Background: an optimization exercise with open tools, aiming at small area, a short achievable clock period and few clock cycles per item. Do not read the settings as production practice. Function was checked by simulation only, so behaviour that the tests miss may differ from the original. Some runs may be left out. An edit can pass the tests and still lose a function that they never use.

File: constraint.sdc
create_clock -name core_clock -period 17.5 [get_ports {clk}]
set_input_delay 3.5000 -clock core_clock [delete_from_list [all_inputs] [get_ports {clk}]]
set_output_delay 3.5000 -clock core_clock [all_outputs]
set_load 0.01 [all_outputs]
File: design.v
`default_nettype none
module fadd
   (  input wire [31:0]  x1,
      input wire [31:0]  x2,
		input wire         clk,
		input wire         rstn,
		input wire         enable_in,
		output wire        enable_out,
      output wire [31:0] y,
      output wire        ovf);
   wire s1 = x1[31:31];
   wire [7:0] e1 = x1[30:23];
   wire [22:0] m1 = x1[22:0];
   wire s2 = x2[31:31];
   wire [7:0] e2 = x2[30:23];
   wire [22:0] m2 = x2[22:0];
   wire [24:0] m1a = (e1 == 8'b0) ? {2'b0,m1} : {2'b1,m1};
   wire [24:0] m2a = (e2 == 8'b0) ? {2'b0,m2} : {2'b1,m2};
   wire [7:0] e1a = (e1 == 8'b0) ? 8'b1 : e1;
   wire [7:0] e2a = (e2 == 8'b0) ? 8'b1 : e2;
   wire [7:0] e2ai = ~e2a;
   wire [8:0] te = {1'b0,e1a}+{1'b0,e2ai};
   wire ce = (te[8:8] == 1'b1) ? 1'b0 : 1'b1;
   wire [8:0] te1 = te[8:0] + 9'b1;
   wire [8:0] te2 = ~te[8:0];
   wire [7:0] tde = (te[8:8] == 1'b1) ? te1[7:0] : te2[7:0];
   wire [4:0] de = (|(tde[7:5])) ? 5'd31 : tde[4:0];
   wire sel = (de[4:0] > 5'b0) ? ce : (m1a > m2a) ? 1'b0 : 1'b1;
	logic [24:0] m1a1;
	logic s21;
	logic s11;
	logic [4:0] de1;
	logic [22:0] m11;
	logic [7:0] e2a1;
	logic [22:0] m21;
	logic [7:0] e1a1;
	logic sel1;
	logic [7:0] e11;
	logic [24:0] m2a1;
	logic [7:0] e21;
	logic enable_in1;
	always @(posedge clk) begin
		m1a1 <= m1a;
		s21 <= s2;
		s11 <= s1;
		de1 <= de;
		m11 <= m1;
		e2a1 <= e2a;
		m21 <= m2;
		e1a1 <= e1a;
		sel1 <= sel;
		e11 <= e1;
		m2a1 <= m2a;
		e21 <= e2;
		enable_in1 <= rstn && enable_in;
	end
   wire [24:0] ms = (sel1 == 1'b0) ? m1a1 : m2a1;
   wire [24:0] mi = (sel1 == 1'b0) ? m2a1 : m1a1;
   wire [7:0] es = (sel1 == 1'b0) ? e1a1 : e2a1;
   wire ss = (sel1 == 1'b0) ? s11 : s21;
   wire [55:0] mie = {mi,31'b0};
   wire [55:0] mia = mie >> de1;
   wire tstck = |(mia[28:0]);
   wire [26:0] mye = (s11 == s21) ? {ms,2'b0} + mia[55:29] : {ms,2'b0} - mia[55:29];
   wire [7:0] esi = es + 8'b1;
   wire [7:0] eyd = (mye[26:26] == 1'b0) ? es : (esi == 8'd255) ? 8'd255 : esi;
   wire [26:0] myd = (mye[26:26] == 1'b0) ? mye : (esi == 8'd255) ? {2'b1,25'b0} : mye >> 1;
   wire stck = (mye[26:26] == 1'b0) ? tstck : (esi == 8'd255) ? 1'b0 : tstck | mye[0:0];
   wire [4:0] se = (myd[25:25]) ? 5'd0 :
                   (myd[24:24]) ? 5'd1 :
                   (myd[23:23]) ? 5'd2 :
                   (myd[22:22]) ? 5'd3 :
                   (myd[21:21]) ? 5'd4 :
                   (myd[20:20]) ? 5'd5 :
                   (myd[19:19]) ? 5'd6 :
                   (myd[18:18]) ? 5'd7 :
                   (myd[17:17]) ? 5'd8 :
                   (myd[16:16]) ? 5'd9 :
                   (myd[15:15]) ? 5'd10 :
                   (myd[14:14]) ? 5'd11 :
                   (myd[13:13]) ? 5'd12 :
                   (myd[12:12]) ? 5'd13 :
                   (myd[11:11]) ? 5'd14 :
                   (myd[10:10]) ? 5'd15 :
                   (myd[9:9]) ? 5'd16 :
                   (myd[8:8]) ? 5'd17 :
                   (myd[7:7]) ? 5'd18 :
                   (myd[6:6]) ? 5'd19 :
                   (myd[5:5]) ? 5'd20 :
                   (myd[4:4]) ? 5'd21 :
                   (myd[3:3]) ? 5'd22 :
                   (myd[2:2]) ? 5'd23 :
                   (myd[1:1]) ? 5'd24 :
                   (myd[0:0]) ? 5'd25 : 5'd27;
	logic stck1;
	logic [7:0] eyd1;
	logic ss1;
	logic s22;
	logic s12;
	logic [26:0] mye1;
	logic [22:0] m12;
	logic [7:0] esi1;
	logic [22:0] m22;
	logic [7:0] e12;
	logic [26:0] myd1;
	logic [4:0] se1;
	logic [7:0] e22;
	logic enable_in2;
	always @(posedge clk) begin
		stck1 <= stck;
		eyd1 <= eyd;
		ss1 <= ss;
		s22 <= s21;
		s12 <= s11;
		mye1 <= mye;
		m12 <= m11;
		esi1 <= esi;
		m22 <= m21;
		e12 <= e11;
		myd1 <= myd;
		se1 <= se;
		e22 <= e21;
		enable_in2 <= rstn && enable_in1;
	end
   wire [8:0] eyf = {1'b0,eyd1} - {4'b0,se1};
   wire [7:0] eyr = (eyf[8:8] == 1'b0 && eyf > 1'b0) ? eyf[7:0] : 8'b0;
   wire [26:0] myf = (eyf[8:8] == 1'b0 && eyf > 1'b0) ? myd1 << se1 : myd1 << (eyd1[4:0] - 5'b1);
   wire [24:0] myr = ((myf[1:1] == 1'b1 && myf[0:0] == 1'b0 && stck1 == 1'b0 && myf[2:2] == 1'b1) || (myf[1:1] == 1'b1 && myf[0:0] == 1'b0 && s12 == s22 && stck1 == 1'b1) || (myf[1:1] == 1'b1 && myf[0:0] == 1'b1)) ? myf[26:2] + 25'b1 : myf[26:2];
   wire [7:0] eyri = eyr + 8'b1;
   wire [7:0] ey = (myr[24:24] == 1'b1) ? eyri : (|myr[23:0] == 1'b0) ? 8'b0 : eyr;
   wire [22:0] my = (myr[24:24] == 1'b1) ? 23'b0 : (|myr[23:0] == 1'b0) ? 23'b0 : myr[22:0];
   wire sy = (ey == 8'b0 && my == 23'b0) ? s12 & s22 : ss1;
   wire nzm1 = |m12;
   wire nzm2 = |m22;
   assign y = (e12 == 8'd255 && e22 != 8'd255) ? {s12,8'd255,nzm1,m12[21:0]} :
              (e22 == 8'd255 && e12 != 8'd255) ? {s22,8'd255,nzm2,m22[21:0]} :
              (e12 == 8'd255 && e22 == 8'd255 && nzm2) ? {s22,8'd255,1'b1,m22[21:0]} :
              (e12 == 8'd255 && e22 == 8'd255 && nzm1) ? {s12,8'd255,1'b1,m12[21:0]} :
              (e12 == 8'd255 && e22 == 8'd255 && s12 == s22) ? {s12,8'd255,23'b0} :
              (e12 == 8'd255 && e22 == 8'd255) ? {1'b1,8'd255,1'b1,22'b0} : {sy,ey,my};
   assign ovf = (e12 < 8'd255 && e22 < 8'd255 && ((mye1[26:26] == 1'b1 && esi1 == 8'd255) || (myr[24:24] == 1'b1 && eyri == 8'd255))) ? 1'b1 : 1'b0;
	assign enable_out = enable_in2;
endmodule                                                                         
`default_nettype wire
`default_nettype none
module fsub
   (  input wire [31:0]  x1,
      input wire [31:0]  x2,
		input wire         clk,
		input wire         rstn,
		input wire         enable_in,
		output wire        enable_out,
      output wire [31:0] y,
      output wire        ovf);
   fadd u1(x1,{~x2[31:31],x2[30:0]},clk,rstn,enable_in,enable_out,y,ovf);
endmodule                                                                         
`default_nettype wire
`default_nettype none
module fmul
   (  input wire [31:0]  x1,
      input wire [31:0]  x2,
      output wire [31:0] y,
      output wire        ovf);
   wire [7:0] e1 = x1[30:23];
   wire [7:0] e2 = x2[30:23];
   wire [47:0] mye = {25'b1,x1[22:0]} * {25'b1,x2[22:0]};
   wire [9:0] ey = (mye[47:47] || &mye[46:22]) ? {2'b0,e1} + {2'b0,e2} - 10'd126 : {2'b0,e1} + {2'b0,e2} - 10'd127;
   wire [22:0] my = (mye[47:47]) ? ((&mye[46:23]) ? {23'b0} : (mye[23:23] && (mye[24:24] || |mye[22:0])) ? mye[46:24] + 23'b1 : mye[46:24]) :
                    ((&mye[45:22]) ? {23'b0} : (mye[22:22] && (mye[23:23] || |mye[21:0])) ? mye[45:23] + 23'b1 : mye[45:23]);
   wire sy = x1[31:31] ^ x2[31:31];
   assign y = (~&e1 && ~&e2 && ~|ey && &mye[46:23]) ? {sy,8'b1,23'b0} :  
              (~&e1 && ~&e2 && (ey[9:9] || ~|ey)) ? {sy,31'b0} :
              (~&e1 && ~&e2 && ey[8:8]) ? {sy,8'd255,23'b0} : {sy,ey[7:0],my};  
   assign ovf = (~&e1 && ~&e2 && ~ey[9:9] && ey[8:8]) ? 1'b1 : 1'b0;
endmodule                                                                         
`default_nettype wire
`default_nettype none
module finv
   (  input wire [31:0]  x,
		input wire clk,
      output wire [31:0] y,
      output wire        exception);
   wire s = x[31:31];
   wire [7:0] e = x[30:23];
   wire [23:0] ma = {1'b1,x[22:0]};
   wire [25:0] x_in = (ma[22:15] == 8'b00000000) ? {26'b11111111100000000011111111} :
                      (ma[22:15] == 8'b00000001) ? {26'b11111110100000100011110010} :
                      (ma[22:15] == 8'b00000010) ? {26'b11111101100001100011000010} :
                      (ma[22:15] == 8'b00000011) ? {26'b11111100100011000001010110} :
                      (ma[22:15] == 8'b00000100) ? {26'b11111011100100111110011001} :
                      (ma[22:15] == 8'b00000101) ? {26'b11111010100111011001110100} :
                      (ma[22:15] == 8'b00000110) ? {26'b11111001101010010011010000} :
                      (ma[22:15] == 8'b00000111) ? {26'b11111000101101101010011000} :
                      (ma[22:15] == 8'b00001000) ? {26'b11110111110001011110110110} :
                      (ma[22:15] == 8'b00001001) ? {26'b11110110110101110000010101} :
                      (ma[22:15] == 8'b00001010) ? {26'b11110101111010011110011111} :
                      (ma[22:15] == 8'b00001011) ? {26'b11110100111111101001000010} :
                      (ma[22:15] == 8'b00001100) ? {26'b11110100000101001111100111} :
                      (ma[22:15] == 8'b00001101) ? {26'b11110011001011010001111011} :
                      (ma[22:15] == 8'b00001110) ? {26'b11110010010001101111101011} :
                      (ma[22:15] == 8'b00001111) ? {26'b11110001011000101000100010} :
                      (ma[22:15] == 8'b00010000) ? {26'b11110000011111111100001111} :
                      (ma[22:15] == 8'b00010001) ? {26'b11101111100111101010011110} :
                      (ma[22:15] == 8'b00010010) ? {26'b11101110101111110010111100} :
                      (ma[22:15] == 8'b00010011) ? {26'b11101101111000010101010111} :
                      (ma[22:15] == 8'b00010100) ? {26'b11101101000001010001011110} :
                      (ma[22:15] == 8'b00010101) ? {26'b11101100001010100110111110} :
                      (ma[22:15] == 8'b00010110) ? {26'b11101011010100010101100110} :
                      (ma[22:15] == 8'b00010111) ? {26'b11101010011110011101000101} :
                      (ma[22:15] == 8'b00011000) ? {26'b11101001101000111101001001} :
                      (ma[22:15] == 8'b00011001) ? {26'b11101000110011110101100010} :
                      (ma[22:15] == 8'b00011010) ? {26'b11100111111111000110000000} :
                      (ma[22:15] == 8'b00011011) ? {26'b11100111001010101110010001} :
                      (ma[22:15] == 8'b00011100) ? {26'b11100110010110101110000111} :
                      (ma[22:15] == 8'b00011101) ? {26'b11100101100011000101010001} :
                      (ma[22:15] == 8'b00011110) ? {26'b11100100101111110011011111} :
                      (ma[22:15] == 8'b00011111) ? {26'b11100011111100111000100010} :
                      (ma[22:15] == 8'b00100000) ? {26'b11100011001010010100001011} :
                      (ma[22:15] == 8'b00100001) ? {26'b11100010011000000110001100} :
                      (ma[22:15] == 8'b00100010) ? {26'b11100001100110001110010100} :
                      (ma[22:15] == 8'b00100011) ? {26'b11100000110100101100010110} :
                      (ma[22:15] == 8'b00100100) ? {26'b11100000000011100000000011} :
                      (ma[22:15] == 8'b00100101) ? {26'b11011111010010101001001101} :
                      (ma[22:15] == 8'b00100110) ? {26'b11011110100010000111100110} :
                      (ma[22:15] == 8'b00100111) ? {26'b11011101110001111011000001} :
                      (ma[22:15] == 8'b00101000) ? {26'b11011101000010000011001111} :
                      (ma[22:15] == 8'b00101001) ? {26'b11011100010010100000000011} :
                      (ma[22:15] == 8'b00101010) ? {26'b11011011100011010001010000} :
                      (ma[22:15] == 8'b00101011) ? {26'b11011010110100010110101001} :
                      (ma[22:15] == 8'b00101100) ? {26'b11011010000101110000000001} :
                      (ma[22:15] == 8'b00101101) ? {26'b11011001010111011101001011} :
                      (ma[22:15] == 8'b00101110) ? {26'b11011000101001011101111011} :
                      (ma[22:15] == 8'b00101111) ? {26'b11010111111011110010000101} :
                      (ma[22:15] == 8'b00110000) ? {26'b11010111001110011001011011} :
                      (ma[22:15] == 8'b00110001) ? {26'b11010110100001010011110011} :
                      (ma[22:15] == 8'b00110010) ? {26'b11010101110100100000111111} :
                      (ma[22:15] == 8'b00110011) ? {26'b11010101001000000000110101} :
                      (ma[22:15] == 8'b00110100) ? {26'b11010100011011110011001000} :
                      (ma[22:15] == 8'b00110101) ? {26'b11010011101111110111101110} :
                      (ma[22:15] == 8'b00110110) ? {26'b11010011000100001110011011} :
                      (ma[22:15] == 8'b00110111) ? {26'b11010010011000110111000100} :
                      (ma[22:15] == 8'b00111000) ? {26'b11010001101101110001011101} :
                      (ma[22:15] == 8'b00111001) ? {26'b11010001000010111101011100} :
                      (ma[22:15] == 8'b00111010) ? {26'b11010000011000011010110111} :
                      (ma[22:15] == 8'b00111011) ? {26'b11001111101110001001100010} :
                      (ma[22:15] == 8'b00111100) ? {26'b11001111000100001001010011} :
                      (ma[22:15] == 8'b00111101) ? {26'b11001110011010011010000000} :
                      (ma[22:15] == 8'b00111110) ? {26'b11001101110000111011011110} :
                      (ma[22:15] == 8'b00111111) ? {26'b11001101000111101101100100} :
                      (ma[22:15] == 8'b01000000) ? {26'b11001100011110110000000111} :
                      (ma[22:15] == 8'b01000001) ? {26'b11001011110110000010111111} :
                      (ma[22:15] == 8'b01000010) ? {26'b11001011001101100110000000} :
                      (ma[22:15] == 8'b01000011) ? {26'b11001010100101011001000001} :
                      (ma[22:15] == 8'b01000100) ? {26'b11001001111101011011111010} :
                      (ma[22:15] == 8'b01000101) ? {26'b11001001010101101110100000} :
                      (ma[22:15] == 8'b01000110) ? {26'b11001000101110010000101010} :
                      (ma[22:15] == 8'b01000111) ? {26'b11001000000111000010001111} :
                      (ma[22:15] == 8'b01001000) ? {26'b11000111100000000011000111} :
                      (ma[22:15] == 8'b01001001) ? {26'b11000110111001010011001000} :
                      (ma[22:15] == 8'b01001010) ? {26'b11000110010010110010001001} :
                      (ma[22:15] == 8'b01001011) ? {26'b11000101101100100000000011} :
                      (ma[22:15] == 8'b01001100) ? {26'b11000101000110011100101011} :
                      (ma[22:15] == 8'b01001101) ? {26'b11000100100000100111111010} :
                      (ma[22:15] == 8'b01001110) ? {26'b11000011111011000001101000} :
                      (ma[22:15] == 8'b01001111) ? {26'b11000011010101101001101011} :
                      (ma[22:15] == 8'b01010000) ? {26'b11000010110000011111111100} :
                      (ma[22:15] == 8'b01010001) ? {26'b11000010001011100100010100} :
                      (ma[22:15] == 8'b01010010) ? {26'b11000001100110110110101001} :
                      (ma[22:15] == 8'b01010011) ? {26'b11000001000010010110110011} :
                      (ma[22:15] == 8'b01010100) ? {26'b11000000011110000100101100} :
                      (ma[22:15] == 8'b01010101) ? {26'b10111111111010000000001011} :
                      (ma[22:15] == 8'b01010110) ? {26'b10111111010110001001001001} :
                      (ma[22:15] == 8'b01010111) ? {26'b10111110110010011111011111} :
                      (ma[22:15] == 8'b01011000) ? {26'b10111110001111000011000100} :
                      (ma[22:15] == 8'b01011001) ? {26'b10111101101011110011110001} :
                      (ma[22:15] == 8'b01011010) ? {26'b10111101001000110001100000} :
                      (ma[22:15] == 8'b01011011) ? {26'b10111100100101111100001000} :
                      (ma[22:15] == 8'b01011100) ? {26'b10111100000011010011100011} :
                      (ma[22:15] == 8'b01011101) ? {26'b10111011100000110111101010} :
                      (ma[22:15] == 8'b01011110) ? {26'b10111010111110101000010110} :
                      (ma[22:15] == 8'b01011111) ? {26'b10111010011100100101100000} :
                      (ma[22:15] == 8'b01100000) ? {26'b10111001111010101111000001} :
                      (ma[22:15] == 8'b01100001) ? {26'b10111001011001000100110011} :
                      (ma[22:15] == 8'b01100010) ? {26'b10111000110111100110101110} :
                      (ma[22:15] == 8'b01100011) ? {26'b10111000010110010100101101} :
                      (ma[22:15] == 8'b01100100) ? {26'b10110111110101001110101000} :
                      (ma[22:15] == 8'b01100101) ? {26'b10110111010100010100011010} :
                      (ma[22:15] == 8'b01100110) ? {26'b10110110110011100101111011} :
                      (ma[22:15] == 8'b01100111) ? {26'b10110110010011000011000111} :
                      (ma[22:15] == 8'b01101000) ? {26'b10110101110010101011110110} :
                      (ma[22:15] == 8'b01101001) ? {26'b10110101010010100000000010} :
                      (ma[22:15] == 8'b01101010) ? {26'b10110100110010011111100110} :
                      (ma[22:15] == 8'b01101011) ? {26'b10110100010010101010011011} :
                      (ma[22:15] == 8'b01101100) ? {26'b10110011110011000000011100} :
                      (ma[22:15] == 8'b01101101) ? {26'b10110011010011100001100010} :
                      (ma[22:15] == 8'b01101110) ? {26'b10110010110100001101100111} :
                      (ma[22:15] == 8'b01101111) ? {26'b10110010010101000100100111} :
                      (ma[22:15] == 8'b01110000) ? {26'b10110001110110000110011011} :
                      (ma[22:15] == 8'b01110001) ? {26'b10110001010111010010111101} :
                      (ma[22:15] == 8'b01110010) ? {26'b10110000111000101010001001} :
                      (ma[22:15] == 8'b01110011) ? {26'b10110000011010001011111000} :
                      (ma[22:15] == 8'b01110100) ? {26'b10101111111011111000000110} :
                      (ma[22:15] == 8'b01110101) ? {26'b10101111011101101110101100} :
                      (ma[22:15] == 8'b01110110) ? {26'b10101110111111101111100110} :
                      (ma[22:15] == 8'b01110111) ? {26'b10101110100001111010101101} :
                      (ma[22:15] == 8'b01111000) ? {26'b10101110000100001111111110} :
                      (ma[22:15] == 8'b01111001) ? {26'b10101101100110101111010011} :
                      (ma[22:15] == 8'b01111010) ? {26'b10101101001001011000100110} :
                      (ma[22:15] == 8'b01111011) ? {26'b10101100101100001011110011} :
                      (ma[22:15] == 8'b01111100) ? {26'b10101100001111001000110101} :
                      (ma[22:15] == 8'b01111101) ? {26'b10101011110010001111100110} :
                      (ma[22:15] == 8'b01111110) ? {26'b10101011010101100000000010} :
                      (ma[22:15] == 8'b01111111) ? {26'b10101010111000111010000100} :
                      (ma[22:15] == 8'b10000000) ? {26'b10101010011100011101101000} :
                      (ma[22:15] == 8'b10000001) ? {26'b10101010000000001010101000} :
                      (ma[22:15] == 8'b10000010) ? {26'b10101001100100000000111111} :
                      (ma[22:15] == 8'b10000011) ? {26'b10101001001000000000101010} :
                      (ma[22:15] == 8'b10000100) ? {26'b10101000101100001001100011} :
                      (ma[22:15] == 8'b10000101) ? {26'b10101000010000011011100110} :
                      (ma[22:15] == 8'b10000110) ? {26'b10100111110100110110101111} :
                      (ma[22:15] == 8'b10000111) ? {26'b10100111011001011010111001} :
                      (ma[22:15] == 8'b10001000) ? {26'b10100110111110000111111111} :
                      (ma[22:15] == 8'b10001001) ? {26'b10100110100010111101111101} :
                      (ma[22:15] == 8'b10001010) ? {26'b10100110000111111100110000} :
                      (ma[22:15] == 8'b10001011) ? {26'b10100101101101000100010010} :
                      (ma[22:15] == 8'b10001100) ? {26'b10100101010010010100011111} :
                      (ma[22:15] == 8'b10001101) ? {26'b10100100110111101101010100} :
                      (ma[22:15] == 8'b10001110) ? {26'b10100100011101001110101100} :
                      (ma[22:15] == 8'b10001111) ? {26'b10100100000010111000100011} :
                      (ma[22:15] == 8'b10010000) ? {26'b10100011101000101010110100} :
                      (ma[22:15] == 8'b10010001) ? {26'b10100011001110100101011101} :
                      (ma[22:15] == 8'b10010010) ? {26'b10100010110100101000011000} :
                      (ma[22:15] == 8'b10010011) ? {26'b10100010011010110011100011} :
                      (ma[22:15] == 8'b10010100) ? {26'b10100010000001000110111000} :
                      (ma[22:15] == 8'b10010101) ? {26'b10100001100111100010010100} :
                      (ma[22:15] == 8'b10010110) ? {26'b10100001001110000101110100} :
                      (ma[22:15] == 8'b10010111) ? {26'b10100000110100110001010100} :
                      (ma[22:15] == 8'b10011000) ? {26'b10100000011011100100101111} :
                      (ma[22:15] == 8'b10011001) ? {26'b10100000000010100000000010} :
                      (ma[22:15] == 8'b10011010) ? {26'b10011111101001100011001010} :
                      (ma[22:15] == 8'b10011011) ? {26'b10011111010000101110000010} :
                      (ma[22:15] == 8'b10011100) ? {26'b10011110111000000000100111} :
                      (ma[22:15] == 8'b10011101) ? {26'b10011110011111011010110110} :
                      (ma[22:15] == 8'b10011110) ? {26'b10011110000110111100101011} :
                      (ma[22:15] == 8'b10011111) ? {26'b10011101101110100110000010} :
                      (ma[22:15] == 8'b10100000) ? {26'b10011101010110010110111001} :
                      (ma[22:15] == 8'b10100001) ? {26'b10011100111110001111001011} :
                      (ma[22:15] == 8'b10100010) ? {26'b10011100100110001110110101} :
                      (ma[22:15] == 8'b10100011) ? {26'b10011100001110010101110100} :
                      (ma[22:15] == 8'b10100100) ? {26'b10011011110110100100000100} :
                      (ma[22:15] == 8'b10100101) ? {26'b10011011011110111001100010} :
                      (ma[22:15] == 8'b10100110) ? {26'b10011011000111010110001100} :
                      (ma[22:15] == 8'b10100111) ? {26'b10011010101111111001111101} :
                      (ma[22:15] == 8'b10101000) ? {26'b10011010011000100100110010} :
                      (ma[22:15] == 8'b10101001) ? {26'b10011010000001010110101000} :
                      (ma[22:15] == 8'b10101010) ? {26'b10011001101010001111011101} :
                      (ma[22:15] == 8'b10101011) ? {26'b10011001010011001111001100} :
                      (ma[22:15] == 8'b10101100) ? {26'b10011000111100010101110011} :
                      (ma[22:15] == 8'b10101101) ? {26'b10011000100101100011001111} :
                      (ma[22:15] == 8'b10101110) ? {26'b10011000001110110111011100} :
                      (ma[22:15] == 8'b10101111) ? {26'b10010111111000010010011001} :
                      (ma[22:15] == 8'b10110000) ? {26'b10010111100001110100000000} :
                      (ma[22:15] == 8'b10110001) ? {26'b10010111001011011100010001} :
                      (ma[22:15] == 8'b10110010) ? {26'b10010110110101001011000111} :
                      (ma[22:15] == 8'b10110011) ? {26'b10010110011111000000100000} :
                      (ma[22:15] == 8'b10110100) ? {26'b10010110001000111100011010} :
                      (ma[22:15] == 8'b10110101) ? {26'b10010101110010111110110000} :
                      (ma[22:15] == 8'b10110110) ? {26'b10010101011101000111100001} :
                      (ma[22:15] == 8'b10110111) ? {26'b10010101000111010110101001} :
                      (ma[22:15] == 8'b10111000) ? {26'b10010100110001101100000110} :
                      (ma[22:15] == 8'b10111001) ? {26'b10010100011100000111110100} :
                      (ma[22:15] == 8'b10111010) ? {26'b10010100000110101001110011} :
                      (ma[22:15] == 8'b10111011) ? {26'b10010011110001010001111101} :
                      (ma[22:15] == 8'b10111100) ? {26'b10010011011100000000010010} :
                      (ma[22:15] == 8'b10111101) ? {26'b10010011000110110100101110} :
                      (ma[22:15] == 8'b10111110) ? {26'b10010010110001101111001110} :
                      (ma[22:15] == 8'b10111111) ? {26'b10010010011100101111110001} :
                      (ma[22:15] == 8'b11000000) ? {26'b10010010000111110110010010} :
                      (ma[22:15] == 8'b11000001) ? {26'b10010001110011000010110001} :
                      (ma[22:15] == 8'b11000010) ? {26'b10010001011110010101001010} :
                      (ma[22:15] == 8'b11000011) ? {26'b10010001001001101101011011} :
                      (ma[22:15] == 8'b11000100) ? {26'b10010000110101001011100001} :
                      (ma[22:15] == 8'b11000101) ? {26'b10010000100000101111011010} :
                      (ma[22:15] == 8'b11000110) ? {26'b10010000001100011001000100} :
                      (ma[22:15] == 8'b11000111) ? {26'b10001111111000001000011011} :
                      (ma[22:15] == 8'b11001000) ? {26'b10001111100011111101011110} :
                      (ma[22:15] == 8'b11001001) ? {26'b10001111001111111000001010} :
                      (ma[22:15] == 8'b11001010) ? {26'b10001110111011111000011101} :
                      (ma[22:15] == 8'b11001011) ? {26'b10001110100111111110010101} :
                      (ma[22:15] == 8'b11001100) ? {26'b10001110010100001001101110} :
                      (ma[22:15] == 8'b11001101) ? {26'b10001110000000011010101000} :
                      (ma[22:15] == 8'b11001110) ? {26'b10001101101100110000111111} :
                      (ma[22:15] == 8'b11001111) ? {26'b10001101011001001100110001} :
                      (ma[22:15] == 8'b11010000) ? {26'b10001101000101101101111100} :
                      (ma[22:15] == 8'b11010001) ? {26'b10001100110010010100011111} :
                      (ma[22:15] == 8'b11010010) ? {26'b10001100011111000000010101} :
                      (ma[22:15] == 8'b11010011) ? {26'b10001100001011110001011111} :
                      (ma[22:15] == 8'b11010100) ? {26'b10001011111000100111111000} :
                      (ma[22:15] == 8'b11010101) ? {26'b10001011100101100011100000} :
                      (ma[22:15] == 8'b11010110) ? {26'b10001011010010100100010100} :
                      (ma[22:15] == 8'b11010111) ? {26'b10001010111111101010010010} :
                      (ma[22:15] == 8'b11011000) ? {26'b10001010101100110101010111} :
                      (ma[22:15] == 8'b11011001) ? {26'b10001010011010000101100010} :
                      (ma[22:15] == 8'b11011010) ? {26'b10001010000111011010110001} :
                      (ma[22:15] == 8'b11011011) ? {26'b10001001110100110101000001} :
                      (ma[22:15] == 8'b11011100) ? {26'b10001001100010010100010001} :
                      (ma[22:15] == 8'b11011101) ? {26'b10001001001111111000011111} :
                      (ma[22:15] == 8'b11011110) ? {26'b10001000111101100001101000} :
                      (ma[22:15] == 8'b11011111) ? {26'b10001000101011001111101011} :
                      (ma[22:15] == 8'b11100000) ? {26'b10001000011001000010100110} :
                      (ma[22:15] == 8'b11100001) ? {26'b10001000000110111010010110} :
                      (ma[22:15] == 8'b11100010) ? {26'b10000111110100110110111010} :
                      (ma[22:15] == 8'b11100011) ? {26'b10000111100010111000010000} :
                      (ma[22:15] == 8'b11100100) ? {26'b10000111010000111110010110} :
                      (ma[22:15] == 8'b11100101) ? {26'b10000110111111001001001010} :
                      (ma[22:15] == 8'b11100110) ? {26'b10000110101101011000101010} :
                      (ma[22:15] == 8'b11100111) ? {26'b10000110011011101100110101} :
                      (ma[22:15] == 8'b11101000) ? {26'b10000110001010000101101000} :
                      (ma[22:15] == 8'b11101001) ? {26'b10000101111000100011000010} :
                      (ma[22:15] == 8'b11101010) ? {26'b10000101100111000101000001} :
                      (ma[22:15] == 8'b11101011) ? {26'b10000101010101101011100011} :
                      (ma[22:15] == 8'b11101100) ? {26'b10000101000100010110100111} :
                      (ma[22:15] == 8'b11101101) ? {26'b10000100110011000110001010} :
                      (ma[22:15] == 8'b11101110) ? {26'b10000100100001111010001011} :
                      (ma[22:15] == 8'b11101111) ? {26'b10000100010000110010101000} :
                      (ma[22:15] == 8'b11110000) ? {26'b10000011111111101111100000} :
                      (ma[22:15] == 8'b11110001) ? {26'b10000011101110110000110000} :
                      (ma[22:15] == 8'b11110010) ? {26'b10000011011101110110010111} :
                      (ma[22:15] == 8'b11110011) ? {26'b10000011001101000000010100} :
                      (ma[22:15] == 8'b11110100) ? {26'b10000010111100001110100100} :
                      (ma[22:15] == 8'b11110101) ? {26'b10000010101011100001000111} :
                      (ma[22:15] == 8'b11110110) ? {26'b10000010011010110111111010} :
                      (ma[22:15] == 8'b11110111) ? {26'b10000010001010010010111100} :
                      (ma[22:15] == 8'b11111000) ? {26'b10000001111001110010001011} :
                      (ma[22:15] == 8'b11111001) ? {26'b10000001101001010101100101} :
                      (ma[22:15] == 8'b11111010) ? {26'b10000001011000111101001010} :
                      (ma[22:15] == 8'b11111011) ? {26'b10000001001000101000110110} :
                      (ma[22:15] == 8'b11111100) ? {26'b10000000111000011000101010} :
                      (ma[22:15] == 8'b11111101) ? {26'b10000000101000001100100011} :
                      (ma[22:15] == 8'b11111110) ? {26'b10000000011000000100100000} : {26'b10000000001000000000100000};
   wire [49:0] k1 = {26'b0,ma} * {24'b0,x_in};
	logic [7:0] e1;
	logic s1;
	logic [25:0] x_in1;
	logic [49:0] k11;
	logic [31:0] x3;
	logic [23:0] ma1;
	always @(posedge clk) begin
		e1 <= e;
		s1 <= s;
		x_in1 <= x_in;
		k11 <= k1;
		x3 <= x;
		ma1 <= ma;
	end
   wire [25:0] l1 = ~k11[49:24] + {26'b1};
   wire [49:0] p1 = {25'b0,l1[25:1]} * {25'b0,x_in1[25:1]};
	logic [7:0] e2;
	logic s2;
	logic [49:0] p11;
	logic [23:0] ma2;
	logic [31:0] x4;
	always @(posedge clk) begin
		e2 <= e1;
		s2 <= s1;
		p11 <= p1;
		ma2 <= ma1;
		x4 <= x3;
	end
   wire [25:0] x_out1 = (p11[22:22] && (|p11[21:0] || p11[23:23])) ? {p11[48:23]} + 26'b1 : {p11[48:23]};
   wire [49:0] k2 = {26'b0,ma2} * {24'b0,x_out1};
	logic [25:0] x_out11;
	logic [49:0] k21;
	logic s3;
	logic [7:0] e3;
	logic [31:0] x5;
	always @(posedge clk) begin
		x_out11 <= x_out1;
		k21 <= k2;
		s3 <= s2;
		e3 <= e2;
		x5 <= x4;
	end
   wire [25:0] l2 = ~k21[49:24] + {26'b1};
   wire [49:0] p2 = {25'b0,l2[25:1]} * {25'b0,x_out11[25:1]};
   wire [25:0] x_out2 = (p2[22:22] && (|p2[21:0] || p2[23:23])) ? {p2[48:23]} + 26'b1 : {p2[48:23]};
   wire [22:0] my = (e3 == 8'd254) ? ((x_out2[3:3]) ? {1'b0,x_out2[25:4]} + 23'b1 : {1'b0,x_out2[25:4]}) :
                    (e3 == 8'd253) ? ((x_out2[2:2]) ? x_out2[25:3] + 23'b1 : x_out2[25:3]) :
                    (x_out2[1:1]) ? x_out2[24:2] + 23'b1 : x_out2[24:2];
   wire [7:0] ey = (e3 == 8'd254) ? 0 : 8'd253 - e3;
   wire [7:0] ey2 = (e3 == 8'd253) ? 0 : ey + 8'b1;
   wire nzm = |x5[22:0];
   assign y = (e3 == 8'd255 && nzm) ? {s3,8'd255,1'b1,x5[21:0]} :  
              (e3 == 8'd255 && ~nzm) ? {s3,8'd0,23'b0} :  
              (~|x5) ? {s3,8'd255,23'b0} :  
              (~|x5[22:0]) ? ((e3 == 8'd254) ? {s3,8'b0,1'b1,22'b0} : (e3 == 8'd253) ? {s3,8'b1,23'b0} : {s3,ey2,23'b0}) : {s3,ey,my};
   assign exception = (e3 == 8'd255 && nzm) ? 1'b1 : 1'b0;
endmodule
module fdiv
   (  input wire [31:0]  x1,
      input wire [31:0]  x2,
		input wire         clk,
		input wire         rstn,
		input wire         enable_in,
		output wire        enable_out,
      output wire [31:0] y,
      output wire        ovf);
   wire [9:0] e = {2'b0,x1[30:23]} - {2'b0,x2[30:23]};
   wire exception;
   wire [31:0] x2i;
   finv u1({x2[31:31],8'd127,x2[22:0]},clk,x2i,exception);
	logic [31:0] x11;
	logic [9:0] e4;
	logic enable_in1;
	always @(posedge clk) begin
		x11 <= x1;
		e4 <= e;
		enable_in1 <= rstn && enable_in;
	end
	logic [31:0] x12;
	logic [9:0] e5;
	logic enable_in2;
	always @(posedge clk) begin
		x12 <= x11;
		e5 <= e4;
		enable_in2 <= rstn && enable_in1;
	end
	logic [31:0] x13;
	logic [9:0] e6;
	logic enable_in3;
	always @(posedge clk) begin
		x13 <= x12;
		e6 <= e5;
		enable_in3 <= rstn && enable_in2;
	end
	logic [31:0] x14;
	logic [9:0] e7;
	logic enable_in4;
   logic [31:0] x2i1;
	always @(posedge clk) begin
		x14 <= x13;
		e7 <= e6;
		enable_in4 <= rstn && enable_in3;
      x2i1 <= x2i;
	end
   wire [31:0] my;
   fmul u2(x2i1,{x14[31:31],8'd127,x14[22:0]},my,ovf);
   wire [9:0] ey = e7 + {2'b0,my[30:23]};
   assign y = (ey[9:9]) ? {my[31:31],31'b0} :
              (ey[8:8]) ? {my[31:31],8'd255,23'b0} : {my[31:31],ey[7:0],my[22:0]};
	assign enable_out = enable_in4;
endmodule                                                                         
`default_nettype wire
`default_nettype none
module fsqrt
   (  input wire [31:0]  x,
		input wire         clk,
		input wire         rstn,
		input wire         enable_in,
		output wire        enable_out,
      output wire [31:0] y,
      output wire        exception);
   wire s = x[31:31];
   wire [7:0] e = x[30:23];
   wire [22:0] m = x[22:0];
   wire [24:0] ma = (|e && ~e[0:0]) ? {2'b1,m} : {1'b1,m,1'b0};
   wire [7:0] ea = {{1'b0,e[7:7]} + 2'd1,e[6:1]};
   wire [26:0] x_in = (ma[24:17] == 8'b1000000) ? 27'b101101000101000011111100000 :
                      (ma[24:17] == 8'b1000001) ? 27'b101100101110111101000001010 :
                      (ma[24:17] == 8'b1000010) ? 27'b101100011001010110001001000 :
                      (ma[24:17] == 8'b1000011) ? 27'b101100000100001110000110110 :
                      (ma[24:17] == 8'b1000100) ? 27'b101011101111100011110010010 :
                      (ma[24:17] == 8'b1000101) ? 27'b101011011011010110000111000 :
                      (ma[24:17] == 8'b1000110) ? 27'b101011000111100100000011101 :
                      (ma[24:17] == 8'b1000111) ? 27'b101010110100001100101010010 :
                      (ma[24:17] == 8'b1001000) ? 27'b101010100001001110111111101 :
                      (ma[24:17] == 8'b1001001) ? 27'b101010001110101010001011101 :
                      (ma[24:17] == 8'b1001010) ? 27'b101001111100011101011000101 :
                      (ma[24:17] == 8'b1001011) ? 27'b101001101010100111110011110 :
                      (ma[24:17] == 8'b1001100) ? 27'b101001011001001000101100001 :
                      (ma[24:17] == 8'b1001101) ? 27'b101001000111111111010011010 :
                      (ma[24:17] == 8'b1001110) ? 27'b101000110111001010111100110 :
                      (ma[24:17] == 8'b1001111) ? 27'b101000100110101010111110001 :
                      (ma[24:17] == 8'b1010000) ? 27'b101000010110011110101110110 :
                      (ma[24:17] == 8'b1010001) ? 27'b101000000110100101100111110 :
                      (ma[24:17] == 8'b1010010) ? 27'b100111110110111111000011111 :
                      (ma[24:17] == 8'b1010011) ? 27'b100111100111101010011111100 :
                      (ma[24:17] == 8'b1010100) ? 27'b100111011000100111011000100 :
                      (ma[24:17] == 8'b1010101) ? 27'b100111001001110101001110001 :
                      (ma[24:17] == 8'b1010110) ? 27'b100110111011010011100000111 :
                      (ma[24:17] == 8'b1010111) ? 27'b100110101101000001110010100 :
                      (ma[24:17] == 8'b1011000) ? 27'b100110011110111111100110001 :
                      (ma[24:17] == 8'b1011001) ? 27'b100110010001001100011111111 :
                      (ma[24:17] == 8'b1011010) ? 27'b100110000011101000000101001 :
                      (ma[24:17] == 8'b1011011) ? 27'b100101110110010001111011111 :
                      (ma[24:17] == 8'b1011100) ? 27'b100101101001001001101011100 :
                      (ma[24:17] == 8'b1011101) ? 27'b100101011100001110111100010 :
                      (ma[24:17] == 8'b1011110) ? 27'b100101001111100001010111001 :
                      (ma[24:17] == 8'b1011111) ? 27'b100101000011000000100101111 :
                      (ma[24:17] == 8'b1100000) ? 27'b100100110110101100010011011 :
                      (ma[24:17] == 8'b1100001) ? 27'b100100101010100100001011001 :
                      (ma[24:17] == 8'b1100010) ? 27'b100100011110100111111001001 :
                      (ma[24:17] == 8'b1100011) ? 27'b100100010010110111001010011 :
                      (ma[24:17] == 8'b1100100) ? 27'b100100000111010001101100100 :
                      (ma[24:17] == 8'b1100101) ? 27'b100011111011110111001101110 :
                      (ma[24:17] == 8'b1100110) ? 27'b100011110000100111011100101 :
                      (ma[24:17] == 8'b1100111) ? 27'b100011100101100010001000111 :
                      (ma[24:17] == 8'b1101000) ? 27'b100011011010100111000010011 :
                      (ma[24:17] == 8'b1101001) ? 27'b100011001111110101111001011 :
                      (ma[24:17] == 8'b1101010) ? 27'b100011000101001110011111001 :
                      (ma[24:17] == 8'b1101011) ? 27'b100010111010110000100101000 :
                      (ma[24:17] == 8'b1101100) ? 27'b100010110000011011111101000 :
                      (ma[24:17] == 8'b1101101) ? 27'b100010100110010000011001100 :
                      (ma[24:17] == 8'b1101110) ? 27'b100010011100001101101101011 :
                      (ma[24:17] == 8'b1101111) ? 27'b100010010010010011101011110 :
                      (ma[24:17] == 8'b1110000) ? 27'b100010001000100010001000100 :
                      (ma[24:17] == 8'b1110001) ? 27'b100001111110111000110111011 :
                      (ma[24:17] == 8'b1110010) ? 27'b100001110101010111101101000 :
                      (ma[24:17] == 8'b1110011) ? 27'b100001101011111110011110001 :
                      (ma[24:17] == 8'b1110100) ? 27'b100001100010101100111111101 :
                      (ma[24:17] == 8'b1110101) ? 27'b100001011001100011000111001 :
                      (ma[24:17] == 8'b1110110) ? 27'b100001010000100000101010010 :
                      (ma[24:17] == 8'b1110111) ? 27'b100001000111100101011111000 :
                      (ma[24:17] == 8'b1111000) ? 27'b100000111110110001011011111 :
                      (ma[24:17] == 8'b1111001) ? 27'b100000110110000100010111010 :
                      (ma[24:17] == 8'b1111010) ? 27'b100000101101011110001000000 :
                      (ma[24:17] == 8'b1111011) ? 27'b100000100100111110100101100 :
                      (ma[24:17] == 8'b1111100) ? 27'b100000011100100101100110111 :
                      (ma[24:17] == 8'b1111101) ? 27'b100000010100010011000011110 :
                      (ma[24:17] == 8'b1111110) ? 27'b100000001100000110110100010 :
                      (ma[24:17] == 8'b1111111) ? 27'b100000000100000000110000001 :
                      (ma[24:17] == 8'b10000000) ? 27'b11111111100000000101111110 :
                      (ma[24:17] == 8'b10000001) ? 27'b11111110100000110101011110 :
                      (ma[24:17] == 8'b10000010) ? 27'b11111101100010010011100110 :
                      (ma[24:17] == 8'b10000011) ? 27'b11111100100100011111011101 :
                      (ma[24:17] == 8'b10000100) ? 27'b11111011100111011000001011 :
                      (ma[24:17] == 8'b10000101) ? 27'b11111010101010111100111100 :
                      (ma[24:17] == 8'b10000110) ? 27'b11111001101111001100111010 :
                      (ma[24:17] == 8'b10000111) ? 27'b11111000110100000111010010 :
                      (ma[24:17] == 8'b10001000) ? 27'b11110111111001101011010011 :
                      (ma[24:17] == 8'b10001001) ? 27'b11110110111111111000001100 :
                      (ma[24:17] == 8'b10001010) ? 27'b11110110000110101101001101 :
                      (ma[24:17] == 8'b10001011) ? 27'b11110101001110001001101001 :
                      (ma[24:17] == 8'b10001100) ? 27'b11110100010110001100110011 :
                      (ma[24:17] == 8'b10001101) ? 27'b11110011011110110101111110 :
                      (ma[24:17] == 8'b10001110) ? 27'b11110010101000000100100000 :
                      (ma[24:17] == 8'b10001111) ? 27'b11110001110001110111101111 :
                      (ma[24:17] == 8'b10010000) ? 27'b11110000111100001111000011 :
                      (ma[24:17] == 8'b10010001) ? 27'b11110000000111001001110100 :
                      (ma[24:17] == 8'b10010010) ? 27'b11101111010010100111011011 :
                      (ma[24:17] == 8'b10010011) ? 27'b11101110011110100111010001 :
                      (ma[24:17] == 8'b10010100) ? 27'b11101101101011001000110011 :
                      (ma[24:17] == 8'b10010101) ? 27'b11101100111000001011011100 :
                      (ma[24:17] == 8'b10010110) ? 27'b11101100000101101110101001 :
                      (ma[24:17] == 8'b10010111) ? 27'b11101011010011110001111000 :
                      (ma[24:17] == 8'b10011000) ? 27'b11101010100010010100100101 :
                      (ma[24:17] == 8'b10011001) ? 27'b11101001110001010110010010 :
                      (ma[24:17] == 8'b10011010) ? 27'b11101001000000110110011110 :
                      (ma[24:17] == 8'b10011011) ? 27'b11101000010000110100101000 :
                      (ma[24:17] == 8'b10011100) ? 27'b11100111100001010000010100 :
                      (ma[24:17] == 8'b10011101) ? 27'b11100110110010001001000010 :
                      (ma[24:17] == 8'b10011110) ? 27'b11100110000011011110010101 :
                      (ma[24:17] == 8'b10011111) ? 27'b11100101010101001111110000 :
                      (ma[24:17] == 8'b10100000) ? 27'b11100100100111011100111000 :
                      (ma[24:17] == 8'b10100001) ? 27'b11100011111010000101010001 :
                      (ma[24:17] == 8'b10100010) ? 27'b11100011001101001000100000 :
                      (ma[24:17] == 8'b10100011) ? 27'b11100010100000100110001010 :
                      (ma[24:17] == 8'b10100100) ? 27'b11100001110100011101110111 :
                      (ma[24:17] == 8'b10100101) ? 27'b11100001001000101111001100 :
                      (ma[24:17] == 8'b10100110) ? 27'b11100000011101011001110001 :
                      (ma[24:17] == 8'b10100111) ? 27'b11011111110010011101001110 :
                      (ma[24:17] == 8'b10101000) ? 27'b11011111000111111001001100 :
                      (ma[24:17] == 8'b10101001) ? 27'b11011110011101101101010010 :
                      (ma[24:17] == 8'b10101010) ? 27'b11011101110011111001001011 :
                      (ma[24:17] == 8'b10101011) ? 27'b11011101001010011100100000 :
                      (ma[24:17] == 8'b10101100) ? 27'b11011100100001010110111100 :
                      (ma[24:17] == 8'b10101101) ? 27'b11011011111000101000001001 :
                      (ma[24:17] == 8'b10101110) ? 27'b11011011010000001111110010 :
                      (ma[24:17] == 8'b10101111) ? 27'b11011010101000001101100010 :
                      (ma[24:17] == 8'b10110000) ? 27'b11011010000000100001000110 :
                      (ma[24:17] == 8'b10110001) ? 27'b11011001011001001010001010 :
                      (ma[24:17] == 8'b10110010) ? 27'b11011000110010001000011011 :
                      (ma[24:17] == 8'b10110011) ? 27'b11011000001011011011100110 :
                      (ma[24:17] == 8'b10110100) ? 27'b11010111100101000011010111 :
                      (ma[24:17] == 8'b10110101) ? 27'b11010110111110111111011110 :
                      (ma[24:17] == 8'b10110110) ? 27'b11010110011001001111100111 :
                      (ma[24:17] == 8'b10110111) ? 27'b11010101110011110011100010 :
                      (ma[24:17] == 8'b10111000) ? 27'b11010101001110101010111110 :
                      (ma[24:17] == 8'b10111001) ? 27'b11010100101001110101101001 :
                      (ma[24:17] == 8'b10111010) ? 27'b11010100000101010011010100 :
                      (ma[24:17] == 8'b10111011) ? 27'b11010011100001000011101101 :
                      (ma[24:17] == 8'b10111100) ? 27'b11010010111101000110100101 :
                      (ma[24:17] == 8'b10111101) ? 27'b11010010011001011011101100 :
                      (ma[24:17] == 8'b10111110) ? 27'b11010001110110000010110100 :
                      (ma[24:17] == 8'b10111111) ? 27'b11010001010010111011101100 :
                      (ma[24:17] == 8'b11000000) ? 27'b11010000110000000110000110 :
                      (ma[24:17] == 8'b11000001) ? 27'b11010000001101100001110100 :
                      (ma[24:17] == 8'b11000010) ? 27'b11001111101011001110100111 :
                      (ma[24:17] == 8'b11000011) ? 27'b11001111001001001100010010 :
                      (ma[24:17] == 8'b11000100) ? 27'b11001110100111011010100110 :
                      (ma[24:17] == 8'b11000101) ? 27'b11001110000101111001010110 :
                      (ma[24:17] == 8'b11000110) ? 27'b11001101100100101000010101 :
                      (ma[24:17] == 8'b11000111) ? 27'b11001101000011100111010110 :
                      (ma[24:17] == 8'b11001000) ? 27'b11001100100010110110001011 :
                      (ma[24:17] == 8'b11001001) ? 27'b11001100000010010100101010 :
                      (ma[24:17] == 8'b11001010) ? 27'b11001011100010000010100100 :
                      (ma[24:17] == 8'b11001011) ? 27'b11001011000001111111101110 :
                      (ma[24:17] == 8'b11001100) ? 27'b11001010100010001011111100 :
                      (ma[24:17] == 8'b11001101) ? 27'b11001010000010100111000010 :
                      (ma[24:17] == 8'b11001110) ? 27'b11001001100011010000110101 :
                      (ma[24:17] == 8'b11001111) ? 27'b11001001000100001001001001 :
                      (ma[24:17] == 8'b11010000) ? 27'b11001000100101001111110011 :
                      (ma[24:17] == 8'b11010001) ? 27'b11001000000110100100101000 :
                      (ma[24:17] == 8'b11010010) ? 27'b11000111101000000111011110 :
                      (ma[24:17] == 8'b11010011) ? 27'b11000111001001111000001010 :
                      (ma[24:17] == 8'b11010100) ? 27'b11000110101011110110100000 :
                      (ma[24:17] == 8'b11010101) ? 27'b11000110001110000010011000 :
                      (ma[24:17] == 8'b11010110) ? 27'b11000101110000011011100111 :
                      (ma[24:17] == 8'b11010111) ? 27'b11000101010011000010000011 :
                      (ma[24:17] == 8'b11011000) ? 27'b11000100110101110101100011 :
                      (ma[24:17] == 8'b11011001) ? 27'b11000100011000110101111011 :
                      (ma[24:17] == 8'b11011010) ? 27'b11000011111100000011000101 :
                      (ma[24:17] == 8'b11011011) ? 27'b11000011011111011100110101 :
                      (ma[24:17] == 8'b11011100) ? 27'b11000011000011000011000011 :
                      (ma[24:17] == 8'b11011101) ? 27'b11000010100110110101100101 :
                      (ma[24:17] == 8'b11011110) ? 27'b11000010001010110100010100 :
                      (ma[24:17] == 8'b11011111) ? 27'b11000001101110111111000101 :
                      (ma[24:17] == 8'b11100000) ? 27'b11000001010011010101110001 :
                      (ma[24:17] == 8'b11100001) ? 27'b11000000110111111000001111 :
                      (ma[24:17] == 8'b11100010) ? 27'b11000000011100100110010111 :
                      (ma[24:17] == 8'b11100011) ? 27'b11000000000001100000000001 :
                      (ma[24:17] == 8'b11100100) ? 27'b10111111100110100101000100 :
                      (ma[24:17] == 8'b11100101) ? 27'b10111111001011110101011000 :
                      (ma[24:17] == 8'b11100110) ? 27'b10111110110001010000110110 :
                      (ma[24:17] == 8'b11100111) ? 27'b10111110010110110111010110 :
                      (ma[24:17] == 8'b11101000) ? 27'b10111101111100101000110000 :
                      (ma[24:17] == 8'b11101001) ? 27'b10111101100010100100111101 :
                      (ma[24:17] == 8'b11101010) ? 27'b10111101001000101011110110 :
                      (ma[24:17] == 8'b11101011) ? 27'b10111100101110111101010011 :
                      (ma[24:17] == 8'b11101100) ? 27'b10111100010101011001001101 :
                      (ma[24:17] == 8'b11101101) ? 27'b10111011111011111111011101 :
                      (ma[24:17] == 8'b11101110) ? 27'b10111011100010101111111100 :
                      (ma[24:17] == 8'b11101111) ? 27'b10111011001001101010100100 :
                      (ma[24:17] == 8'b11110000) ? 27'b10111010110000101111001101 :
                      (ma[24:17] == 8'b11110001) ? 27'b10111010010111111101110000 :
                      (ma[24:17] == 8'b11110010) ? 27'b10111001111111010110001000 :
                      (ma[24:17] == 8'b11110011) ? 27'b10111001100110111000001110 :
                      (ma[24:17] == 8'b11110100) ? 27'b10111001001110100011111011 :
                      (ma[24:17] == 8'b11110101) ? 27'b10111000110110011001001010 :
                      (ma[24:17] == 8'b11110110) ? 27'b10111000011110010111110011 :
                      (ma[24:17] == 8'b11110111) ? 27'b10111000000110011111110010 :
                      (ma[24:17] == 8'b11111000) ? 27'b10110111101110110000111111 :
                      (ma[24:17] == 8'b11111001) ? 27'b10110111010111001011010101 :
                      (ma[24:17] == 8'b11111010) ? 27'b10110110111111101110101110 :
                      (ma[24:17] == 8'b11111011) ? 27'b10110110101000011011000101 :
                      (ma[24:17] == 8'b11111100) ? 27'b10110110010001010000010100 :
                      (ma[24:17] == 8'b11111101) ? 27'b10110101111010001110010100 :
                      (ma[24:17] == 8'b11111110) ? 27'b10110101100011010101000001 : {1'b0,27'b10110101001100100100010101};
   wire [50:0] k1 = {26'b0,ma} * {23'b0,x_in};
	logic [24:0] ma1;
	logic [22:0] m3;
	logic [7:0] ea1;
	logic s1;
	logic [26:0] x_in1;
	logic [50:0] k11;
	logic [31:0] x1;
	logic [7:0] e1;
	logic enable_in1;
	always @(posedge clk) begin
		ma1 <= ma;
		m3 <= m;
		ea1 <= ea;
		s1 <= s;
		x_in1 <= x_in;
		k11 <= k1;
		x1 <= x;
		e1 <= e;
		enable_in1 <= rstn && enable_in;
	end
   wire [49:0] l1 = {25'b0,x_in1[26:2]} * {25'b0,x_in1[26:2]};
   wire [49:0] m1 = {25'b0,k11[50:26]} * {25'b0,l1[49:25]};
	logic [24:0] ma2;
	logic [22:0] m4;
	logic [7:0] ea2;
	logic [26:0] x_in2;
	logic s2;
	logic [49:0] m11;
	logic [31:0] x2;
	logic [7:0] e2;
	logic enable_in2;
	always @(posedge clk) begin
		ma2 <= ma1;
		m4 <= m3;
		ea2 <= ea1;
		x_in2 <= x_in1;
		s2 <= s1;
		m11 <= m1;
		x2 <= x1;
		e2 <= e1;
		enable_in2 <= rstn && enable_in1;
	end
   wire [29:0] n1 = {1'b0,x_in2,1'b0} + {2'b0,x_in2};
   wire [30:0] p1 = {n1,1'b0} - {1'b0,m11[49:20]};
   wire [26:0] x_out1 = (p1[1:1] && (p1[0:0] || p1[2:2])) ? {p1[28:2]} + 28'b1 : {p1[28:2]};
   wire [50:0] k2 = {26'b0,ma2} * {23'b0,x_out1};
   wire [49:0] l2 = {25'b0,x_out1[26:2]} * {25'b0,x_out1[26:2]};
	logic [7:0] e3;
	logic [26:0] x_out11;
	logic [22:0] m5;
	logic [7:0] ea3;
	logic [50:0] k21;
	logic s3;
	logic [49:0] l21;
	logic [31:0] x3;
	logic enable_in3;
	always @(posedge clk) begin
		e3 <= e2;
		x_out11 <= x_out1;
		m5 <= m4;
		ea3 <= ea2;
		k21 <= k2;
		s3 <= s2;
		l21 <= l2;
		x3 <= x2;
		enable_in3 <= rstn && enable_in2;
	end
   wire [49:0] m2 = {25'b0,k21[50:26]} * {25'b0,l21[49:25]};
   wire [29:0] n2 = {1'b0,x_out11,1'b0} + {2'b0,x_out11};
   wire [30:0] p2 = {n2,1'b0} - {1'b0,m2[49:20]};
   wire [26:0] x_out2 = (p2[1:1] && (p2[0:0] || p2[2:2])) ? {p2[28:2]} + 28'b1 : {p2[28:2]};
   wire [24:0] mye = (x_out2[26:26]) ? ((x_out2[2:2]) ? {1'b0,x_out2[26:3]}+25'b1 : {1'b0,x_out2[26:3]}) :
                     (x_out2[1:1]) ? {1'b0,x_out2[25:2]}+25'b1 : {1'b0,x_out2[25:2]};
   wire [22:0] my = (mye[24:24]) ? 23'b0 : mye[22:0];
   wire [7:0] eye = (x_out2[26:26]) ? 8'd254 - ea3 : 8'd253 - ea3;
   wire [7:0] ey = (mye[24:24]) ? eye+8'b1 : eye;
	logic [7:0] e4;
	logic [22:0] m6;
	logic s4;
	logic [7:0] ey1;
	logic [31:0] x4;
	logic [22:0] my1;
	logic enable_in4;
	always @(posedge clk) begin
		e4 <= e3;
		m6 <= m5;
		s4 <= s3;
		ey1 <= ey;
		x4 <= x3;
		my1 <= my;
		enable_in4 <= rstn && enable_in3;
	end
   wire [31:0] y_mul;
   wire ovf;
   fmul u3(x4,{s4,ey1,my1},y_mul,ovf);
   wire nzm = |m6;
   assign y = (e4 == 8'd255 && nzm) ? {s4,8'd255,1'b1,m6[21:0]} :  
              (s4 == 1'b0 && e4 == 8'd255 && ~nzm) ? {1'b0,8'd255,23'b0} :  
              (~|x4) ? {1'b0,8'b0,23'b0} :  
              (s4 == 1'b1 && ~|x4[30:0]) ? {1'b1,8'b0,23'b0} :  
              (s4 == 1'b1) ? {1'b1,8'd255,1'b1,22'b0} :  
              (x4[31:0] == 32'b111111100111011101011) ? {32'b11111011111110011101101100000} : y_mul;  
   assign exception = ((e4 == 8'd255 && nzm) || s4 == 1'b1 || ovf) ? 1'b1 : 1'b0;
	assign enable_out = enable_in4;
endmodule                                                                         
`default_nettype wire
`default_nettype none
module fsgnj
   (  input wire [31:0]  x1,
      input wire [31:0]  x2,
      output wire [31:0] y,
      output wire        exception);
   wire s1 = x1[31:31];
   wire [7:0] e1 = x1[30:23];
   wire [22:0] m1 = x1[22:0];
   wire s2 = x2[31:31];
   wire [7:0] e2 = x2[30:23];
   wire [22:0] m2 = x2[22:0];
   wire nzm1 = |m1;
   wire nzm2 = |m2;
   assign y = (e1 == 8'd255 && nzm1) ? {s1,8'd255,1'b1,m1[21:0]} :
              (e2 == 8'd255 && nzm2) ? {s2,8'd255,1'b1,m2[21:0]} :  
              {s2,e1,m1};
   assign exception = ((e1 == 8'd255 && nzm1) || (e2 == 8'd255 && nzm2)) ? 1'b1 : 1'b0;
endmodule                                                                         
`default_nettype wire
`default_nettype none
module fsgnjn
   (  input wire [31:0]  x1,
      input wire [31:0]  x2,
      output wire [31:0] y,
      output wire        exception);
   wire s1 = x1[31:31];
   wire [7:0] e1 = x1[30:23];
   wire [22:0] m1 = x1[22:0];
   wire s2 = x2[31:31];
   wire [7:0] e2 = x2[30:23];
   wire [22:0] m2 = x2[22:0];
   wire nzm1 = |m1;
   wire nzm2 = |m2;
   assign y = (e1 == 8'd255 && nzm1) ? {s1,8'd255,1'b1,m1[21:0]} :
              (e2 == 8'd255 && nzm2) ? {s2,8'd255,1'b1,m2[21:0]} :  
              {~s2,e1,m1};
   assign exception = ((e1 == 8'd255 && nzm1) || (e2 == 8'd255 && nzm2)) ? 1'b1 : 1'b0;
endmodule                                                                         
`default_nettype wire
`default_nettype none
module fsgnjx
   (  input wire [31:0]  x1,
      input wire [31:0]  x2,
      output wire [31:0] y,
      output wire        exception);
   wire s1 = x1[31:31];
   wire [7:0] e1 = x1[30:23];
   wire [22:0] m1 = x1[22:0];
   wire s2 = x2[31:31];
   wire [7:0] e2 = x2[30:23];
   wire [22:0] m2 = x2[22:0];
   wire nzm1 = |m1;
   wire nzm2 = |m2;
   wire sy = s1 ^ s2;
   assign y = (e1 == 8'd255 && nzm1) ? {s1,8'd255,1'b1,m1[21:0]} :
              (e2 == 8'd255 && nzm2) ? {s2,8'd255,1'b1,m2[21:0]} :  
              {sy,e1,m1};
   assign exception = ((e1 == 8'd255 && nzm1) || (e2 == 8'd255 && nzm2)) ? 1'b1 : 1'b0;
endmodule                                                                         
`default_nettype wire
`default_nettype none
module fcvtws
   (  input wire [31:0]  x,
      output wire [31:0] y,
      output wire        exception);
   wire s = x[31:31];
   wire [7:0] e = x[30:23];
   wire [55:0] m = {31'b0,1'b1,x[22:0],1'b0};
   wire [7:0] se = (e[7:7]) ? e - 8'd127 : 8'd127 - e;
   wire [55:0] myf = (e[7:7]) ? m << se : m >> se;
   wire [31:0] myr = (myf[23:23]) ? myf[55:24] + 32'b1 : myf[55:24];
   wire [31:0] my = (s) ? ~myr + 32'b1 : myr;
   assign y = my;
   assign exception = (e[7:7] && se > 8'd30 && ~(s && e == 8'd158 && ~|x[22:0])) ? 1'b1 : 1'b0;
endmodule                                                                         
`default_nettype wire
`default_nettype none
module fcvtsw
   (  input wire [31:0]  x,
      output wire [31:0] y);
   wire s = x[31:31];
   wire [31:0] m = (s) ? {1'b0,~x[30:0]} + 32'b1 : {1'b0,x[30:0]};
   wire my0 = ~|m[31:0];
   wire my1 = ~|m[31:1];
   wire my2 = ~|m[31:2];
   wire my3 = ~|m[31:3];
   wire my4 = ~|m[31:4];
   wire my5 = ~|m[31:5];
   wire my6 = ~|m[31:6];
   wire my7 = ~|m[31:7];
   wire my8 = ~|m[31:8];
   wire my9 = ~|m[31:9];
   wire my10 = ~|m[31:10];
   wire my11 = ~|m[31:11];
   wire my12 = ~|m[31:12];
   wire my13 = ~|m[31:13];
   wire my14 = ~|m[31:14];
   wire my15 = ~|m[31:15];
   wire my16 = ~|m[31:16];
   wire my17 = ~|m[31:17];
   wire my18 = ~|m[31:18];
   wire my19 = ~|m[31:19];
   wire my20 = ~|m[31:20];
   wire my21 = ~|m[31:21];
   wire my22 = ~|m[31:22];
   wire my23 = ~|m[31:23];
   wire my24 = ~|m[31:24];
   wire my25 = ~|m[31:25];
   wire my26 = ~|m[31:26];
   wire my27 = ~|m[31:27];
   wire my28 = ~|m[31:28];
   wire my29 = ~|m[31:29];
   wire my30 = ~|m[31:30];
   wire my31 = ~|m[31:31];
   wire [5:0] se = {4'b0,my0}+{4'b0,my1}+{4'b0,my2}+{4'b0,my3}+{4'b0,my4}+{4'b0,my5}+{4'b0,my6}+{4'b0,my7}+{4'b0,my8}+{4'b0,my9}+{4'b0,my10}+{4'b0,my11}+{4'b0,my12}+{4'b0,my13}+{4'b0,my14}+{4'b0,my15}+{4'b0,my16}+{4'b0,my17}+{4'b0,my18}+{4'b0,my19}+{4'b0,my20}+{4'b0,my21}+{4'b0,my22}+{4'b0,my23}+{4'b0,my24}+{4'b0,my25}+{4'b0,my26}+{4'b0,my27}+{4'b0,my28}+{4'b0,my29}+{4'b0,my30}+{4'b0,my31};
   wire [31:0] myf = m << se;
   wire [24:0] myr = (myf[7:7] && (|myf[6:0] || myf[8:8])) ? {1'b0,myf[31:8]} + 25'b1 : myf[31:8];
   wire [22:0] my = (myr[24:24]) ? 23'b0 : myr[22:0];
   wire [7:0] ey = (~|x) ? 8'b0 : (myr[24:24]) ? 8'd159 - {2'b0,se} : 8'd158 - {2'b0,se};
   assign y = {s,ey,my};
endmodule                                                                         
`default_nettype wire
`default_nettype none
module feq
   (  input wire [31:0]  x1,
      input wire [31:0]  x2,
      output wire        y,
      output wire        exception);
   wire [7:0] e1 = x1[30:23];
   wire [22:0] m1 = x1[22:0];
   wire [7:0] e2 = x2[30:23];
   wire [22:0] m2 = x2[22:0];
   wire yy = (x1 == x2) ? 1'b1 : 1'b0;
   wire nzm1 = |m1;
   wire nzm2 = |m2;
   assign y = (e2 == 8'd255 && nzm2) ? 1'b0 :
              (e1 == 8'd255 && nzm1) ? 1'b0 :  
              (e1 == 8'b0 && m1 == 8'b0 && e2 == 8'b0 && m2 == 8'b0) ? 1'b1 :  
              yy;
   assign exception = (e2 == 8'd255 && nzm2) ? 1'b1 :
                  (e1 == 8'd255 && nzm1) ? 1'b1 :  
                  1'b0;
endmodule                                                                         
`default_nettype wire
`default_nettype none
module fle
   (  input wire [31:0]  x1,
      input wire [31:0]  x2,
      output wire        y,
      output wire        exception);
   wire s1 = x1[31:31];
   wire [7:0] e1 = x1[30:23];
   wire [22:0] m1 = x1[22:0];
   wire s2 = x2[31:31];
   wire [7:0] e2 = x2[30:23];
   wire [22:0] m2 = x2[22:0];
   wire yy = (x1 <= x2) ? 1'b1 : 1'b0;
   wire nzm1 = |m1;
   wire nzm2 = |m2;
   assign y = (e2 == 8'd255 && nzm2) ? 1'b0 :
              (e1 == 8'd255 && nzm1) ? 1'b0 :  
              (e1 == 8'b0 && m1 == 8'b0 && e2 == 8'b0 && m2 == 8'b0) ? 1'b1 :  
              (e1 == 8'b0 && m1 == 8'b0 && e2 == 8'b0 && m2 == 8'b0) ? 1'b1 :  
              ((s1 == 1'b1 || s2 == 1'b1) && x1 != x2) ? ~yy :  
              yy;
   assign exception = (e2 == 8'd255 && nzm2) ? 1'b1 :
                  (e1 == 8'd255 && nzm1) ? 1'b1 :  
                  1'b0;
endmodule                                                                         
`default_nettype wire
`default_nettype none
module fpu
  (input wire        clk,
   input wire        rstn,
   input wire        enabled,
   input wire [13:0] op,
   input wire [31:0] rs1,
   input wire [31:0] frs1,
   input wire [31:0] frs2,
   output reg        completed,
   output reg [31:0] result);
   wire              i_fadd   = op[0];
   wire              i_fsub   = op[1];
   wire              i_fmul   = op[2];
   wire              i_fdiv   = op[3];
   wire              i_fsqrt  = op[4];
   wire              i_fsgnj  = op[5];
   wire              i_fsgnjn = op[6];
   wire              i_fsgnjx = op[7];
   wire              i_fcvtws = op[8];
   wire              i_fmvxw  = op[9];
   wire              i_feq    = op[10];
   wire              i_fle    = op[11];
   wire              i_fcvtsw = op[12];
   wire              i_fmvwx  = op[13];
   wire [31:0]       fadd_result;
   wire              fadd_ovf;
   wire              fadd_completed;
   fadd _fadd(.clk(clk), .rstn(rstn),
              .x1(frs1), .x2(frs2),
              .enable_in(enabled  && i_fadd),
              .enable_out(fadd_completed),
              .y(fadd_result), .ovf(fadd_ovf));
   wire [31:0]       fsub_result;
   wire              fsub_ovf;
   wire              fsub_completed;
   fsub _fsub(.clk(clk), .rstn(rstn),
              .x1(frs1), .x2(frs2),
              .enable_in(enabled  && i_fsub),
              .enable_out(fsub_completed),
              .y(fsub_result), .ovf(fsub_ovf));
   wire [31:0]       fmul_result;
   wire              fmul_ovf;
   wire              fmul_completed = enabled;
   fmul _fmul(.x1(frs1), .x2(frs2), .y(fmul_result), .ovf(fmul_ovf));
   wire [31:0]       fdiv_result;
   wire              fdiv_ovf;
   wire              fdiv_completed;
   fdiv _fdiv(.clk(clk), .rstn(rstn),
              .x1(frs1), .x2(frs2),
              .enable_in(enabled  && i_fdiv),
              .enable_out(fdiv_completed),
              .y(fdiv_result), .ovf(fdiv_ovf));
   wire [31:0]       fsqrt_result;
   wire              fsqrt_ovf;
   wire              fsqrt_completed;
   fsqrt _fsqrt(.clk(clk), .rstn(rstn),
                .x(frs1),
                .enable_in(enabled && i_fsqrt),
                .enable_out(fsqrt_completed),
                .y(fsqrt_result), .exception(fsqrt_ovf));
   wire [31:0]       fsgnj_result;
   wire              fsgnj_exception;
   wire              fsgnj_completed = enabled;
   fsgnj _fsgnj(.x1(frs1), .x2(frs2), .y(fsgnj_result), .exception(fsgnj_exception));
   wire [31:0]       fsgnjn_result;
   wire              fsgnjn_exception;
   wire              fsgnjn_completed = enabled;
   fsgnjn _fsgnjn(.x1(frs1), .x2(frs2), .y(fsgnjn_result), .exception(fsgnjn_exception));
   wire [31:0]       fsgnjx_result;
   wire              fsgnjx_exception;
   wire              fsgnjx_completed = enabled;
   fsgnjx _fsgnjx(.x1(frs1), .x2(frs2), .y(fsgnjx_result), .exception(fsgnjx_exception));
   wire [31:0]       fcvtws_result;
   wire              fcvtws_exception;
   wire              fcvtws_completed = enabled;
   fcvtws _fcvtws(.x(frs1), .y(fcvtws_result), .exception(fcvtws_exception));
   wire              feq_result;
   wire              feq_exception;
   wire              feq_completed = enabled;
   feq _feq(.x1(frs1), .x2(frs2), .y(feq_result), .exception(feq_exception));
   wire              fle_result;
   wire              fle_exception;
   wire              fle_completed = enabled;
   fle _fle(.x1(frs1), .x2(frs2), .y(fle_result), .exception(fle_exception));
   wire [31:0]       fcvtsw_result;
   wire              fcvtsw_completed = enabled;
   fcvtsw _fcvtsw(.x(rs1), .y(fcvtsw_result));
   wire              fmvxw_completed = enabled;
   wire              fmvwx_completed = enabled;
   wire [31:0]       _result = i_fadd? fadd_result:
                     i_fsub? fsub_result:
                     i_fmul? fmul_result:
                     i_fdiv? fdiv_result:
                     i_fsqrt? fsqrt_result:
                     i_fsgnj? fsgnj_result:
                     i_fsgnjn? fsgnjn_result:
                     i_fsgnjx? fsgnjx_result:
                     i_fcvtws? fcvtws_result:
                     i_fmvxw? frs1:
                     i_feq? {31'b0, feq_result}:
                     i_fle? {31'b0, fle_result}:
                     i_fcvtsw? fcvtsw_result:
                     i_fmvwx? rs1:
                     32'b0;
   wire              _completed = (i_fadd? fadd_completed:
                                   i_fsub? fsub_completed:
                                   i_fmul? fmul_completed:
                                   i_fdiv? fdiv_completed:
                                   i_fsqrt? fsqrt_completed:
                                   i_fsgnj? fsgnj_completed:
                                   i_fsgnjn? fsgnjn_completed:
                                   i_fsgnjx? fsgnjx_completed:
                                   i_fcvtws? fcvtws_completed:
                                   i_fmvxw? fmvxw_completed:
                                   i_feq? feq_completed:
                                   i_fle? fle_completed:
                                   i_fcvtsw? fcvtsw_completed:
                                   i_fmvwx? fmvwx_completed:
                                   1'b0);
   always @(posedge clk) begin
      if (rstn) begin
         if(enabled && !_completed) begin
            completed <= 1'b0;
         end else if (_completed) begin
            result <= _result;
            completed <= 1'b1;
         end
      end else begin
         completed <= 0;
      end
   end
endmodule
`default_nettype wire
`default_nettype none
module fpu_top
  (input wire         clk,
   input wire         rstn,
   input wire         start,
   input wire [3:0]   op,
   input wire [31:0]  a,
   input wire [31:0]  b,
   output wire        ready,
   output wire        done,
   output wire [31:0] result);
   reg                pending;
   reg [3:0]          op_q;
   reg [31:0]         a_q;
   reg [31:0]         b_q;
   wire               fpu_completed;
   assign done = pending && fpu_completed;
   assign ready = !pending || done;
   wire               accept = rstn && start && ready;
   wire [3:0]         op_s = accept ? op : op_q;
   wire [31:0]        a_s = accept ? a : a_q;
   wire [31:0]        b_s = accept ? b : b_q;
   wire [13:0]        op_onehot = (op_s < 4'd14) ? (14'b1 << op_s) : 14'b0;
   fpu _fpu(.clk(clk), .rstn(rstn),
            .enabled(accept),
            .op(op_onehot),
            .rs1(a_s),
            .frs1(a_s),
            .frs2(b_s),
            .completed(fpu_completed),
            .result(result));
   always @(posedge clk) begin
      if (!rstn) begin
         pending <= 1'b0;
      end else if (accept) begin
         pending <= 1'b1;
         op_q <= op;
         a_q <= a;
         b_q <= b;
      end else if (done) begin
         pending <= 1'b0;
      end
   end
endmodule
`default_nettype wire
File: run.sh
#!/bin/bash
# synth_recipe.tcl (not shown) runs the flow's synth.tcl, then flattens the netlist and writes it again
# the make line also repeats each setting of config.mk as NAME=value (left out here)
make -C /OpenROAD-flow-scripts/flow DESIGN_CONFIG=/design/flow/config.mk WORK_HOME=/design/flow/orfs CLKGATE_MAP_FILE= SYNTH_SCRIPT=/design/flow/synth_recipe.tcl finish
File: config.mk
export PLATFORM = sky130hd
export DESIGN_NAME = fpu_top
export DESIGN_NICKNAME = fpu_top
export VERILOG_FILES = /design/flow/design.v
export SDC_FILE = /design/flow/constraint.sdc
export NUM_CORES = 8
export LEC_CHECK = 0
export CAP_MARGIN = 20
export CORE_MARGIN = 2
export CORE_UTILIZATION = 40
export SLEW_MARGIN = 20
==> impl_results.md, run 1 <==
* Run status: complete, no violations
* CP startpoint kind: input pin
* Hpwl dp at 1062000 microns
* CP startpoint: a[29]
* RePlAce Congestion at 1.045
* RSZ-0062 raised after global routing: no
* Met3 WL at 142500 microns
* CTS Sinks at 917
* Starting Density at 40.08%
* Mapped Cells at 38420
* #FFs+latches synth at 917
* Core area at 810900 sq um
* Register area at 19420 sq um
* Width of the die at 905.4 microns
* Clk latency of the worst-skew pair at 1.02 ns
* Critical path class: input pin to flip-flop
* Worst-path clk slew at 0.07 ns
* Initial antenna violation count at 147
* Vias at 284100
* Hold crit path type: flip-flop to flip-flop
* Netlist Area Pre-Place at 325000 sq um
* DR DRC count at 0
* Fill count at 80480
* Required time worst endpoint at 18.36 ns
* R2R Setup Slk at 0.86 ns
* Tcrit/Tclk final at 97.26%
* Ports at 105
* CP arrival at 17.89 ns
* Critical path capture point type: flip-flop
* Synth Flop Type: dfxtp_1
* Setup violators final at 0
* Fin. Hold Viols at 0
* Max-slew violation count at 0
* Min Tclk post-route at 17.02 ns
* Max_cap viols at 0
* Area occupied by multi-input gates at 270700 sq um
* GR Overflow Total at 0
* Cell Area, Placed at 351600 sq um
* Share of layout cells above drive strength 1 at 8.447%
* Hold Startpoint: _fpu._fdiv.e4[6]$_DFF_P_
* Number of port buffers at 104
* Post-synth ARST share at 0%
* Synth warn at 6
* Hold buffers post-CTS at 0
* Routed length on met1 at 557900 microns
* Most frequent cells in the layout: 7634 x inv_1, 6703 x fa_1, 5740 x nand2_1, 2584 x ha_1, 2243 x buf_4
* Routed length on met2 at 583500 microns
* CP delay by family, top: compound AO/OA/AOI/OAI gates
* Setup Skew at 0.1792 ns
* Total track usage at 32.80%
* Die area at 819700 sq um
* DRT Pass-1 Iters at 10
* Max Used Layer: met5
* DRT antenna net count at 0
* Reg2Reg Launch Point: _fpu._fsqrt.x_in1[10]$_DFF_P_
* Slew HR at 12.37%
* CTS root buffer: clkbuf_16
* Pin count of the biggest net entering global routing at 106
* Syn Nets at 47770
* Worst-Margin Slew at 1.305 ns
* Area growth syn-to-layout at 9.723%
* Most common cell after layout, fill and taps aside: inv_1
* DR iter-0 viols at 28290
* Post-Syn Area per Cell at 8.460 sq um
* CTS tree: built
* Rows at 331
* Design area at 356600 sq um
* Via density at 5.692
* Critical path fanouts, max at 24
* Global-route wire length before repair at 2006000 microns
* Largest stage delay, worst path at 0.58 ns
* Nets at 48260
* Register area share after synthesis at 5.957%
* Worst-case clock buffer depth at 4
* Post-detailed-routing wire length at 1357000 microns
* Post-synth EDFFs at 100
* H-Tree Depth at 4
* Yosys cell types at 133
* WL/cell at 27.18 microns
* Num CTS Buffers at 136
* Die height at 905.4 microns
* F_max at 0.05875 GHz
* Critical-path top delay cell: or4_1
* Crit path buf inv count at 14
* Number of global-route vias before repair at 299400
Testbench counts for the RTL of run 1, summed over its fixed seeds: cycles 51,184, ops 24,000.
run 1: registers in the layout (all words and copies together) (netlist names), 25 cells and up:
name,cells
_fpu._fsqrt.x_in1,27
_fpu._fdiv.u1.p11,49
_fpu.result,32
_fpu._fdiv.x14,32
_fpu._fsqrt.l21,25
_fpu._fsqrt.x_in2,27
b_q,32
_fpu._fdiv.x13,32
_fpu._fsqrt.ma2,25
_fpu._fsqrt.k11,25
_fpu._fdiv.u1.x_out11,25
a_q,32
_fpu._fadd.myd1,26
_fpu._fsub.u1.myd1,26
_fpu._fdiv.u1.k21,26
_fpu._fdiv.u1.k11,26
_fpu._fdiv.x2i1,25
_fpu._fsqrt.x_out11,27
_fpu._fsqrt.k21,25
_fpu._fsqrt.m11,29
run 1: kinds of logic after synthesis:
family | synth area share (%)
mux | 1.570
simple gates | 17.33
other cells | 0.001154
xor+xnor | 3.066
flops | 5.957
buf+inv | 11.35
fa+ha+maj | 51.24
compound gates | 9.485
run 1: Yosys cell counts (all sizes together) (83+ instances only):
library cell | n | area share [%]
xor2 | 339 | 0.91
dfxtp | 817 | 5.0
edfxtp | 100 | 0.92
a221oi | 106 | 0.29
a21oi | 1272 | 2.0
o21ai | 995 | 1.5
o21bai | 106 | 0.24
nor3 | 461 | 0.72
mux2i | 253 | 0.78
nor4 | 204 | 0.42
xnor2 | 789 | 2.1
and2 | 2112 | 4.1
clkbuf | 1737 | 2.0
nand2b | 145 | 0.28
o2111ai | 84 | 0.23
a22oi | 146 | 0.34
buf | 330 | 0.46
nor2b | 132 | 0.25
o211ai | 171 | 0.40
o22ai | 272 | 0.52
o21a | 139 | 0.32
and3 | 165 | 0.32
nor2 | 1991 | 2.3
ha | 2584 | 9.9
inv | 7665 | 8.9
o31ai | 83 | 0.19
nand2 | 5759 | 6.7
fa | 6703 | 41
nand4 | 224 | 0.44
a21o | 251 | 0.58
nand3 | 484 | 0.75
a31oi | 174 | 0.34
a211oi | 159 | 0.37
or3 | 119 | 0.23
mux2 | 126 | 0.44
run 1: final timing paths:
path                                 end  depth (start not counted)
min reg2reg     _fpu._fdiv.e5[6]$_DFF_P_                          0
max          _fpu._fsqrt.k11[50]$_DFF_P_                         59
max reg2reg  _fpu._fsqrt.m11[48]$_DFF_P_                         57
min             _fpu._fdiv.e5[6]$_DFF_P_                          0
run 1: layout make-up:
cell class                 instances  share of cell area, %
sequential                       917                  5.445
tap                            10820                  3.797
clock buffer                     171                  1.080
inverter                        7699                  8.109
multi-input combinational      27730                  75.91
clock inverter                    69                 0.1954
timing repair buffer            2419                  5.403
antenna                           83                0.05825
run 1: worst reg2reg max path: cells and delay by family (launching register included):
kind | cells | cell delay [ns]
xor+xnor | 2 | 0.27
buf+inv | 5 | 0.91
fa+ha+maj | 16 | 7.32
flops | 1 | 0.60
compound gates | 26 | 6.07
simple gates | 8 | 1.35
run 1: what timing repair did:
action	in CTS	in global routing
gates resized for setup	0	33
endpoints found under the setup margin	0	29
setup buffers	0	1
hold endpoints to repair	0	0
run 1: metal layers:
| metal | track usage [%] | up-vias |
|---|---|---|
| met5 | 0 | - |
| met4 | 13.99 | 74 |
| met3 | 8.451 | 3372 |
| met2 | 49.89 | 14750 |
| met1 | 44.37 | 145500 |
| li1 | - | 120400 |
run 1: per-stage QoR:
step                      setup slack [ns]  TNS [ns]  cells  hold WS, ns
after floorplan                     0.1036         0  38420       0.3096
after global placement              -1.090    -16.26  49580       0.3102
after detailed placement           -0.7752    -6.859  49590       0.3120
after CTS                           0.1371         0  49830       0.2853
after global routing              0.002416         0  49830       0.3112
final                               0.4790         0  49910       0.2899
run_1/final_placement.png
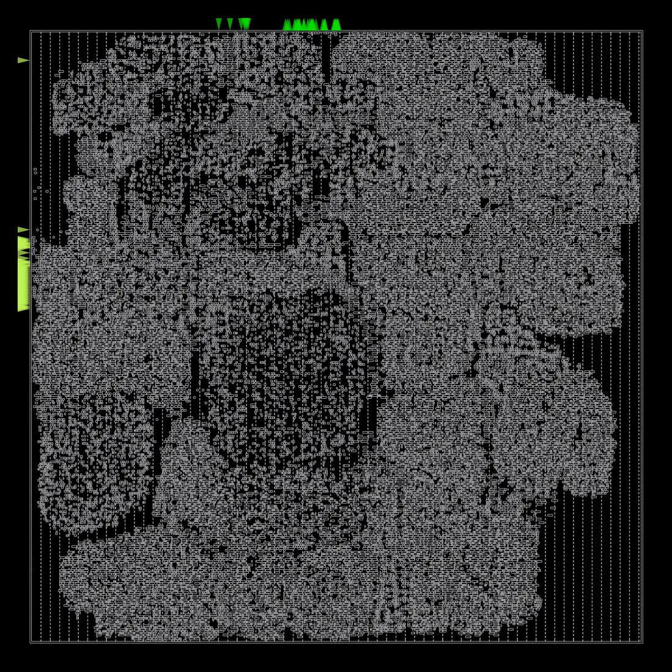
Seq Cell Count: 917
# Taps: 10820
post-layout util: 43.97%
Seq/total area: 5.445%

run_1/cell_classes.png
The bar under the picture is 200 microns long.
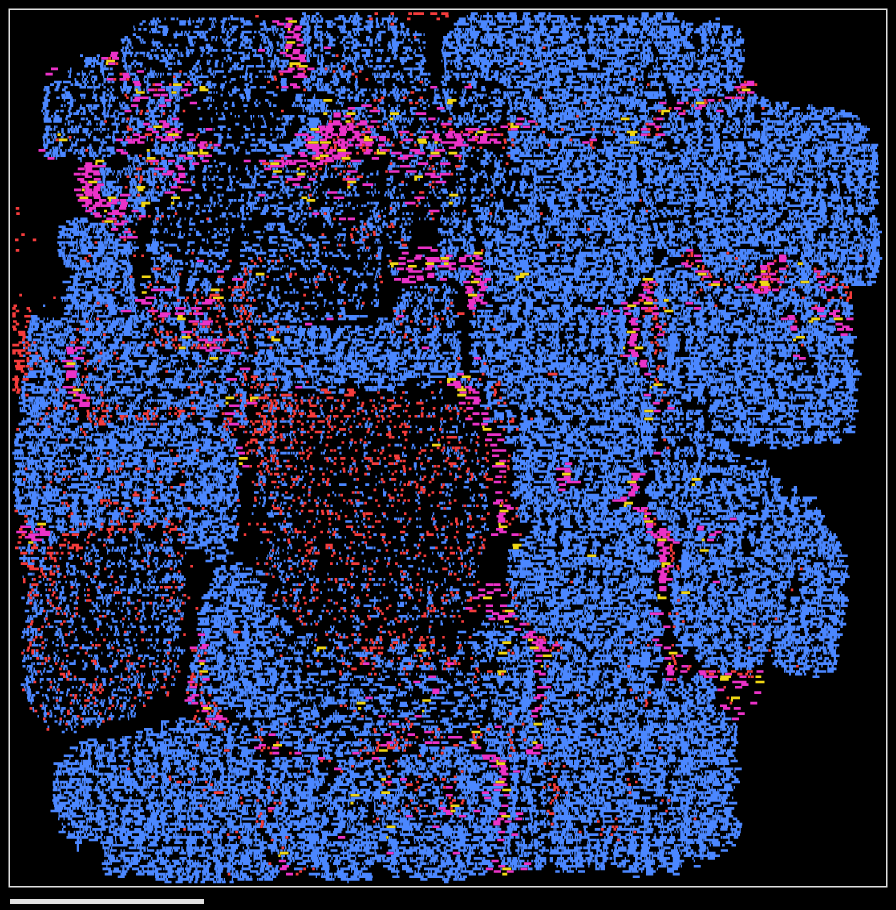
| class | color | cells |
|---|---|---|
| clock drivers and dummy loads | yellow | 240 |
| flip-flops | magenta | 917 |
| other buffers and delay cells | red | 2419 |
| all other logic | blue | 35432 |

run_1/pdn.png
Pins as bars on the die edge.
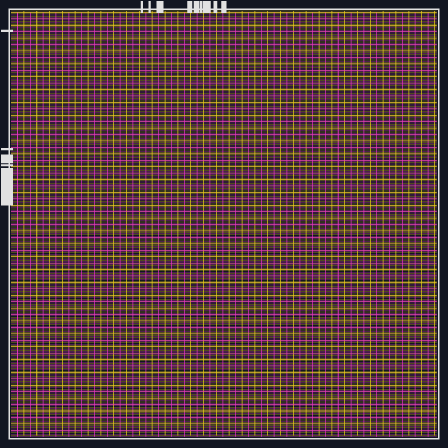
| net | color |
|---|---|
| VSS | magenta |
| VDD | yellow |
met5 straps: 66
met1 rails: 332

run_1/met4.png
Supply wires on this layer in gray.
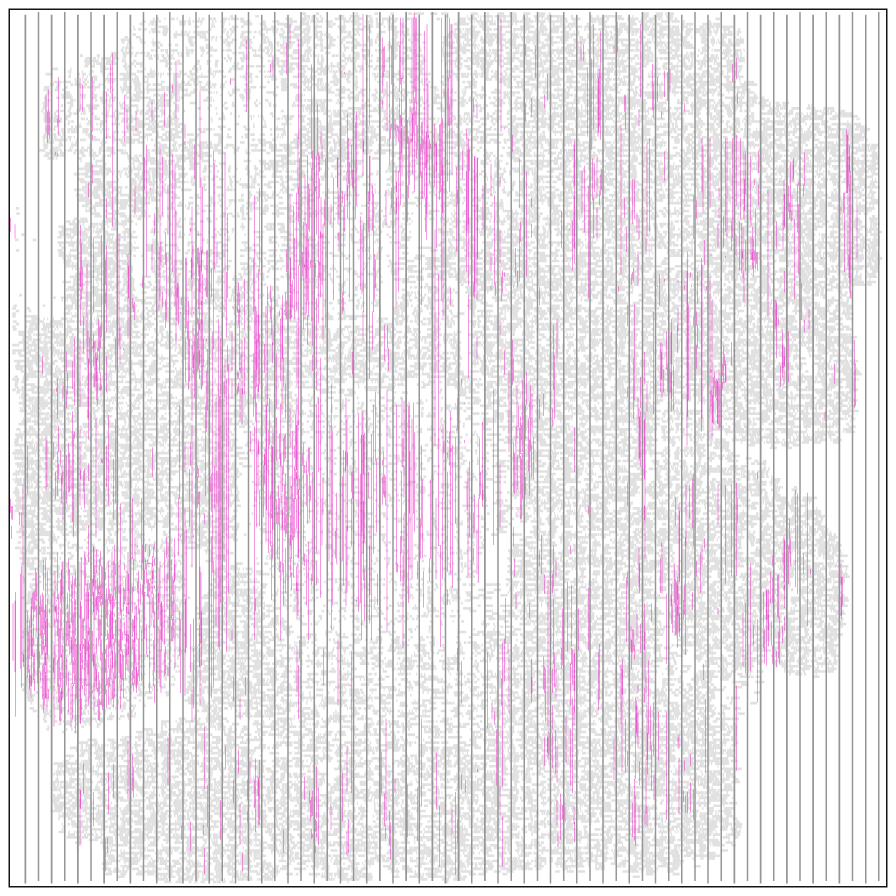

## Run 2: large edit since run 1, in outline
design.v: 1215 -> 1600 lines; modules unchanged: 5
  fadd_s1: new, 66 lines
  fadd_s2: new, 29 lines
  fmul: edited, 17 -> 28 lines
  mul27x25: new, 1080 lines
  tab_div: new, 3 lines
  tab_sqrt: new, 3 lines
  fcvtws: edited, 14 -> 11 lines
  norm32: new, 16 lines
  inc_pfx: new, 37 lines
  fpu_top: edited, 43 -> 206 lines
  removed: fadd, fsub, finv, fdiv, fsqrt, fcvtsw, fpu
==> module fadd_s2 as of run 2 <==
module fadd_s2
   (  input wire [31:0]  x1,
      input wire [31:0]  x2,
      input wire [25:0]  m,
      input wire [7:0]   eyr,
      input wire         rnd,
      input wire         sy,
      output wire [31:0] y);
   wire s1 = x1[31];
   wire [7:0] e1 = x1[30:23];
   wire [22:0] m1 = x1[22:0];
   wire s2 = x2[31];
   wire [7:0] e2 = x2[30:23];
   wire [22:0] m2 = x2[22:0];
   wire [24:0] myr;
   inc_pfx #(25) _inc(.x({1'b0, m[25:2]}), .cin(rnd), .y(myr));
   wire [7:0] ey = myr[24] ? eyr + 8'd1 : (~|myr[23:0]) ? 8'b0 : eyr;
   wire [22:0] my = myr[22:0];
   wire nzm1 = |m1;
   wire nzm2 = |m2;
   wire i1 = &e1;
   wire i2 = &e2;
   assign y = (i1 && !i2) ? {s1,8'd255,nzm1,m1[21:0]} :
              (i2 && !i1) ? {s2,8'd255,nzm2,m2[21:0]} :
              (i1 && i2 && nzm2) ? {s2,8'd255,1'b1,m2[21:0]} :
              (i1 && i2 && nzm1) ? {s1,8'd255,1'b1,m1[21:0]} :
              (i1 && i2 && s1 == s2) ? {s1,8'd255,23'b0} :
              (i1 && i2) ? {1'b1,8'd255,1'b1,22'b0} : {sy,ey,my};
endmodule
==> module fadd_s1 as of run 2 <==
module fadd_s1
   (  input wire [31:0]  x1,
      input wire [31:0]  x2,
      output wire [25:0] m,
      output wire [7:0]  eyr,
      output wire        rnd,
      output wire        sy,
      output wire        near,
      output wire        neg);
   wire s1 = x1[31];
   wire [7:0] e1 = x1[30:23];
   wire [22:0] m1 = x1[22:0];
   wire s2 = x2[31];
   wire [7:0] e2 = x2[30:23];
   wire [22:0] m2 = x2[22:0];
   wire e1z = ~|e1;
   wire e2z = ~|e2;
   wire [23:0] m1a = {~e1z, m1};
   wire [23:0] m2a = {~e2z, m2};
   wire [7:0] e1a = {e1[7:1], e1[0] | e1z};
   wire [7:0] e2a = {e2[7:1], e2[0] | e2z};
   wire eff_add = (s1 == s2);
   wire [8:0] d12 = {1'b0, e1a} - {1'b0, e2a};
   wire [8:0] d21 = {1'b0, e2a} - {1'b0, e1a};
   wire e1gt = d21[8];
   wire e2gt = d12[8];
   wire [7:0] tde = e1gt ? d12[7:0] : d21[7:0];
   wire [4:0] de = (|tde[7:5]) ? 5'd31 : tde[4:0];
   wire sel = {e2a, m2a} >= {e1a, m1a};
   wire ss = sel ? s2 : s1;
   wire zero = eff_add ? ~|m1a & ~|m2a : (e1a == e2a) & (m1a == m2a);
   assign sy = zero ? s1 & s2 : ss;
   wire fsel = e2gt | (~e1gt & (m2a[23] | ~m1a[23]));
   wire [23:0] ms = fsel ? m2a : m1a;
   wire [23:0] mi = fsel ? m1a : m2a;
   wire [7:0] es = fsel ? e2a : e1a;
   wire [26:0] mie = {1'b0, mi, 2'b0};
   wire [26:0] mia = mie >> de;
   wire [26:0] lowmask = ~(27'h7ffffff << de);
   wire tstck = |(mie & lowmask);
   wire [26:0] mye = eff_add ? {1'b0, ms, 2'b0} + mia : {1'b0, ms, 2'b0} - mia;
   wire es254 = (es == 8'd254);
   wire esgt1 = |es[7:1];
   reg [25:0] fmyf;
   reg fstck;
   always @(*) begin
      if (mye[26]) begin
         fmyf = es254 ? {1'b1, 25'b0} : mye[26:1];
         fstck = es254 ? 1'b0 : tstck | mye[0];
      end else if (!mye[25] && esgt1) begin
         fmyf = {mye[24:0], 1'b0};
         fstck = tstck;
      end else begin
         fmyf = mye[25:0];
         fstck = tstck;
      end
   end
   wire [7:0] es_p1 = es254 ? 8'd255 : es + 8'd1;
   wire [7:0] es_m1 = es - 8'd1;
   wire [7:0] feyr = mye[26] ? es_p1 : mye[25] ? es : (esgt1 & mye[24]) ? es_m1 : 8'd0;
   assign near = ~eff_add & ~|de[4:1];
   assign neg = mye[26];
   assign m = near ? mye[25:0] : fmyf;
   assign eyr = near ? es : feyr;
   assign rnd = fmyf[1] & (fmyf[0] | (~fstck & fmyf[2]) | (fstck & eff_add));
endmodule
==> module fcvtws as of run 2 <==
module fcvtws
   (  input wire [31:0]  x,
      output wire [31:0] y);
   wire s = x[31];
   wire [7:0] e = x[30:23];
   wire [8:0] sh = 9'd182 - {1'b0, e};
   wire [56:0] t = {1'b1, x[22:0], 33'b0};
   wire [56:0] z = (sh[8] || sh == 9'd0) ? 57'b0 : t >> sh;
   wire r = z[0];
   inc_pfx #(32) _inc(.x({32{s}} ^ z[32:1]), .cin(r ^ s), .y(y));
endmodule
==> module tab_div as of run 2 <==
module tab_div(input wire [7:0] i, output wire [25:0] y);
   assign y = (i[7] ? (i[6] ? (i[5] ? (i[4] ? (i[3] ? (i[2] ? (i[1] ? (i[0] ? 26'h2008020 : 26'h2018120) : (i[0] ? 26'h2028323 : 26'h203862a)) : (i[1] ? (i[0] ? 26'h2048a36 : 26'h2058f4a) : (i[0] ? 26'h2069565 : 26'h2079c8b))) : (i[2] ? (i[1] ? (i[0] ? 26'h208a4bc : 26'h209adfa) : (i[0] ? 26'h20ab847 : 26'h20bc3a4)) : (i[1] ? (i[0] ? 26'h20cd014 : 26'h20ddd97) : (i[0] ? 26'h20eec30 : 26'h20ffbe0)))) : (i[3] ? (i[2] ? (i[1] ? (i[0] ? 26'h2110ca8 : 26'h2121e8b) : (i[0] ? 26'h213318a : 26'h21445a7)) : (i[1] ? (i[0] ? 26'h2155ae3 : 26'h2167141) : (i[0] ? 26'h21788c2 : 26'h218a168))) : (i[2] ? (i[1] ? (i[0] ? 26'h219bb35 : 26'h21ad62a) : (i[0] ? 26'h21bf24a : 26'h21d0f96)) : (i[1] ? (i[0] ? 26'h21e2e10 : 26'h21f4dba) : (i[0] ? 26'h2206e96 : 26'h22190a6))))) : (i[4] ? (i[3] ? (i[2] ? (i[1] ? (i[0] ? 26'h222b3eb : 26'h223d868) : (i[0] ? 26'h224fe1f : 26'h2262511)) : (i[1] ? (i[0] ? 26'h2274d41 : 26'h22876b1) : (i[0] ? 26'h229a162 : 26'h22acd57))) : (i[2] ? (i[1] ? (i[0] ? 26'h22bfa92 : 26'h22d2914) : (i[0] ? 26'h22e58e0 : 26'h22f89f8)) : (i[1] ? (i[0] ? 26'h230bc5f : 26'h231f015) : (i[0] ? 26'h233251f : 26'h2345b7c)))) : (i[3] ? (i[2] ? (i[1] ? (i[0] ? 26'h2359331 : 26'h236cc3f) : (i[0] ? 26'h23806a8 : 26'h239426e)) : (i[1] ? (i[0] ? 26'h23a7f95 : 26'h23bbe1d) : (i[0] ? 26'h23cfe0a : 26'h23e3f5e))) : (i[2] ? (i[1] ? (i[0] ? 26'h23f821b : 26'h240c644) : (i[0] ? 26'h2420bda : 26'h24352e1)) : (i[1] ? (i[0] ? 26'h2449b5b : 26'h245e54a) : (i[0] ? 26'h24730b1 : 26'h2487d92)))))) : (i[5] ? (i[4] ? (i[3] ? (i[2] ? (i[1] ? (i[0] ? 26'h249cbf1 : 26'h24b1bce) : (i[0] ? 26'h24c6d2e : 26'h24dc012)) : (i[1] ? (i[0] ? 26'h24f147d : 26'h2506a73) : (i[0] ? 26'h251c1f4 : 26'h2531b06))) : (i[2] ? (i[1] ? (i[0] ? 26'h25475a9 : 26'h255d1e1) : (i[0] ? 26'h2572fb0 : 26'h2588f1a)) : (i[1] ? (i[0] ? 26'h259f020 : 26'h25b52c7) : (i[0] ? 26'h25cb711 : 26'h25e1d00)))) : (i[3] ? (i[2] ? (i[1] ? (i[0] ? 26'h25f8499 : 26'h260eddc) : (i[0] ? 26'h26258cf : 26'h263c573)) : (i[1] ? (i[0] ? 26'h26533cc : 26'h266a3dd) : (i[0] ? 26'h26815a8 : 26'h2698932))) : (i[2] ? (i[1] ? (i[0] ? 26'h26afe7d : 26'h26c758c) : (i[0] ? 26'h26dee62 : 26'h26f6904)) : (i[1] ? (i[0] ? 26'h270e574 : 26'h27263b5) : (i[0] ? 26'h273e3cb : 26'h27565b9))))) : (i[4] ? (i[3] ? (i[2] ? (i[1] ? (i[0] ? 26'h276e982 : 26'h2786f2b) : (i[0] ? 26'h279f6b6 : 26'h27b8027)) : (i[1] ? (i[0] ? 26'h27d0b82 : 26'h27e98ca) : (i[0] ? 26'h2802802 : 26'h281b92f))) : (i[2] ? (i[1] ? (i[0] ? 26'h2834c54 : 26'h284e174) : (i[0] ? 26'h2867894 : 26'h28811b8)) : (i[1] ? (i[0] ? 26'h289ace3 : 26'h28b4a18) : (i[0] ? 26'h28ce95d : 26'h28e8ab4)))) : (i[3] ? (i[2] ? (i[1] ? (i[0] ? 26'h2902e23 : 26'h291d3ac) : (i[0] ? 26'h2937b54 : 26'h295251f)) : (i[1] ? (i[0] ? 26'h296d112 : 26'h2987f30) : (i[0] ? 26'h29a2f7d : 26'h29be1ff))) : (i[2] ? (i[1] ? (i[0] ? 26'h29d96b9 : 26'h29f4daf) : (i[0] ? 26'h2a106e6 : 26'h2a2c263)) : (i[1] ? (i[0] ? 26'h2a4802a : 26'h2a6403f) : (i[0] ? 26'h2a802a8 : 26'h2a9c768))))))) : (i[6] ? (i[5] ? (i[4] ? (i[3] ? (i[2] ? (i[1] ? (i[0] ? 26'h2ab8e84 : 26'h2ad5802) : (i[0] ? 26'h2af23e6 : 26'h2b0f235)) : (i[1] ? (i[0] ? 26'h2b2c2f3 : 26'h2b49626) : (i[0] ? 26'h2b66bd3 : 26'h2b843fe))) : (i[2] ? (i[1] ? (i[0] ? 26'h2ba1ead : 26'h2bbfbe6) : (i[0] ? 26'h2bddbac : 26'h2bfbe06)) : (i[1] ? (i[0] ? 26'h2c1a2f8 : 26'h2c38a89) : (i[0] ? 26'h2c574bd : 26'h2c7619b)))) : (i[3] ? (i[2] ? (i[1] ? (i[0] ? 26'h2c95127 : 26'h2cb4367) : (i[0] ? 26'h2cd3862 : 26'h2cf301c)) : (i[1] ? (i[0] ? 26'h2d12a9b : 26'h2d327e6) : (i[0] ? 26'h2d52802 : 26'h2d72af6))) : (i[2] ? (i[1] ? (i[0] ? 26'h2d930c7 : 26'h2db397b) : (i[0] ? 26'h2dd451a : 26'h2df53a8)) : (i[1] ? (i[0] ? 26'h2e1652d : 26'h2e379ae) : (i[0] ? 26'h2e59133 : 26'h2e7abc1))))) : (i[4] ? (i[3] ? (i[2] ? (i[1] ? (i[0] ? 26'h2e9c960 : 26'h2ebea16) : (i[0] ? 26'h2ee0dea : 26'h2f034e3)) : (i[1] ? (i[0] ? 26'h2f25f08 : 26'h2f48c60) : (i[0] ? 26'h2f6bcf1 : 26'h2f8f0c4))) : (i[2] ? (i[1] ? (i[0] ? 26'h2fb27df : 26'h2fd6249) : (i[0] ? 26'h2ffa00b : 26'h301e12c)) : (i[1] ? (i[0] ? 26'h30425b3 : 26'h3066da9) : (i[0] ? 26'h308b914 : 26'h30b07fc)))) : (i[3] ? (i[2] ? (i[1] ? (i[0] ? 26'h30d5a6b : 26'h30fb068) : (i[0] ? 26'h31209fa : 26'h314672b)) : (i[1] ? (i[0] ? 26'h316c803 : 26'h3192c89) : (i[0] ? 26'h31b94c8 : 26'h31e00c7))) : (i[2] ? (i[1] ? (i[0] ? 26'h320708f : 26'h322e42a) : (i[0] ? 26'h3255ba0 : 26'h327d6fa)) : (i[1] ? (i[0] ? 26'h32a5641 : 26'h32cd980) : (i[0] ? 26'h32f60bf : 26'h331ec07)))))) : (i[5] ? (i[4] ? (i[3] ? (i[2] ? (i[1] ? (i[0] ? 26'h3347b64 : 26'h3370ede) : (i[0] ? 26'h339a680 : 26'h33c4253)) : (i[1] ? (i[0] ? 26'h33ee262 : 26'h34186b7) : (i[0] ? 26'h3442f5c : 26'h346dc5d))) : (i[2] ? (i[1] ? (i[0] ? 26'h3498dc4 : 26'h34c439b) : (i[0] ? 26'h34efdee : 26'h351bcc8)) : (i[1] ? (i[0] ? 26'h3548035 : 26'h357483f) : (i[0] ? 26'h35a14f3 : 26'h35ce65b)))) : (i[3] ? (i[2] ? (i[1] ? (i[0] ? 26'h35fbc85 : 26'h362977b) : (i[0] ? 26'h365774b : 26'h3685c01)) : (i[1] ? (i[0] ? 26'h36b45a9 : 26'h36e3450) : (i[0] ? 26'h3712803 : 26'h37420cf))) : (i[2] ? (i[1] ? (i[0] ? 26'h3771ec1 : 26'h37a21e6) : (i[0] ? 26'h37d2a4d : 26'h3803803)) : (i[1] ? (i[0] ? 26'h3834b16 : 26'h3866394) : (i[0] ? 26'h389818c : 26'h38ca50b))))) : (i[4] ? (i[3] ? (i[2] ? (i[1] ? (i[0] ? 26'h38fce22 : 26'h392fcdf) : (i[0] ? 26'h3963151 : 26'h3996b87)) : (i[1] ? (i[0] ? 26'h39cab91 : 26'h39ff180) : (i[0] ? 26'h3a33d62 : 26'h3a68f49))) : (i[2] ? (i[1] ? (i[0] ? 26'h3a9e745 : 26'h3ad4566) : (i[0] ? 26'h3b0a9be : 26'h3b4145e)) : (i[1] ? (i[0] ? 26'h3b78557 : 26'h3bafcbc) : (i[0] ? 26'h3be7a9e : 26'h3c1ff0f)))) : (i[3] ? (i[2] ? (i[1] ? (i[0] ? 26'h3c58a22 : 26'h3c91beb) : (i[0] ? 26'h3ccb47b : 26'h3d053e7)) : (i[1] ? (i[0] ? 26'h3d3fa42 : 26'h3d7a79f) : (i[0] ? 26'h3db5c15 : 26'h3df17b6))) : (i[2] ? (i[1] ? (i[0] ? 26'h3e2da98 : 26'h3e6a4d0) : (i[0] ? 26'h3ea7674 : 26'h3ee4f99)) : (i[1] ? (i[0] ? 26'h3f23056 : 26'h3f618c2) : (i[0] ? 26'h3fa08f2 : 26'h3fe00ff))))))));
endmodule
==> module fmul as of run 2 <==
module fmul
   (  input wire [9:0]   es,      
      input wire         fin,     
      input wire         sy,
      input wire [31:0]  pr,
      output wire        c,
      output wire [31:0] y);
   wire [47:20] mye = pr[28:1];
   wire st0 = pr[0] | mye[20] | mye[21];
   wire [9:0] eA = es - 10'd126;
   wire [9:0] eB = es - 10'd127;
   wire zA = ~|eA, zB = ~|eB;
   wire uA = eA[9] | zA, uB = eB[9] | zB;
   assign c = mye[47] | &mye[46:22];
   wire [9:0] ey = c ? eA : eB;
   wire ez = c ? zA : zB;
   wire eu = c ? uA : uB;
   wire eo = c ? eA[8] : eB[8];
   wire r1 = mye[23] & (mye[24] | mye[22] | st0);
   wire r0 = mye[22] & (mye[23] | st0);
   wire [22:0] my1, my0;
   inc_pfx #(23) _inc1(.x(mye[46:24]), .cin(r1), .y(my1));
   inc_pfx #(23) _inc0(.x(mye[45:23]), .cin(r0), .y(my0));
   wire [22:0] my = mye[47] ? my1 : my0;
   assign y = (fin && ez && &mye[46:23]) ? {sy,8'b1,23'b0} :
              (fin && eu) ? {sy,31'b0} :
              (fin && eo) ? {sy,8'd255,23'b0} : {sy,ey[7:0],my};
endmodule
==> module inc_pfx as of run 2 <==
module inc_pfx #(parameter W = 25)
   (  input wire [W-1:0] x,
      input wire         cin,
      output wire [W-1:0] y);
   wire [W-1:0] a1, a2, a3, a4, a5;
   genvar i;
   generate
      for (i = 0; i < W; i = i + 1) begin : bt
         if (i & 1) begin : l1
            assign a1[i] = x[i] & x[i - 1];
         end else begin : k1
            assign a1[i] = x[i];
         end
         if (i & 2) begin : l2
            assign a2[i] = a1[i] & a1[((i >> 1) << 1) - 1];
         end else begin : k2
            assign a2[i] = a1[i];
         end
         if (i & 4) begin : l3
            assign a3[i] = a2[i] & a2[((i >> 2) << 2) - 1];
         end else begin : k3
            assign a3[i] = a2[i];
         end
         if (i & 8) begin : l4
            assign a4[i] = a3[i] & a3[((i >> 3) << 3) - 1];
         end else begin : k4
            assign a4[i] = a3[i];
         end
         if (i & 16) begin : l5
            assign a5[i] = a4[i] & a4[((i >> 4) << 4) - 1];
         end else begin : k5
            assign a5[i] = a4[i];
         end
      end
   endgenerate
   assign y = x ^ {a5[W-2:0] & {(W-1){cin}}, cin};
endmodule
==> module norm32 as of run 2 <==
module norm32
   (  input wire [31:0]  x,
      input wire         lim,
      input wire [7:0]   limit,
      output wire [31:0] y,
      output reg [5:0]   sh);
   wire [31:0] marker = (lim && limit <= 8'd32) ? (32'd1 << (8'd32 - limit)) : 32'd0;
   wire [31:0] lzin = x | marker;
   integer k;
   always @(*) begin
      sh = 6'd32;
      for (k = 0; k < 32; k = k + 1)
        if (lzin[k]) sh = 6'd31 - k[5:0];
   end
   assign y = x << sh;
endmodule
==> flow/run.sh (new file) <==
#!/bin/bash
export SETUP_SLACK_MARGIN=9
bash standard.sh > standard.log 2>&1
==> standard.sh (new file) <==
#!/bin/bash
# synth_recipe.tcl (not shown) runs the flow's synth.tcl, then flattens the netlist and writes it again
# the make line also repeats each setting of config.mk as NAME=value (left out here)
make -C /OpenROAD-flow-scripts/flow DESIGN_CONFIG=/design/flow/config.mk WORK_HOME=/design/flow/orfs CLKGATE_MAP_FILE= SYNTH_SCRIPT=/design/flow/synth_recipe.tcl "${@:-finish}"
--- a/config.mk
+++ b/config.mk
@@ -8,4 +8,5 @@
 export CAP_MARGIN = 20
 export CORE_MARGIN = 2
-export CORE_UTILIZATION = 40
+export CORE_UTILIZATION = 45
 export SLEW_MARGIN = 20
+export TNS_END_PERCENT = 10
removed: run.sh
run_2/met4.png
Supply wires on this layer in gray.
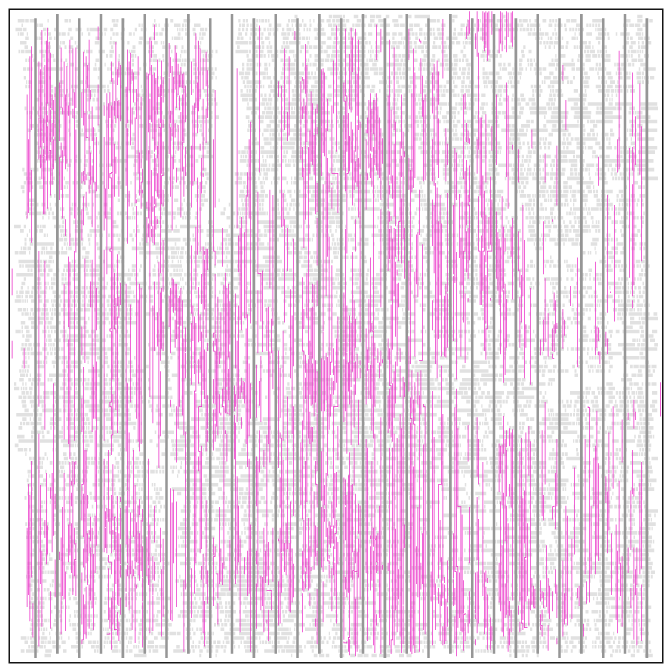
main direction: vertical
longest straight run: 170 microns
Vias: 95910
post-detailed-routing wire length: 450400 microns

run_2/pdn.png
Pins as bars on the die edge.
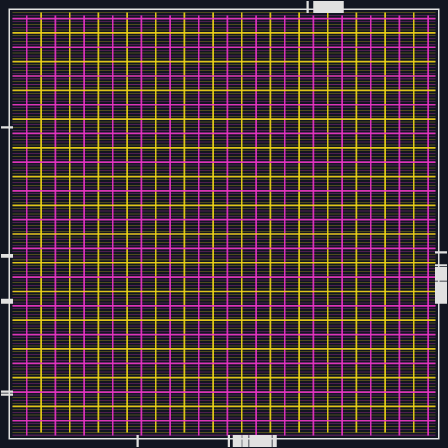
| net | color |
|---|---|
| VSS | magenta |
| VDD | yellow |
met5 straps: 29
signal pins: 105

run_2/cell_classes.png
The bar under the picture is 100 microns long.
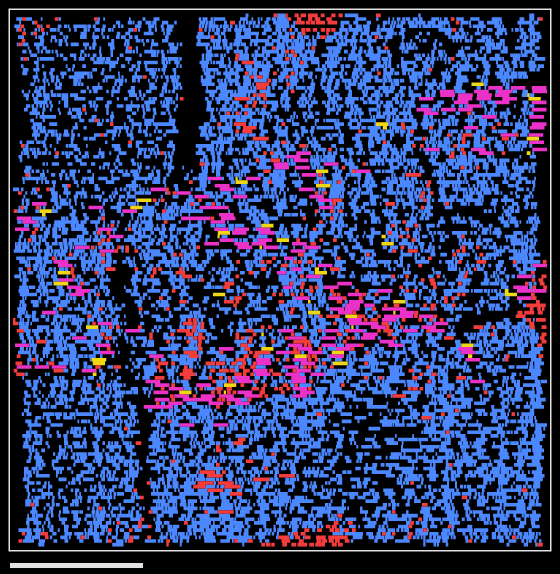
core area: 160200 sq um
design area: 81800 sq um
Seq/total area: 7.491%
Rows: 147
post-layout util: 51.06%

==> run 2 against run 1 <==
Compared with the run above:
- synthesized cell count fell by 72%
- final area fell by 77%
- setup slack improved by 7.4 ns
- sequential share of layout area rose by 2.0 points
- non-clock buffer count fell by 1689
- die area fell by 80%
- synthesized area fell by 78%
- fmax rose by 77%
- final cell count fell by 75%
- routed wire length fell by 67%
- critical path type unchanged
==> impl_results.md, run 2 <==
* Final cell count without fillers at 12640 (was 49910)
* Hold crit path type: flip-flop to flip-flop (unchanged)
* Netlist Area Pre-Place at 72440 sq um (was 325000 sq um)
* Setup Skew at 0.02041 ns (was 0.1792 ns)
* Global-route wire length before repair at 628700 microns (was 2006000 microns)
* Min Tclk post-route at 9.603 ns (was 17.02 ns)
* Most common cell after layout, fill and taps aside: a21oi_1 (was inv_1)
* DR iter-0 viols at 19340 (was 28290)
* Yosys cell types at 123 (was 133)
* DRT antenna net count at 0 (unchanged)
* Slew HR at 10.44% (was 12.37%)
* Area growth syn-to-layout at 12.93% (was 9.723%)
* Num CTS Buffers at 27 (was 136)
* Max_cap viols at 0 (unchanged)
* Worst-path clk slew at 0.07 ns (about the same)
* Most common cell in the synthesized netlist: a21oi_1 (was inv_1)
* Synth Flop Type: edfxtp_1 (was dfxtp_1)
* Post-synth EDFFs at 200 (was 100)
* Placed cell count at 12290 (was 49590)
* Fin. Hold Viols at 0 (unchanged)
* #FFs+latches synth at 206 (was 917)
* Number of port buffers at 104 (unchanged)
* Worst setup margin at 7.897 ns (was 0.4790 ns)
* Area leader, netlist: edfxtp_1 (was fa_1)
* Post-synth ARST share at 0% (unchanged)
* Clk latency of the worst-skew pair at 0.64 ns (was 1.02 ns)
* CP startpoint kind: input pin (unchanged)
* CTS Sinks at 206 (was 917)
* Worst-case clock buffer depth at 3 (was 4)
* Required time worst endpoint at 17.87 ns (was 18.36 ns)
* Most frequent cells in the layout: 1103 x a21oi_1, 999 x o21ai_0, 993 x nand2_1, 858 x nor2_1, 546 x inv_1 (was 7634 x inv_1, 6703 x fa_1, 5740 x nand2_1, 2584 x ha_1, 2243 x buf_4)
* Critical path fanouts, max at 32 (was 24)
* Die area at 164200 sq um (was 819700 sq um)
* Via density at 7.586 (was 5.692)
* Width of the die at 405.2 microns (was 905.4 microns)
* RePlAce Congestion at 1.110 (was 1.045)
* Fill count at 16000 (was 80480)
* Die height at 405.2 microns (was 905.4 microns)
* Tcrit/Tclk final at 54.87% (was 97.26%)
* Setup violators final at 0 (unchanged)
* Synth top area share at 8.291% (was 41.29%)
* Total track usage at 51.85% (was 32.80%)
* Pin count of the biggest net entering global routing at 82 (was 106)
* Synth warn at 3 (was 6)
* Largest registers: PR (32), ra (32), rb (32)
* CP arrival at 9.97 ns (was 17.89 ns)
* Post-Syn Area per Cell at 6.717 sq um (was 8.460 sq um)
* Starting Density at 45.22% (was 40.08%)
* Initial antenna violation count at 22 (was 147)
* Ports at 105 (unchanged)
* GR Overflow Total at 0 (unchanged)
* H-Tree Depth at 1 (was 4)
* DRT Pass-1 Iters at 19 (was 10)
* Critical path class: input pin to flip-flop (unchanged)
* F_max at 0.1041 GHz (was 0.05875 GHz)
* WL/cell at 35.62 microns (was 27.18 microns)
* TNS Setup at 0 ns (unchanged)
* Mapped Cells at 10780 (was 38420)
* Critical path capture point type: flip-flop (unchanged)
* Nets at 11170 (was 48260)
* Register area share after synthesis at 8.457% (was 5.957%)
* CTS root buffer: clkbuf_16 (unchanged)
* CTS tree: built (unchanged)
* Hpwl dp at 312300 microns (was 1062000 microns)
* Ranking of synthesized cells by area: edfxtp_1 8.3%, fa_1 8.1%, a21oi_1 8.0% (was fa_1 41%, ha_1 9.9%, inv_1 8.8%)
* Syn Nets at 11510 (was 47770)
* RSZ-0062 raised after global routing: yes (was no)
* Synth top cells by count: 1155 x a21oi_1, 1056 x o21ai_0, 1029 x nand2_1, 904 x nor2_1, 903 x clkbuf_1 (was 7650 x inv_1, 6703 x fa_1, 5758 x nand2_1, 2584 x ha_1, 2109 x and2_1)
* Number of global-route vias before repair at 86540 (was 299400)
* Run status: complete, no violations (unchanged)
Testbench counts for the RTL of run 2, summed over its fixed seeds: cycles 57,182, ops 24,000.
-- run 2: cell count changes in the layout (fill, tap and decap cells not counted), moves of 347 or more --
cell     before  now
buf_4      2243  515
dfxtp_1     772    4
xnor2_1     702  355
fa_1       6703  277
ha_1       2584  328
and2_1     2109  107
nor2_1     1945  858
inv_1      7634  546
nand2_1    5740  993
-- run 2: worst paths after layout --
path	start	end	slack, ns	cells past startpoint
max	a[26]	X[5]$_DFFE_PP_	7.90	20
min	PR[31]$_DFFE_PP_	K[24]$_DFFE_PP_	0.57	2
max reg2reg	opr[3]$_DFFE_PP_	PR[25]$_DFFE_PP_	7.90	34
min reg2reg	PR[31]$_DFFE_PP_	K[24]$_DFFE_PP_	0.57	2
-- run 2: layer usage --
layer / GRT usage [%] / routed length, microns / up-vias
li1: - / - / 39300
met1: 63.59 / 158200 / 45100
met2: 72.01 / 174100 / 9053
met3: 22.04 / 74630 / 2454
met4: 37.18 / 43080 / 12
met5: 1.160 / 377 / -
-- run 2: repair_timing --
item                       in CTS  in global routing
pin swaps                     135                105
hold buffers                    0                  0
cloned                         21                  5
setup endpoints to repair     124                122
gates resized for setup       540                243
buffers inserted              169                 93
-- run 2: layout make-up --
type / instances / area (sq um) / area share [%]
multi-input cells: 8867 / 62760 / 76.72
repair buffers: 730 / 6832 / 8.351
flip-flops and latches: 206 / 6128 / 7.491
well taps: 2160 / 2703 / 3.304
inverters: 612 / 2389 / 2.920
clock buffers: 30 / 686.9 / 0.8397
clock inverters: 19 / 242.7 / 0.2967
diodes: 18 / 45.04 / 0.05506
repair inverters: 2 / 18.77 / 0.02294
-- run 2: critical path, cell delays in order --
cell	delay [ns]
clkdlybuf4s50_1	0.86
nor3_1	0.18
a21oi_4	0.41
buf_6	0.47
mux2_2	0.40
buf_4	0.27
inv_2	0.57
ha_1	0.27
buf_4	0.35
nand2_1	0.17
o21ai_0	0.35
nor2_1	0.12
a211oi_1	0.63
a31oi_1	0.08
o21ai_0	0.48
a211oi_1	0.15
a21oi_1	0.30
nor2_1	0.08
a21oi_1	0.14
o21ai_0	0.09
-- run 2: logic make-up after synthesis --
kind of cell / after synthesis / synth area share (%)
xor+xnor: 497 / 6.091
compound gates: 4342 / 38.53
buf+inv: 1714 / 9.113
mux: 182 / 3.104
fa+ha+maj: 660 / 14.41
simple gates: 3183 / 20.30
flops: 206 / 8.457
-- run 2: through the flow --
stage / cell area [sq um] / hold slack [ns]
CTS: 79940 / 0.5731
global placement: 75200 / 0.5403
global route: 81760 / 0.5853
detailed placement: 75230 / 0.5564
floorplan: 72890 / 0.4963
finish: 81800 / 0.5685
run_2/wire_density.png
The die is cut into 20 by 20 equal tiles; white is low, dark blue is high, scaled to the fullest tile. Values are wire area over tile area, all layers added.
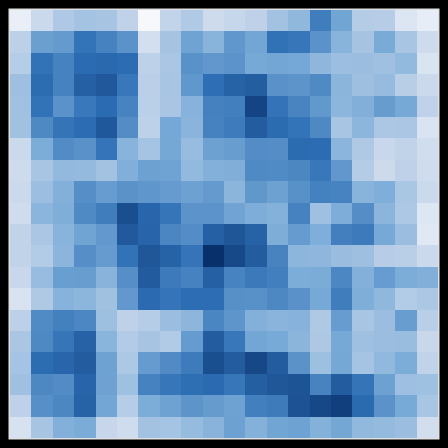

==> run 3, diff against run 2 <==
--- a/design.v
+++ b/design.v
@@ -126,5 +126,5 @@
 endmodule
-module mul27x25(input wire [26:0] a, input wire [24:0] b, output wire [51:0] p);
-  wire one0 = b[0] ^ 1'b0;
-  wire two0 = (b[1] & ~b[0] & ~1'b0) | (~b[1] & b[0] & 1'b0);
+module mul27x25(input wire [26:0] a, input wire [24:0] b, input wire cin, output wire [51:0] p);
+  wire one0 = b[0] ^ cin;
+  wire two0 = (b[1] & ~b[0] & ~cin) | (~b[1] & b[0] & cin);
   wire neg0 = b[1];
@@ -1217,44 +1217,4 @@
       input wire [31:0]  x2,
-      output wire [31:0] y,
-      output wire        exception);
-   wire s1 = x1[31:31];
-   wire [7:0] e1 = x1[30:23];
-   wire [22:0] m1 = x1[22:0];
-   wire s2 = x2[31:31];
-   wire [7:0] e2 = x2[30:23];
-   wire [22:0] m2 = x2[22:0];
-   wire nzm1 = |m1;
-   wire nzm2 = |m2;
-   assign y = (e1 == 8'd255 && nzm1) ? {s1,8'd255,1'b1,m1[21:0]} :
-              (e2 == 8'd255 && nzm2) ? {s2,8'd255,1'b1,m2[21:0]} :  
-              {s2,e1,m1};
-   assign exception = ((e1 == 8'd255 && nzm1) || (e2 == 8'd255 && nzm2)) ? 1'b1 : 1'b0;
-endmodule                                                                         
-`default_nettype wire
-`default_nettype none
-module fsgnjn
-   (  input wire [31:0]  x1,
-      input wire [31:0]  x2,
-      output wire [31:0] y,
-      output wire        exception);
-   wire s1 = x1[31:31];
-   wire [7:0] e1 = x1[30:23];
-   wire [22:0] m1 = x1[22:0];
-   wire s2 = x2[31:31];
-   wire [7:0] e2 = x2[30:23];
-   wire [22:0] m2 = x2[22:0];
-   wire nzm1 = |m1;
-   wire nzm2 = |m2;
-   assign y = (e1 == 8'd255 && nzm1) ? {s1,8'd255,1'b1,m1[21:0]} :
-              (e2 == 8'd255 && nzm2) ? {s2,8'd255,1'b1,m2[21:0]} :  
-              {~s2,e1,m1};
-   assign exception = ((e1 == 8'd255 && nzm1) || (e2 == 8'd255 && nzm2)) ? 1'b1 : 1'b0;
-endmodule                                                                         
-`default_nettype wire
-`default_nettype none
-module fsgnjx
-   (  input wire [31:0]  x1,
-      input wire [31:0]  x2,
-      output wire [31:0] y,
-      output wire        exception);
+      input wire         sg,
+      output wire [31:0] y);
    wire s1 = x1[31:31];
@@ -1267,8 +1227,6 @@
    wire nzm2 = |m2;
-   wire sy = s1 ^ s2;
    assign y = (e1 == 8'd255 && nzm1) ? {s1,8'd255,1'b1,m1[21:0]} :
-              (e2 == 8'd255 && nzm2) ? {s2,8'd255,1'b1,m2[21:0]} :  
-              {sy,e1,m1};
-   assign exception = ((e1 == 8'd255 && nzm1) || (e2 == 8'd255 && nzm2)) ? 1'b1 : 1'b0;
-endmodule                                                                         
+              (e2 == 8'd255 && nzm2) ? {s2,8'd255,1'b1,m2[21:0]} :
+              {sg,e1,m1};
+endmodule
 `default_nettype wire
@@ -1362,3 +1320,3 @@
       for (i = 0; i < W; i = i + 1) begin : bt
-         if (i & 1) begin : l1
+         if ((i & 1) != 0) begin : l1
             assign a1[i] = x[i] & x[i - 1];
@@ -1367,3 +1325,3 @@
          end
-         if (i & 2) begin : l2
+         if ((i & 2) != 0) begin : l2
             assign a2[i] = a1[i] & a1[((i >> 1) << 1) - 1];
@@ -1372,3 +1330,3 @@
          end
-         if (i & 4) begin : l3
+         if ((i & 4) != 0) begin : l3
             assign a3[i] = a2[i] & a2[((i >> 2) << 2) - 1];
@@ -1377,3 +1335,3 @@
          end
-         if (i & 8) begin : l4
+         if ((i & 8) != 0) begin : l4
             assign a4[i] = a3[i] & a3[((i >> 3) << 3) - 1];
@@ -1382,3 +1340,3 @@
          end
-         if (i & 16) begin : l5
+         if ((i & 16) != 0) begin : l5
             assign a5[i] = a4[i] & a4[((i >> 4) << 4) - 1];
@@ -1415,2 +1373,3 @@
    reg                RND, SY, NEG;
+   reg [10:0]         rs;        
    assign ready = ~busy;
@@ -1432,3 +1391,2 @@
    wire               s20 = PR[0];
-   wire [24:0]        l_div = ~P[49:25] + {24'b0, ~P[24]};
    wire               rP = P[22] & (P[21] | P[20] | s20 | P[23]);
@@ -1436,5 +1394,5 @@
    wire               c0 = P[23] & rP;
-   wire [22:0]        my_div = P[47:25] + {22'b0, c0 | P[24]};
+   wire               cx = c0 | P[24];
    wire               m2z = ~|rb[22:0];
-   wire [22:0]        x2i = m2z ? 23'b0 : my_div;
+   wire               x0 = m2z | (cx & &P[47:25]);
    wire [29:0]        n_sq = {1'b0, X, 1'b0} + {2'b0, X};
@@ -1443,11 +1401,11 @@
    inc_pfx #(27) _incs(.x(p_sq[28:2]), .cin(p_sq[1] & (p_sq[0] | p_sq[2])), .y(xo_sq));
-   wire [24:0]        mye_sq1, mye_sq0;
-   inc_pfx #(25) _incq1(.x({1'b0, X[26:3]}), .cin(X[2]), .y(mye_sq1));
-   inc_pfx #(25) _incq0(.x({1'b0, X[25:2]}), .cin(X[1]), .y(mye_sq0));
-   wire [24:0]        mye_sq = X[26] ? mye_sq1 : mye_sq0;
-   wire [22:0]        my_sq = mye_sq[24] ? 23'b0 : mye_sq[22:0];
+   wire [22:0]        sq_base = X[26] ? X[25:3] : X[24:2];
+   wire               sq_c = X[26] ? X[2] : X[1];
+   wire               sq_z = sq_c & &sq_base;
+   wire               mye24 = X[26] ? (&X[26:3] & X[2]) : (&X[25:2] & X[1]);
    wire [7:0]         ea_r = {{1'b0, ra[30]} + 2'd1, ra[29:24]};
-   wire [7:0]         ey_sq = (X[26] ? 8'd254 - ea_r : 8'd253 - ea_r) + {7'b0, mye_sq[24]};
+   wire [7:0]         ey_sq = (X[26] ? 8'd254 - ea_r : 8'd253 - ea_r) + {7'b0, mye24};
    reg [26:0]         mA;
    reg [24:0]         mB;
+   reg                mC;
    always @(*) begin
@@ -1455,2 +1413,3 @@
       mB = {2'b01, rb[22:0]};
+      mC = 1'b0;
       if (o_div) begin
@@ -1459,4 +1418,4 @@
            4'd3: begin mA = {1'b0, xo_div}; mB = {2'b01, rb[22:0]}; end
-           4'd5: begin mA = {4'b0001, x2i}; mB = {2'b01, ra[22:0]}; end
-           default: begin mA = {2'b0, l_div}; mB = X[25:1]; end
+           4'd5: begin mA = {4'b0001, ra[22:0]}; mB = {2'b01, x0 ? 23'b0 : P[47:25]}; mC = ~x0 & cx; end
+           default: begin mA = {2'b0, X[25:1]}; mB = ~P[49:25]; mC = ~P[24]; end
          endcase
@@ -1467,3 +1426,3 @@
            4'd3, 4'd7: begin mA = {2'b0, K}; mB = P[49:25]; end
-           default: begin mA = {4'b0001, my_sq}; mB = {2'b01, ra[22:0]}; end
+           default: begin mA = {4'b0001, ra[22:0]}; mB = {2'b01, sq_z ? 23'b0 : sq_base}; mC = ~sq_z & sq_c; end
          endcase
@@ -1472,3 +1431,3 @@
    wire [51:0]        Pm;
-   mul27x25 _mul(.a(mA), .b(mB), .p(Pm));
+   mul27x25 _mul(.a(mA), .b(mB), .cin(mC), .p(Pm));
    reg [7:0]          fe1, fe2;
@@ -1519,11 +1478,9 @@
    fcvtws _fcvtws(.x(ra), .y(fcvtws_y));
-   wire [31:0]        fsgnj_y, fsgnjn_y, fsgnjx_y;
+   wire [31:0]        fsgnj_y;
    wire               feq_y, fle_y;
-   wire               e0, e1, e2, e4, e5;
-   fsgnj _fsgnj(.x1(ra), .x2(rb), .y(fsgnj_y), .exception(e0));
-   fsgnjn _fsgnjn(.x1(ra), .x2(rb), .y(fsgnjn_y), .exception(e1));
-   fsgnjx _fsgnjx(.x1(ra), .x2(rb), .y(fsgnjx_y), .exception(e2));
+   wire               e4, e5;
+   wire               sg = rs[5] ? rb[31] : rs[4] ? ~rb[31] : ra[31] ^ rb[31];
+   fsgnj _fsgnj(.x1(ra), .x2(rb), .sg(sg), .y(fsgnj_y));
    feq _feq(.x1(ra), .x2(rb), .y(feq_y), .exception(e4));
    fle _fle(.x1(ra), .x2(rb), .y(fle_y), .exception(e5));
-   reg [10:0]         rs;
    always @(posedge clk)
@@ -1534,4 +1491,4 @@
    assign result = ({32{rs[10]}} & fcvtws_y) | ({32{rs[9]}} & fadd_y) | ({32{rs[8]}} & fmul_y) | ({32{rs[7]}} & fdiv_y) |
-                   ({32{rs[6]}} & fsqrt_y) | ({32{rs[5]}} & fsgnj_y) | ({32{rs[4]}} & fsgnjn_y) |
-                   ({32{rs[3]}} & fsgnjx_y) | {31'b0, rs[2] & feq_y} | {31'b0, rs[1] & fle_y} |
+                   ({32{rs[6]}} & fsqrt_y) | ({32{rs[5] | rs[4] | rs[3]}} & fsgnj_y) |
+                   {31'b0, rs[2] & feq_y} | {31'b0, rs[1] & fle_y} |
                    ({32{rs[0]}} & ra);
run_3/wire_density.png
The die is cut into 40 by 40 equal tiles; white is low, dark blue is high, scaled to the fullest tile. Values are wire area over tile area, all layers added.
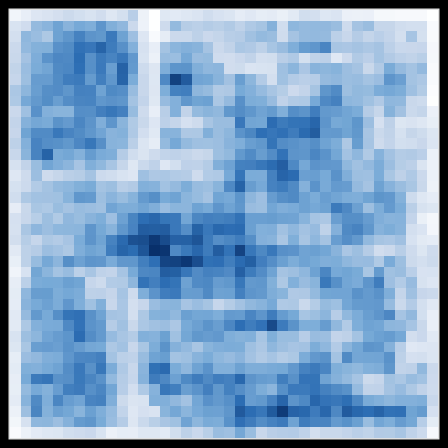
fullest tile: 1.2
mean over tiles: 0.52
nearly empty tiles: 0.30%
densest ninth of the die: center
tiles over half the peak: 39%
Vias: 92730
WL/cell: 34.97 microns

run_3/met4.png
Supply wires on this layer in gray.
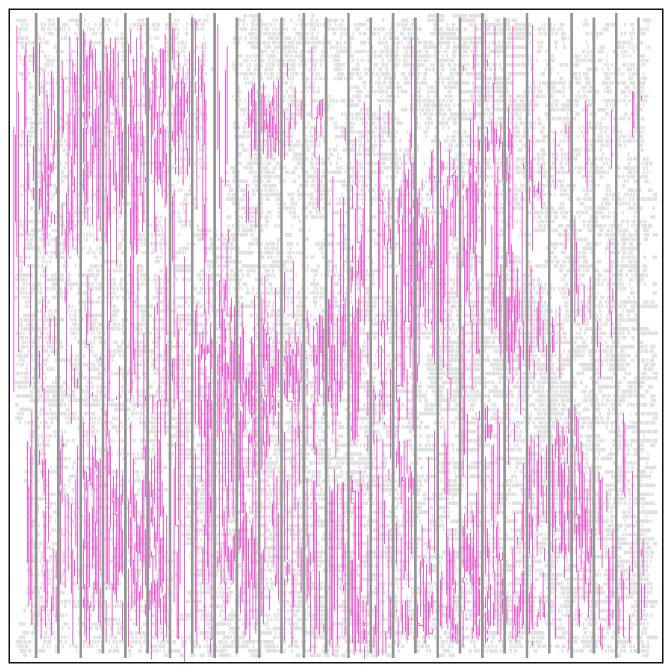
nets with wire on the layer: 730
longest straight run: 246 microns
share of all routed wire: 8.8%
wire length on this layer: 37.5 mm
main direction: vertical
post-detailed-routing wire length: 426300 microns

run_3/cell_classes.png
The bar under the picture is 100 microns long.
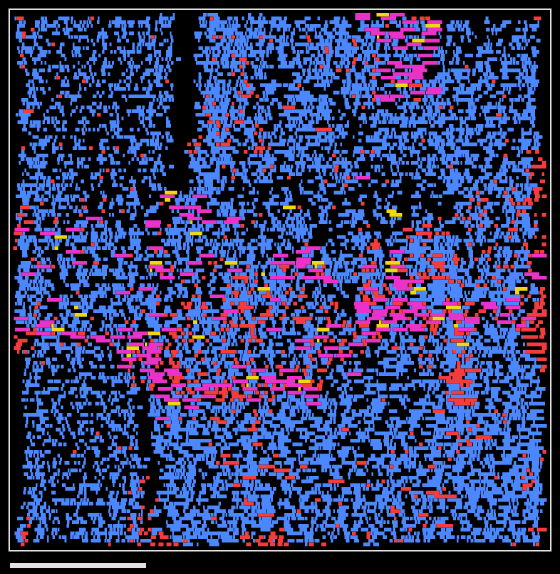
Seq/total area: 7.593%
design area: 80690 sq um

==> run 3 against run 2 <==
Compared with the run above:
- still clean
- global-route usage is 0.45 points lower
- final area is 1.4% lower
- worst hold slack worse by 0.011 ns
- final cell count is 3.6% lower
- register-to-register slack better by 0.43 ns
- clock-buffer cell count is 1 lower
- synthesized cell count is 4.5% lower
- synthesized area is 4.3% lower
==> impl_results.md, run 3 <==
* Run status: complete, no violations (unchanged)
* TNS Setup at 0 ns (unchanged)
* Core area at 153500 sq um (was 160200 sq um)
* Largest registers: PR (32), ra (32), rb (32) (unchanged)
* Width of the die at 396.5 microns (was 405.2 microns)
* Initial antenna violation count at 21 (was 22)
* Setup Skew at 0.04794 ns (was 0.02041 ns)
* Required time worst endpoint at 18.01 ns (was 17.87 ns)
* Placed cell count at 11750 (was 12290)
* CTS Sinks at 206 (unchanged)
* DRT Pass-1 Iters at 14 (was 19)
* Number of global-route vias before repair at 83900 (was 86540)
* Area leader, netlist: edfxtp_1 (unchanged)
* Met3 WL at 72510 microns (was 74630 microns)
* Starting Density at 45.17% (was 45.22%)
* #FFs+latches synth at 206 (unchanged)
* Synth top cells by count: 1141 x a21oi_1, 1049 x o21ai_0, 1024 x nand2_1, 897 x clkbuf_1, 847 x nor2_1 (was 1155 x a21oi_1, 1056 x o21ai_0, 1029 x nand2_1, 904 x nor2_1, 903 x clkbuf_1)
* Num CTS Buffers at 27 (unchanged)
* CTS tree: built (unchanged)
* Cell Area, Placed at 72200 sq um (was 75230 sq um)
* Critical path capture point type: flip-flop (unchanged)
* Synth Flop Type: edfxtp_1 (unchanged)
* Max Used Layer: met5 (unchanged)
* Most common cell after layout, fill and taps aside: a21oi_1 (unchanged)
* Most common cell in the synthesized netlist: a21oi_1 (unchanged)
* Mapped Cells at 10300 (was 10780)
* CP arrival at 9.71 ns (was 9.97 ns)
* Rows at 144 (was 147)
* Post-layout util at 52.56% (was 51.06%)
* Post-Syn Area per Cell at 6.730 sq um (was 6.717 sq um)
* RePlAce Congestion at 1.122 (was 1.110)
* RSZ-0062 raised after global routing: yes (unchanged)
* Routed length on met1 at 152100 microns (was 158200 microns)
* Worst-case clock buffer depth at 3 (unchanged)
* Worst setup margin at 8.295 ns (was 7.897 ns)
* Number of port buffers at 104 (unchanged)
* Post-synth EDFFs at 200 (unchanged)
* Register area share after synthesis at 8.835% (was 8.457%)
* Syn Nets at 11020 (was 11510)
* Post-synth ARST share at 0% (unchanged)
* Hpwl dp at 289500 microns (was 312300 microns)
* H-Tree Depth at 1 (unchanged)
* F_max at 0.1086 GHz (was 0.1041 GHz)
* Worst-path clk slew at 0.07 ns (about the same)
* DRT antenna net count at 0 (unchanged)
* Yosys cell types at 112 (was 123)
* Tcrit/Tclk final at 52.60% (was 54.87%)
* DR iter-0 viols at 18300 (was 19340)
* DR DRC count at 0 (unchanged)
* Hold crit path type: flip-flop to flip-flop (unchanged)
* Final cell count without fillers at 12190 (was 12640)
* Fill count at 15230 (was 16000)
* Ranking of synthesized cells by area: edfxtp_1 8.7%, fa_1 8.4%, a21oi_1 8.2% (was edfxtp_1 8.3%, fa_1 8.1%, a21oi_1 8.0%)
* Routed length on met2 at 163500 microns (was 174100 microns)
* Synth warn at 3 (unchanged)
* Place WS at 6.352 ns (was 5.959 ns)
* Clk latency of the worst-skew pair at 0.66 ns (was 0.64 ns)
* Most frequent cells in the layout: 1084 x a21oi_1, 991 x nand2_1, 981 x o21ai_0, 780 x nor2_1, 577 x buf_4 (was 1103 x a21oi_1, 999 x o21ai_0, 993 x nand2_1, 858 x nor2_1, 546 x inv_1)
* Global-route wire length before repair at 603300 microns (was 628700 microns)
* Synth top area share at 8.662% (was 8.291%)
* Max-slew violation count at 0 (unchanged)
* GR Overflow Total at 0 (unchanged)
* Critical path class: input pin to flip-flop (unchanged)
* Netlist Area Pre-Place at 69340 sq um (was 72440 sq um)
* Fin. Hold Viols at 0 (unchanged)
* Via density at 7.607 (was 7.586)
* Worst-Margin Slew at 1.392 ns (was 1.343 ns)
* Max_cap viols at 0 (unchanged)
* CP startpoint kind: input pin (unchanged)
* Hold buffers post-CTS at 0 (unchanged)
* Die height at 396.5 microns (was 405.2 microns)
* Die area at 157200 sq um (was 164200 sq um)
* Setup violators final at 0 (unchanged)
* CTS root buffer: clkbuf_16 (unchanged)
* Min Tclk post-route at 9.205 ns (was 9.603 ns)
* Pin count of the biggest net entering global routing at 187 (was 82)
* Slew HR at 6.021% (was 10.44%)
* Total track usage at 51.41% (was 51.85%)
* Share of layout cells above drive strength 1 at 14.88% (was 13.41%)
* Critical path fanouts, max at 65 (was 32)
* Ports at 105 (unchanged)
* Area growth syn-to-layout at 16.37% (was 12.93%)
* Nets at 10830 (was 11170)
Testbench counts for the RTL of run 3, summed over its fixed seeds: cycles 57,182, ops 24,000.
-- run 3: cell types whose count changed after synthesis, sizes merged, moves of 25 or more --
cell / before / now
xnor2: 372 / 290
maj3: 6 / 31
o22ai: 315 / 245
nor2: 910 / 848
a221oi: 118 / 197
and2: 116 / 84
xor2: 124 / 94
a222oi: 73 / 31
buf: 198 / 160
o211ai: 201 / 148
nor3: 282 / 240
inv: 583 / 531
o31ai: 67 / 41
-- run 3: cell type report --
class | count | area, sq um | share of cell area [%]
multi-input cells | 8500 | 60890 | 75.46
flip-flops and latches | 206 | 6127 | 7.593
well taps | 2044 | 2557 | 3.169
inverters | 550 | 2185 | 2.707
clock inverters | 21 | 230.2 | 0.2853
repair buffers | 826 | 7983 | 9.893
clock buffers | 29 | 683.2 | 0.8466
diodes | 14 | 35.03 | 0.04342
-- run 3: critical path, stage by stage --
cell             delay (ns)
clkdlybuf4s50_1        0.52
nor4_2                 0.54
a21o_4                 0.42
buf_6                  0.45
nand2_1                0.19
a21boi_4               0.20
buf_4                  0.30
buf_4                  0.42
nor2_1                 0.91
nor2_1                 0.08
a211oi_1               0.25
a31oi_1                0.07
a221oi_1               1.03
o311ai_0               0.50
a31oi_1                0.27
-- run 3: metrics by stage --
step	hold WS (ns)
3_5_place_dp	0.5401
4_1_cts	0.5567
5_1_grt	0.6080
2_1_floorplan	0.4963
6_report	0.5578
3_3_place_gp	0.5377
-- run 3: routing by layer --
layer / global-route usage (%) / vias to the layer above
met1: 65.25 / 43570
met5: 1.262 / -
met2: 70.38 / 8824
li1: - / 38000
met4: 32.93 / 28
met3: 22.06 / 2311
-- run 3: path summary, 6_finish.rpt --
| check | startpoint | endpoint | slack, ns | depth (start not counted) |
|---|---|---|---|---|
| worst max-delay path | a[28] | X[15]$_DFFE_PP_ | 8.30 | 15 |
| worst min-delay path | done_r$_SDFFE_PN0P_ | done_r$_SDFFE_PN0P_ | 0.56 | 1 |
| worst max register to register | X[22]$_DFFE_PP_ | PR[28]$_DFFE_PP_ | 8.33 | 35 |
| worst min register to register | done_r$_SDFFE_PN0P_ | done_r$_SDFFE_PN0P_ | 0.56 | 1 |
-- run 3: timing repair --
item,4_1_cts,5_1_grt
gates cloned,36,9
gates resized for setup,734,221
endpoints found under the setup margin,116,112
pin swaps,134,120
buffers inserted,226,107
-- run 3: cell families after synthesis --
family                   synth area share (%)
XOR/XNOR                                4.851
flip-flops                              8.835
adder cells (fa/ha/maj)                 15.28
buffers and inverters                   8.795
multiplexers                            3.571
AND/OR/NAND/NOR                         19.96
AO/OA/AOI/OAI                           38.71
run_3/pdn.png
Pins as bars on the die edge.
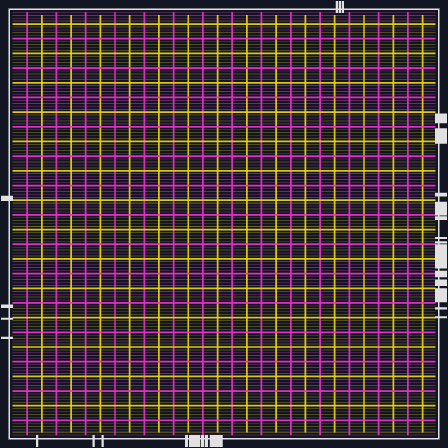

==> run 4, diff against run 3 <==
--- a/design.v
+++ b/design.v
@@ -35,8 +35,8 @@
    wire [23:0] ms = fsel ? m2a : m1a;
-   wire [23:0] mi = fsel ? m1a : m2a;
    wire [7:0] es = fsel ? e2a : e1a;
-   wire [26:0] mie = {1'b0, mi, 2'b0};
-   wire [26:0] mia = mie >> de;
+   wire [26:0] mie1 = {1'b0, m1a, 2'b0};
+   wire [26:0] mie2 = {1'b0, m2a, 2'b0};
    wire [26:0] lowmask = ~(27'h7ffffff << de);
-   wire tstck = |(mie & lowmask);
+   wire [26:0] mia = fsel ? (mie1 >> de) : (mie2 >> de);
+   wire tstck = fsel ? |(mie1 & lowmask) : |(mie2 & lowmask);
    wire [26:0] mye = eff_add ? {1'b0, ms, 2'b0} + mia : {1'b0, ms, 2'b0} - mia;
@@ -1378,3 +1378,3 @@
    wire               op_div = (op == 4'd3);
-   wire               op_one = (op == 4'd5) | (op == 4'd6) | (op == 4'd7) | (op == 4'd8) | (op == 4'd9) |
+   wire               op_one = (op == 4'd5) | (op == 4'd6) | (op == 4'd7) | (op == 4'd9) |
                                (op == 4'd10) | (op == 4'd11) | (op == 4'd13) | (op == 4'd14) | (op == 4'd15);
@@ -1407,15 +1407,31 @@
    wire [7:0]         ey_sq = (X[26] ? 8'd254 - ea_r : 8'd253 - ea_r) + {7'b0, mye24};
-   reg [26:0]         mA;
-   reg [24:0]         mB;
-   reg                mC;
+   reg [6:0]          sa, sb;
+   reg [2:0]          sc;
+   wire [26:0]        mA = ({27{sa[0]}} & {4'b0001, ra[22:0]}) |
+                           ({27{sa[1]}} & {1'b0, X[25:0]}) |
+                           ({27{sa[2]}} & {1'b0, xo_div}) |
+                           ({27{sa[3]}} & {2'b0, X[25:1]}) |
+                           ({27{sa[4]}} & X) |
+                           ({27{sa[5]}} & {2'b0, X[26:2]}) |
+                           ({27{sa[6]}} & {2'b0, K});
+   wire [24:0]        mB = ({25{sb[0]}} & {2'b01, rb[22:0]}) |
+                           ({25{sb[1]}} & {2'b01, x0 ? 23'b0 : P[47:25]}) |
+                           ({25{sb[2]}} & ~P[49:25]) |
+                           ({25{sb[3]}} & rb[24:0]) |
+                           ({25{sb[4]}} & X[26:2]) |
+                           ({25{sb[5]}} & P[49:25]) |
+                           ({25{sb[6]}} & {2'b01, sq_z ? 23'b0 : sq_base});
+   wire               mC = (sc[0] & ~x0 & cx) | (sc[1] & ~P[24]) | (sc[2] & ~sq_z & sq_c);
+   reg [6:0]          sa_n, sb_n;
+   reg [2:0]          sc_n;
    always @(*) begin
-      mA = {4'b0001, ra[22:0]};
-      mB = {2'b01, rb[22:0]};
-      mC = 1'b0;
-      if (o_div) begin
+      sa_n = 7'b0000001; sb_n = 7'b0000001; sc_n = 3'b000;         
+      if (accept) begin
+         if (op == 4'd3) begin sa_n = 7'b0000010; sb_n = 7'b0000001; end         
+         else if (op == 4'd4) begin sa_n = 7'b0010000; sb_n = 7'b0001000; end    
+      end else if (o_div) begin
          case (cnt)
-           4'd1: begin mA = {1'b0, X[25:0]}; mB = {2'b01, rb[22:0]}; end
-           4'd3: begin mA = {1'b0, xo_div}; mB = {2'b01, rb[22:0]}; end
-           4'd5: begin mA = {4'b0001, ra[22:0]}; mB = {2'b01, x0 ? 23'b0 : P[47:25]}; mC = ~x0 & cx; end
-           default: begin mA = {2'b0, X[25:1]}; mB = ~P[49:25]; mC = ~P[24]; end
+           4'd1, 4'd3: begin sa_n = 7'b0001000; sb_n = 7'b0000100; sc_n = 3'b010; end   
+           4'd2: begin sa_n = 7'b0000100; sb_n = 7'b0000001; end                      
+           default: begin sa_n = 7'b0000001; sb_n = 7'b0000010; sc_n = 3'b001; end    
          endcase
@@ -1423,6 +1439,6 @@
          case (cnt)
-           4'd1, 4'd5: begin mA = X; mB = rb[24:0]; end
-           4'd2, 4'd6: begin mA = {2'b0, X[26:2]}; mB = X[26:2]; end
-           4'd3, 4'd7: begin mA = {2'b0, K}; mB = P[49:25]; end
-           default: begin mA = {4'b0001, ra[22:0]}; mB = {2'b01, sq_z ? 23'b0 : sq_base}; mC = ~sq_z & sq_c; end
+           4'd1, 4'd5: begin sa_n = 7'b0100000; sb_n = 7'b0010000; end    
+           4'd2, 4'd6: begin sa_n = 7'b1000000; sb_n = 7'b0100000; end    
+           4'd4: begin sa_n = 7'b0010000; sb_n = 7'b0001000; end          
+           default: begin sa_n = 7'b0000001; sb_n = 7'b1000000; sc_n = 3'b100; end   
          endcase
@@ -1430,2 +1446,7 @@
    end
+   always @(posedge clk) begin
+      sa <= sa_n;
+      sb <= sb_n;
+      sc <= sc_n;
+   end
    wire [51:0]        Pm;
@@ -1487,6 +1508,6 @@
      if (accept)
-       rs <= {op == 4'd8, op == 4'd0 || op == 4'd1 || op == 4'd12, op == 4'd2, op == 4'd3, op == 4'd4, op == 4'd5, op == 4'd6,
+       rs <= {1'b0, op == 4'd0 || op == 4'd1 || op == 4'd12, op == 4'd2, op == 4'd3, op == 4'd4, op == 4'd5, op == 4'd6,
               op == 4'd7, op == 4'd10, op == 4'd11,
-              op == 4'd9 || op == 4'd13 || op == 4'd14 || op == 4'd15};
-   assign result = ({32{rs[10]}} & fcvtws_y) | ({32{rs[9]}} & fadd_y) | ({32{rs[8]}} & fmul_y) | ({32{rs[7]}} & fdiv_y) |
+              op == 4'd8 || op == 4'd9 || op == 4'd13 || op == 4'd14 || op == 4'd15};
+   assign result = ({32{rs[9]}} & fadd_y) | ({32{rs[8]}} & fmul_y) | ({32{rs[7]}} & fdiv_y) |
                    ({32{rs[6]}} & fsqrt_y) | ({32{rs[5] | rs[4] | rs[3]}} & fsgnj_y) |
@@ -1543,2 +1564,3 @@
          end
+         if (opr == 4'd8) ra <= fcvtws_y;
          if (o_div & (cnt == 4'd3)) X <= {1'b0, xo_div};
run_4/pdn.png
Pins as bars on the die edge.
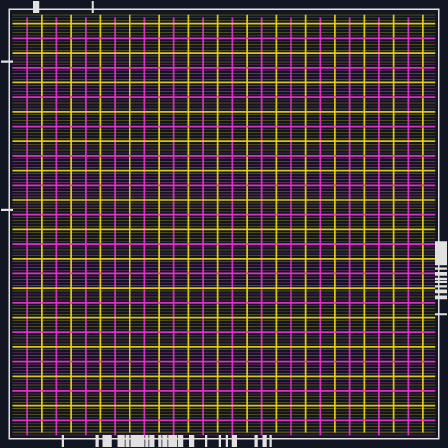
| net | color |
|---|---|
| VDD | yellow |
| VSS | magenta |
met5 straps: 28
rows: 143
met1 rails: 144
met4 straps: 28
signal pins: 105

run_4/final_placement.png
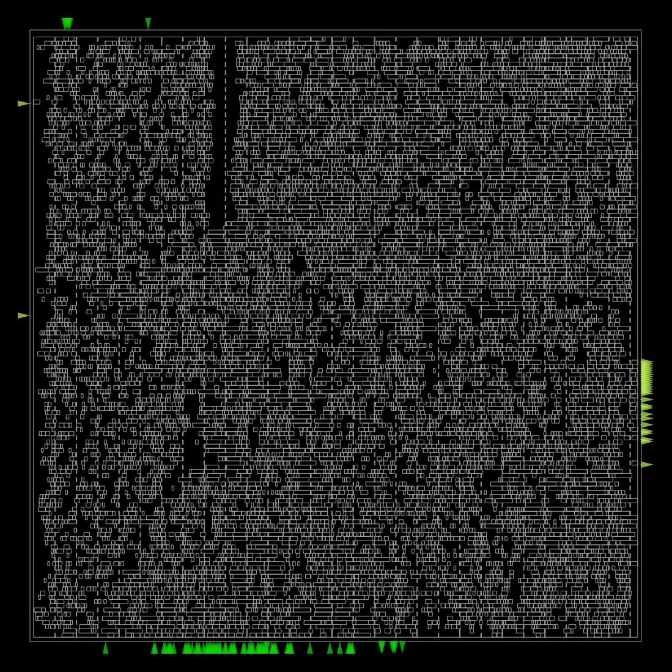
Seq/total area: 7.891%
fill count: 15060
Rows: 143
final cell count without fillers: 12110
core area: 152300 sq um

==> run 4 against run 3 <==
Compared with the run above:
- final area shrank 0.78%
- via count shrank 0.62%
- fmax grew 1.7%
- routed wire length shrank 1.1%
- register-to-register slack gained 0.20 ns
- critical endpoint is now result[17]
- still clean
==> impl_results.md, run 4 <==
* Nets at 10770 (was 10830)
* Ports at 105 (unchanged)
* Place WS at 6.500 ns (was 6.352 ns)
* Setup violators final at 0 (unchanged)
* Setup Skew at 0.07628 ns (was 0.04794 ns)
* Number of port buffers at 104 (unchanged)
* Num CTS Buffers at 30 (was 27)
* Total track usage at 50.32% (was 51.41%)
* Post-synth EDFFs at 199 (was 200)
* Die area at 157000 sq um (was 157200 sq um)
* Critical path class: flip-flop to primary output (was input pin to flip-flop)
* CP arrival at 5.55 ns (was 9.71 ns)
* Syn Nets at 10920 (was 11020)
* Width of the die at 396.2 microns (was 396.5 microns)
* Reg2Reg Launch Point: PR[24]$_DFFE_PP_ (was X[22]$_DFFE_PP_)
* Max_cap viols at 0 (unchanged)
* Synth top area share at 8.633% (was 8.662%)
* RePlAce Congestion at 1.100 (was 1.122)
* Global-route wire length before repair at 593000 microns (was 603300 microns)
* Required time worst endpoint at 14.00 ns (was 18.01 ns)
* Register area share after synthesis at 9.124% (was 8.835%)
* Max-slew violation count at 0 (unchanged)
* F_max at 0.1105 GHz (was 0.1086 GHz)
* Most frequent cells in the layout: 1032 x o21ai_0, 983 x a21oi_1, 954 x nand2_1, 770 x nor2_1, 585 x buf_4 (was 1084 x a21oi_1, 991 x nand2_1, 981 x o21ai_0, 780 x nor2_1, 577 x buf_4)
* Area leader, netlist: edfxtp_1 (unchanged)
* Placed cell count at 11620 (was 11750)
* Initial antenna violation count at 18 (was 21)
* Hold buffers post-CTS at 0 (unchanged)
* Most common cell in the synthesized netlist: o21ai_0 (was a21oi_1)
* Vias at 92150 (was 92730)
* DR DRC count at 0 (unchanged)
* CP startpoint: PR[24]$_DFFE_PP_ (was a[28])
* Pin count of the biggest net entering global routing at 161 (was 187)
* Post-synth ARST share at 0% (unchanged)
* GR Overflow Total at 0 (unchanged)
* Synth Flop Type: edfxtp_1 (unchanged)
* Worst-path clk slew at 0.06 ns (was 0.07 ns)
* Tcrit/Tclk final at 51.72% (was 52.60%)
* Yosys cell types at 113 (was 112)
* DR iter-0 viols at 18990 (was 18300)
* Worst-Margin Slew at 1.288 ns (was 1.392 ns)
* Share of layout cells above drive strength 1 at 13.83% (was 14.88%)
* CTS Sinks at 216 (was 206)
* DRT antenna net count at 0 (unchanged)
* Number of global-route vias before repair at 83670 (was 83900)
* Die height at 396.2 microns (was 396.5 microns)
* DRT Pass-1 Iters at 22 (was 14)
* TNS Setup at 0 ns (unchanged)
* H-Tree Depth at 1 (unchanged)
* CTS root buffer: clkbuf_16 (unchanged)
* Run status: complete, no violations (unchanged)
* Min Tclk post-route at 9.050 ns (was 9.205 ns)
* Hold crit path type: flip-flop to flip-flop (unchanged)
* Via density at 7.609 (was 7.607)
* Worst setup margin at 8.450 ns (was 8.295 ns)
* CP startpoint kind: flip-flop (was input pin)
Testbench counts for the RTL of run 4, summed over its fixed seeds: cycles 58,171, ops 24,000.
run_4/cell_classes.png
The bar under the picture is 100 microns long.
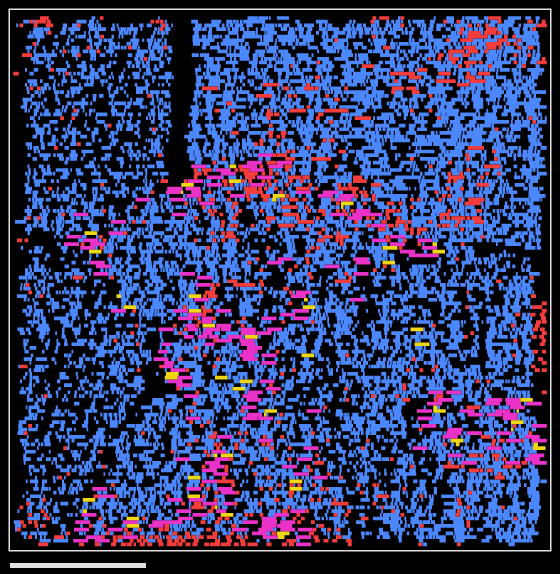
| class | color | cells |
|---|---|---|
| other buffers and delay cells | red | 843 |
| all other logic | blue | 8958 |
| clock drivers and dummy loads | yellow | 56 |
| flip-flops | magenta | 216 |

==> run 4: area by class of cell <==
| class | instances | area (sq um) |
|---|---|---|
| repair inverters | 2 | 12.51 |
| clock buffers | 40 | 957.2 |
| repair buffers | 843 | 8337 |
| well taps | 2030 | 2540 |
| fillers | 15060 | 72200 |
| diodes | 8 | 20.02 |
| clock inverters | 16 | 160.2 |
| flip-flops and latches | 216 | 6317 |
| inverters | 538 | 2118 |
| multi-input cells | 8418 | 59600 |
==> run 4: cell families after synthesis <==
group | Yosys count | share of synthesized area, %
compound gates | 4127 | 38.15
simple gates | 2978 | 19.92
flops | 216 | 9.124
mux | 232 | 3.864
fa+ha+maj | 651 | 14.92
xor+xnor | 416 | 5.296
buf+inv | 1582 | 8.721
==> run 4: final timing paths <==
kind                            cells after the start               end  slack (ns)
worst max-delay path                               16        result[17]        8.45
worst min-delay path                                2   K[24]$_DFFE_PP_        0.54
worst max register to register                     34  PR[31]$_DFFE_PP_        8.53
worst min register to register                      2   K[24]$_DFFE_PP_        0.54
==> run 4: per-layer routing <==
layer / up-vias / global-route usage (%) / part of all wire [%]
li1: 37710 / - / -
met1: 43160 / 61.80 / 35
met2: 8677 / 71.54 / 39
met3: 2578 / 19.82 / 16
met4: 28 / 35.18 / 9.6
met5: - / 0 / 0.13
==> run 4: repair_timing <==
item	in CTS	in global routing
gates cloned	43	23
endpoints found under the setup margin	114	107
pin swaps	63	115
setup buffers	214	146
gates resized for setup	455	264
==> run 4: per-stage QoR <==
stage	utilization (%)	instance area, sq um
5_1_grt	52.57	80040
3_3_place_gp	47.00	71570
4_1_cts	50.73	77250
3_5_place_dp	47.02	71600
2_1_floorplan	-	69310
6_report	52.58	80060
==> run 4: worst max-delay path, cell delays in order (launching register included) <==
cell,delay [ns]
edfxtp_1,0.60
nand4_1,0.23
nor4_4,0.33
buf_4,0.23
buf_4,0.18
nand2_1,0.11
nand2_1,0.27
a21oi_1,0.11
nand2_1,0.07
nand2_1,0.05
a21oi_1,0.53
nand2b_1,0.26
buf_4,0.33
a211oi_2,0.11
a222oi_1,0.42
nand3_1,0.42
clkdlybuf4s50_1,0.60
run_4/wire_density.png
The die is cut into 40 by 40 equal tiles; white is low, dark blue is high, scaled to the fullest tile. Values are wire area over tile area, all layers added.
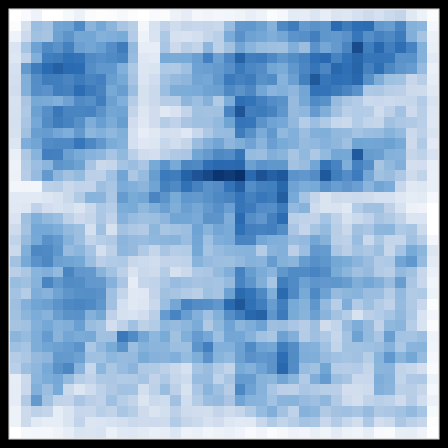

==> run 5, diff against run 4 <==
==> flow/run.sh (replaced) <==
#!/bin/bash
export SETUP_SLACK_MARGIN=10.5
export BUFFER_PORTS_ARGS="-buffer_cell sky130_fd_sc_hd__buf_4"
bash standard.sh > standard.log 2>&1
--- a/config.mk
+++ b/config.mk
@@ -7,2 +7,3 @@
 export LEC_CHECK = 0
+export ABC_AREA = 1
 export CAP_MARGIN = 20
run_5/wire_density.png
The die is cut into 38 by 38 equal tiles; white is low, dark blue is high, scaled to the fullest tile. Values are wire area over tile area, all layers added.
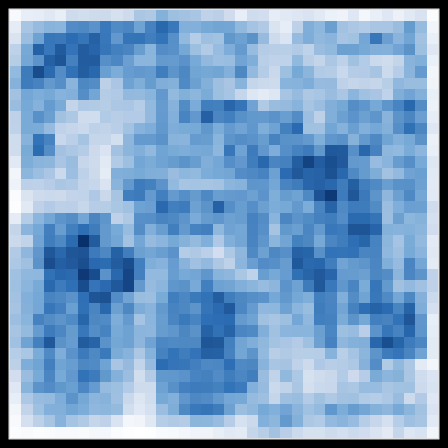
post-detailed-routing wire length: 386900 microns
Vias: 82480
total track usage: 51.84%
WL/cell: 32.60 microns

run_5/met4.png
Supply wires on this layer in gray.
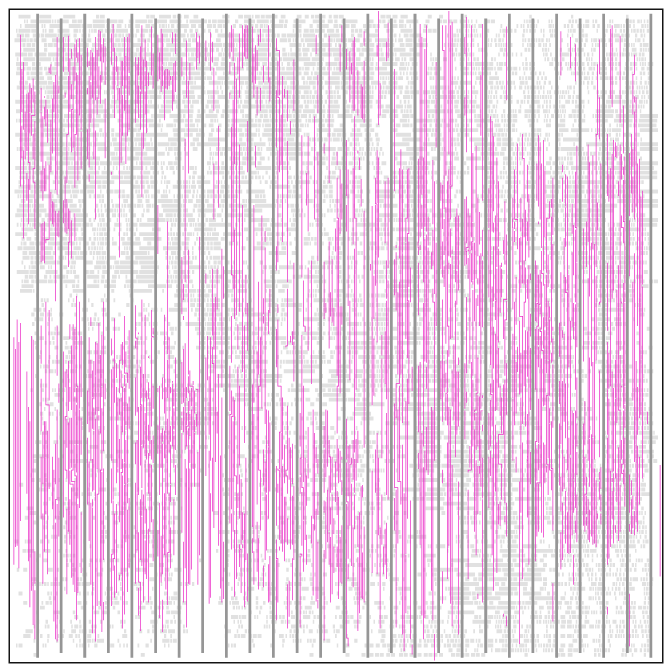

run_5/cell_classes.png
The bar under the picture is 100 microns long.
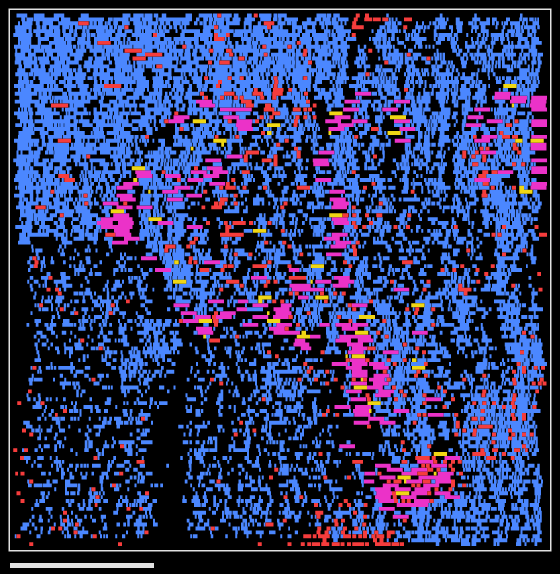
Seq/total area: 8.921%
core area: 137200 sq um
post-layout util: 51.63%

==> run 5 against run 4 <==
Compared with the run above:
- critical path depth shrank 3
- synthesized area shrank 10%
- highest routed layer unchanged
- still clean
- largest cell class unchanged
- critical endpoint is now result[31]
- fmax grew 4.1%
==> impl_results.md, run 5 <==
* Run status: complete, no violations (unchanged)
* Die area at 140700 sq um (was 157000 sq um)
* Max_cap viols at 0 (unchanged)
* H-Tree Depth at 1 (unchanged)
* Post-synth EDFFs at 199 (unchanged)
* Area leader, netlist: nand2_1 (was edfxtp_1)
* Register area share after synthesis at 10.19% (was 9.124%)
* Hold crit path type: flip-flop to flip-flop (unchanged)
* F_max at 0.1151 GHz (was 0.1105 GHz)
* Area growth syn-to-layout at 14.26% (was 15.66%)
* Tcrit/Tclk final at 49.66% (was 51.72%)
* Worst-path clk slew at 0.06 ns (about the same)
* Synth warn at 3 (unchanged)
* Ranking of synthesized cells by area: nand2_1 11%, edfxtp_1 9.6%, fa_1 9.4% (was edfxtp_1 8.6%, fa_1 8.4%, o21ai_0 7.8%)
* Rows at 136 (was 143)
* Max-slew violation count at 0 (unchanged)
* DRT Pass-1 Iters at 12 (was 22)
* Worst-Margin Slew at 1.247 ns (was 1.288 ns)
* Starting Density at 45.18% (was 45.46%)
* Yosys cell types at 86 (was 113)
* Synth Flop Type: edfxtp_1 (unchanged)
* Pin count of the biggest net entering global routing at 114 (was 161)
* Synth top cells by count: 1891 x nand2_1, 1253 x inv_1, 1001 x o21ai_0, 840 x nor2_1, 643 x a21oi_1 (was 1083 x o21ai_0, 1052 x a21oi_1, 996 x nand2_1, 876 x clkbuf_1, 810 x nor2_1)
* Place WS at 6.806 ns (was 6.500 ns)
* Fin. Hold Viols at 0 (unchanged)
* Hpwl dp at 277400 microns (was 284800 microns)
* FF-to-FF End: PR[31]$_DFFE_PP_ (unchanged)
* Width of the die at 375.1 microns (was 396.2 microns)
* Global-route wire length before repair at 538400 microns (was 593000 microns)
* Most common cell after layout, fill and taps aside: nand2_1 (was o21ai_0)
* CTS tree: built (unchanged)
* Min Tclk post-route at 8.691 ns (was 9.050 ns)
* Critical path capture point type: primary output (unchanged)
* Setup violators final at 0 (unchanged)
* Nets at 10750 (was 10770)
* Synth top area share at 11.45% (was 8.633%)
* DR DRC count at 0 (unchanged)
* Num CTS Buffers at 29 (was 30)
* Reg2Reg Launch Point: sb[3]$_DFF_P_ (was PR[24]$_DFFE_PP_)
* CTS Sinks at 216 (unchanged)
* Hold Crit Depth at 2 (unchanged)
* R2R Setup Slk at 9.03 ns (was 8.53 ns)
* Slew HR at 16.31% (was 13.55%)
* Hold Startpoint: cnt[3]$_SDFFE_PP0P_ (was PR[31]$_DFFE_PP_)
* Ports at 105 (unchanged)
* Mapped Cells at 9942 (was 10200)
* Most frequent cells in the layout: 1820 x nand2_1, 1213 x inv_1, 929 x o21ai_0, 797 x nor2_1, 603 x a21oi_1 (was 1032 x o21ai_0, 983 x a21oi_1, 954 x nand2_1, 770 x nor2_1, 585 x buf_4)
* RSZ-0062 raised after global routing: yes (unchanged)
* Number of global-route vias before repair at 75950 (was 83670)
* #FFs+latches synth at 216 (unchanged)
* Worst setup margin at 8.809 ns (was 8.450 ns)
* CP startpoint kind: flip-flop (unchanged)
* Critical path class: flip-flop to primary output (unchanged)
* Required time worst endpoint at 14.00 ns (about the same)
* Share of layout cells above drive strength 1 at 11.96% (was 13.83%)
* Die height at 375.1 microns (was 396.2 microns)
* Critical path fanouts, max at 10 (was 15)
* Number of port buffers at 104 (unchanged)
* Setup Skew at 0.03543 ns (was 0.07628 ns)
* Post-Syn Area per Cell at 6.233 sq um (was 6.785 sq um)
* Syn Nets at 10660 (was 10920)
* DR iter-0 viols at 14750 (was 18990)
* Via density at 6.949 (was 7.609)
* Most common cell in the synthesized netlist: nand2_1 (was o21ai_0)
* Netlist Area Pre-Place at 61970 sq um (was 69220 sq um)
* DRT antenna net count at 0 (unchanged)
* GR Overflow Total at 0 (unchanged)
* Post-synth ARST share at 0% (unchanged)
* CTS root buffer: clkbuf_16 (unchanged)
* Largest registers: PR (32), ra (32), rb (32) (unchanged)
* Initial antenna violation count at 33 (was 18)
* R2R depth at 43 (was 34)
* Worst-case clock buffer depth at 3 (unchanged)
* Fill count at 13780 (was 15060)
* TNS Setup at 0 ns (unchanged)
* CP arrival at 5.19 ns (was 5.55 ns)
* RePlAce Congestion at 1.161 (was 1.100)
==> run 5: logic make-up after synthesis <==
kind of cell	Yosys count	share of synthesized area, %
adder cells (fa/ha/maj)	648	16.62
AND/OR/NAND/NOR	3715	25.42
flip-flops	216	10.19
multiplexers	14	0.2261
buffers and inverters	1917	11.86
AO/OA/AOI/OAI	2819	27.00
XOR/XNOR	613	8.688
==> run 5: cell type report <==
class / instances / area [sq um] / share of cell area [%]
Clock inverter: 18 / 161.4 / 0.2279
Timing Repair inverter: 6 / 32.53 / 0.04594
Tap cell: 1794 / 2245 / 3.170
Timing Repair Buffer: 601 / 5226 / 7.381
Multi-Input combinational cell: 7828 / 50700 / 71.61
Inverter: 1348 / 5311 / 7.501
Antenna cell: 23 / 57.56 / 0.08128
Sequential cell: 216 / 6317 / 8.921
Clock buffer: 34 / 754.5 / 1.065
==> run 5: worst max path at each step <==
stage / from / endpoint / depth (start not counted)
floorplan: ra[24]$_DFFE_PP_ / EYR[5]$_DFFE_PP_ / 54
global placement: X[26]$_DFFE_PP_ / PR[24]$_DFFE_PP_ / 35
detailed placement: X[26]$_DFFE_PP_ / PR[24]$_DFFE_PP_ / 35
CTS: PR[11]$_DFFE_PP_ / result[14] / 31
global route: rb[11]$_DFFE_PP_ / PR[31]$_DFFE_PP_ / 54
finish: rb[11]$_DFFE_PP_ / result[31] / 13
==> run 5: through the flow <==
stage                     area, sq um  instances  utilization (%)  hold slack (ns)
after floorplan                 62330       9942                -           0.5000
after global placement          64830      11490            47.27           0.5181
after detailed placement        64840      11490            47.28           0.5461
after CTS                       67710      11660            49.37           0.5530
after global routing            70760      11850            51.59           0.5692
final                           70810      11870            51.63           0.5498
==> run 5: what timing repair did <==
| item | 4_1_cts | 5_1_grt |
|---|---|---|
| resized for setup | 254 | 343 |
| hold endpoints to repair | 0 | 0 |
| gates cloned | 20 | 21 |
| hold buffers | 0 | 0 |
| pin swaps | 40 | 157 |
| endpoints found under the setup margin | 122 | 125 |
| buffers inserted | 97 | 155 |
==> run 5: per-layer routing <==
metal	routed length [microns]	share of wire [%]	GRT usage [%]
met3	57420	15	19.29
met1	130900	34	60.67
met2	154900	40	74.98
met4	43440	11	43.49
met5	226	0.058	0.03431
==> run 5: critical path, cell delays in order (launching register included) <==
cell       delay (ns)
edfxtp_1         0.68
nor4_2           0.38
nand4_1          0.14
nand2b_4         0.23
buf_4            0.23
nand2_1          0.20
inv_1            0.13
nor2_1           0.70
nand3_1          0.59
nand2_1          0.24
a41oi_1          0.09
o21ai_0          0.26
o2111ai_1        0.37
buf_4            0.29
run_5/final_placement.png
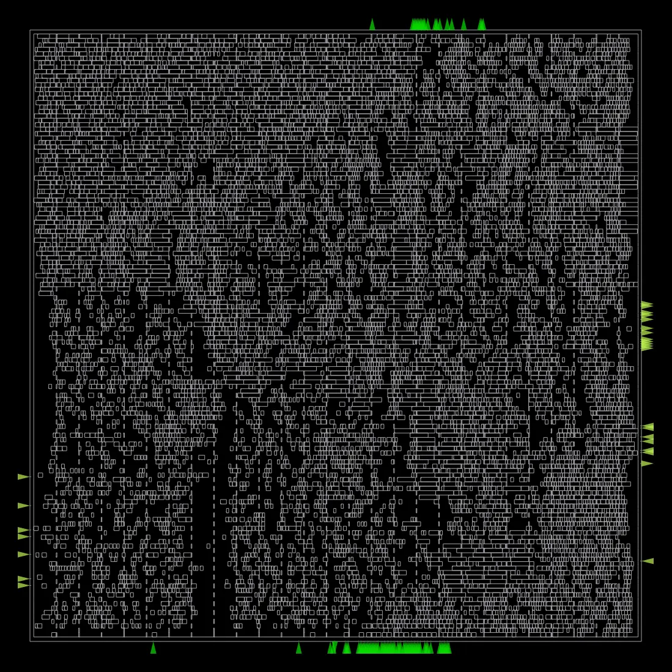

==> run 6, diff against run 5 <==
--- a/design.v
+++ b/design.v
@@ -1210,4 +1210,7 @@
 endmodule
-module tab_sqrt(input wire [7:0] i, output wire [26:0] y);
-   assign y = (i[7] ? (i[6] ? (i[5] ? (i[4] ? (i[3] ? (i[2] ? (i[1] ? (i[0] ? 27'h2d4c915 : 27'h2d63541) : (i[0] ? 27'h2d7a394 : 27'h2d91414)) : (i[1] ? (i[0] ? 27'h2da86c5 : 27'h2dbfbae) : (i[0] ? 27'h2dd72d5 : 27'h2deec3f))) : (i[2] ? (i[1] ? (i[0] ? 27'h2e067f2 : 27'h2e1e5f3) : (i[0] ? 27'h2e3664a : 27'h2e4e8fb)) : (i[1] ? (i[0] ? 27'h2e66e0e : 27'h2e7f588) : (i[0] ? 27'h2e97f70 : 27'h2eb0bcd)))) : (i[3] ? (i[2] ? (i[1] ? (i[0] ? 27'h2ec9aa4 : 27'h2ee2bfc) : (i[0] ? 27'h2efbfdd : 27'h2f1564d)) : (i[1] ? (i[0] ? 27'h2f2ef53 : 27'h2f48af6) : (i[0] ? 27'h2f6293d : 27'h2f7ca30))) : (i[2] ? (i[1] ? (i[0] ? 27'h2f96dd6 : 27'h2fb1436) : (i[0] ? 27'h2fcbd58 : 27'h2fe6944)) : (i[1] ? (i[0] ? 27'h3001801 : 27'h301c997) : (i[0] ? 27'h3037e0f : 27'h3053571))))) : (i[4] ? (i[3] ? (i[2] ? (i[1] ? (i[0] ? 27'h306efc5 : 27'h308ad14) : (i[0] ? 27'h30a6d65 : 27'h30c30c3)) : (i[1] ? (i[0] ? 27'h30df735 : 27'h30fc0c5) : (i[0] ? 27'h3118d7b : 27'h3135d63))) : (i[2] ? (i[1] ? (i[0] ? 27'h3153083 : 27'h31706e7) : (i[0] ? 27'h318e098 : 27'h31abda0)) : (i[1] ? (i[0] ? 27'h31c9e0a : 27'h31e81de) : (i[0] ? 27'h3206928 : 27'h32253f3)))) : (i[3] ? (i[2] ? (i[1] ? (i[0] ? 27'h3244249 : 27'h3263435) : (i[0] ? 27'h32829c2 : 27'h32a22fc)) : (i[1] ? (i[0] ? 27'h32c1fee : 27'h32e20a4) : (i[0] ? 27'h330252a : 27'h3322d8b))) : (i[2] ? (i[1] ? (i[0] ? 27'h33439d6 : 27'h3364a15) : (i[0] ? 27'h3385e56 : 27'h33a76a6)) : (i[1] ? (i[0] ? 27'h33c9312 : 27'h33eb3a7) : (i[0] ? 27'h340d874 : 27'h3430186)))))) : (i[5] ? (i[4] ? (i[3] ? (i[2] ? (i[1] ? (i[0] ? 27'h3452eec : 27'h34760b4) : (i[0] ? 27'h34996ec : 27'h34bd1a5)) : (i[1] ? (i[0] ? 27'h34e10ed : 27'h35054d4) : (i[0] ? 27'h3529d69 : 27'h354eabe))) : (i[2] ? (i[1] ? (i[0] ? 27'h3573ce2 : 27'h35993e7) : (i[0] ? 27'h35befde : 27'h35e50d7)) : (i[1] ? (i[0] ? 27'h360b6e6 : 27'h363221b) : (i[0] ? 27'h365928a : 27'h3680846)))) : (i[3] ? (i[2] ? (i[1] ? (i[0] ? 27'h36a8362 : 27'h36d03f2) : (i[0] ? 27'h36f8a09 : 27'h37215bc)) : (i[1] ? (i[0] ? 27'h374a720 : 27'h3773e4b) : (i[0] ? 27'h379db52 : 27'h37c7e4c))) : (i[2] ? (i[1] ? (i[0] ? 27'h37f274e : 27'h381d671) : (i[0] ? 27'h3848bcc : 27'h3874777)) : (i[1] ? (i[0] ? 27'h38a098a : 27'h38cd220) : (i[0] ? 27'h38fa151 : 27'h3927738))))) : (i[4] ? (i[3] ? (i[2] ? (i[1] ? (i[0] ? 27'h39553f0 : 27'h3983795) : (i[0] ? 27'h39b2242 : 27'h39e1414)) : (i[1] ? (i[0] ? 27'h3a10d28 : 27'h3a40d9e) : (i[0] ? 27'h3a71592 : 27'h3aa2525))) : (i[2] ? (i[1] ? (i[0] ? 27'h3ad3c78 : 27'h3b05ba9) : (i[0] ? 27'h3b382dc : 27'h3b6b233)) : (i[1] ? (i[0] ? 27'h3b9e9d1 : 27'h3bd29db) : (i[0] ? 27'h3c07274 : 27'h3c3c3c3)))) : (i[3] ? (i[2] ? (i[1] ? (i[0] ? 27'h3c71def : 27'h3ca8120) : (i[0] ? 27'h3cded7e : 27'h3d16333)) : (i[1] ? (i[0] ? 27'h3d4e269 : 27'h3d86b4d) : (i[0] ? 27'h3dbfe0c : 27'h3df9ad3))) : (i[2] ? (i[1] ? (i[0] ? 27'h3e341d2 : 27'h3e6f33a) : (i[0] ? 27'h3eaaf3c : 27'h3ee760b)) : (i[1] ? (i[0] ? 27'h3f247dd : 27'h3f624e6) : (i[0] ? 27'h3fa0d5e : 27'h3fe017e))))))) : (i[6] ? (i[5] ? (i[4] ? (i[3] ? (i[2] ? (i[1] ? (i[0] ? 27'h4020181 : 27'h4060da2) : (i[0] ? 27'h40a261e : 27'h40e4b37)) : (i[1] ? (i[0] ? 27'h4127d2c : 27'h416bc40) : (i[0] ? 27'h41b08ba : 27'h41f62df))) : (i[2] ? (i[1] ? (i[0] ? 27'h423caf8 : 27'h4284152) : (i[0] ? 27'h42cc639 : 27'h43159fd)) : (i[1] ? (i[0] ? 27'h435fcf1 : 27'h43aaf68) : (i[0] ? 27'h43f71bb : 27'h4444444)))) : (i[3] ? (i[2] ? (i[1] ? (i[0] ? 27'h449275e : 27'h44e1b6b) : (i[0] ? 27'h45320cc : 27'h45837e8)) : (i[1] ? (i[0] ? 27'h45d6128 : 27'h4629cf9) : (i[0] ? 27'h467ebcb : 27'h46d4e13))) : (i[2] ? (i[1] ? (i[0] ? 27'h472c447 : 27'h4784ee5) : (i[0] ? 27'h47dee6e : 27'h483a364)) : (i[1] ? (i[0] ? 27'h4896e53 : 27'h48f4fc9) : (i[0] ? 27'h4954859 : 27'h49b589b))))) : (i[4] ? (i[3] ? (i[2] ? (i[1] ? (i[0] ? 27'h4a1812f : 27'h4a7c2b9) : (i[0] ? 27'h4ae1de2 : 27'h4b4935c)) : (i[1] ? (i[0] ? 27'h4bb23df : 27'h4c1d029) : (i[0] ? 27'h4c898ff : 27'h4cf7f31))) : (i[2] ? (i[1] ? (i[0] ? 27'h4d68394 : 27'h4dda707) : (i[0] ? 27'h4e4ea71 : 27'h4ec4ec4)) : (i[1] ? (i[0] ? 27'h4f3d4fc : 27'h4fb7e1f) : (i[0] ? 27'h5034b3e : 27'h50b3d76)))) : (i[3] ? (i[2] ? (i[1] ? (i[0] ? 27'h51355f1 : 27'h51b95e6) : (i[0] ? 27'h523fe9a : 27'h52c9161)) : (i[1] ? (i[0] ? 27'h5354f9e : 27'h53e3ac5) : (i[0] ? 27'h547545d : 27'h5509dfd))) : (i[2] ? (i[1] ? (i[0] ? 27'h55a1952 : 27'h563c81d) : (i[0] ? 27'h56dac38 : 27'h577c792)) : (i[1] ? (i[0] ? 27'h5821c36 : 27'h58cac48) : (i[0] ? 27'h5977a0a : 27'h5a287e0)))))) : (i[5] ? (i[4] ? (i[3] ? (i[2] ? (i[1] ? (i[0] ? 27'h3452eec : 27'h34760b4) : (i[0] ? 27'h34996ec : 27'h34bd1a5)) : (i[1] ? (i[0] ? 27'h34e10ed : 27'h35054d4) : (i[0] ? 27'h3529d69 : 27'h354eabe))) : (i[2] ? (i[1] ? (i[0] ? 27'h3573ce2 : 27'h35993e7) : (i[0] ? 27'h35befde : 27'h35e50d7)) : (i[1] ? (i[0] ? 27'h360b6e6 : 27'h363221b) : (i[0] ? 27'h365928a : 27'h3680846)))) : (i[3] ? (i[2] ? (i[1] ? (i[0] ? 27'h36a8362 : 27'h36d03f2) : (i[0] ? 27'h36f8a09 : 27'h37215bc)) : (i[1] ? (i[0] ? 27'h374a720 : 27'h3773e4b) : (i[0] ? 27'h379db52 : 27'h37c7e4c))) : (i[2] ? (i[1] ? (i[0] ? 27'h37f274e : 27'h381d671) : (i[0] ? 27'h3848bcc : 27'h3874777)) : (i[1] ? (i[0] ? 27'h38a098a : 27'h38cd220) : (i[0] ? 27'h38fa151 : 27'h3927738))))) : (i[4] ? (i[3] ? (i[2] ? (i[1] ? (i[0] ? 27'h39553f0 : 27'h3983795) : (i[0] ? 27'h39b2242 : 27'h39e1414)) : (i[1] ? (i[0] ? 27'h3a10d28 : 27'h3a40d9e) : (i[0] ? 27'h3a71592 : 27'h3aa2525))) : (i[2] ? (i[1] ? (i[0] ? 27'h3ad3c78 : 27'h3b05ba9) : (i[0] ? 27'h3b382dc : 27'h3b6b233)) : (i[1] ? (i[0] ? 27'h3b9e9d1 : 27'h3bd29db) : (i[0] ? 27'h3c07274 : 27'h3c3c3c3)))) : (i[3] ? (i[2] ? (i[1] ? (i[0] ? 27'h3c71def : 27'h3ca8120) : (i[0] ? 27'h3cded7e : 27'h3d16333)) : (i[1] ? (i[0] ? 27'h3d4e269 : 27'h3d86b4d) : (i[0] ? 27'h3dbfe0c : 27'h3df9ad3))) : (i[2] ? (i[1] ? (i[0] ? 27'h3e341d2 : 27'h3e6f33a) : (i[0] ? 27'h3eaaf3c : 27'h3ee760b)) : (i[1] ? (i[0] ? 27'h3f247dd : 27'h3f624e6) : (i[0] ? 27'h3fa0d5e : 27'h3fe017e))))))));
+module tab_sqrt_lo(input wire [5:0] i, output wire [26:0] y);
+   assign y = (i[5] ? (i[4] ? (i[3] ? (i[2] ? (i[1] ? (i[0] ? 27'h4020181 : 27'h4060da2) : (i[0] ? 27'h40a261e : 27'h40e4b37)) : (i[1] ? (i[0] ? 27'h4127d2c : 27'h416bc40) : (i[0] ? 27'h41b08ba : 27'h41f62df))) : (i[2] ? (i[1] ? (i[0] ? 27'h423caf8 : 27'h4284152) : (i[0] ? 27'h42cc639 : 27'h43159fd)) : (i[1] ? (i[0] ? 27'h435fcf1 : 27'h43aaf68) : (i[0] ? 27'h43f71bb : 27'h4444444)))) : (i[3] ? (i[2] ? (i[1] ? (i[0] ? 27'h449275e : 27'h44e1b6b) : (i[0] ? 27'h45320cc : 27'h45837e8)) : (i[1] ? (i[0] ? 27'h45d6128 : 27'h4629cf9) : (i[0] ? 27'h467ebcb : 27'h46d4e13))) : (i[2] ? (i[1] ? (i[0] ? 27'h472c447 : 27'h4784ee5) : (i[0] ? 27'h47dee6e : 27'h483a364)) : (i[1] ? (i[0] ? 27'h4896e53 : 27'h48f4fc9) : (i[0] ? 27'h4954859 : 27'h49b589b))))) : (i[4] ? (i[3] ? (i[2] ? (i[1] ? (i[0] ? 27'h4a1812f : 27'h4a7c2b9) : (i[0] ? 27'h4ae1de2 : 27'h4b4935c)) : (i[1] ? (i[0] ? 27'h4bb23df : 27'h4c1d029) : (i[0] ? 27'h4c898ff : 27'h4cf7f31))) : (i[2] ? (i[1] ? (i[0] ? 27'h4d68394 : 27'h4dda707) : (i[0] ? 27'h4e4ea71 : 27'h4ec4ec4)) : (i[1] ? (i[0] ? 27'h4f3d4fc : 27'h4fb7e1f) : (i[0] ? 27'h5034b3e : 27'h50b3d76)))) : (i[3] ? (i[2] ? (i[1] ? (i[0] ? 27'h51355f1 : 27'h51b95e6) : (i[0] ? 27'h523fe9a : 27'h52c9161)) : (i[1] ? (i[0] ? 27'h5354f9e : 27'h53e3ac5) : (i[0] ? 27'h547545d : 27'h5509dfd))) : (i[2] ? (i[1] ? (i[0] ? 27'h55a1952 : 27'h563c81d) : (i[0] ? 27'h56dac38 : 27'h577c792)) : (i[1] ? (i[0] ? 27'h5821c36 : 27'h58cac48) : (i[0] ? 27'h5977a0a : 27'h5a287e0))))));
+endmodule
+module tab_sqrt_hi(input wire [6:0] i, output wire [26:0] y);
+   assign y = (i[6] ? (i[5] ? (i[4] ? (i[3] ? (i[2] ? (i[1] ? (i[0] ? 27'h2d4c915 : 27'h2d63541) : (i[0] ? 27'h2d7a394 : 27'h2d91414)) : (i[1] ? (i[0] ? 27'h2da86c5 : 27'h2dbfbae) : (i[0] ? 27'h2dd72d5 : 27'h2deec3f))) : (i[2] ? (i[1] ? (i[0] ? 27'h2e067f2 : 27'h2e1e5f3) : (i[0] ? 27'h2e3664a : 27'h2e4e8fb)) : (i[1] ? (i[0] ? 27'h2e66e0e : 27'h2e7f588) : (i[0] ? 27'h2e97f70 : 27'h2eb0bcd)))) : (i[3] ? (i[2] ? (i[1] ? (i[0] ? 27'h2ec9aa4 : 27'h2ee2bfc) : (i[0] ? 27'h2efbfdd : 27'h2f1564d)) : (i[1] ? (i[0] ? 27'h2f2ef53 : 27'h2f48af6) : (i[0] ? 27'h2f6293d : 27'h2f7ca30))) : (i[2] ? (i[1] ? (i[0] ? 27'h2f96dd6 : 27'h2fb1436) : (i[0] ? 27'h2fcbd58 : 27'h2fe6944)) : (i[1] ? (i[0] ? 27'h3001801 : 27'h301c997) : (i[0] ? 27'h3037e0f : 27'h3053571))))) : (i[4] ? (i[3] ? (i[2] ? (i[1] ? (i[0] ? 27'h306efc5 : 27'h308ad14) : (i[0] ? 27'h30a6d65 : 27'h30c30c3)) : (i[1] ? (i[0] ? 27'h30df735 : 27'h30fc0c5) : (i[0] ? 27'h3118d7b : 27'h3135d63))) : (i[2] ? (i[1] ? (i[0] ? 27'h3153083 : 27'h31706e7) : (i[0] ? 27'h318e098 : 27'h31abda0)) : (i[1] ? (i[0] ? 27'h31c9e0a : 27'h31e81de) : (i[0] ? 27'h3206928 : 27'h32253f3)))) : (i[3] ? (i[2] ? (i[1] ? (i[0] ? 27'h3244249 : 27'h3263435) : (i[0] ? 27'h32829c2 : 27'h32a22fc)) : (i[1] ? (i[0] ? 27'h32c1fee : 27'h32e20a4) : (i[0] ? 27'h330252a : 27'h3322d8b))) : (i[2] ? (i[1] ? (i[0] ? 27'h33439d6 : 27'h3364a15) : (i[0] ? 27'h3385e56 : 27'h33a76a6)) : (i[1] ? (i[0] ? 27'h33c9312 : 27'h33eb3a7) : (i[0] ? 27'h340d874 : 27'h3430186)))))) : (i[5] ? (i[4] ? (i[3] ? (i[2] ? (i[1] ? (i[0] ? 27'h3452eec : 27'h34760b4) : (i[0] ? 27'h34996ec : 27'h34bd1a5)) : (i[1] ? (i[0] ? 27'h34e10ed : 27'h35054d4) : (i[0] ? 27'h3529d69 : 27'h354eabe))) : (i[2] ? (i[1] ? (i[0] ? 27'h3573ce2 : 27'h35993e7) : (i[0] ? 27'h35befde : 27'h35e50d7)) : (i[1] ? (i[0] ? 27'h360b6e6 : 27'h363221b) : (i[0] ? 27'h365928a : 27'h3680846)))) : (i[3] ? (i[2] ? (i[1] ? (i[0] ? 27'h36a8362 : 27'h36d03f2) : (i[0] ? 27'h36f8a09 : 27'h37215bc)) : (i[1] ? (i[0] ? 27'h374a720 : 27'h3773e4b) : (i[0] ? 27'h379db52 : 27'h37c7e4c))) : (i[2] ? (i[1] ? (i[0] ? 27'h37f274e : 27'h381d671) : (i[0] ? 27'h3848bcc : 27'h3874777)) : (i[1] ? (i[0] ? 27'h38a098a : 27'h38cd220) : (i[0] ? 27'h38fa151 : 27'h3927738))))) : (i[4] ? (i[3] ? (i[2] ? (i[1] ? (i[0] ? 27'h39553f0 : 27'h3983795) : (i[0] ? 27'h39b2242 : 27'h39e1414)) : (i[1] ? (i[0] ? 27'h3a10d28 : 27'h3a40d9e) : (i[0] ? 27'h3a71592 : 27'h3aa2525))) : (i[2] ? (i[1] ? (i[0] ? 27'h3ad3c78 : 27'h3b05ba9) : (i[0] ? 27'h3b382dc : 27'h3b6b233)) : (i[1] ? (i[0] ? 27'h3b9e9d1 : 27'h3bd29db) : (i[0] ? 27'h3c07274 : 27'h3c3c3c3)))) : (i[3] ? (i[2] ? (i[1] ? (i[0] ? 27'h3c71def : 27'h3ca8120) : (i[0] ? 27'h3cded7e : 27'h3d16333)) : (i[1] ? (i[0] ? 27'h3d4e269 : 27'h3d86b4d) : (i[0] ? 27'h3dbfe0c : 27'h3df9ad3))) : (i[2] ? (i[1] ? (i[0] ? 27'h3e341d2 : 27'h3e6f33a) : (i[0] ? 27'h3eaaf3c : 27'h3ee760b)) : (i[1] ? (i[0] ? 27'h3f247dd : 27'h3f624e6) : (i[0] ? 27'h3fa0d5e : 27'h3fe017e)))))));
 endmodule
@@ -1387,4 +1390,6 @@
    wire [24:0]        ma_in = (|a[30:23] && ~a[23]) ? {2'b01,a[22:0]} : {1'b1,a[22:0],1'b0};
-   wire [26:0]        tsqrt_y;
-   tab_sqrt _tsqrt(.i(ma_in[24:17]), .y(tsqrt_y));
+   wire [26:0]        tsqrt_lo, tsqrt_hi;
+   tab_sqrt_lo _tsqlo(.i(a[22:17]), .y(tsqrt_lo));
+   tab_sqrt_hi _tsqhi(.i(a[22:16]), .y(tsqrt_hi));
+   wire [26:0]        tsqrt_y = (|a[30:23] && ~a[23]) ? tsqrt_lo : tsqrt_hi;
    wire [50:20]       P = PR[31:1];
==> flow/run.sh (replaced) <==
#!/bin/bash
export SETUP_SLACK_MARGIN=9
bash standard.sh > standard.log 2>&1
--- a/config.mk
+++ b/config.mk
@@ -7,3 +7,2 @@
 export LEC_CHECK = 0
-export ABC_AREA = 1
 export CAP_MARGIN = 20
run_6/final_placement.png
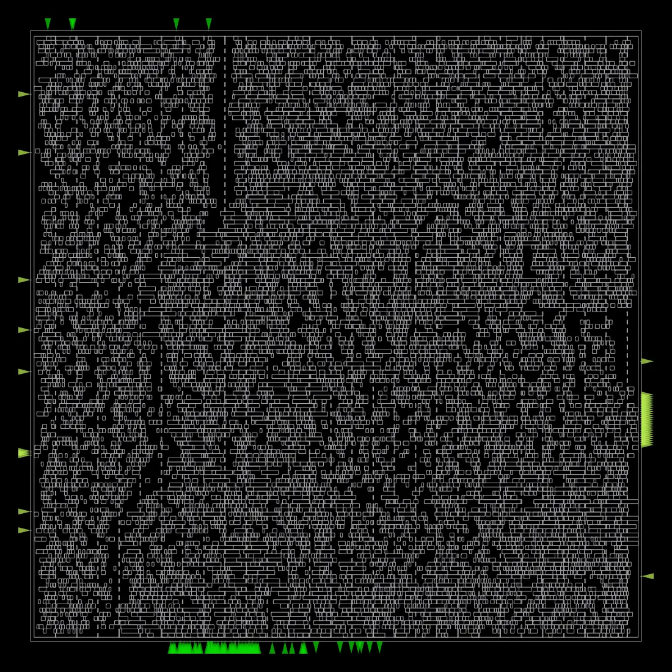
core area: 154200 sq um
Rows: 144
Seq/total area: 8.044%
# Taps: 2044
fill count: 15540

run_6/wire_density.png
The die is cut into 40 by 40 equal tiles; white is low, dark blue is high, scaled to the fullest tile. Values are wire area over tile area, all layers added.
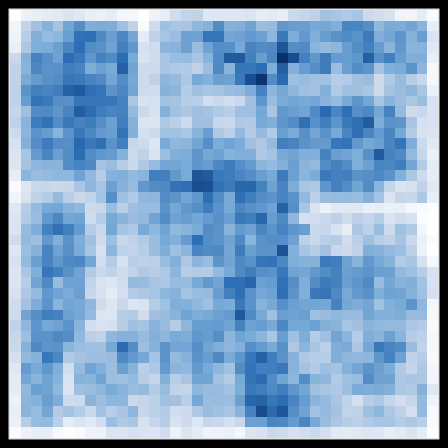
densest ninth of the die: center
fullest tile: 1.1
tiles over half the peak: 40%
mean over tiles: 0.47
nearly empty tiles: 0.60%
total track usage: 48.72%
WL/cell: 33.73 microns
post-detailed-routing wire length: 408600 microns

run_6/cell_classes.png
The bar under the picture is 100 microns long.
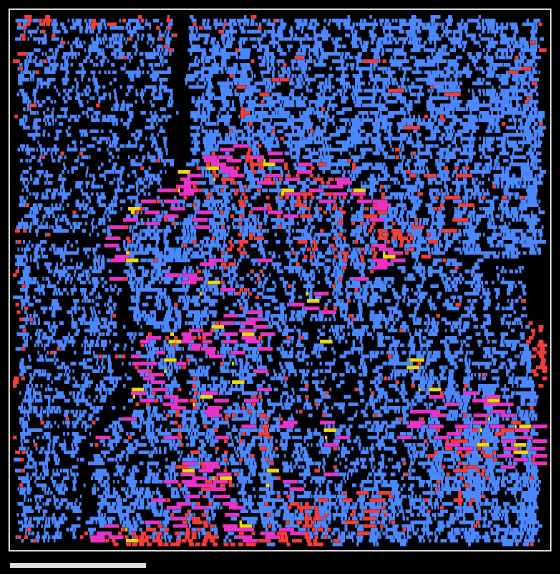
| class | color | cells |
|---|---|---|
| clock drivers and dummy loads | yellow | 55 |
| all other logic | blue | 9080 |
| other buffers and delay cells | red | 708 |
| flip-flops | magenta | 216 |
post-layout util: 50.93%
design area: 78550 sq um

==> run 6 against run 5 <==
Compared with the run above:
- still clean
- global-route usage decreased by 3.1 points
- critical path depth increased by 5
- die area increased by 13%
- via count increased by 10%
- fmax decreased by 2.9%
- synthesized area increased by 13%
- sequential share of layout area decreased by 0.88 points
- final area increased by 11%
- utilization decreased by 0.70 points
- critical path type unchanged
- highest routed layer unchanged
==> impl_results.md, run 6 <==
* Most common cell in the synthesized netlist: o21ai_0 (was nand2_1)
* CP delay by family, top: simple AND/OR/NAND/NOR gates (unchanged)
* RSZ-0062 raised after global routing: yes (unchanged)
* Max_cap viols at 0 (unchanged)
* Max Used Layer: met5 (unchanged)
* DR DRC count at 0 (unchanged)
* Number of port buffers at 104 (unchanged)
* Via density at 7.492 (was 6.949)
* Area growth syn-to-layout at 12.37% (was 14.26%)
* Hold Crit Depth at 2 (unchanged)
* Share of layout cells above drive strength 1 at 12.25% (was 11.96%)
* Largest stage delay, worst path at 0.47 ns (was 0.70 ns)
* Most common cell after layout, fill and taps aside: o21ai_0 (was nand2_1)
* Crit-path cells: and3_1 > and3_1 > nand3_1 > nor2_4 > nand2_1 > nor2_1 > and4_1 > and3_1 > and3_1 > nand3_1 > nor2_4 > o221ai_1 > or2_2 > o211ai_1 > o31ai_1 > o21ai_0 > nand4_1 > dlygate4sd2_1 (was nor4_2 > nand4_1 > nand2b_4 > buf_4 > nand2_1 > inv_1 > nor2_1 > nand3_1 > nand2_1 > a41oi_1 > o21ai_0 > o2111ai_1 > buf_4)
* F_max at 0.1117 GHz (was 0.1151 GHz)
* Worst-case clock buffer depth at 3 (unchanged)
* Placed cell count at 11750 (was 11490)
* Worst path most repeated cell: and3_1
* Min Tclk post-route at 8.954 ns (was 8.691 ns)
* Critical path capture point type: primary output (unchanged)
* Synth top area share at 8.549% (was 11.45%)
* Ports at 105 (unchanged)
* Die area at 158500 sq um (was 140700 sq um)
* Cell depth of the worst setup path at 18 (was 13)
* Vias at 90770 (was 82480)
* Worst-path clk slew at 0.06 ns (about the same)
* Setup Skew at 0.05834 ns (was 0.03543 ns)
* R2R depth at 43 (unchanged)
* Nets at 10760 (was 10750)
* Post-synth EDFFs at 199 (unchanged)
* Global-route wire length before repair at 580400 microns (was 538400 microns)
* Critical-path top delay cell: edfxtp_1 (was nor2_1)
* GR Overflow Total at 0 (unchanged)
* Ranking of synthesized cells by area: edfxtp_1 8.5%, fa_1 8.4%, o21ai_0 7.8% (was nand2_1 11%, edfxtp_1 9.6%, fa_1 9.4%)
* DRT Pass-1 Iters at 12 (unchanged)
* Largest registers: PR (32), ra (32), rb (32) (unchanged)
* Crit path buf inv count at 1 (was 3)
* Initial antenna violation count at 16 (was 33)
* Routed length on met2 at 166700 microns (was 154900 microns)
* Clk latency of the worst-skew pair at 0.68 ns (was 0.64 ns)
* Post-Syn Area per Cell at 6.755 sq um (was 6.233 sq um)
* Synth warn at 3 (unchanged)
* Register area share after synthesis at 9.036% (was 10.19%)
* Area leader, netlist: edfxtp_1 (was nand2_1)
* Hpwl dp at 281800 microns (was 277400 microns)
* Netlist Area Pre-Place at 69900 sq um (was 61970 sq um)
* CTS tree: built (unchanged)
* Tcrit/Tclk final at 51.17% (was 49.66%)
* Width of the die at 398.1 microns (was 375.1 microns)
* Num CTS Buffers at 30 (was 29)
* H-Tree Depth at 1 (unchanged)
* Post-synth ARST share at 0% (unchanged)
* DR iter-0 viols at 17270 (was 14750)
* Synth top cells by count: 1091 x o21ai_0, 1069 x nand2_1, 1045 x a21oi_1, 879 x clkbuf_1, 806 x nor2_1 (was 1891 x nand2_1, 1253 x inv_1, 1001 x o21ai_0, 840 x nor2_1, 643 x a21oi_1)
* Worst-Margin Slew at 1.293 ns (was 1.247 ns)
* Required time worst endpoint at 14.00 ns (about the same)
* Fin. Hold Viols at 0 (unchanged)
* TNS Setup at 0 ns (unchanged)
* Setup violators final at 0 (unchanged)
* Synth Flop Type: edfxtp_1 (unchanged)
* Pin count of the biggest net entering global routing at 183 (was 114)
* CTS Sinks at 216 (unchanged)
* CP arrival at 5.45 ns (was 5.19 ns)
* Die height at 398.1 microns (was 375.1 microns)
* Run status: complete, no violations (unchanged)
* CTS root buffer: clkbuf_16 (unchanged)
* Most frequent cells in the layout: 1039 x o21ai_0, 1032 x nand2_1, 998 x a21oi_1, 766 x nor2_1, 525 x inv_1 (was 1820 x nand2_1, 1213 x inv_1, 929 x o21ai_0, 797 x nor2_1, 603 x a21oi_1)
* Final cell count without fillers at 12120 (was 11870)
* Hold_ws at 0.5427 ns (was 0.5498 ns)
* Critical path fanouts, max at 6 (was 10)
* Yosys cell types at 126 (was 86)
* Hold crit path type: flip-flop to flip-flop (unchanged)
* Critical path class: flip-flop to primary output (unchanged)
* Mapped Cells at 10350 (was 9942)
* Routed length on met1 at 148700 microns (was 130900 microns)
* Met3 WL at 59400 microns (was 57420 microns)
* RePlAce Congestion at 1.090 (was 1.161)
* Number of global-route vias before repair at 81850 (was 75950)
* CP startpoint kind: flip-flop (unchanged)
* Starting Density at 45.32% (was 45.18%)
* Max-slew violation count at 0 (unchanged)
* Syn Nets at 11070 (was 10660)
* DRT antenna net count at 0 (unchanged)
* #FFs+latches synth at 216 (unchanged)
Testbench counts for the RTL of run 6, summed over its fixed seeds: cycles 58,171, ops 24,000.
==> run 6: tightest hold or removal path: stages (launching register included) <==
cell and delay [ns]:
edfxtp_1 0.33, nand2_1 0.05, o21ai_0 0.06
==> run 6: metrics by stage <==
stage	instance area (sq um)	utilization, %	setup WS, ns
after floorplan	70030	-	8.986
after global placement	72080	46.74	6.849
after detailed placement	72090	46.74	6.775
after CTS	76500	49.60	8.849
after global routing	78520	50.91	8.421
final	78550	50.93	8.546
==> run 6: area by class of cell <==
class	instances	area [sq um]
Timing Repair Buffer	708	6696
Clock inverter	18	142.6
Multi-Input combinational cell	8509	59790
Timing Repair inverter	3	15.01
Clock buffer	37	777.0
Antenna cell	13	32.53
Sequential cell	216	6319
Tap cell	2044	2557
Inverter	568	2216
Fill cell	15540	75680
==> run 6: repair_timing <==
action | CTS | global route
hold buffers | 0 | 0
setup buffers | 165 | 99
setup endpoints to repair | 99 | 93
gates cloned | 26 | 7
gates resized for setup | 407 | 222
pin swaps | 110 | 104
==> run 6: per-layer routing <==
metal  vias to the layer above  GRT usage [%]
met5                         -              0
li1                      37780              -
met2                      8118          71.04
met4                        14          29.66
met3                      2026          14.50
met1                     42840          62.93
==> run 6: path summary, 6_finish.rpt <==
check | start | end | slack [ns]
setup / recovery | M[3]$_DFFE_PP_ | result[30] | 8.55
hold / removal | PR[31]$_DFFE_PP_ | K[24]$_DFFE_PP_ | 0.54
setup reg to reg | ra[27]$_DFFE_PP_ | M[21]$_DFFE_PP_ | 8.63
hold reg to reg | PR[31]$_DFFE_PP_ | K[24]$_DFFE_PP_ | 0.54
==> run 6: logic make-up after synthesis <==
family	after synthesis	synth area share, %
fa+ha+maj	651	14.79
flops	216	9.036
simple gates	3123	20.73
xor+xnor	391	4.899
compound gates	4108	37.71
buf+inv	1629	8.929
mux	230	3.908
run_6/met4.png
Supply wires on this layer in gray.
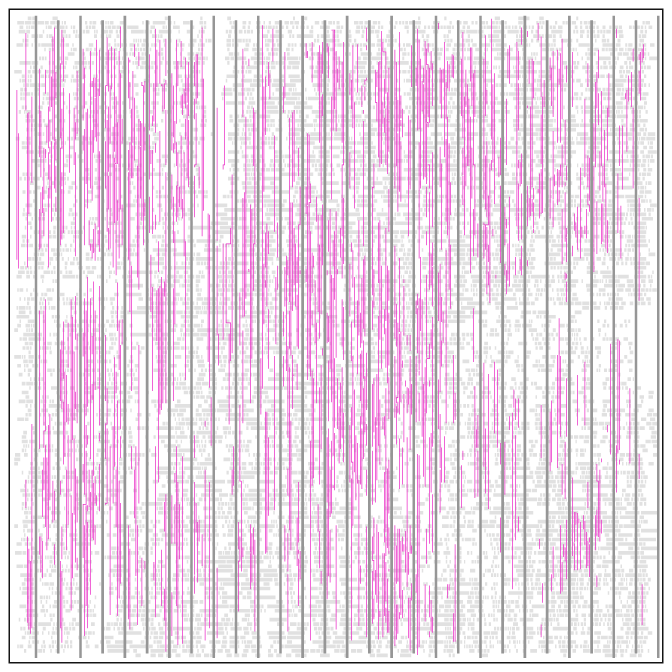

==> run 7, diff against run 6 <==
==> flow/run.sh (replaced) <==
#!/bin/bash
export SETUP_SLACK_MARGIN=9
export BUFFER_PORTS_ARGS="-buffer_cell sky130_fd_sc_hd__buf_4"
bash standard.sh > standard.log 2>&1
run_7/met4.png
Supply wires on this layer in gray.
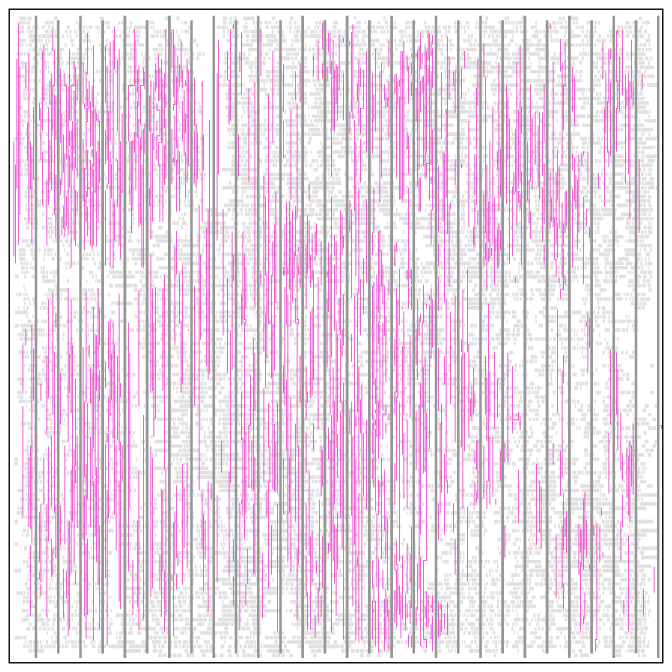
main direction: vertical
share of all routed wire: 8.6%

run_7/pdn.png
Pins as bars on the die edge.
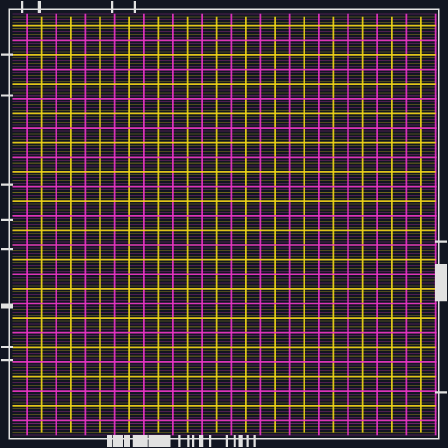
| net | color |
|---|---|
| VSS | magenta |
| VDD | yellow |
met4 straps: 29
met1 rails: 145
width of the die: 398.1 microns
die height: 398.1 microns

run_7/wire_density.png
The die is cut into 40 by 40 equal tiles; white is low, dark blue is high, scaled to the fullest tile. Values are wire area over tile area, all layers added.
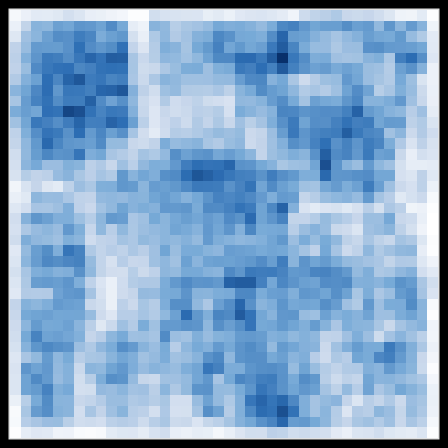
densest ninth of the die: center
nearly empty tiles: 0.70%
tiles over half the peak: 38%
mean over tiles: 0.47
fullest tile: 1.1
total track usage: 48.52%
WL/cell: 33.79 microns
Vias: 90270
post-detailed-routing wire length: 407900 microns

==> run 7 against run 6 <==
Compared with the run above:
- still clean on timing, DRC and antenna
- setup slack lost 0.12 ns
- synthesized area is the same
- fmax shrank 1.3%
==> impl_results.md, run 7 <==
* Run status: complete, no violations (unchanged)
* Hold_ws at 0.5419 ns (was 0.5427 ns)
* Worst path most repeated cell: buf_4 (was and3_1)
* DRT Pass-1 Iters at 21 (was 12)
* Post-synth EDFFs at 199 (unchanged)
* Register area share after synthesis at 9.036% (unchanged)
* Critical-path top delay cell: a221oi_1 (was edfxtp_1)
* Post-synth ARST share at 0% (unchanged)
* Area leader, netlist: edfxtp_1 (unchanged)
* Synth Flop Type: edfxtp_1 (unchanged)
* CTS Sinks at 216 (unchanged)
* Mapped Cells at 10350 (unchanged)
* Critical path class: flip-flop to primary output (unchanged)
* Largest registers: PR (32), ra (32), rb (32) (unchanged)
* Post-Syn Area per Cell at 6.755 sq um (unchanged)
* DR DRC count at 0 (unchanged)
* Synth top area share at 8.549% (unchanged)
* CTS root buffer: clkbuf_16 (unchanged)
* Synth top cells by count: 1091 x o21ai_0, 1069 x nand2_1, 1045 x a21oi_1, 879 x clkbuf_1, 806 x nor2_1 (unchanged)
* Core area at 154200 sq um (unchanged)
* Fill count at 15750 (was 15540)
* H-Tree Depth at 1 (unchanged)
* Ranking of synthesized cells by area: edfxtp_1 8.5%, fa_1 8.4%, o21ai_0 7.8% (unchanged)
* Hpwl dp at 283700 microns (was 281800 microns)
* RSZ-0062 raised after global routing: yes (unchanged)
* Final cell count without fillers at 12070 (was 12120)
* Setup violators final at 0 (unchanged)
* Worst-case clock buffer depth at 3 (unchanged)
* Global-route wire length before repair at 577600 microns (was 580400 microns)
* Syn Nets at 11070 (unchanged)
* Number of global-route vias before repair at 81550 (was 81850)
* GR Overflow Total at 0 (unchanged)
* Fin. Hold Viols at 0 (unchanged)
* Initial antenna violation count at 24 (was 16)
* Ports at 105 (unchanged)
* R2R Setup Slk at 8.73 ns (was 8.63 ns)
* Synth warn at 3 (unchanged)
* Max_cap viols at 0 (unchanged)
* Netlist Area Pre-Place at 69900 sq um (unchanged)
* Max-slew violation count at 0 (unchanged)
* Placed cell count at 11740 (was 11750)
* Nets at 10720 (was 10760)
* Die area at 158500 sq um (unchanged)
* Worst-path clk slew at 0.06 ns (about the same)
* RePlAce Congestion at 1.071 (was 1.090)
* Number of port buffers at 104 (unchanged)
* CP startpoint kind: flip-flop (unchanged)
* #FFs+latches synth at 216 (unchanged)
* Tcrit/Tclk final at 51.86% (was 51.17%)
* Most frequent cells in the layout: 1048 x o21ai_0, 1044 x nand2_1, 1002 x a21oi_1, 771 x nor2_1, 565 x buf_4 (was 1039 x o21ai_0, 1032 x nand2_1, 998 x a21oi_1, 766 x nor2_1, 525 x inv_1)
* Share of layout cells above drive strength 1 at 12.37% (was 12.25%)
* Most common cell after layout, fill and taps aside: o21ai_0 (unchanged)
* Required time worst endpoint at 14.00 ns (about the same)
* F_max at 0.1102 GHz (was 0.1117 GHz)
* Clk latency of the worst-skew pair at 0.68 ns (about the same)
* Most common cell in the synthesized netlist: o21ai_0 (unchanged)
* Setup Skew at 0.03166 ns (was 0.05834 ns)
* Starting Density at 45.32% (unchanged)
* Worst-Margin Slew at 1.221 ns (was 1.293 ns)
* Critical path fanouts, max at 11 (was 6)
* Slew HR at 17.86% (was 13.49%)
* TNS Setup at 0 ns (unchanged)
* Min Tclk post-route at 9.075 ns (was 8.954 ns)
* Num CTS Buffers at 30 (unchanged)
* Cell Area, Placed at 71760 sq um (was 72090 sq um)
* DRT antenna net count at 0 (unchanged)
* Design area at 77580 sq um (was 78550 sq um)
* Largest stage delay, worst path at 0.67 ns (was 0.47 ns)
* Pin count of the biggest net entering global routing at 159 (was 183)
* DR iter-0 viols at 17290 (was 17270)
* Critical path capture point type: primary output (unchanged)
* CTS tree: built (unchanged)
* Yosys cell types at 126 (unchanged)
* Crit-path cells: nand4_1 > buf_4 > or2_2 > nor2_1 > nand2_1 > nor2_2 > a31oi_1 > buf_4 > nor2b_1 > and3_1 > nand3_1 > xor2_2 > nand3_1 > a221oi_1 > o2111ai_1 > buf_4 (was and3_1 > and3_1 > nand3_1 > nor2_4 > nand2_1 > nor2_1 > and4_1 > and3_1 > and3_1 > nand3_1 > nor2_4 > o221ai_1 > or2_2 > o211ai_1 > o31ai_1 > o21ai_0 > nand4_1 > dlygate4sd2_1)
* CP arrival at 5.57 ns (was 5.45 ns)
* Via density at 7.478 (was 7.492)
* Rows at 144 (unchanged)
* Hold crit path type: flip-flop to flip-flop (unchanged)
==> run 7: per-layer routing <==
layer  vias to the layer above  global-route usage [%]  routed length [microns]
li1                      37730                       -                        -
met3                      1912                   14.26                    58310
met4                        16                   31.16                    35010
met1                     42830                   62.08                   148600
met5                         -                       0                      116
met2                      7793                   70.90                   165900
==> run 7: worst paths after layout <==
check / from / end / cells after the start
worst max-delay path: PR[21]$_DFFE_PP_ / result[24] / 16
worst min-delay path: PR[31]$_DFFE_PP_ / K[24]$_DFFE_PP_ / 2
worst max register to register: X[3]$_DFFE_PP_ / PR[28]$_DFFE_PP_ / 31
worst min register to register: PR[31]$_DFFE_PP_ / K[24]$_DFFE_PP_ / 2
==> run 7: logic make-up (layout without fill, tap and decap cells) <==
| family | count (synthesis) | in the layout | synth area share, % |
|---|---|---|---|
| AOI/OAI and AO/OA | 4108 | 4110 | 37.71 |
| and+or+nand+nor | 3123 | 3132 | 20.73 |
| buffers and inverters | 1629 | 1287 | 8.929 |
| adders and majority gates | 651 | 651 | 14.79 |
| xor gates and xnor gates | 391 | 391 | 4.899 |
| muxes | 230 | 230 | 3.908 |
| DFF | 216 | 216 | 9.036 |
| other | 0 | 11 | 0 |
==> run 7: cell type report <==
| cell class | count | area [sq um] | area share [%] |
|---|---|---|---|
| Tap cell | 2044 | 2557 | 3.297 |
| Multi-Input combinational cell | 8514 | 59460 | 76.65 |
| Timing Repair Buffer | 660 | 5917 | 7.627 |
| Inverter | 568 | 2216 | 2.856 |
| Clock buffer | 34 | 807.0 | 1.040 |
| Timing Repair inverter | 3 | 15.01 | 0.01935 |
| Clock inverter | 22 | 257.7 | 0.3322 |
| Sequential cell | 216 | 6319 | 8.145 |
| Antenna cell | 11 | 27.53 | 0.03548 |
==> run 7: critical path: cells and delay by family, from the launching register on <==
kind                      cells  cell delay, ns
AOI/OAI and AO/OA             3            1.36
xor gates and xnor gates      1            0.37
and+or+nand+nor               9            1.94
buffers and inverters         3            0.70
DFF                           1            0.51
==> run 7: stage by stage <==
stage | utilization, % | setup slack, ns
2_1_floorplan | - | 8.986
3_3_place_gp | 46.50 | 6.480
3_5_place_dp | 46.53 | 6.401
4_1_cts | 49.36 | 8.813
5_1_grt | 50.28 | 8.479
6_report | 50.30 | 8.425
==> run 7: what timing repair did <==
action	in CTS	in global routing
setup buffers	166	67
gates resized for setup	367	159
cloned	21	12
setup endpoints to repair	99	91
hold buffers	0	0
pin swaps	73	92
run_7/cell_classes.png
The bar under the picture is 100 microns long.
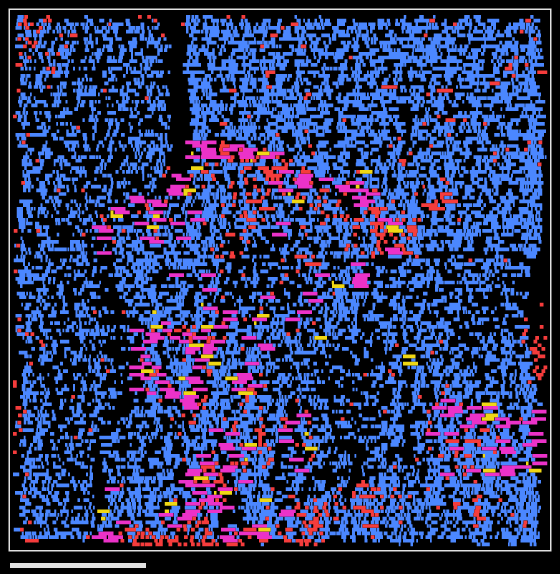

==> run 8, diff against run 7 <==
--- a/config.mk
+++ b/config.mk
@@ -7,2 +7,3 @@
 export LEC_CHECK = 0
+export ABC_AREA = 1
 export CAP_MARGIN = 20
run_8/cell_classes.png
The bar under the picture is 100 microns long.
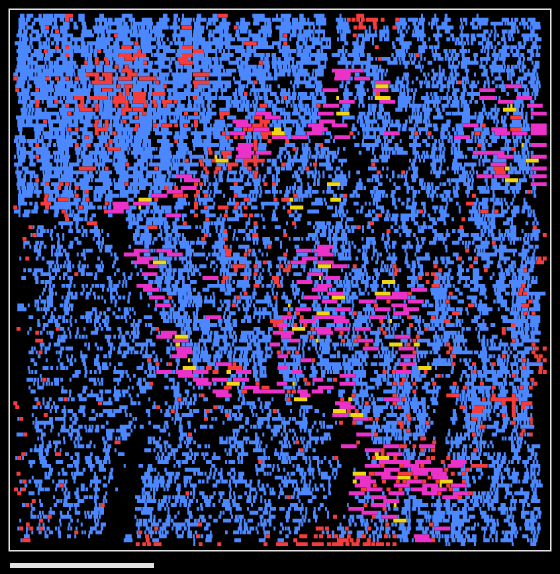
| class | color | cells |
|---|---|---|
| all other logic | blue | 9130 |
| other buffers and delay cells | red | 691 |
| flip-flops | magenta | 216 |
| clock drivers and dummy loads | yellow | 54 |
Seq/total area: 8.806%
design area: 71740 sq um
core area: 137200 sq um

run_8/met4.png
Supply wires on this layer in gray.
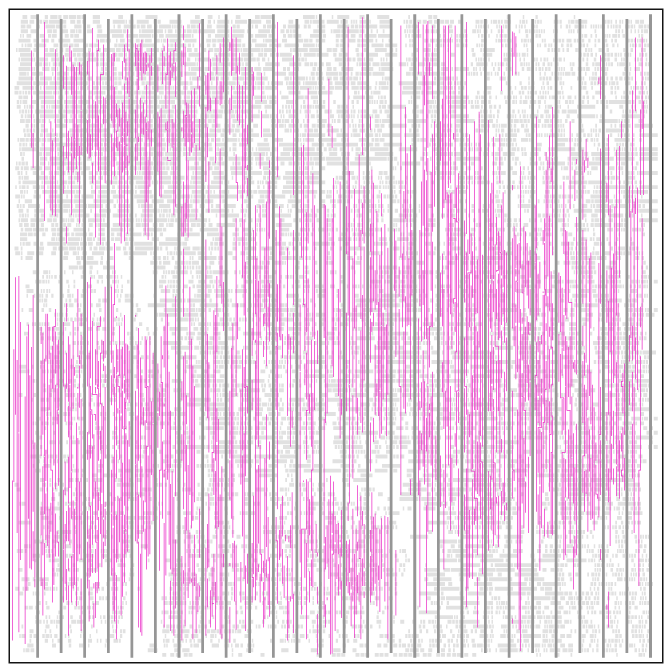
share of all routed wire: 11%
wire length on this layer: 41.6 mm
nets with wire on the layer: 747
longest straight run: 197 microns

==> run 8 against run 7 <==
Compared with the run above:
- the layout now fails its checks (max-capacitance violations, max-slew violations)
- synthesized area shrank 11%
- final area shrank 7.5%
- flip-flop and latch count is the same
- non-clock buffer count up 31
- routed wire length down 7.4%
==> impl_results.md, run 8 <==
* Run status: finished with violations (was complete, no violations)
* Failing Checks: max-capacitance violations, max-slew violations
* Hold buffers post-CTS at 0 (unchanged)
* Slew HR at -0.4705% (was 17.86%)
* Required time worst endpoint at 17.98 ns (was 14.00 ns)
* Worst-path clk slew at 0.06 ns (about the same)
* Setup Skew at 0.03909 ns (was 0.03166 ns)
* RSZ-0062 raised after global routing: yes (unchanged)
* Share of layout cells above drive strength 1 at 12.58% (was 12.37%)
* Area growth syn-to-layout at 15.63% (was 10.98%)
* Worst-Margin Slew at 1.465 ns (was 1.221 ns)
* Synth top area share at 11.63% (was 8.549%)
* Worst setup margin at 8.629 ns (was 8.425 ns)
* DRT antenna net count at 0 (unchanged)
* H-Tree Depth at 1 (unchanged)
* DR DRC count at 0 (unchanged)
* Worst path most repeated cell: nand2_1 (was buf_4)
* Clk latency of the worst-skew pair at 0.66 ns (was 0.68 ns)
* Most common cell in the synthesized netlist: nand2_1 (was o21ai_0)
* Area occupied by multi-input gates at 50630 sq um (was 59460 sq um)
* GR Overflow Total at 0 (unchanged)
* CP startpoint kind: flip-flop (unchanged)
* Synth warn at 3 (unchanged)
* Critical-path top delay cell: mux2i_1 (was a221oi_1)
* Critical path fanouts, max at 7 (was 11)
* Post-layout util at 52.31% (was 50.30%)
* Critical path class: flip-flop to flip-flop (was flip-flop to primary output)
* Critical path capture point type: flip-flop (was primary output)
* Ranking of synthesized cells by area: nand2_1 12%, edfxtp_1 9.6%, fa_1 9.4% (was edfxtp_1 8.5%, fa_1 8.4%, o21ai_0 7.8%)
* Die area at 140900 sq um (was 158500 sq um)
* DRT Pass-1 Iters at 13 (was 21)
* Syn Nets at 10620 (was 11070)
* #FFs+latches synth at 216 (unchanged)
* TNS Setup at 0 ns (unchanged)
* CP arrival at 9.35 ns (was 5.57 ns)
* Netlist Area Pre-Place at 62040 sq um (was 69900 sq um)
* Max_cap viols at 1 (was 0)
* Number of global-route vias before repair at 74170 (was 81550)
* Most frequent cells in the layout: 1874 x nand2_1, 1152 x inv_1, 870 x o21ai_0, 842 x nor2_1, 590 x a21oi_1 (was 1048 x o21ai_0, 1044 x nand2_1, 1002 x a21oi_1, 771 x nor2_1, 565 x buf_4)
* Post-Syn Area per Cell at 6.271 sq um (was 6.755 sq um)
* Via density at 6.862 (was 7.478)
* Pin count of the biggest net entering global routing at 100 (was 159)
* Number of port buffers at 104 (unchanged)
* Synth top cells by count: 1923 x nand2_1, 1203 x inv_1, 936 x o21ai_0, 886 x nor2_1, 623 x a21oi_1 (was 1091 x o21ai_0, 1069 x nand2_1, 1045 x a21oi_1, 879 x clkbuf_1, 806 x nor2_1)
* Fin. Hold Viols at 0 (unchanged)
* Worst-case clock buffer depth at 3 (unchanged)
* Synth Flop Type: edfxtp_1 (unchanged)
* Setup violators final at 0 (unchanged)
* Mapped Cells at 9894 (was 10350)
* Tcrit/Tclk final at 50.69% (was 51.86%)
* Hold crit path type: flip-flop to flip-flop (unchanged)
* Cell Area, Placed at 64700 sq um (was 71760 sq um)
* Die height at 375.3 microns (was 398.1 microns)
* Largest stage delay, worst path at 1.16 ns (was 0.67 ns)
* Max-slew violation count at 1 (was 0)
* Width of the die at 375.3 microns (was 398.1 microns)
* Fill count at 13960 (was 15750)
* Nets at 10790 (was 10720)
* DR iter-0 viols at 14510 (was 17290)
* Rows at 136 (was 144)
* CTS tree: built (unchanged)
* Register area at 6317 sq um (was 6319 sq um)
* Post-synth EDFFs at 199 (unchanged)
* Global-route wire length before repair at 523500 microns (was 577600 microns)
* CTS root buffer: clkbuf_16 (unchanged)
* Yosys cell types at 88 (was 126)
* Ports at 105 (unchanged)
* Register area share after synthesis at 10.18% (was 9.036%)
* Area leader, netlist: nand2_1 (was edfxtp_1)
* Post-synth ARST share at 0% (unchanged)
* CTS Sinks at 216 (unchanged)
* Place WS at 5.982 ns (was 6.401 ns)
* Most common cell after layout, fill and taps aside: nand2_1 (was o21ai_0)
* Hpwl dp at 269000 microns (was 283700 microns)
* Starting Density at 45.24% (was 45.32%)
* RePlAce Congestion at 1.215 (was 1.071)
* Largest registers: PR (32), ra (32), rb (32) (unchanged)
* Initial antenna violation count at 31 (was 24)
* Num CTS Buffers at 29 (was 30)
* Min Tclk post-route at 8.871 ns (was 9.075 ns)
* F_max at 0.1127 GHz (was 0.1102 GHz)
run_8/wire_density.png
The die is cut into 38 by 38 equal tiles; white is low, dark blue is high, scaled to the fullest tile. Values are wire area over tile area, all layers added.
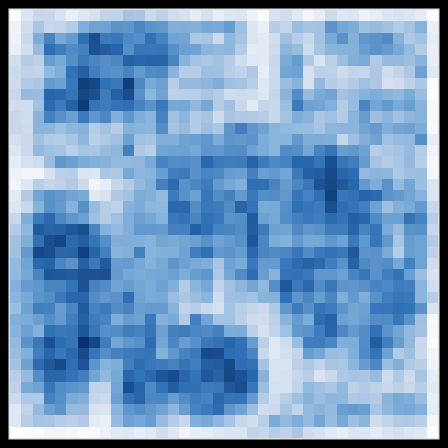
fullest tile: 1.0
tiles over half the peak: 50%
mean over tiles: 0.50
nearly empty tiles: 0.30%
post-detailed-routing wire length: 377800 microns
WL/cell: 31.72 microns
Vias: 81730
total track usage: 50.09%

## run 8: cell count changes in the layout (fill, tap and decap cells not counted), moves of 189 or more
cell,change
nand2_1,+830
inv_1,+623
nand3_1,+189
xnor2_1,-199
a21oi_1,-412
xor2_1,+428
## run 8: cells by family after synthesis
logic type,share of synthesized area [%]
buffers and inverters,11.71
xor gates and xnor gates,8.704
DFF,10.18
and+or+nand+nor,25.16
muxes,0.3227
adders and majority gates,16.66
AOI/OAI and AO/OA,27.26
## run 8: per-layer routing
layer / routed length [microns] / GRT usage, %
met1: 129700 / 59.63
met2: 151700 / 72.72
met3: 54660 / 16.80
met4: 41600 / 41.71
met5: 89 / 0.2058
## run 8: layout make-up
type	instances	share of cell area, %
timing repair buffer	691	8.806
inverter	1309	7.233
clock buffer	33	1.046
timing repair inverter	4	0.05058
multi-input combinational	7817	70.57
clock inverter	21	0.2703
tap	1794	3.129
antenna	25	0.08720
sequential	216	8.806
## run 8: worst paths after layout
check                           cells after the start  slack, ns                  end                 start
worst min-delay path                                2       0.58  cnt[3]$_SDFFE_PP0P_   cnt[3]$_SDFFE_PP0P_
worst max register to register                     50       8.63     EYR[4]$_DFFE_PP_  rb[25]$_SDFFCE_PP0P_
worst max-delay path                               50       8.63     EYR[4]$_DFFE_PP_  rb[25]$_SDFFCE_PP0P_
worst min register to register                      2       0.58  cnt[3]$_SDFFE_PP0P_   cnt[3]$_SDFFE_PP0P_
## run 8: what timing repair did
action	in CTS	in global routing
pin swaps	19	189
resized for setup	178	492
endpoints found under the setup margin	98	92
setup buffers	86	243
cloned	6	31
## run 8: stage by stage
step	hold WS, ns	cells
finish	0.5769	11910
global route	0.5734	11890
CTS	0.5629	11610
detailed placement	0.5531	11460
global placement	0.5183	11460
floorplan	0.5000	9894
## run 8: worst max-delay path: cells and delay by family, from the launching register on
| family | cells | cell delay (ns) |
|---|---|---|
| flops | 1 | 0.43 |
| mux | 1 | 1.16 |
| buf+inv | 8 | 1.06 |
| compound gates | 17 | 2.57 |
| xor+xnor | 1 | 0.27 |
| fa+ha+maj | 3 | 0.88 |
| simple gates | 20 | 2.33 |
run_8/final_placement.png
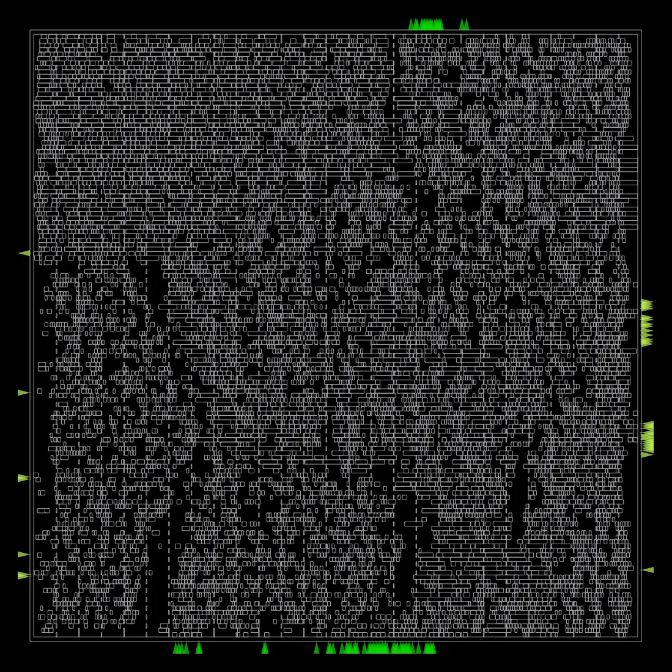

==> run 9, diff against run 8 <==
--- a/design.v
+++ b/design.v
@@ -45,14 +45,9 @@
    reg [25:0] fmyf;
-   reg fstck;
    always @(*) begin
-      if (mye[26]) begin
+      if (mye[26])
          fmyf = es254 ? {1'b1, 25'b0} : mye[26:1];
-         fstck = es254 ? 1'b0 : tstck | mye[0];
-      end else if (!mye[25] && esgt1) begin
+      else if (!mye[25] && esgt1)
          fmyf = {mye[24:0], 1'b0};
-         fstck = tstck;
-      end else begin
+      else
          fmyf = mye[25:0];
-         fstck = tstck;
-      end
    end
@@ -65,3 +60,7 @@
    assign eyr = near ? es : feyr;
-   assign rnd = fmyf[1] & (fmyf[0] | (~fstck & fmyf[2]) | (fstck & eff_add));
+   wire stck_r = tstck | mye[0];
+   wire rnd_r = ~es254 & mye[2] & (mye[1] | (~stck_r & mye[3]) | (stck_r & eff_add));
+   wire rnd_l = mye[0] & ((~tstck & mye[1]) | (tstck & eff_add));
+   wire rnd_0 = mye[1] & (mye[0] | (~tstck & mye[2]) | (tstck & eff_add));
+   assign rnd = mye[26] ? rnd_r : (!mye[25] && esgt1) ? rnd_l : rnd_0;
 endmodule
@@ -1401,3 +1400,3 @@
    wire               m2z = ~|rb[22:0];
-   wire               x0 = m2z | (cx & &P[47:25]);
+   wire               x0 = m2z;
    wire [29:0]        n_sq = {1'b0, X, 1'b0} + {2'b0, X};
@@ -1406,4 +1405,4 @@
    inc_pfx #(27) _incs(.x(p_sq[28:2]), .cin(p_sq[1] & (p_sq[0] | p_sq[2])), .y(xo_sq));
-   wire [22:0]        sq_base = X[26] ? X[25:3] : X[24:2];
-   wire               sq_c = X[26] ? X[2] : X[1];
+   wire [22:0]        sq_base = xo_sq[26] ? xo_sq[25:3] : xo_sq[24:2];
+   wire               sq_c = xo_sq[26] ? xo_sq[2] : xo_sq[1];
    wire               sq_z = sq_c & &sq_base;
@@ -1427,4 +1426,4 @@
                            ({25{sb[5]}} & P[49:25]) |
-                           ({25{sb[6]}} & {2'b01, sq_z ? 23'b0 : sq_base});
-   wire               mC = (sc[0] & ~x0 & cx) | (sc[1] & ~P[24]) | (sc[2] & ~sq_z & sq_c);
+                           ({25{sb[6]}} & {2'b01, K[22:0]});
+   wire               mC = (sc[0] & ~x0 & cx) | (sc[1] & ~P[24]) | (sc[2] & K[23]);
    reg [6:0]          sa_n, sb_n;
@@ -1575,3 +1574,7 @@
               4'd2, 4'd6: K <= P[50:26];
-              4'd4, 4'd8: X <= xo_sq;
+              4'd4: X <= xo_sq;
+              4'd8: begin
+                 X <= xo_sq;
+                 K <= {1'b0, ~sq_z & sq_c, sq_z ? 23'b0 : sq_base};
+              end
               4'd9: K <= {3'b0, k_last};
==> flow/run.sh (replaced) <==
#!/bin/bash
export SETUP_SLACK_MARGIN=9
bash standard.sh > standard.log 2>&1
--- a/config.mk
+++ b/config.mk
@@ -7,3 +7,2 @@
 export LEC_CHECK = 0
-export ABC_AREA = 1
 export CAP_MARGIN = 20
run_9/final_placement.png
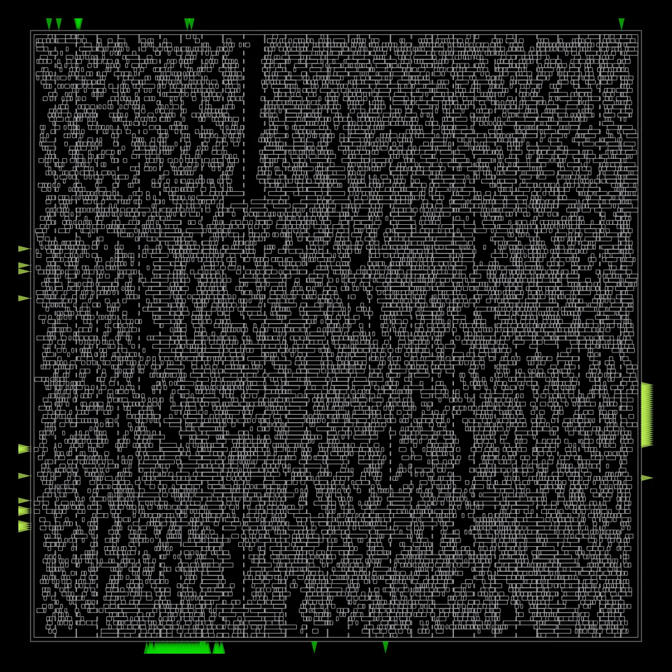
final cell count without fillers: 12370
Seq Cell Count: 216
fill count: 15950
post-layout util: 50.99%
Rows: 146

run_9/met4.png
Supply wires on this layer in gray.
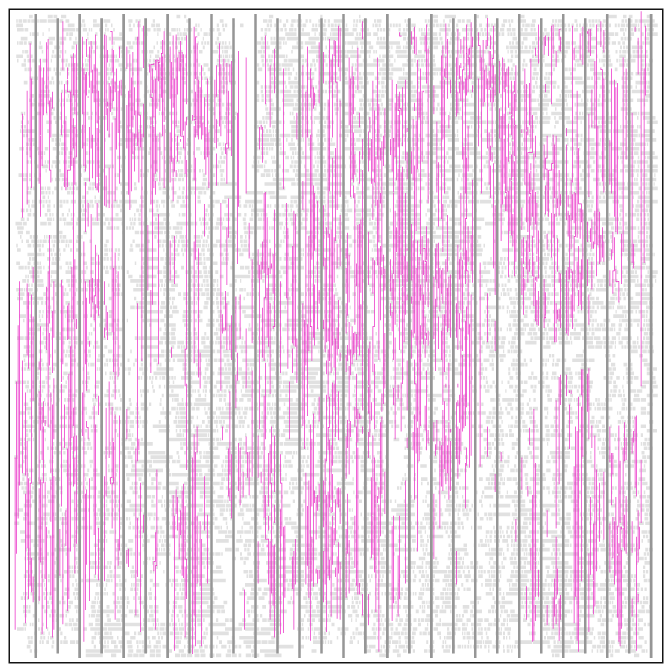
wire length on this layer: 38.7 mm
share of all routed wire: 9.1%
main direction: vertical
nets with wire on the layer: 740
longest straight run: 247 microns

==> run 9 against run 8 <==
Compared with the run above:
- now clean on timing, DRC and antenna
- final cell count is 3.8% higher
- critical path type is now flip-flop to primary output
- largest cell class unchanged
- fmax is 1.3% lower
- global-route usage is 0.81 points lower
- setup slack worse by 0.11 ns
- non-clock buffer count is 15 higher
==> impl_results.md, run 9 <==
* Fin. Hold Viols at 0 (unchanged)
* Synth Flop Type: edfxtp_1 (unchanged)
* H-Tree Depth at 1 (unchanged)
* Register area share after synthesis at 8.838% (was 10.18%)
* Required time worst endpoint at 14.00 ns (was 17.98 ns)
* CTS tree: built (unchanged)
* Most common cell after layout, fill and taps aside: o21ai_0 (was nand2_1)
* Min Tclk post-route at 8.984 ns (was 8.871 ns)
* Worst-case clock buffer depth at 3 (unchanged)
* Clk latency of the worst-skew pair at 0.68 ns (was 0.66 ns)
* CP startpoint kind: flip-flop (unchanged)
* Ports at 105 (unchanged)
* Core area at 158000 sq um (was 137200 sq um)
* Largest stage delay, worst path at 0.65 ns (was 1.16 ns)
* Vias at 93880 (was 81730)
* GR Overflow Total at 0 (unchanged)
* DR iter-0 viols at 17840 (was 14510)
* RSZ-0062 raised after global routing: yes (unchanged)
* Crit-path cells: clkinv_4 > nor3_4 > nand2_1 > nor2_4 > nand3_2 > o21ai_1 > buf_6 > buf_4 > and3_1 > nand4_1 > xor2_2 > nand2_1 > a221oi_2 > o2111ai_1 > clkdlybuf4s50_1
* Most frequent cells in the layout: 1119 x o21ai_0, 1078 x a21oi_1, 981 x nand2_1, 734 x nor2_1, 510 x inv_1 (was 1874 x nand2_1, 1152 x inv_1, 870 x o21ai_0, 842 x nor2_1, 590 x a21oi_1)
* Die area at 162000 sq um (was 140900 sq um)
* Largest registers: PR (32), ra (32), rb (32) (unchanged)
* Cell depth of the worst setup path at 15 (was 50)
* RePlAce Congestion at 1.081 (was 1.215)
* Max_cap viols at 0 (was 1)
* Die height at 402.5 microns (was 375.3 microns)
* Hold crit path type: flip-flop to flip-flop (unchanged)
* DR DRC count at 0 (unchanged)
* Num CTS Buffers at 31 (was 29)
* DRT Pass-1 Iters at 17 (was 13)
* TNS Setup at 0 ns (unchanged)
* Synth top area share at 8.361% (was 11.63%)
* Crit path buf inv count at 4 (was 8)
* Register area at 6319 sq um (was 6317 sq um)
* Width of the die at 402.5 microns (was 375.3 microns)
* Initial antenna violation count at 28 (was 31)
* Area leader, netlist: edfxtp_1 (was nand2_1)
* Critical path capture point type: primary output (was flip-flop)
* Hold buffers post-CTS at 0 (unchanged)
* Post-detailed-routing wire length at 424900 microns (was 377800 microns)
* Critical-path top delay cell: a221oi_2 (was mux2i_1)
* Post-synth EDFFs at 199 (unchanged)
* Critical path fanouts, max at 9 (was 7)
* Worst-path clk slew at 0.06 ns (about the same)
* R2R Setup Slk at 8.85 ns (was 8.63 ns)
* Setup Skew at 0.02327 ns (was 0.03909 ns)
* CTS root buffer: clkbuf_16 (unchanged)
* F_max at 0.1113 GHz (was 0.1127 GHz)
* Number of global-route vias before repair at 84720 (was 74170)
* FF-to-FF End: PR[31]$_DFFE_PP_ (was EYR[4]$_DFFE_PP_)
* Syn Nets at 11330 (was 10620)
* Reg2Reg Launch Point: sa[5]$_SDFF_PP0_ (was rb[25]$_SDFFCE_PP0P_)
* Starting Density at 45.23% (was 45.24%)
* Nets at 10980 (was 10790)
* CP startpoint: PR[21]$_DFFE_PP_ (was rb[25]$_SDFFCE_PP0P_)
* Global-route wire length before repair at 599400 microns (was 523500 microns)
* Worst path most repeated cell: nand2_1 (unchanged)
* CTS Sinks at 216 (unchanged)
* Via density at 7.592 (was 6.862)
* CP delay by family, top: compound AO/OA/AOI/OAI gates (unchanged)
* Critical path capture point: result[29] (was EYR[4]$_DFFE_PP_)
* Tcrit/Tclk final at 51.34% (was 50.69%)
* Synth top cells by count: 1146 x o21ai_0, 1120 x a21oi_1, 1014 x nand2_1, 912 x clkbuf_1, 774 x nor2_1 (was 1923 x nand2_1, 1203 x inv_1, 936 x o21ai_0, 886 x nor2_1, 623 x a21oi_1)
* Mapped Cells at 10610 (was 9894)
* Critical path class: flip-flop to primary output (was flip-flop to flip-flop)
* Total track usage at 49.28% (was 50.09%)
* Synth warn at 3 (unchanged)
* Placed cell count at 12000 (was 11460)
* Yosys cell types at 123 (was 88)
* Area growth syn-to-layout at 12.74% (was 15.63%)
* Post-Syn Area per Cell at 6.737 sq um (was 6.271 sq um)
* Number of port buffers at 104 (unchanged)
* Pin count of the biggest net entering global routing at 193 (was 100)
* #FFs+latches synth at 216 (unchanged)
* Post-synth ARST share at 0% (unchanged)
* Run status: complete, no violations (was finished with violations)
* Setup violators final at 0 (unchanged)
* Most common cell in the synthesized netlist: o21ai_0 (was nand2_1)
* Area occupied by multi-input gates at 61540 sq um (was 50630 sq um)
* CP arrival at 5.48 ns (was 9.35 ns)
* Netlist Area Pre-Place at 71470 sq um (was 62040 sq um)
* Max-slew violation count at 0 (was 1)
* Ranking of synthesized cells by area: edfxtp_1 8.4%, fa_1 8.2%, o21ai_0 8.0% (was nand2_1 12%, edfxtp_1 9.6%, fa_1 9.4%)
* Worst-Margin Slew at 1.278 ns (was 1.465 ns)
* Slew HR at 13.91% (was -0.4705%)
* Hpwl dp at 296100 microns (was 269000 microns)
* DRT antenna net count at 0 (unchanged)
* WL/cell at 34.36 microns (was 31.72 microns)
* Share of layout cells above drive strength 1 at 12.37% (was 12.58%)
* R2R depth at 29 (was 50)
Testbench counts for the RTL of run 9, summed over its fixed seeds: cycles 58,171, ops 24,000.
run_9/cell_classes.png
The bar under the picture is 100 microns long.
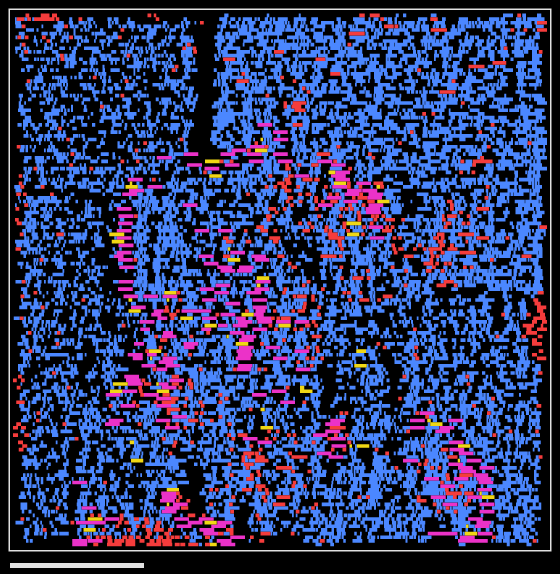
Seq/total area: 7.842%
design area: 80580 sq um

run 9: cell count changes after synthesis, sizes merged, moves of 140 or more:
cell,previous run,this run
xnor2,78,305
inv,1244,542
a21oi,627,1120
o21ai,1022,1162
a22oi,30,171
nand3,498,320
nand2,1941,1016
xor2,536,96
clkbuf,437,914
run 9: routing by layer:
layer / vias up / global-route usage [%] / routed length, microns
li1: 38860 / - / -
met2: 8409 / 70.81 / 169900
met3: 2277 / 18.43 / 64550
met4: 16 / 33.23 / 38670
met5: - / 0.08921 / 104
met1: 44320 / 61.03 / 151700
run 9: metrics by stage:
step,hold WS [ns],instance area (sq um),setup slack (ns)
2_1_floorplan,0.5122,71540,9.009
3_3_place_gp,0.5532,73560,6.400
3_5_place_dp,0.5720,73610,6.294
4_1_cts,0.5907,78350,8.733
5_1_grt,0.6223,80550,8.622
6_report,0.5897,80580,8.516
run 9: cell families (layout without fill, tap and decap cells):
logic type	Yosys count	after routing	synth area share, %
compound gates	4303	4306	38.33
simple gates	3146	3153	20.74
buf+inv	1664	1329	8.876
fa+ha+maj	651	651	14.46
xor+xnor	402	402	4.947
mux	226	226	3.811
flops	216	216	8.838
other cells	0	10	0
run 9: area by class of cell:
cell class / instances / share of cell area (%)
multi-input cells: 8738 / 76.37
repair buffers: 706 / 8.410
flip-flops and latches: 216 / 7.842
well taps: 2072 / 3.217
inverters: 563 / 2.769
clock buffers: 37 / 1.016
clock inverters: 21 / 0.3308
diodes: 10 / 0.03106
repair inverters: 2 / 0.01242
run 9: timing repair:
item / in CTS / in global routing
endpoints found under the hold margin: 0 / 0
gates cloned: 24 / 9
setup endpoints to repair: 99 / 113
gates resized for setup: 415 / 268
pin swaps: 78 / 117
setup buffers: 165 / 96
run 9: worst min-delay path by stage:
stage / from / end / slack, ns / cells after the start
global route: K[24]$_DFFE_PP_ / K[24]$_DFFE_PP_ / 0.62 / 1
CTS: K[24]$_DFFE_PP_ / K[24]$_DFFE_PP_ / 0.59 / 1
floorplan: PR[31]$_DFFE_PP_ / K[24]$_DFFE_PP_ / 0.51 / 1
detailed placement: K[24]$_DFFE_PP_ / K[24]$_DFFE_PP_ / 0.57 / 1
finish: K[24]$_DFFE_PP_ / K[24]$_DFFE_PP_ / 0.59 / 1
global placement: cnt[1]$_SDFFE_PP0P_ / cnt[1]$_SDFFE_PP0P_ / 0.55 / 2
run_9/wire_density.png
The die is cut into 20 by 20 equal tiles; white is low, dark blue is high, scaled to the fullest tile. Values are wire area over tile area, all layers added.
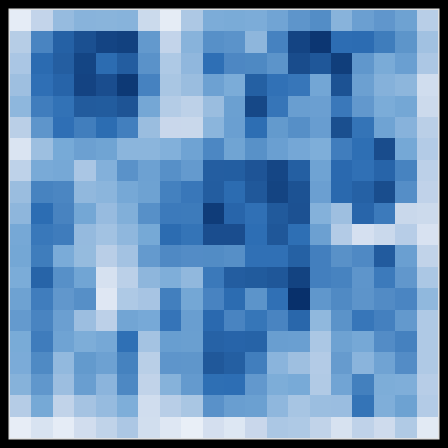

==> run 10, diff against run 9 <==
==> flow/run.sh (replaced) <==
#!/bin/bash
export SETUP_SLACK_MARGIN=9
export BUFFER_PORTS_ARGS="-buffer_cell sky130_fd_sc_hd__buf_4"
bash standard.sh > standard.log 2>&1
run_10/wire_density.png
The die is cut into 20 by 20 equal tiles; white is low, dark blue is high, scaled to the fullest tile. Values are wire area over tile area, all layers added.
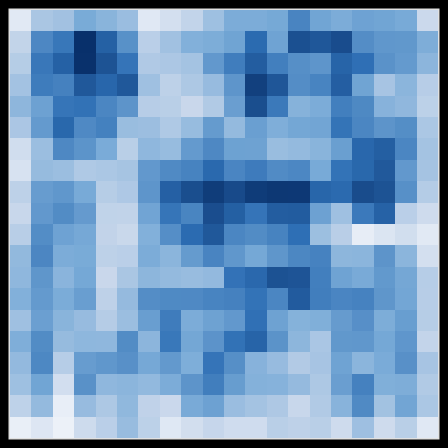
Vias: 94810
WL/cell: 35.11 microns
post-detailed-routing wire length: 435400 microns

run_10/cell_classes.png
The bar under the picture is 100 microns long.
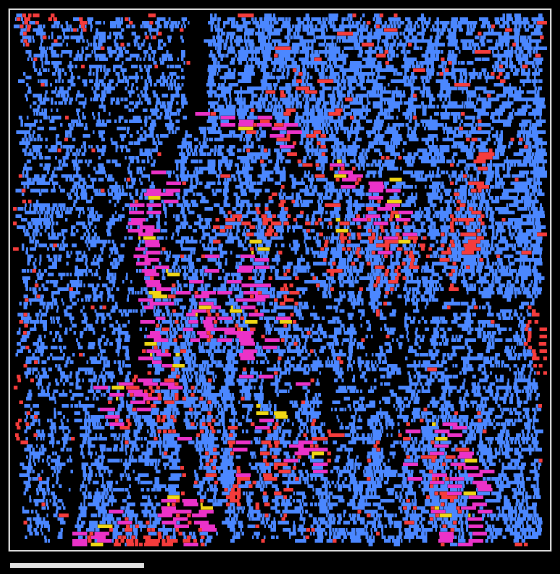
| class | color | cells |
|---|---|---|
| all other logic | blue | 9303 |
| flip-flops | magenta | 216 |
| other buffers and delay cells | red | 744 |
| clock drivers and dummy loads | yellow | 52 |
post-layout util: 51.16%
design area: 80850 sq um
core area: 158000 sq um
Seq/total area: 7.815%

==> run 10 against run 9 <==
Compared with the run above:
- still clean on timing, DRC and antenna
- worst hold slack better by 0.014 ns
- routed wire length up 2.5%
- via count up 0.99%
==> impl_results.md, run 10 <==
* Synth top cells by count: 1146 x o21ai_0, 1120 x a21oi_1, 1014 x nand2_1, 912 x clkbuf_1, 774 x nor2_1 (unchanged)
* Required time worst endpoint at 14.00 ns (about the same)
* Max_cap viols at 0 (unchanged)
* Slew HR at 10.14% (was 13.91%)
* Most frequent cells in the layout: 1115 x o21ai_0, 1076 x a21oi_1, 980 x nand2_1, 737 x nor2_1, 613 x buf_4 (was 1119 x o21ai_0, 1078 x a21oi_1, 981 x nand2_1, 734 x nor2_1, 510 x inv_1)
* DR DRC count at 0 (unchanged)
* CTS tree: built (unchanged)
* Mapped Cells at 10610 (unchanged)
* FF-to-FF End: PR[30]$_DFFE_PP_ (was PR[31]$_DFFE_PP_)
* Global-route wire length before repair at 607600 microns (was 599400 microns)
* Cell Area, Placed at 73270 sq um (was 73610 sq um)
* Num CTS Buffers at 28 (was 31)
* Min Tclk post-route at 8.926 ns (was 8.984 ns)
* Largest registers: PR (32), ra (32), rb (32) (unchanged)
* R2R Setup Slk at 8.63 ns (was 8.85 ns)
* Share of layout cells above drive strength 1 at 13.51% (was 12.37%)
* Die area at 162000 sq um (unchanged)
* CP delay by family, top: compound AO/OA/AOI/OAI gates (unchanged)
* Crit-path cells: inv_1 > nor2_4 > nand3_2 > o21ai_1 > buf_4 > and3_1 > nand4_1 > xor2_1 > nand2_1 > a221oi_1 > o2111ai_1 > buf_4 (was clkinv_4 > nor3_4 > nand2_1 > nor2_4 > nand3_2 > o21ai_1 > buf_6 > buf_4 > and3_1 > nand4_1 > xor2_2 > nand2_1 > a221oi_2 > o2111ai_1 > clkdlybuf4s50_1)
* Hpwl dp at 299500 microns (was 296100 microns)
* Fin. Hold Viols at 0 (unchanged)
* Nets at 11020 (was 10980)
* Pin count of the biggest net entering global routing at 168 (was 193)
* Setup Skew at 0.04753 ns (was 0.02327 ns)
* Final cell count without fillers at 12400 (was 12370)
* Reg2Reg Launch Point: rb[4]$_DFFE_PP_ (was sa[5]$_SDFF_PP0_)
* Worst-Margin Slew at 1.348 ns (was 1.278 ns)
* TNS Setup at 0 ns (unchanged)
* Clk latency of the worst-skew pair at 0.65 ns (was 0.68 ns)
* DR iter-0 viols at 18880 (was 17840)
* Starting Density at 45.23% (unchanged)
* Worst path most repeated cell: buf_4 (was nand2_1)
* Hold endpoint: K[24]$_DFFE_PP_ (unchanged)
* Via density at 7.645 (was 7.592)
* Post-synth ARST share at 0% (unchanged)
* R2R depth at 38 (was 29)
* CTS root buffer: clkbuf_16 (unchanged)
* Number of global-route vias before repair at 85390 (was 84720)
* RePlAce Congestion at 1.084 (was 1.081)
* #FFs+latches synth at 216 (unchanged)
* Critical path class: flip-flop to primary output (unchanged)
* Critical-path top delay cell: a221oi_1 (was a221oi_2)
* Hold crit path type: flip-flop to flip-flop (unchanged)
* DRT antenna net count at 0 (unchanged)
* Critical path capture point type: primary output (unchanged)
* RSZ-0062 raised after global routing: yes (unchanged)
* Die height at 402.5 microns (unchanged)
* Syn Nets at 11330 (unchanged)
* Worst-path clk slew at 0.08 ns (was 0.06 ns)
* Setup violators final at 0 (unchanged)
* CTS Sinks at 216 (unchanged)
* Area growth syn-to-layout at 13.12% (was 12.74%)
* Ports at 105 (unchanged)
* Placed cell count at 11990 (was 12000)
* CP arrival at 5.43 ns (was 5.48 ns)
* CP startpoint kind: flip-flop (unchanged)
* Most common cell in the synthesized netlist: o21ai_0 (unchanged)
* Post-Syn Area per Cell at 6.737 sq um (unchanged)
* Synth warn at 3 (unchanged)
* Synth top area share at 8.361% (unchanged)
* Area leader, netlist: edfxtp_1 (unchanged)
* Ranking of synthesized cells by area: edfxtp_1 8.4%, fa_1 8.2%, o21ai_0 8.0% (unchanged)
* Width of the die at 402.5 microns (unchanged)
* Synth Flop Type: edfxtp_1 (unchanged)
* Max-slew violation count at 0 (unchanged)
* Hold_ws at 0.6039 ns (was 0.5897 ns)
* Rows at 146 (unchanged)
* Most common cell after layout, fill and taps aside: o21ai_0 (unchanged)
* GR Overflow Total at 0 (unchanged)
* Run status: complete, no violations (unchanged)
* Hold Startpoint: K[24]$_DFFE_PP_ (unchanged)
* Register area share after synthesis at 8.838% (unchanged)
* Worst-case clock buffer depth at 3 (unchanged)
* Crit path buf inv count at 3 (was 4)
* F_max at 0.1120 GHz (was 0.1113 GHz)
* Number of port buffers at 104 (unchanged)
* Tcrit/Tclk final at 51.01% (was 51.34%)
* Initial antenna violation count at 19 (was 28)
* Netlist Area Pre-Place at 71470 sq um (unchanged)
* Yosys cell types at 123 (unchanged)
* Hold Crit Depth at 1 (unchanged)
* DRT Pass-1 Iters at 30 (was 17)
* Largest stage delay, worst path at 0.83 ns (was 0.65 ns)
* H-Tree Depth at 1 (unchanged)
* Total track usage at 50.07% (was 49.28%)
* Critical path fanouts, max at 16 (was 9)
* Post-synth EDFFs at 199 (unchanged)
run_10/met4.png
Supply wires on this layer in gray.
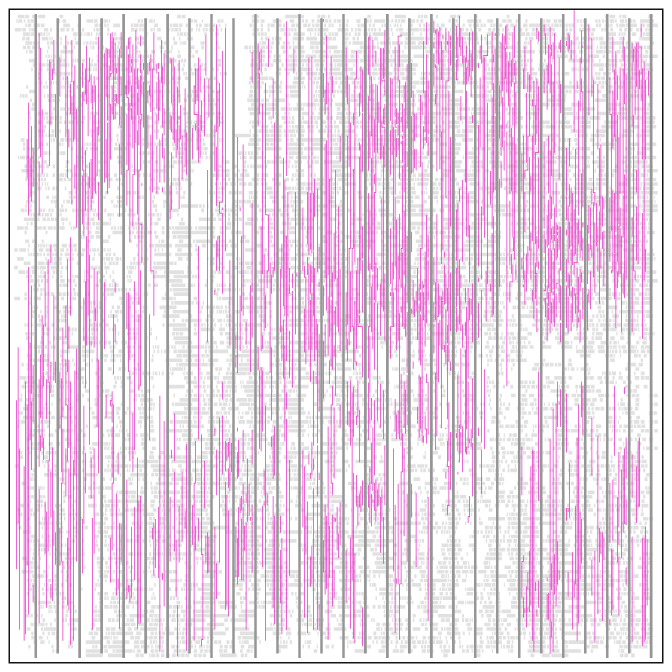

==> run 10: cell counts after synthesis <==
Identical to the previous run, type by type.
==> run 10: worst max-delay path by stage <==
stage,startpoint,to,slack [ns],depth (start not counted)
5_1_grt,rb[4]$_DFFE_PP_,PR[31]$_DFFE_PP_,8.45,34
4_1_cts,rb[8]$_DFFE_PP_,PR[31]$_DFFE_PP_,8.88,33
3_3_place_gp,ra[28]$_DFFE_PP_,M[6]$_DFFE_PP_,6.38,36
6_report,PR[25]$_DFFE_PP_,result[28],8.57,12
3_5_place_dp,ra[28]$_DFFE_PP_,M[2]$_DFFE_PP_,6.11,36
2_1_floorplan,rb[20]$_DFFE_PP_,PR[31]$_DFFE_PP_,9.01,35
==> run 10: final cells by class <==
class,instances,area [sq um]
Sequential cell,216,6319
Fill cell,15890,77170
Antenna cell,15,37.54
Inverter,563,2245
Clock inverter,20,192.7
Multi-Input combinational cell,8737,61610
Tap cell,2072,2592
Timing Repair Buffer,744,7103
Clock buffer,32,737.0
Timing Repair inverter,3,15.01
==> run 10: routing by layer <==
layer | track usage (%) | wire length (microns)
met1 | 61.82 | 153400
met2 | 71.84 | 173300
met3 | 19.16 | 67480
met4 | 33.56 | 40870
met5 | 0.9515 | 372
==> run 10: timing repair <==
action	4_1_cts	5_1_grt
hold buffers	0	0
pin swaps	66	126
setup buffers	160	139
cloned	26	18
endpoints found under the setup margin	99	108
gates resized for setup	427	284
==> run 10: per-stage QoR <==
| stage | utilization, % | setup WS [ns] |
|---|---|---|
| floorplan | - | 9.009 |
| global placement | 46.35 | 6.384 |
| detailed placement | 46.37 | 6.113 |
| CTS | 49.34 | 8.880 |
| global route | 51.15 | 8.453 |
| finish | 51.16 | 8.574 |
==> run 10: logic make-up (layout without fill, tap and decap cells) <==
| kind of cell | count (synthesis) | in the layout | share of synthesized area [%] |
|---|---|---|---|
| AOI/OAI and AO/OA | 4303 | 4307 | 38.33 |
| and+or+nand+nor | 3146 | 3151 | 20.74 |
| buffers and inverters | 1664 | 1362 | 8.876 |
| adders and majority gates | 651 | 651 | 14.46 |
| xor gates and xnor gates | 402 | 402 | 4.947 |
| muxes | 226 | 226 | 3.811 |
| DFF | 216 | 216 | 8.838 |
| other | 0 | 15 | 0 |
==> run 10: worst reg2reg max path: cells and delay by family (launching register included) <==
| family | cells | cell delay (ns) |
|---|---|---|
| AO/OA/AOI/OAI | 13 | 2.28 |
| adder cells (fa/ha/maj) | 6 | 2.68 |
| flip-flops | 1 | 0.49 |
| AND/OR/NAND/NOR | 10 | 2.08 |
| XOR/XNOR | 1 | 0.12 |
| buffers and inverters | 8 | 0.97 |
run_10/pdn.png
Pins as bars on the die edge.
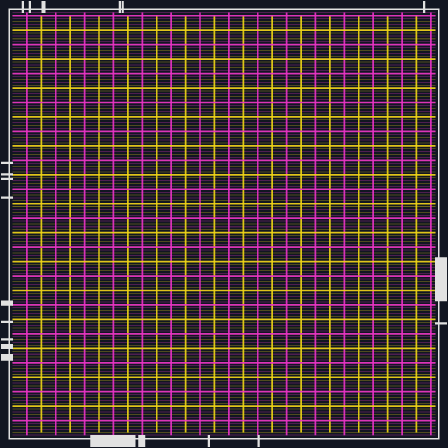

==> run 11, diff against run 10 <==
==> flow/run.sh (replaced) <==
#!/bin/bash
export SETUP_SLACK_MARGIN=10.5
export BUFFER_PORTS_ARGS="-buffer_cell sky130_fd_sc_hd__buf_4"
bash standard.sh > standard.log 2>&1
--- a/config.mk
+++ b/config.mk
@@ -7,2 +7,3 @@
 export LEC_CHECK = 0
+export ABC_AREA = 1
 export CAP_MARGIN = 20
run_11/pdn.png
Pins as bars on the die edge.
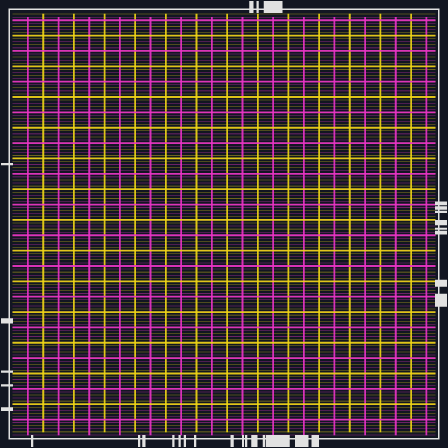
| net | color |
|---|---|
| VSS | magenta |
| VDD | yellow |
met5 straps: 27
met4 straps: 27
rows: 137

run_11/met4.png
Supply wires on this layer in gray.
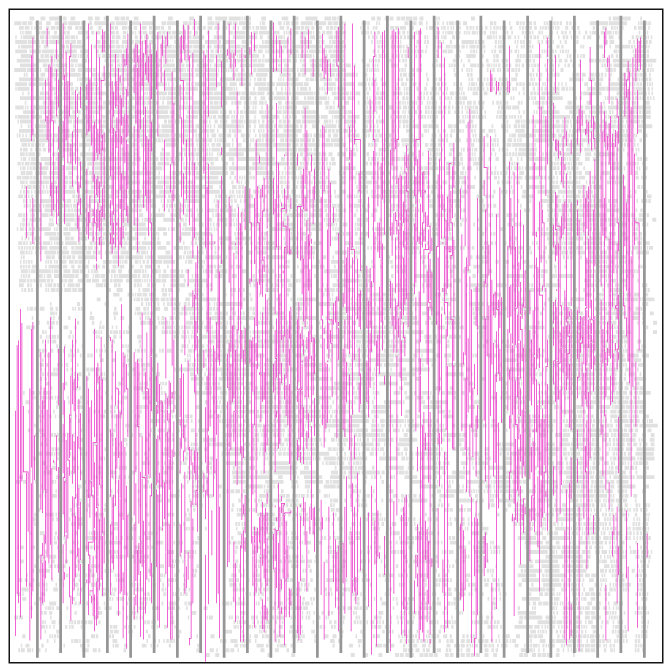
nets with wire on the layer: 792
longest straight run: 192 microns
wire length on this layer: 44.3 mm
share of all routed wire: 11%
main direction: vertical

==> run 11 against run 10 <==
Compared with the run above:
- flip-flop and latch count is the same
- non-clock buffer count shrank 75
- final area down 9.4%
- critical path depth is 7 higher
- fmax increased by 7.8%
- utilization increased by 1.3 points
- setup slack better by 0.65 ns
- clock skew down 0.010 ns
- still clean
- register-to-register slack gained 0.65 ns
==> impl_results.md, run 11 <==
* CTS tree: built (unchanged)
* GR Overflow Total at 0 (unchanged)
* Number of port buffers at 104 (unchanged)
* Register area share after synthesis at 9.982% (was 8.838%)
* Post-Syn Area per Cell at 6.227 sq um (was 6.737 sq um)
* Die height at 379.0 microns (was 402.5 microns)
* Critical path capture point type: primary output (unchanged)
* Post-synth ARST share at 0% (unchanged)
* DR DRC count at 0 (unchanged)
* Synth top cells by count: 1937 x nand2_1, 1295 x inv_1, 975 x o21ai_0, 867 x nor2_1, 676 x a21oi_1 (was 1146 x o21ai_0, 1120 x a21oi_1, 1014 x nand2_1, 912 x clkbuf_1, 774 x nor2_1)
* Most frequent cells in the layout: 1866 x nand2_1, 1246 x inv_1, 896 x o21ai_0, 815 x nor2_1, 631 x a21oi_1 (was 1115 x o21ai_0, 1076 x a21oi_1, 980 x nand2_1, 737 x nor2_1, 613 x buf_4)
* Final cell count without fillers at 12230 (was 12400)
* Placed cell count at 11810 (was 11990)
* WL/cell at 31.89 microns (was 35.11 microns)
* CTS Sinks at 216 (unchanged)
* Total track usage at 51.60% (was 50.07%)
* Nets at 11040 (was 11020)
* Crit-path cells: buf_4 > buf_4 > inv_2 > nor2_1 > nand4_1 > buf_4 > inv_1 > nand2_1 > buf_12 > nor2_1 > nand2_2 > inv_1 > nor2_4 > inv_1 > nand2_1 > a21oi_1 > a211oi_2 > o221ai_1 > buf_4 (was inv_1 > nor2_4 > nand3_2 > o21ai_1 > buf_4 > and3_1 > nand4_1 > xor2_1 > nand2_1 > a221oi_1 > o2111ai_1 > buf_4)
* Most common cell after layout, fill and taps aside: nand2_1 (was o21ai_0)
* Vias at 84370 (was 94810)
* Number of global-route vias before repair at 76960 (was 85390)
* Synth Flop Type: edfxtp_1 (unchanged)
* CP startpoint kind: flip-flop (unchanged)
* #FFs+latches synth at 216 (unchanged)
* Run status: complete, no violations (unchanged)
* Clk latency of the worst-skew pair at 0.68 ns (was 0.65 ns)
* Post-detailed-routing wire length at 390000 microns (was 435400 microns)
* Fill count at 14030 (was 15890)
* F_max at 0.1208 GHz (was 0.1120 GHz)
* Global-route wire length before repair at 543700 microns (was 607600 microns)
* CP arrival at 4.78 ns (was 5.43 ns)
* CTS root buffer: clkbuf_16 (unchanged)
* Rows at 137 (was 146)
* Via density at 6.898 (was 7.645)
* Critical-path top delay cell: edfxtp_1 (was a221oi_1)
* Num CTS Buffers at 31 (was 28)
* Die area at 143600 sq um (was 162000 sq um)
* Starting Density at 45.35% (was 45.23%)
* Worst-case clock buffer depth at 3 (unchanged)
* RSZ-0062 raised after global routing: yes (unchanged)
* Cell Area, Placed at 66310 sq um (was 73270 sq um)
* TNS Setup at 0 ns (unchanged)
* Worst path most repeated cell: buf_4 (unchanged)
* Hpwl dp at 284500 microns (was 299500 microns)
* Post-synth EDFFs at 199 (unchanged)
* Setup Skew at 0.03723 ns (was 0.04753 ns)
* Yosys cell types at 86 (was 123)
* Share of layout cells above drive strength 1 at 13.37% (was 13.51%)
* DRT Pass-1 Iters at 13 (was 30)
* Min Tclk post-route at 8.280 ns (was 8.926 ns)
* Max_cap viols at 0 (unchanged)
* Mapped Cells at 10160 (was 10610)
* Largest stage delay, worst path at 0.47 ns (was 0.83 ns)
* Area growth syn-to-layout at 15.78% (was 13.12%)
* DR iter-0 viols at 14650 (was 18880)
* Ports at 105 (unchanged)
* Critical path class: flip-flop to primary output (unchanged)
run_11/cell_classes.png
The bar under the picture is 100 microns long.
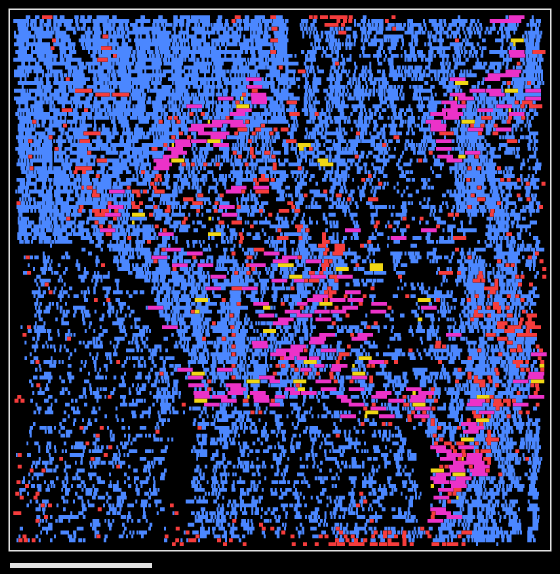
core area: 139500 sq um
post-layout util: 52.50%
design area: 73260 sq um

==> run 11: area by class of cell <==
class,count,area [sq um],share of cell area [%]
Clock buffer,45,922.1,1.259
Inverter,1418,5578,7.614
Multi-Input combinational cell,7971,51890,70.84
Timing Repair inverter,9,68.82,0.09394
Antenna cell,15,37.54,0.05124
Clock inverter,13,122.6,0.1674
Sequential cell,216,6320,8.627
Tap cell,1876,2347,3.204
Timing Repair Buffer,669,5964,8.142
==> run 11: routing by layer <==
metal	track usage, %	up-vias	wire (microns)
li1	-	35050	-
met1	61.49	39100	134000
met2	73.80	7789	154600
met3	17.47	2401	56690
met4	44.36	30	44330
met5	1.475	-	399
==> run 11: critical path: cells and delay by family, from the launching register on <==
family / cells / cell delay [ns]
buf+inv: 9 / 1.71
compound gates: 3 / 0.79
simple gates: 7 / 1.13
flops: 1 / 0.47
==> run 11: worst paths after layout <==
check / cells past startpoint / to / slack [ns] / start
hold reg to reg: 2 / cnt[3]$_SDFFE_PP0P_ / 0.54 / cnt[3]$_SDFFE_PP0P_
setup reg to reg: 51 / M[16]$_DFFE_PP_ / 9.28 / rb[27]$_SDFFCE_PP0P_
setup / recovery: 19 / result[13] / 9.22 / ra[29]$_DFFE_PP_
hold / removal: 2 / cnt[3]$_SDFFE_PP0P_ / 0.54 / cnt[3]$_SDFFE_PP0P_
==> run 11: per-stage QoR <==
| step | setup slack [ns] | hold WS, ns |
|---|---|---|
| final | 9.220 | 0.5434 |
| after detailed placement | 7.449 | 0.5372 |
| after global placement | 7.576 | 0.5169 |
| after global routing | 8.884 | 0.5924 |
| after CTS | 9.517 | 0.5439 |
| after floorplan | 10.22 | 0.5039 |
==> run 11: kinds of logic (layout without fill, tap and decap cells) <==
kind of cell               count (synthesis)  in the layout  synth area share, %
DFF                                      216            216                9.982
and+or+nand+nor                         3757           3770                25.22
adders and majority gates                651            651                16.34
xor gates and xnor gates                 600            600                8.341
AOI/OAI and AO/OA                       2929           2930                27.68
muxes                                     20             20               0.3164
buffers and inverters                   1988           2154                12.12
other                                      0             15                    0
==> run 11: timing repair <==
| action | in CTS | in global routing |
|---|---|---|
| cloned | 19 | 18 |
| hold buffers | 0 | 0 |
| setup endpoints to repair | 127 | 134 |
| pin swaps | 116 | 117 |
| setup buffers | 217 | 95 |
| gates resized for setup | 480 | 243 |

==> notes/layouts.md <==
Pictures saved along the way, in no particular order.

Cell outlines without signal wires.
panel A
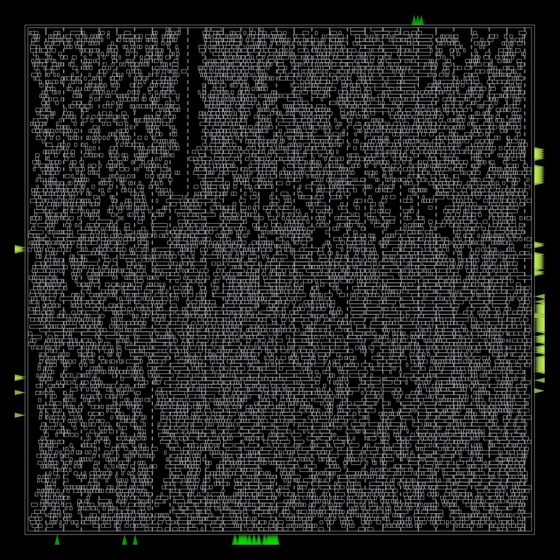
panel B
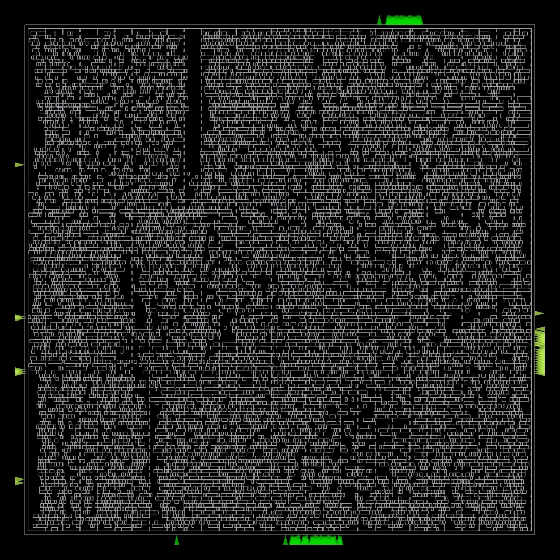
panel C
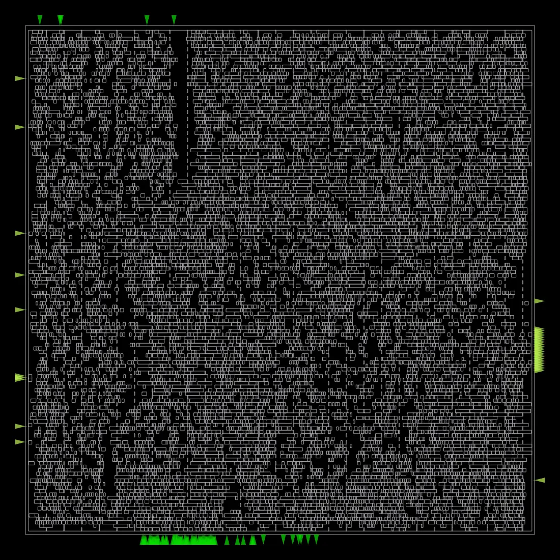
panel D
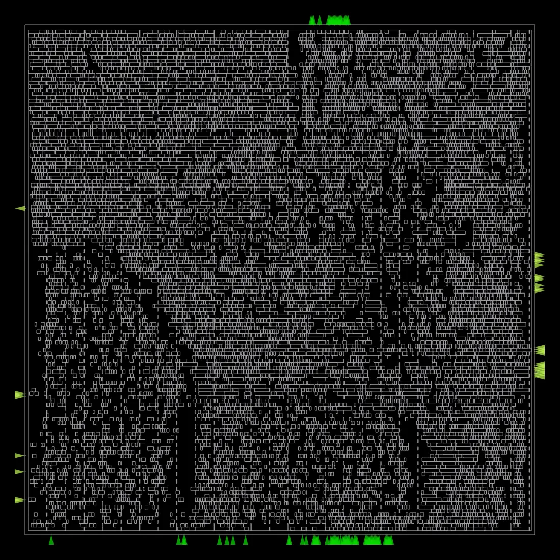
run 2 -> panel B
run 3 -> panel A
run 11 -> panel D
run 7 -> panel C

-- port drivers added, routing unchanged --
Ports are ideal in the flow. The routed layouts listed here were re-timed in OpenROAD. Step 1 assumes that a clkbuf_16 drives the clock port and a buf_2 every other input. Step 2, shift: input delay + t, output delay - t, t = (earliest + latest rising clock arrival at the registers) / 2. This alone moves slack from input paths to output paths. Three values: ideal, step 1, step 2; two values: the first two.
run | t, ns | slack for setup (ns) | worst register clock-pin slew, ns | worst slew at a driven data input, ns | pins driven straight from the clock port
run 1 | 1.091 | 0.479 / 0.608 / -0.483 | 0.08 / 0.08 | 0.19 | 1
run 2 | 0.710 | 7.897 / 7.845 / 7.233 | 0.08 / 0.08 | 0.15 | 1
run 3 | 0.732 | 8.295 / 8.216 / 7.627 | 0.08 / 0.08 | 0.17 | 1
run 4 | 0.722 | 8.450 / 8.381 / 7.858 | 0.08 / 0.08 | 0.06 | 1
run 5 | 0.706 | 8.809 / 8.729 / 8.238 | 0.07 / 0.07 | 0.17 | 1
run 6 | 0.732 | 8.546 / 8.467 / 7.977 | 0.08 / 0.08 | 0.05 | 1
run 7 | 0.740 | 8.425 / 8.346 / 8.728 | 0.08 / 0.08 | 0.05 | 1
run 8 | 0.720 | 8.629 / 8.629 / 8.629 | 0.08 / 0.08 | 0.07 | 1
run 9 | 0.772 | 8.516 / 8.408 / 7.985 | 0.08 / 0.08 | 0.05 | 1
run 10 | 0.731 | 8.574 / 8.471 / 8.626 | 0.08 / 0.08 | 0.05 | 1
run 11 | 0.760 | 9.220 / 9.127 / 8.733 | 0.08 / 0.08 | 0.07 | 1
With both steps, setup timing fails in run 1, where it was met with ideal ports. The setup slack of run 1, which loses most, moves by +0.129 ns with the drivers and by -0.962 ns with both steps.
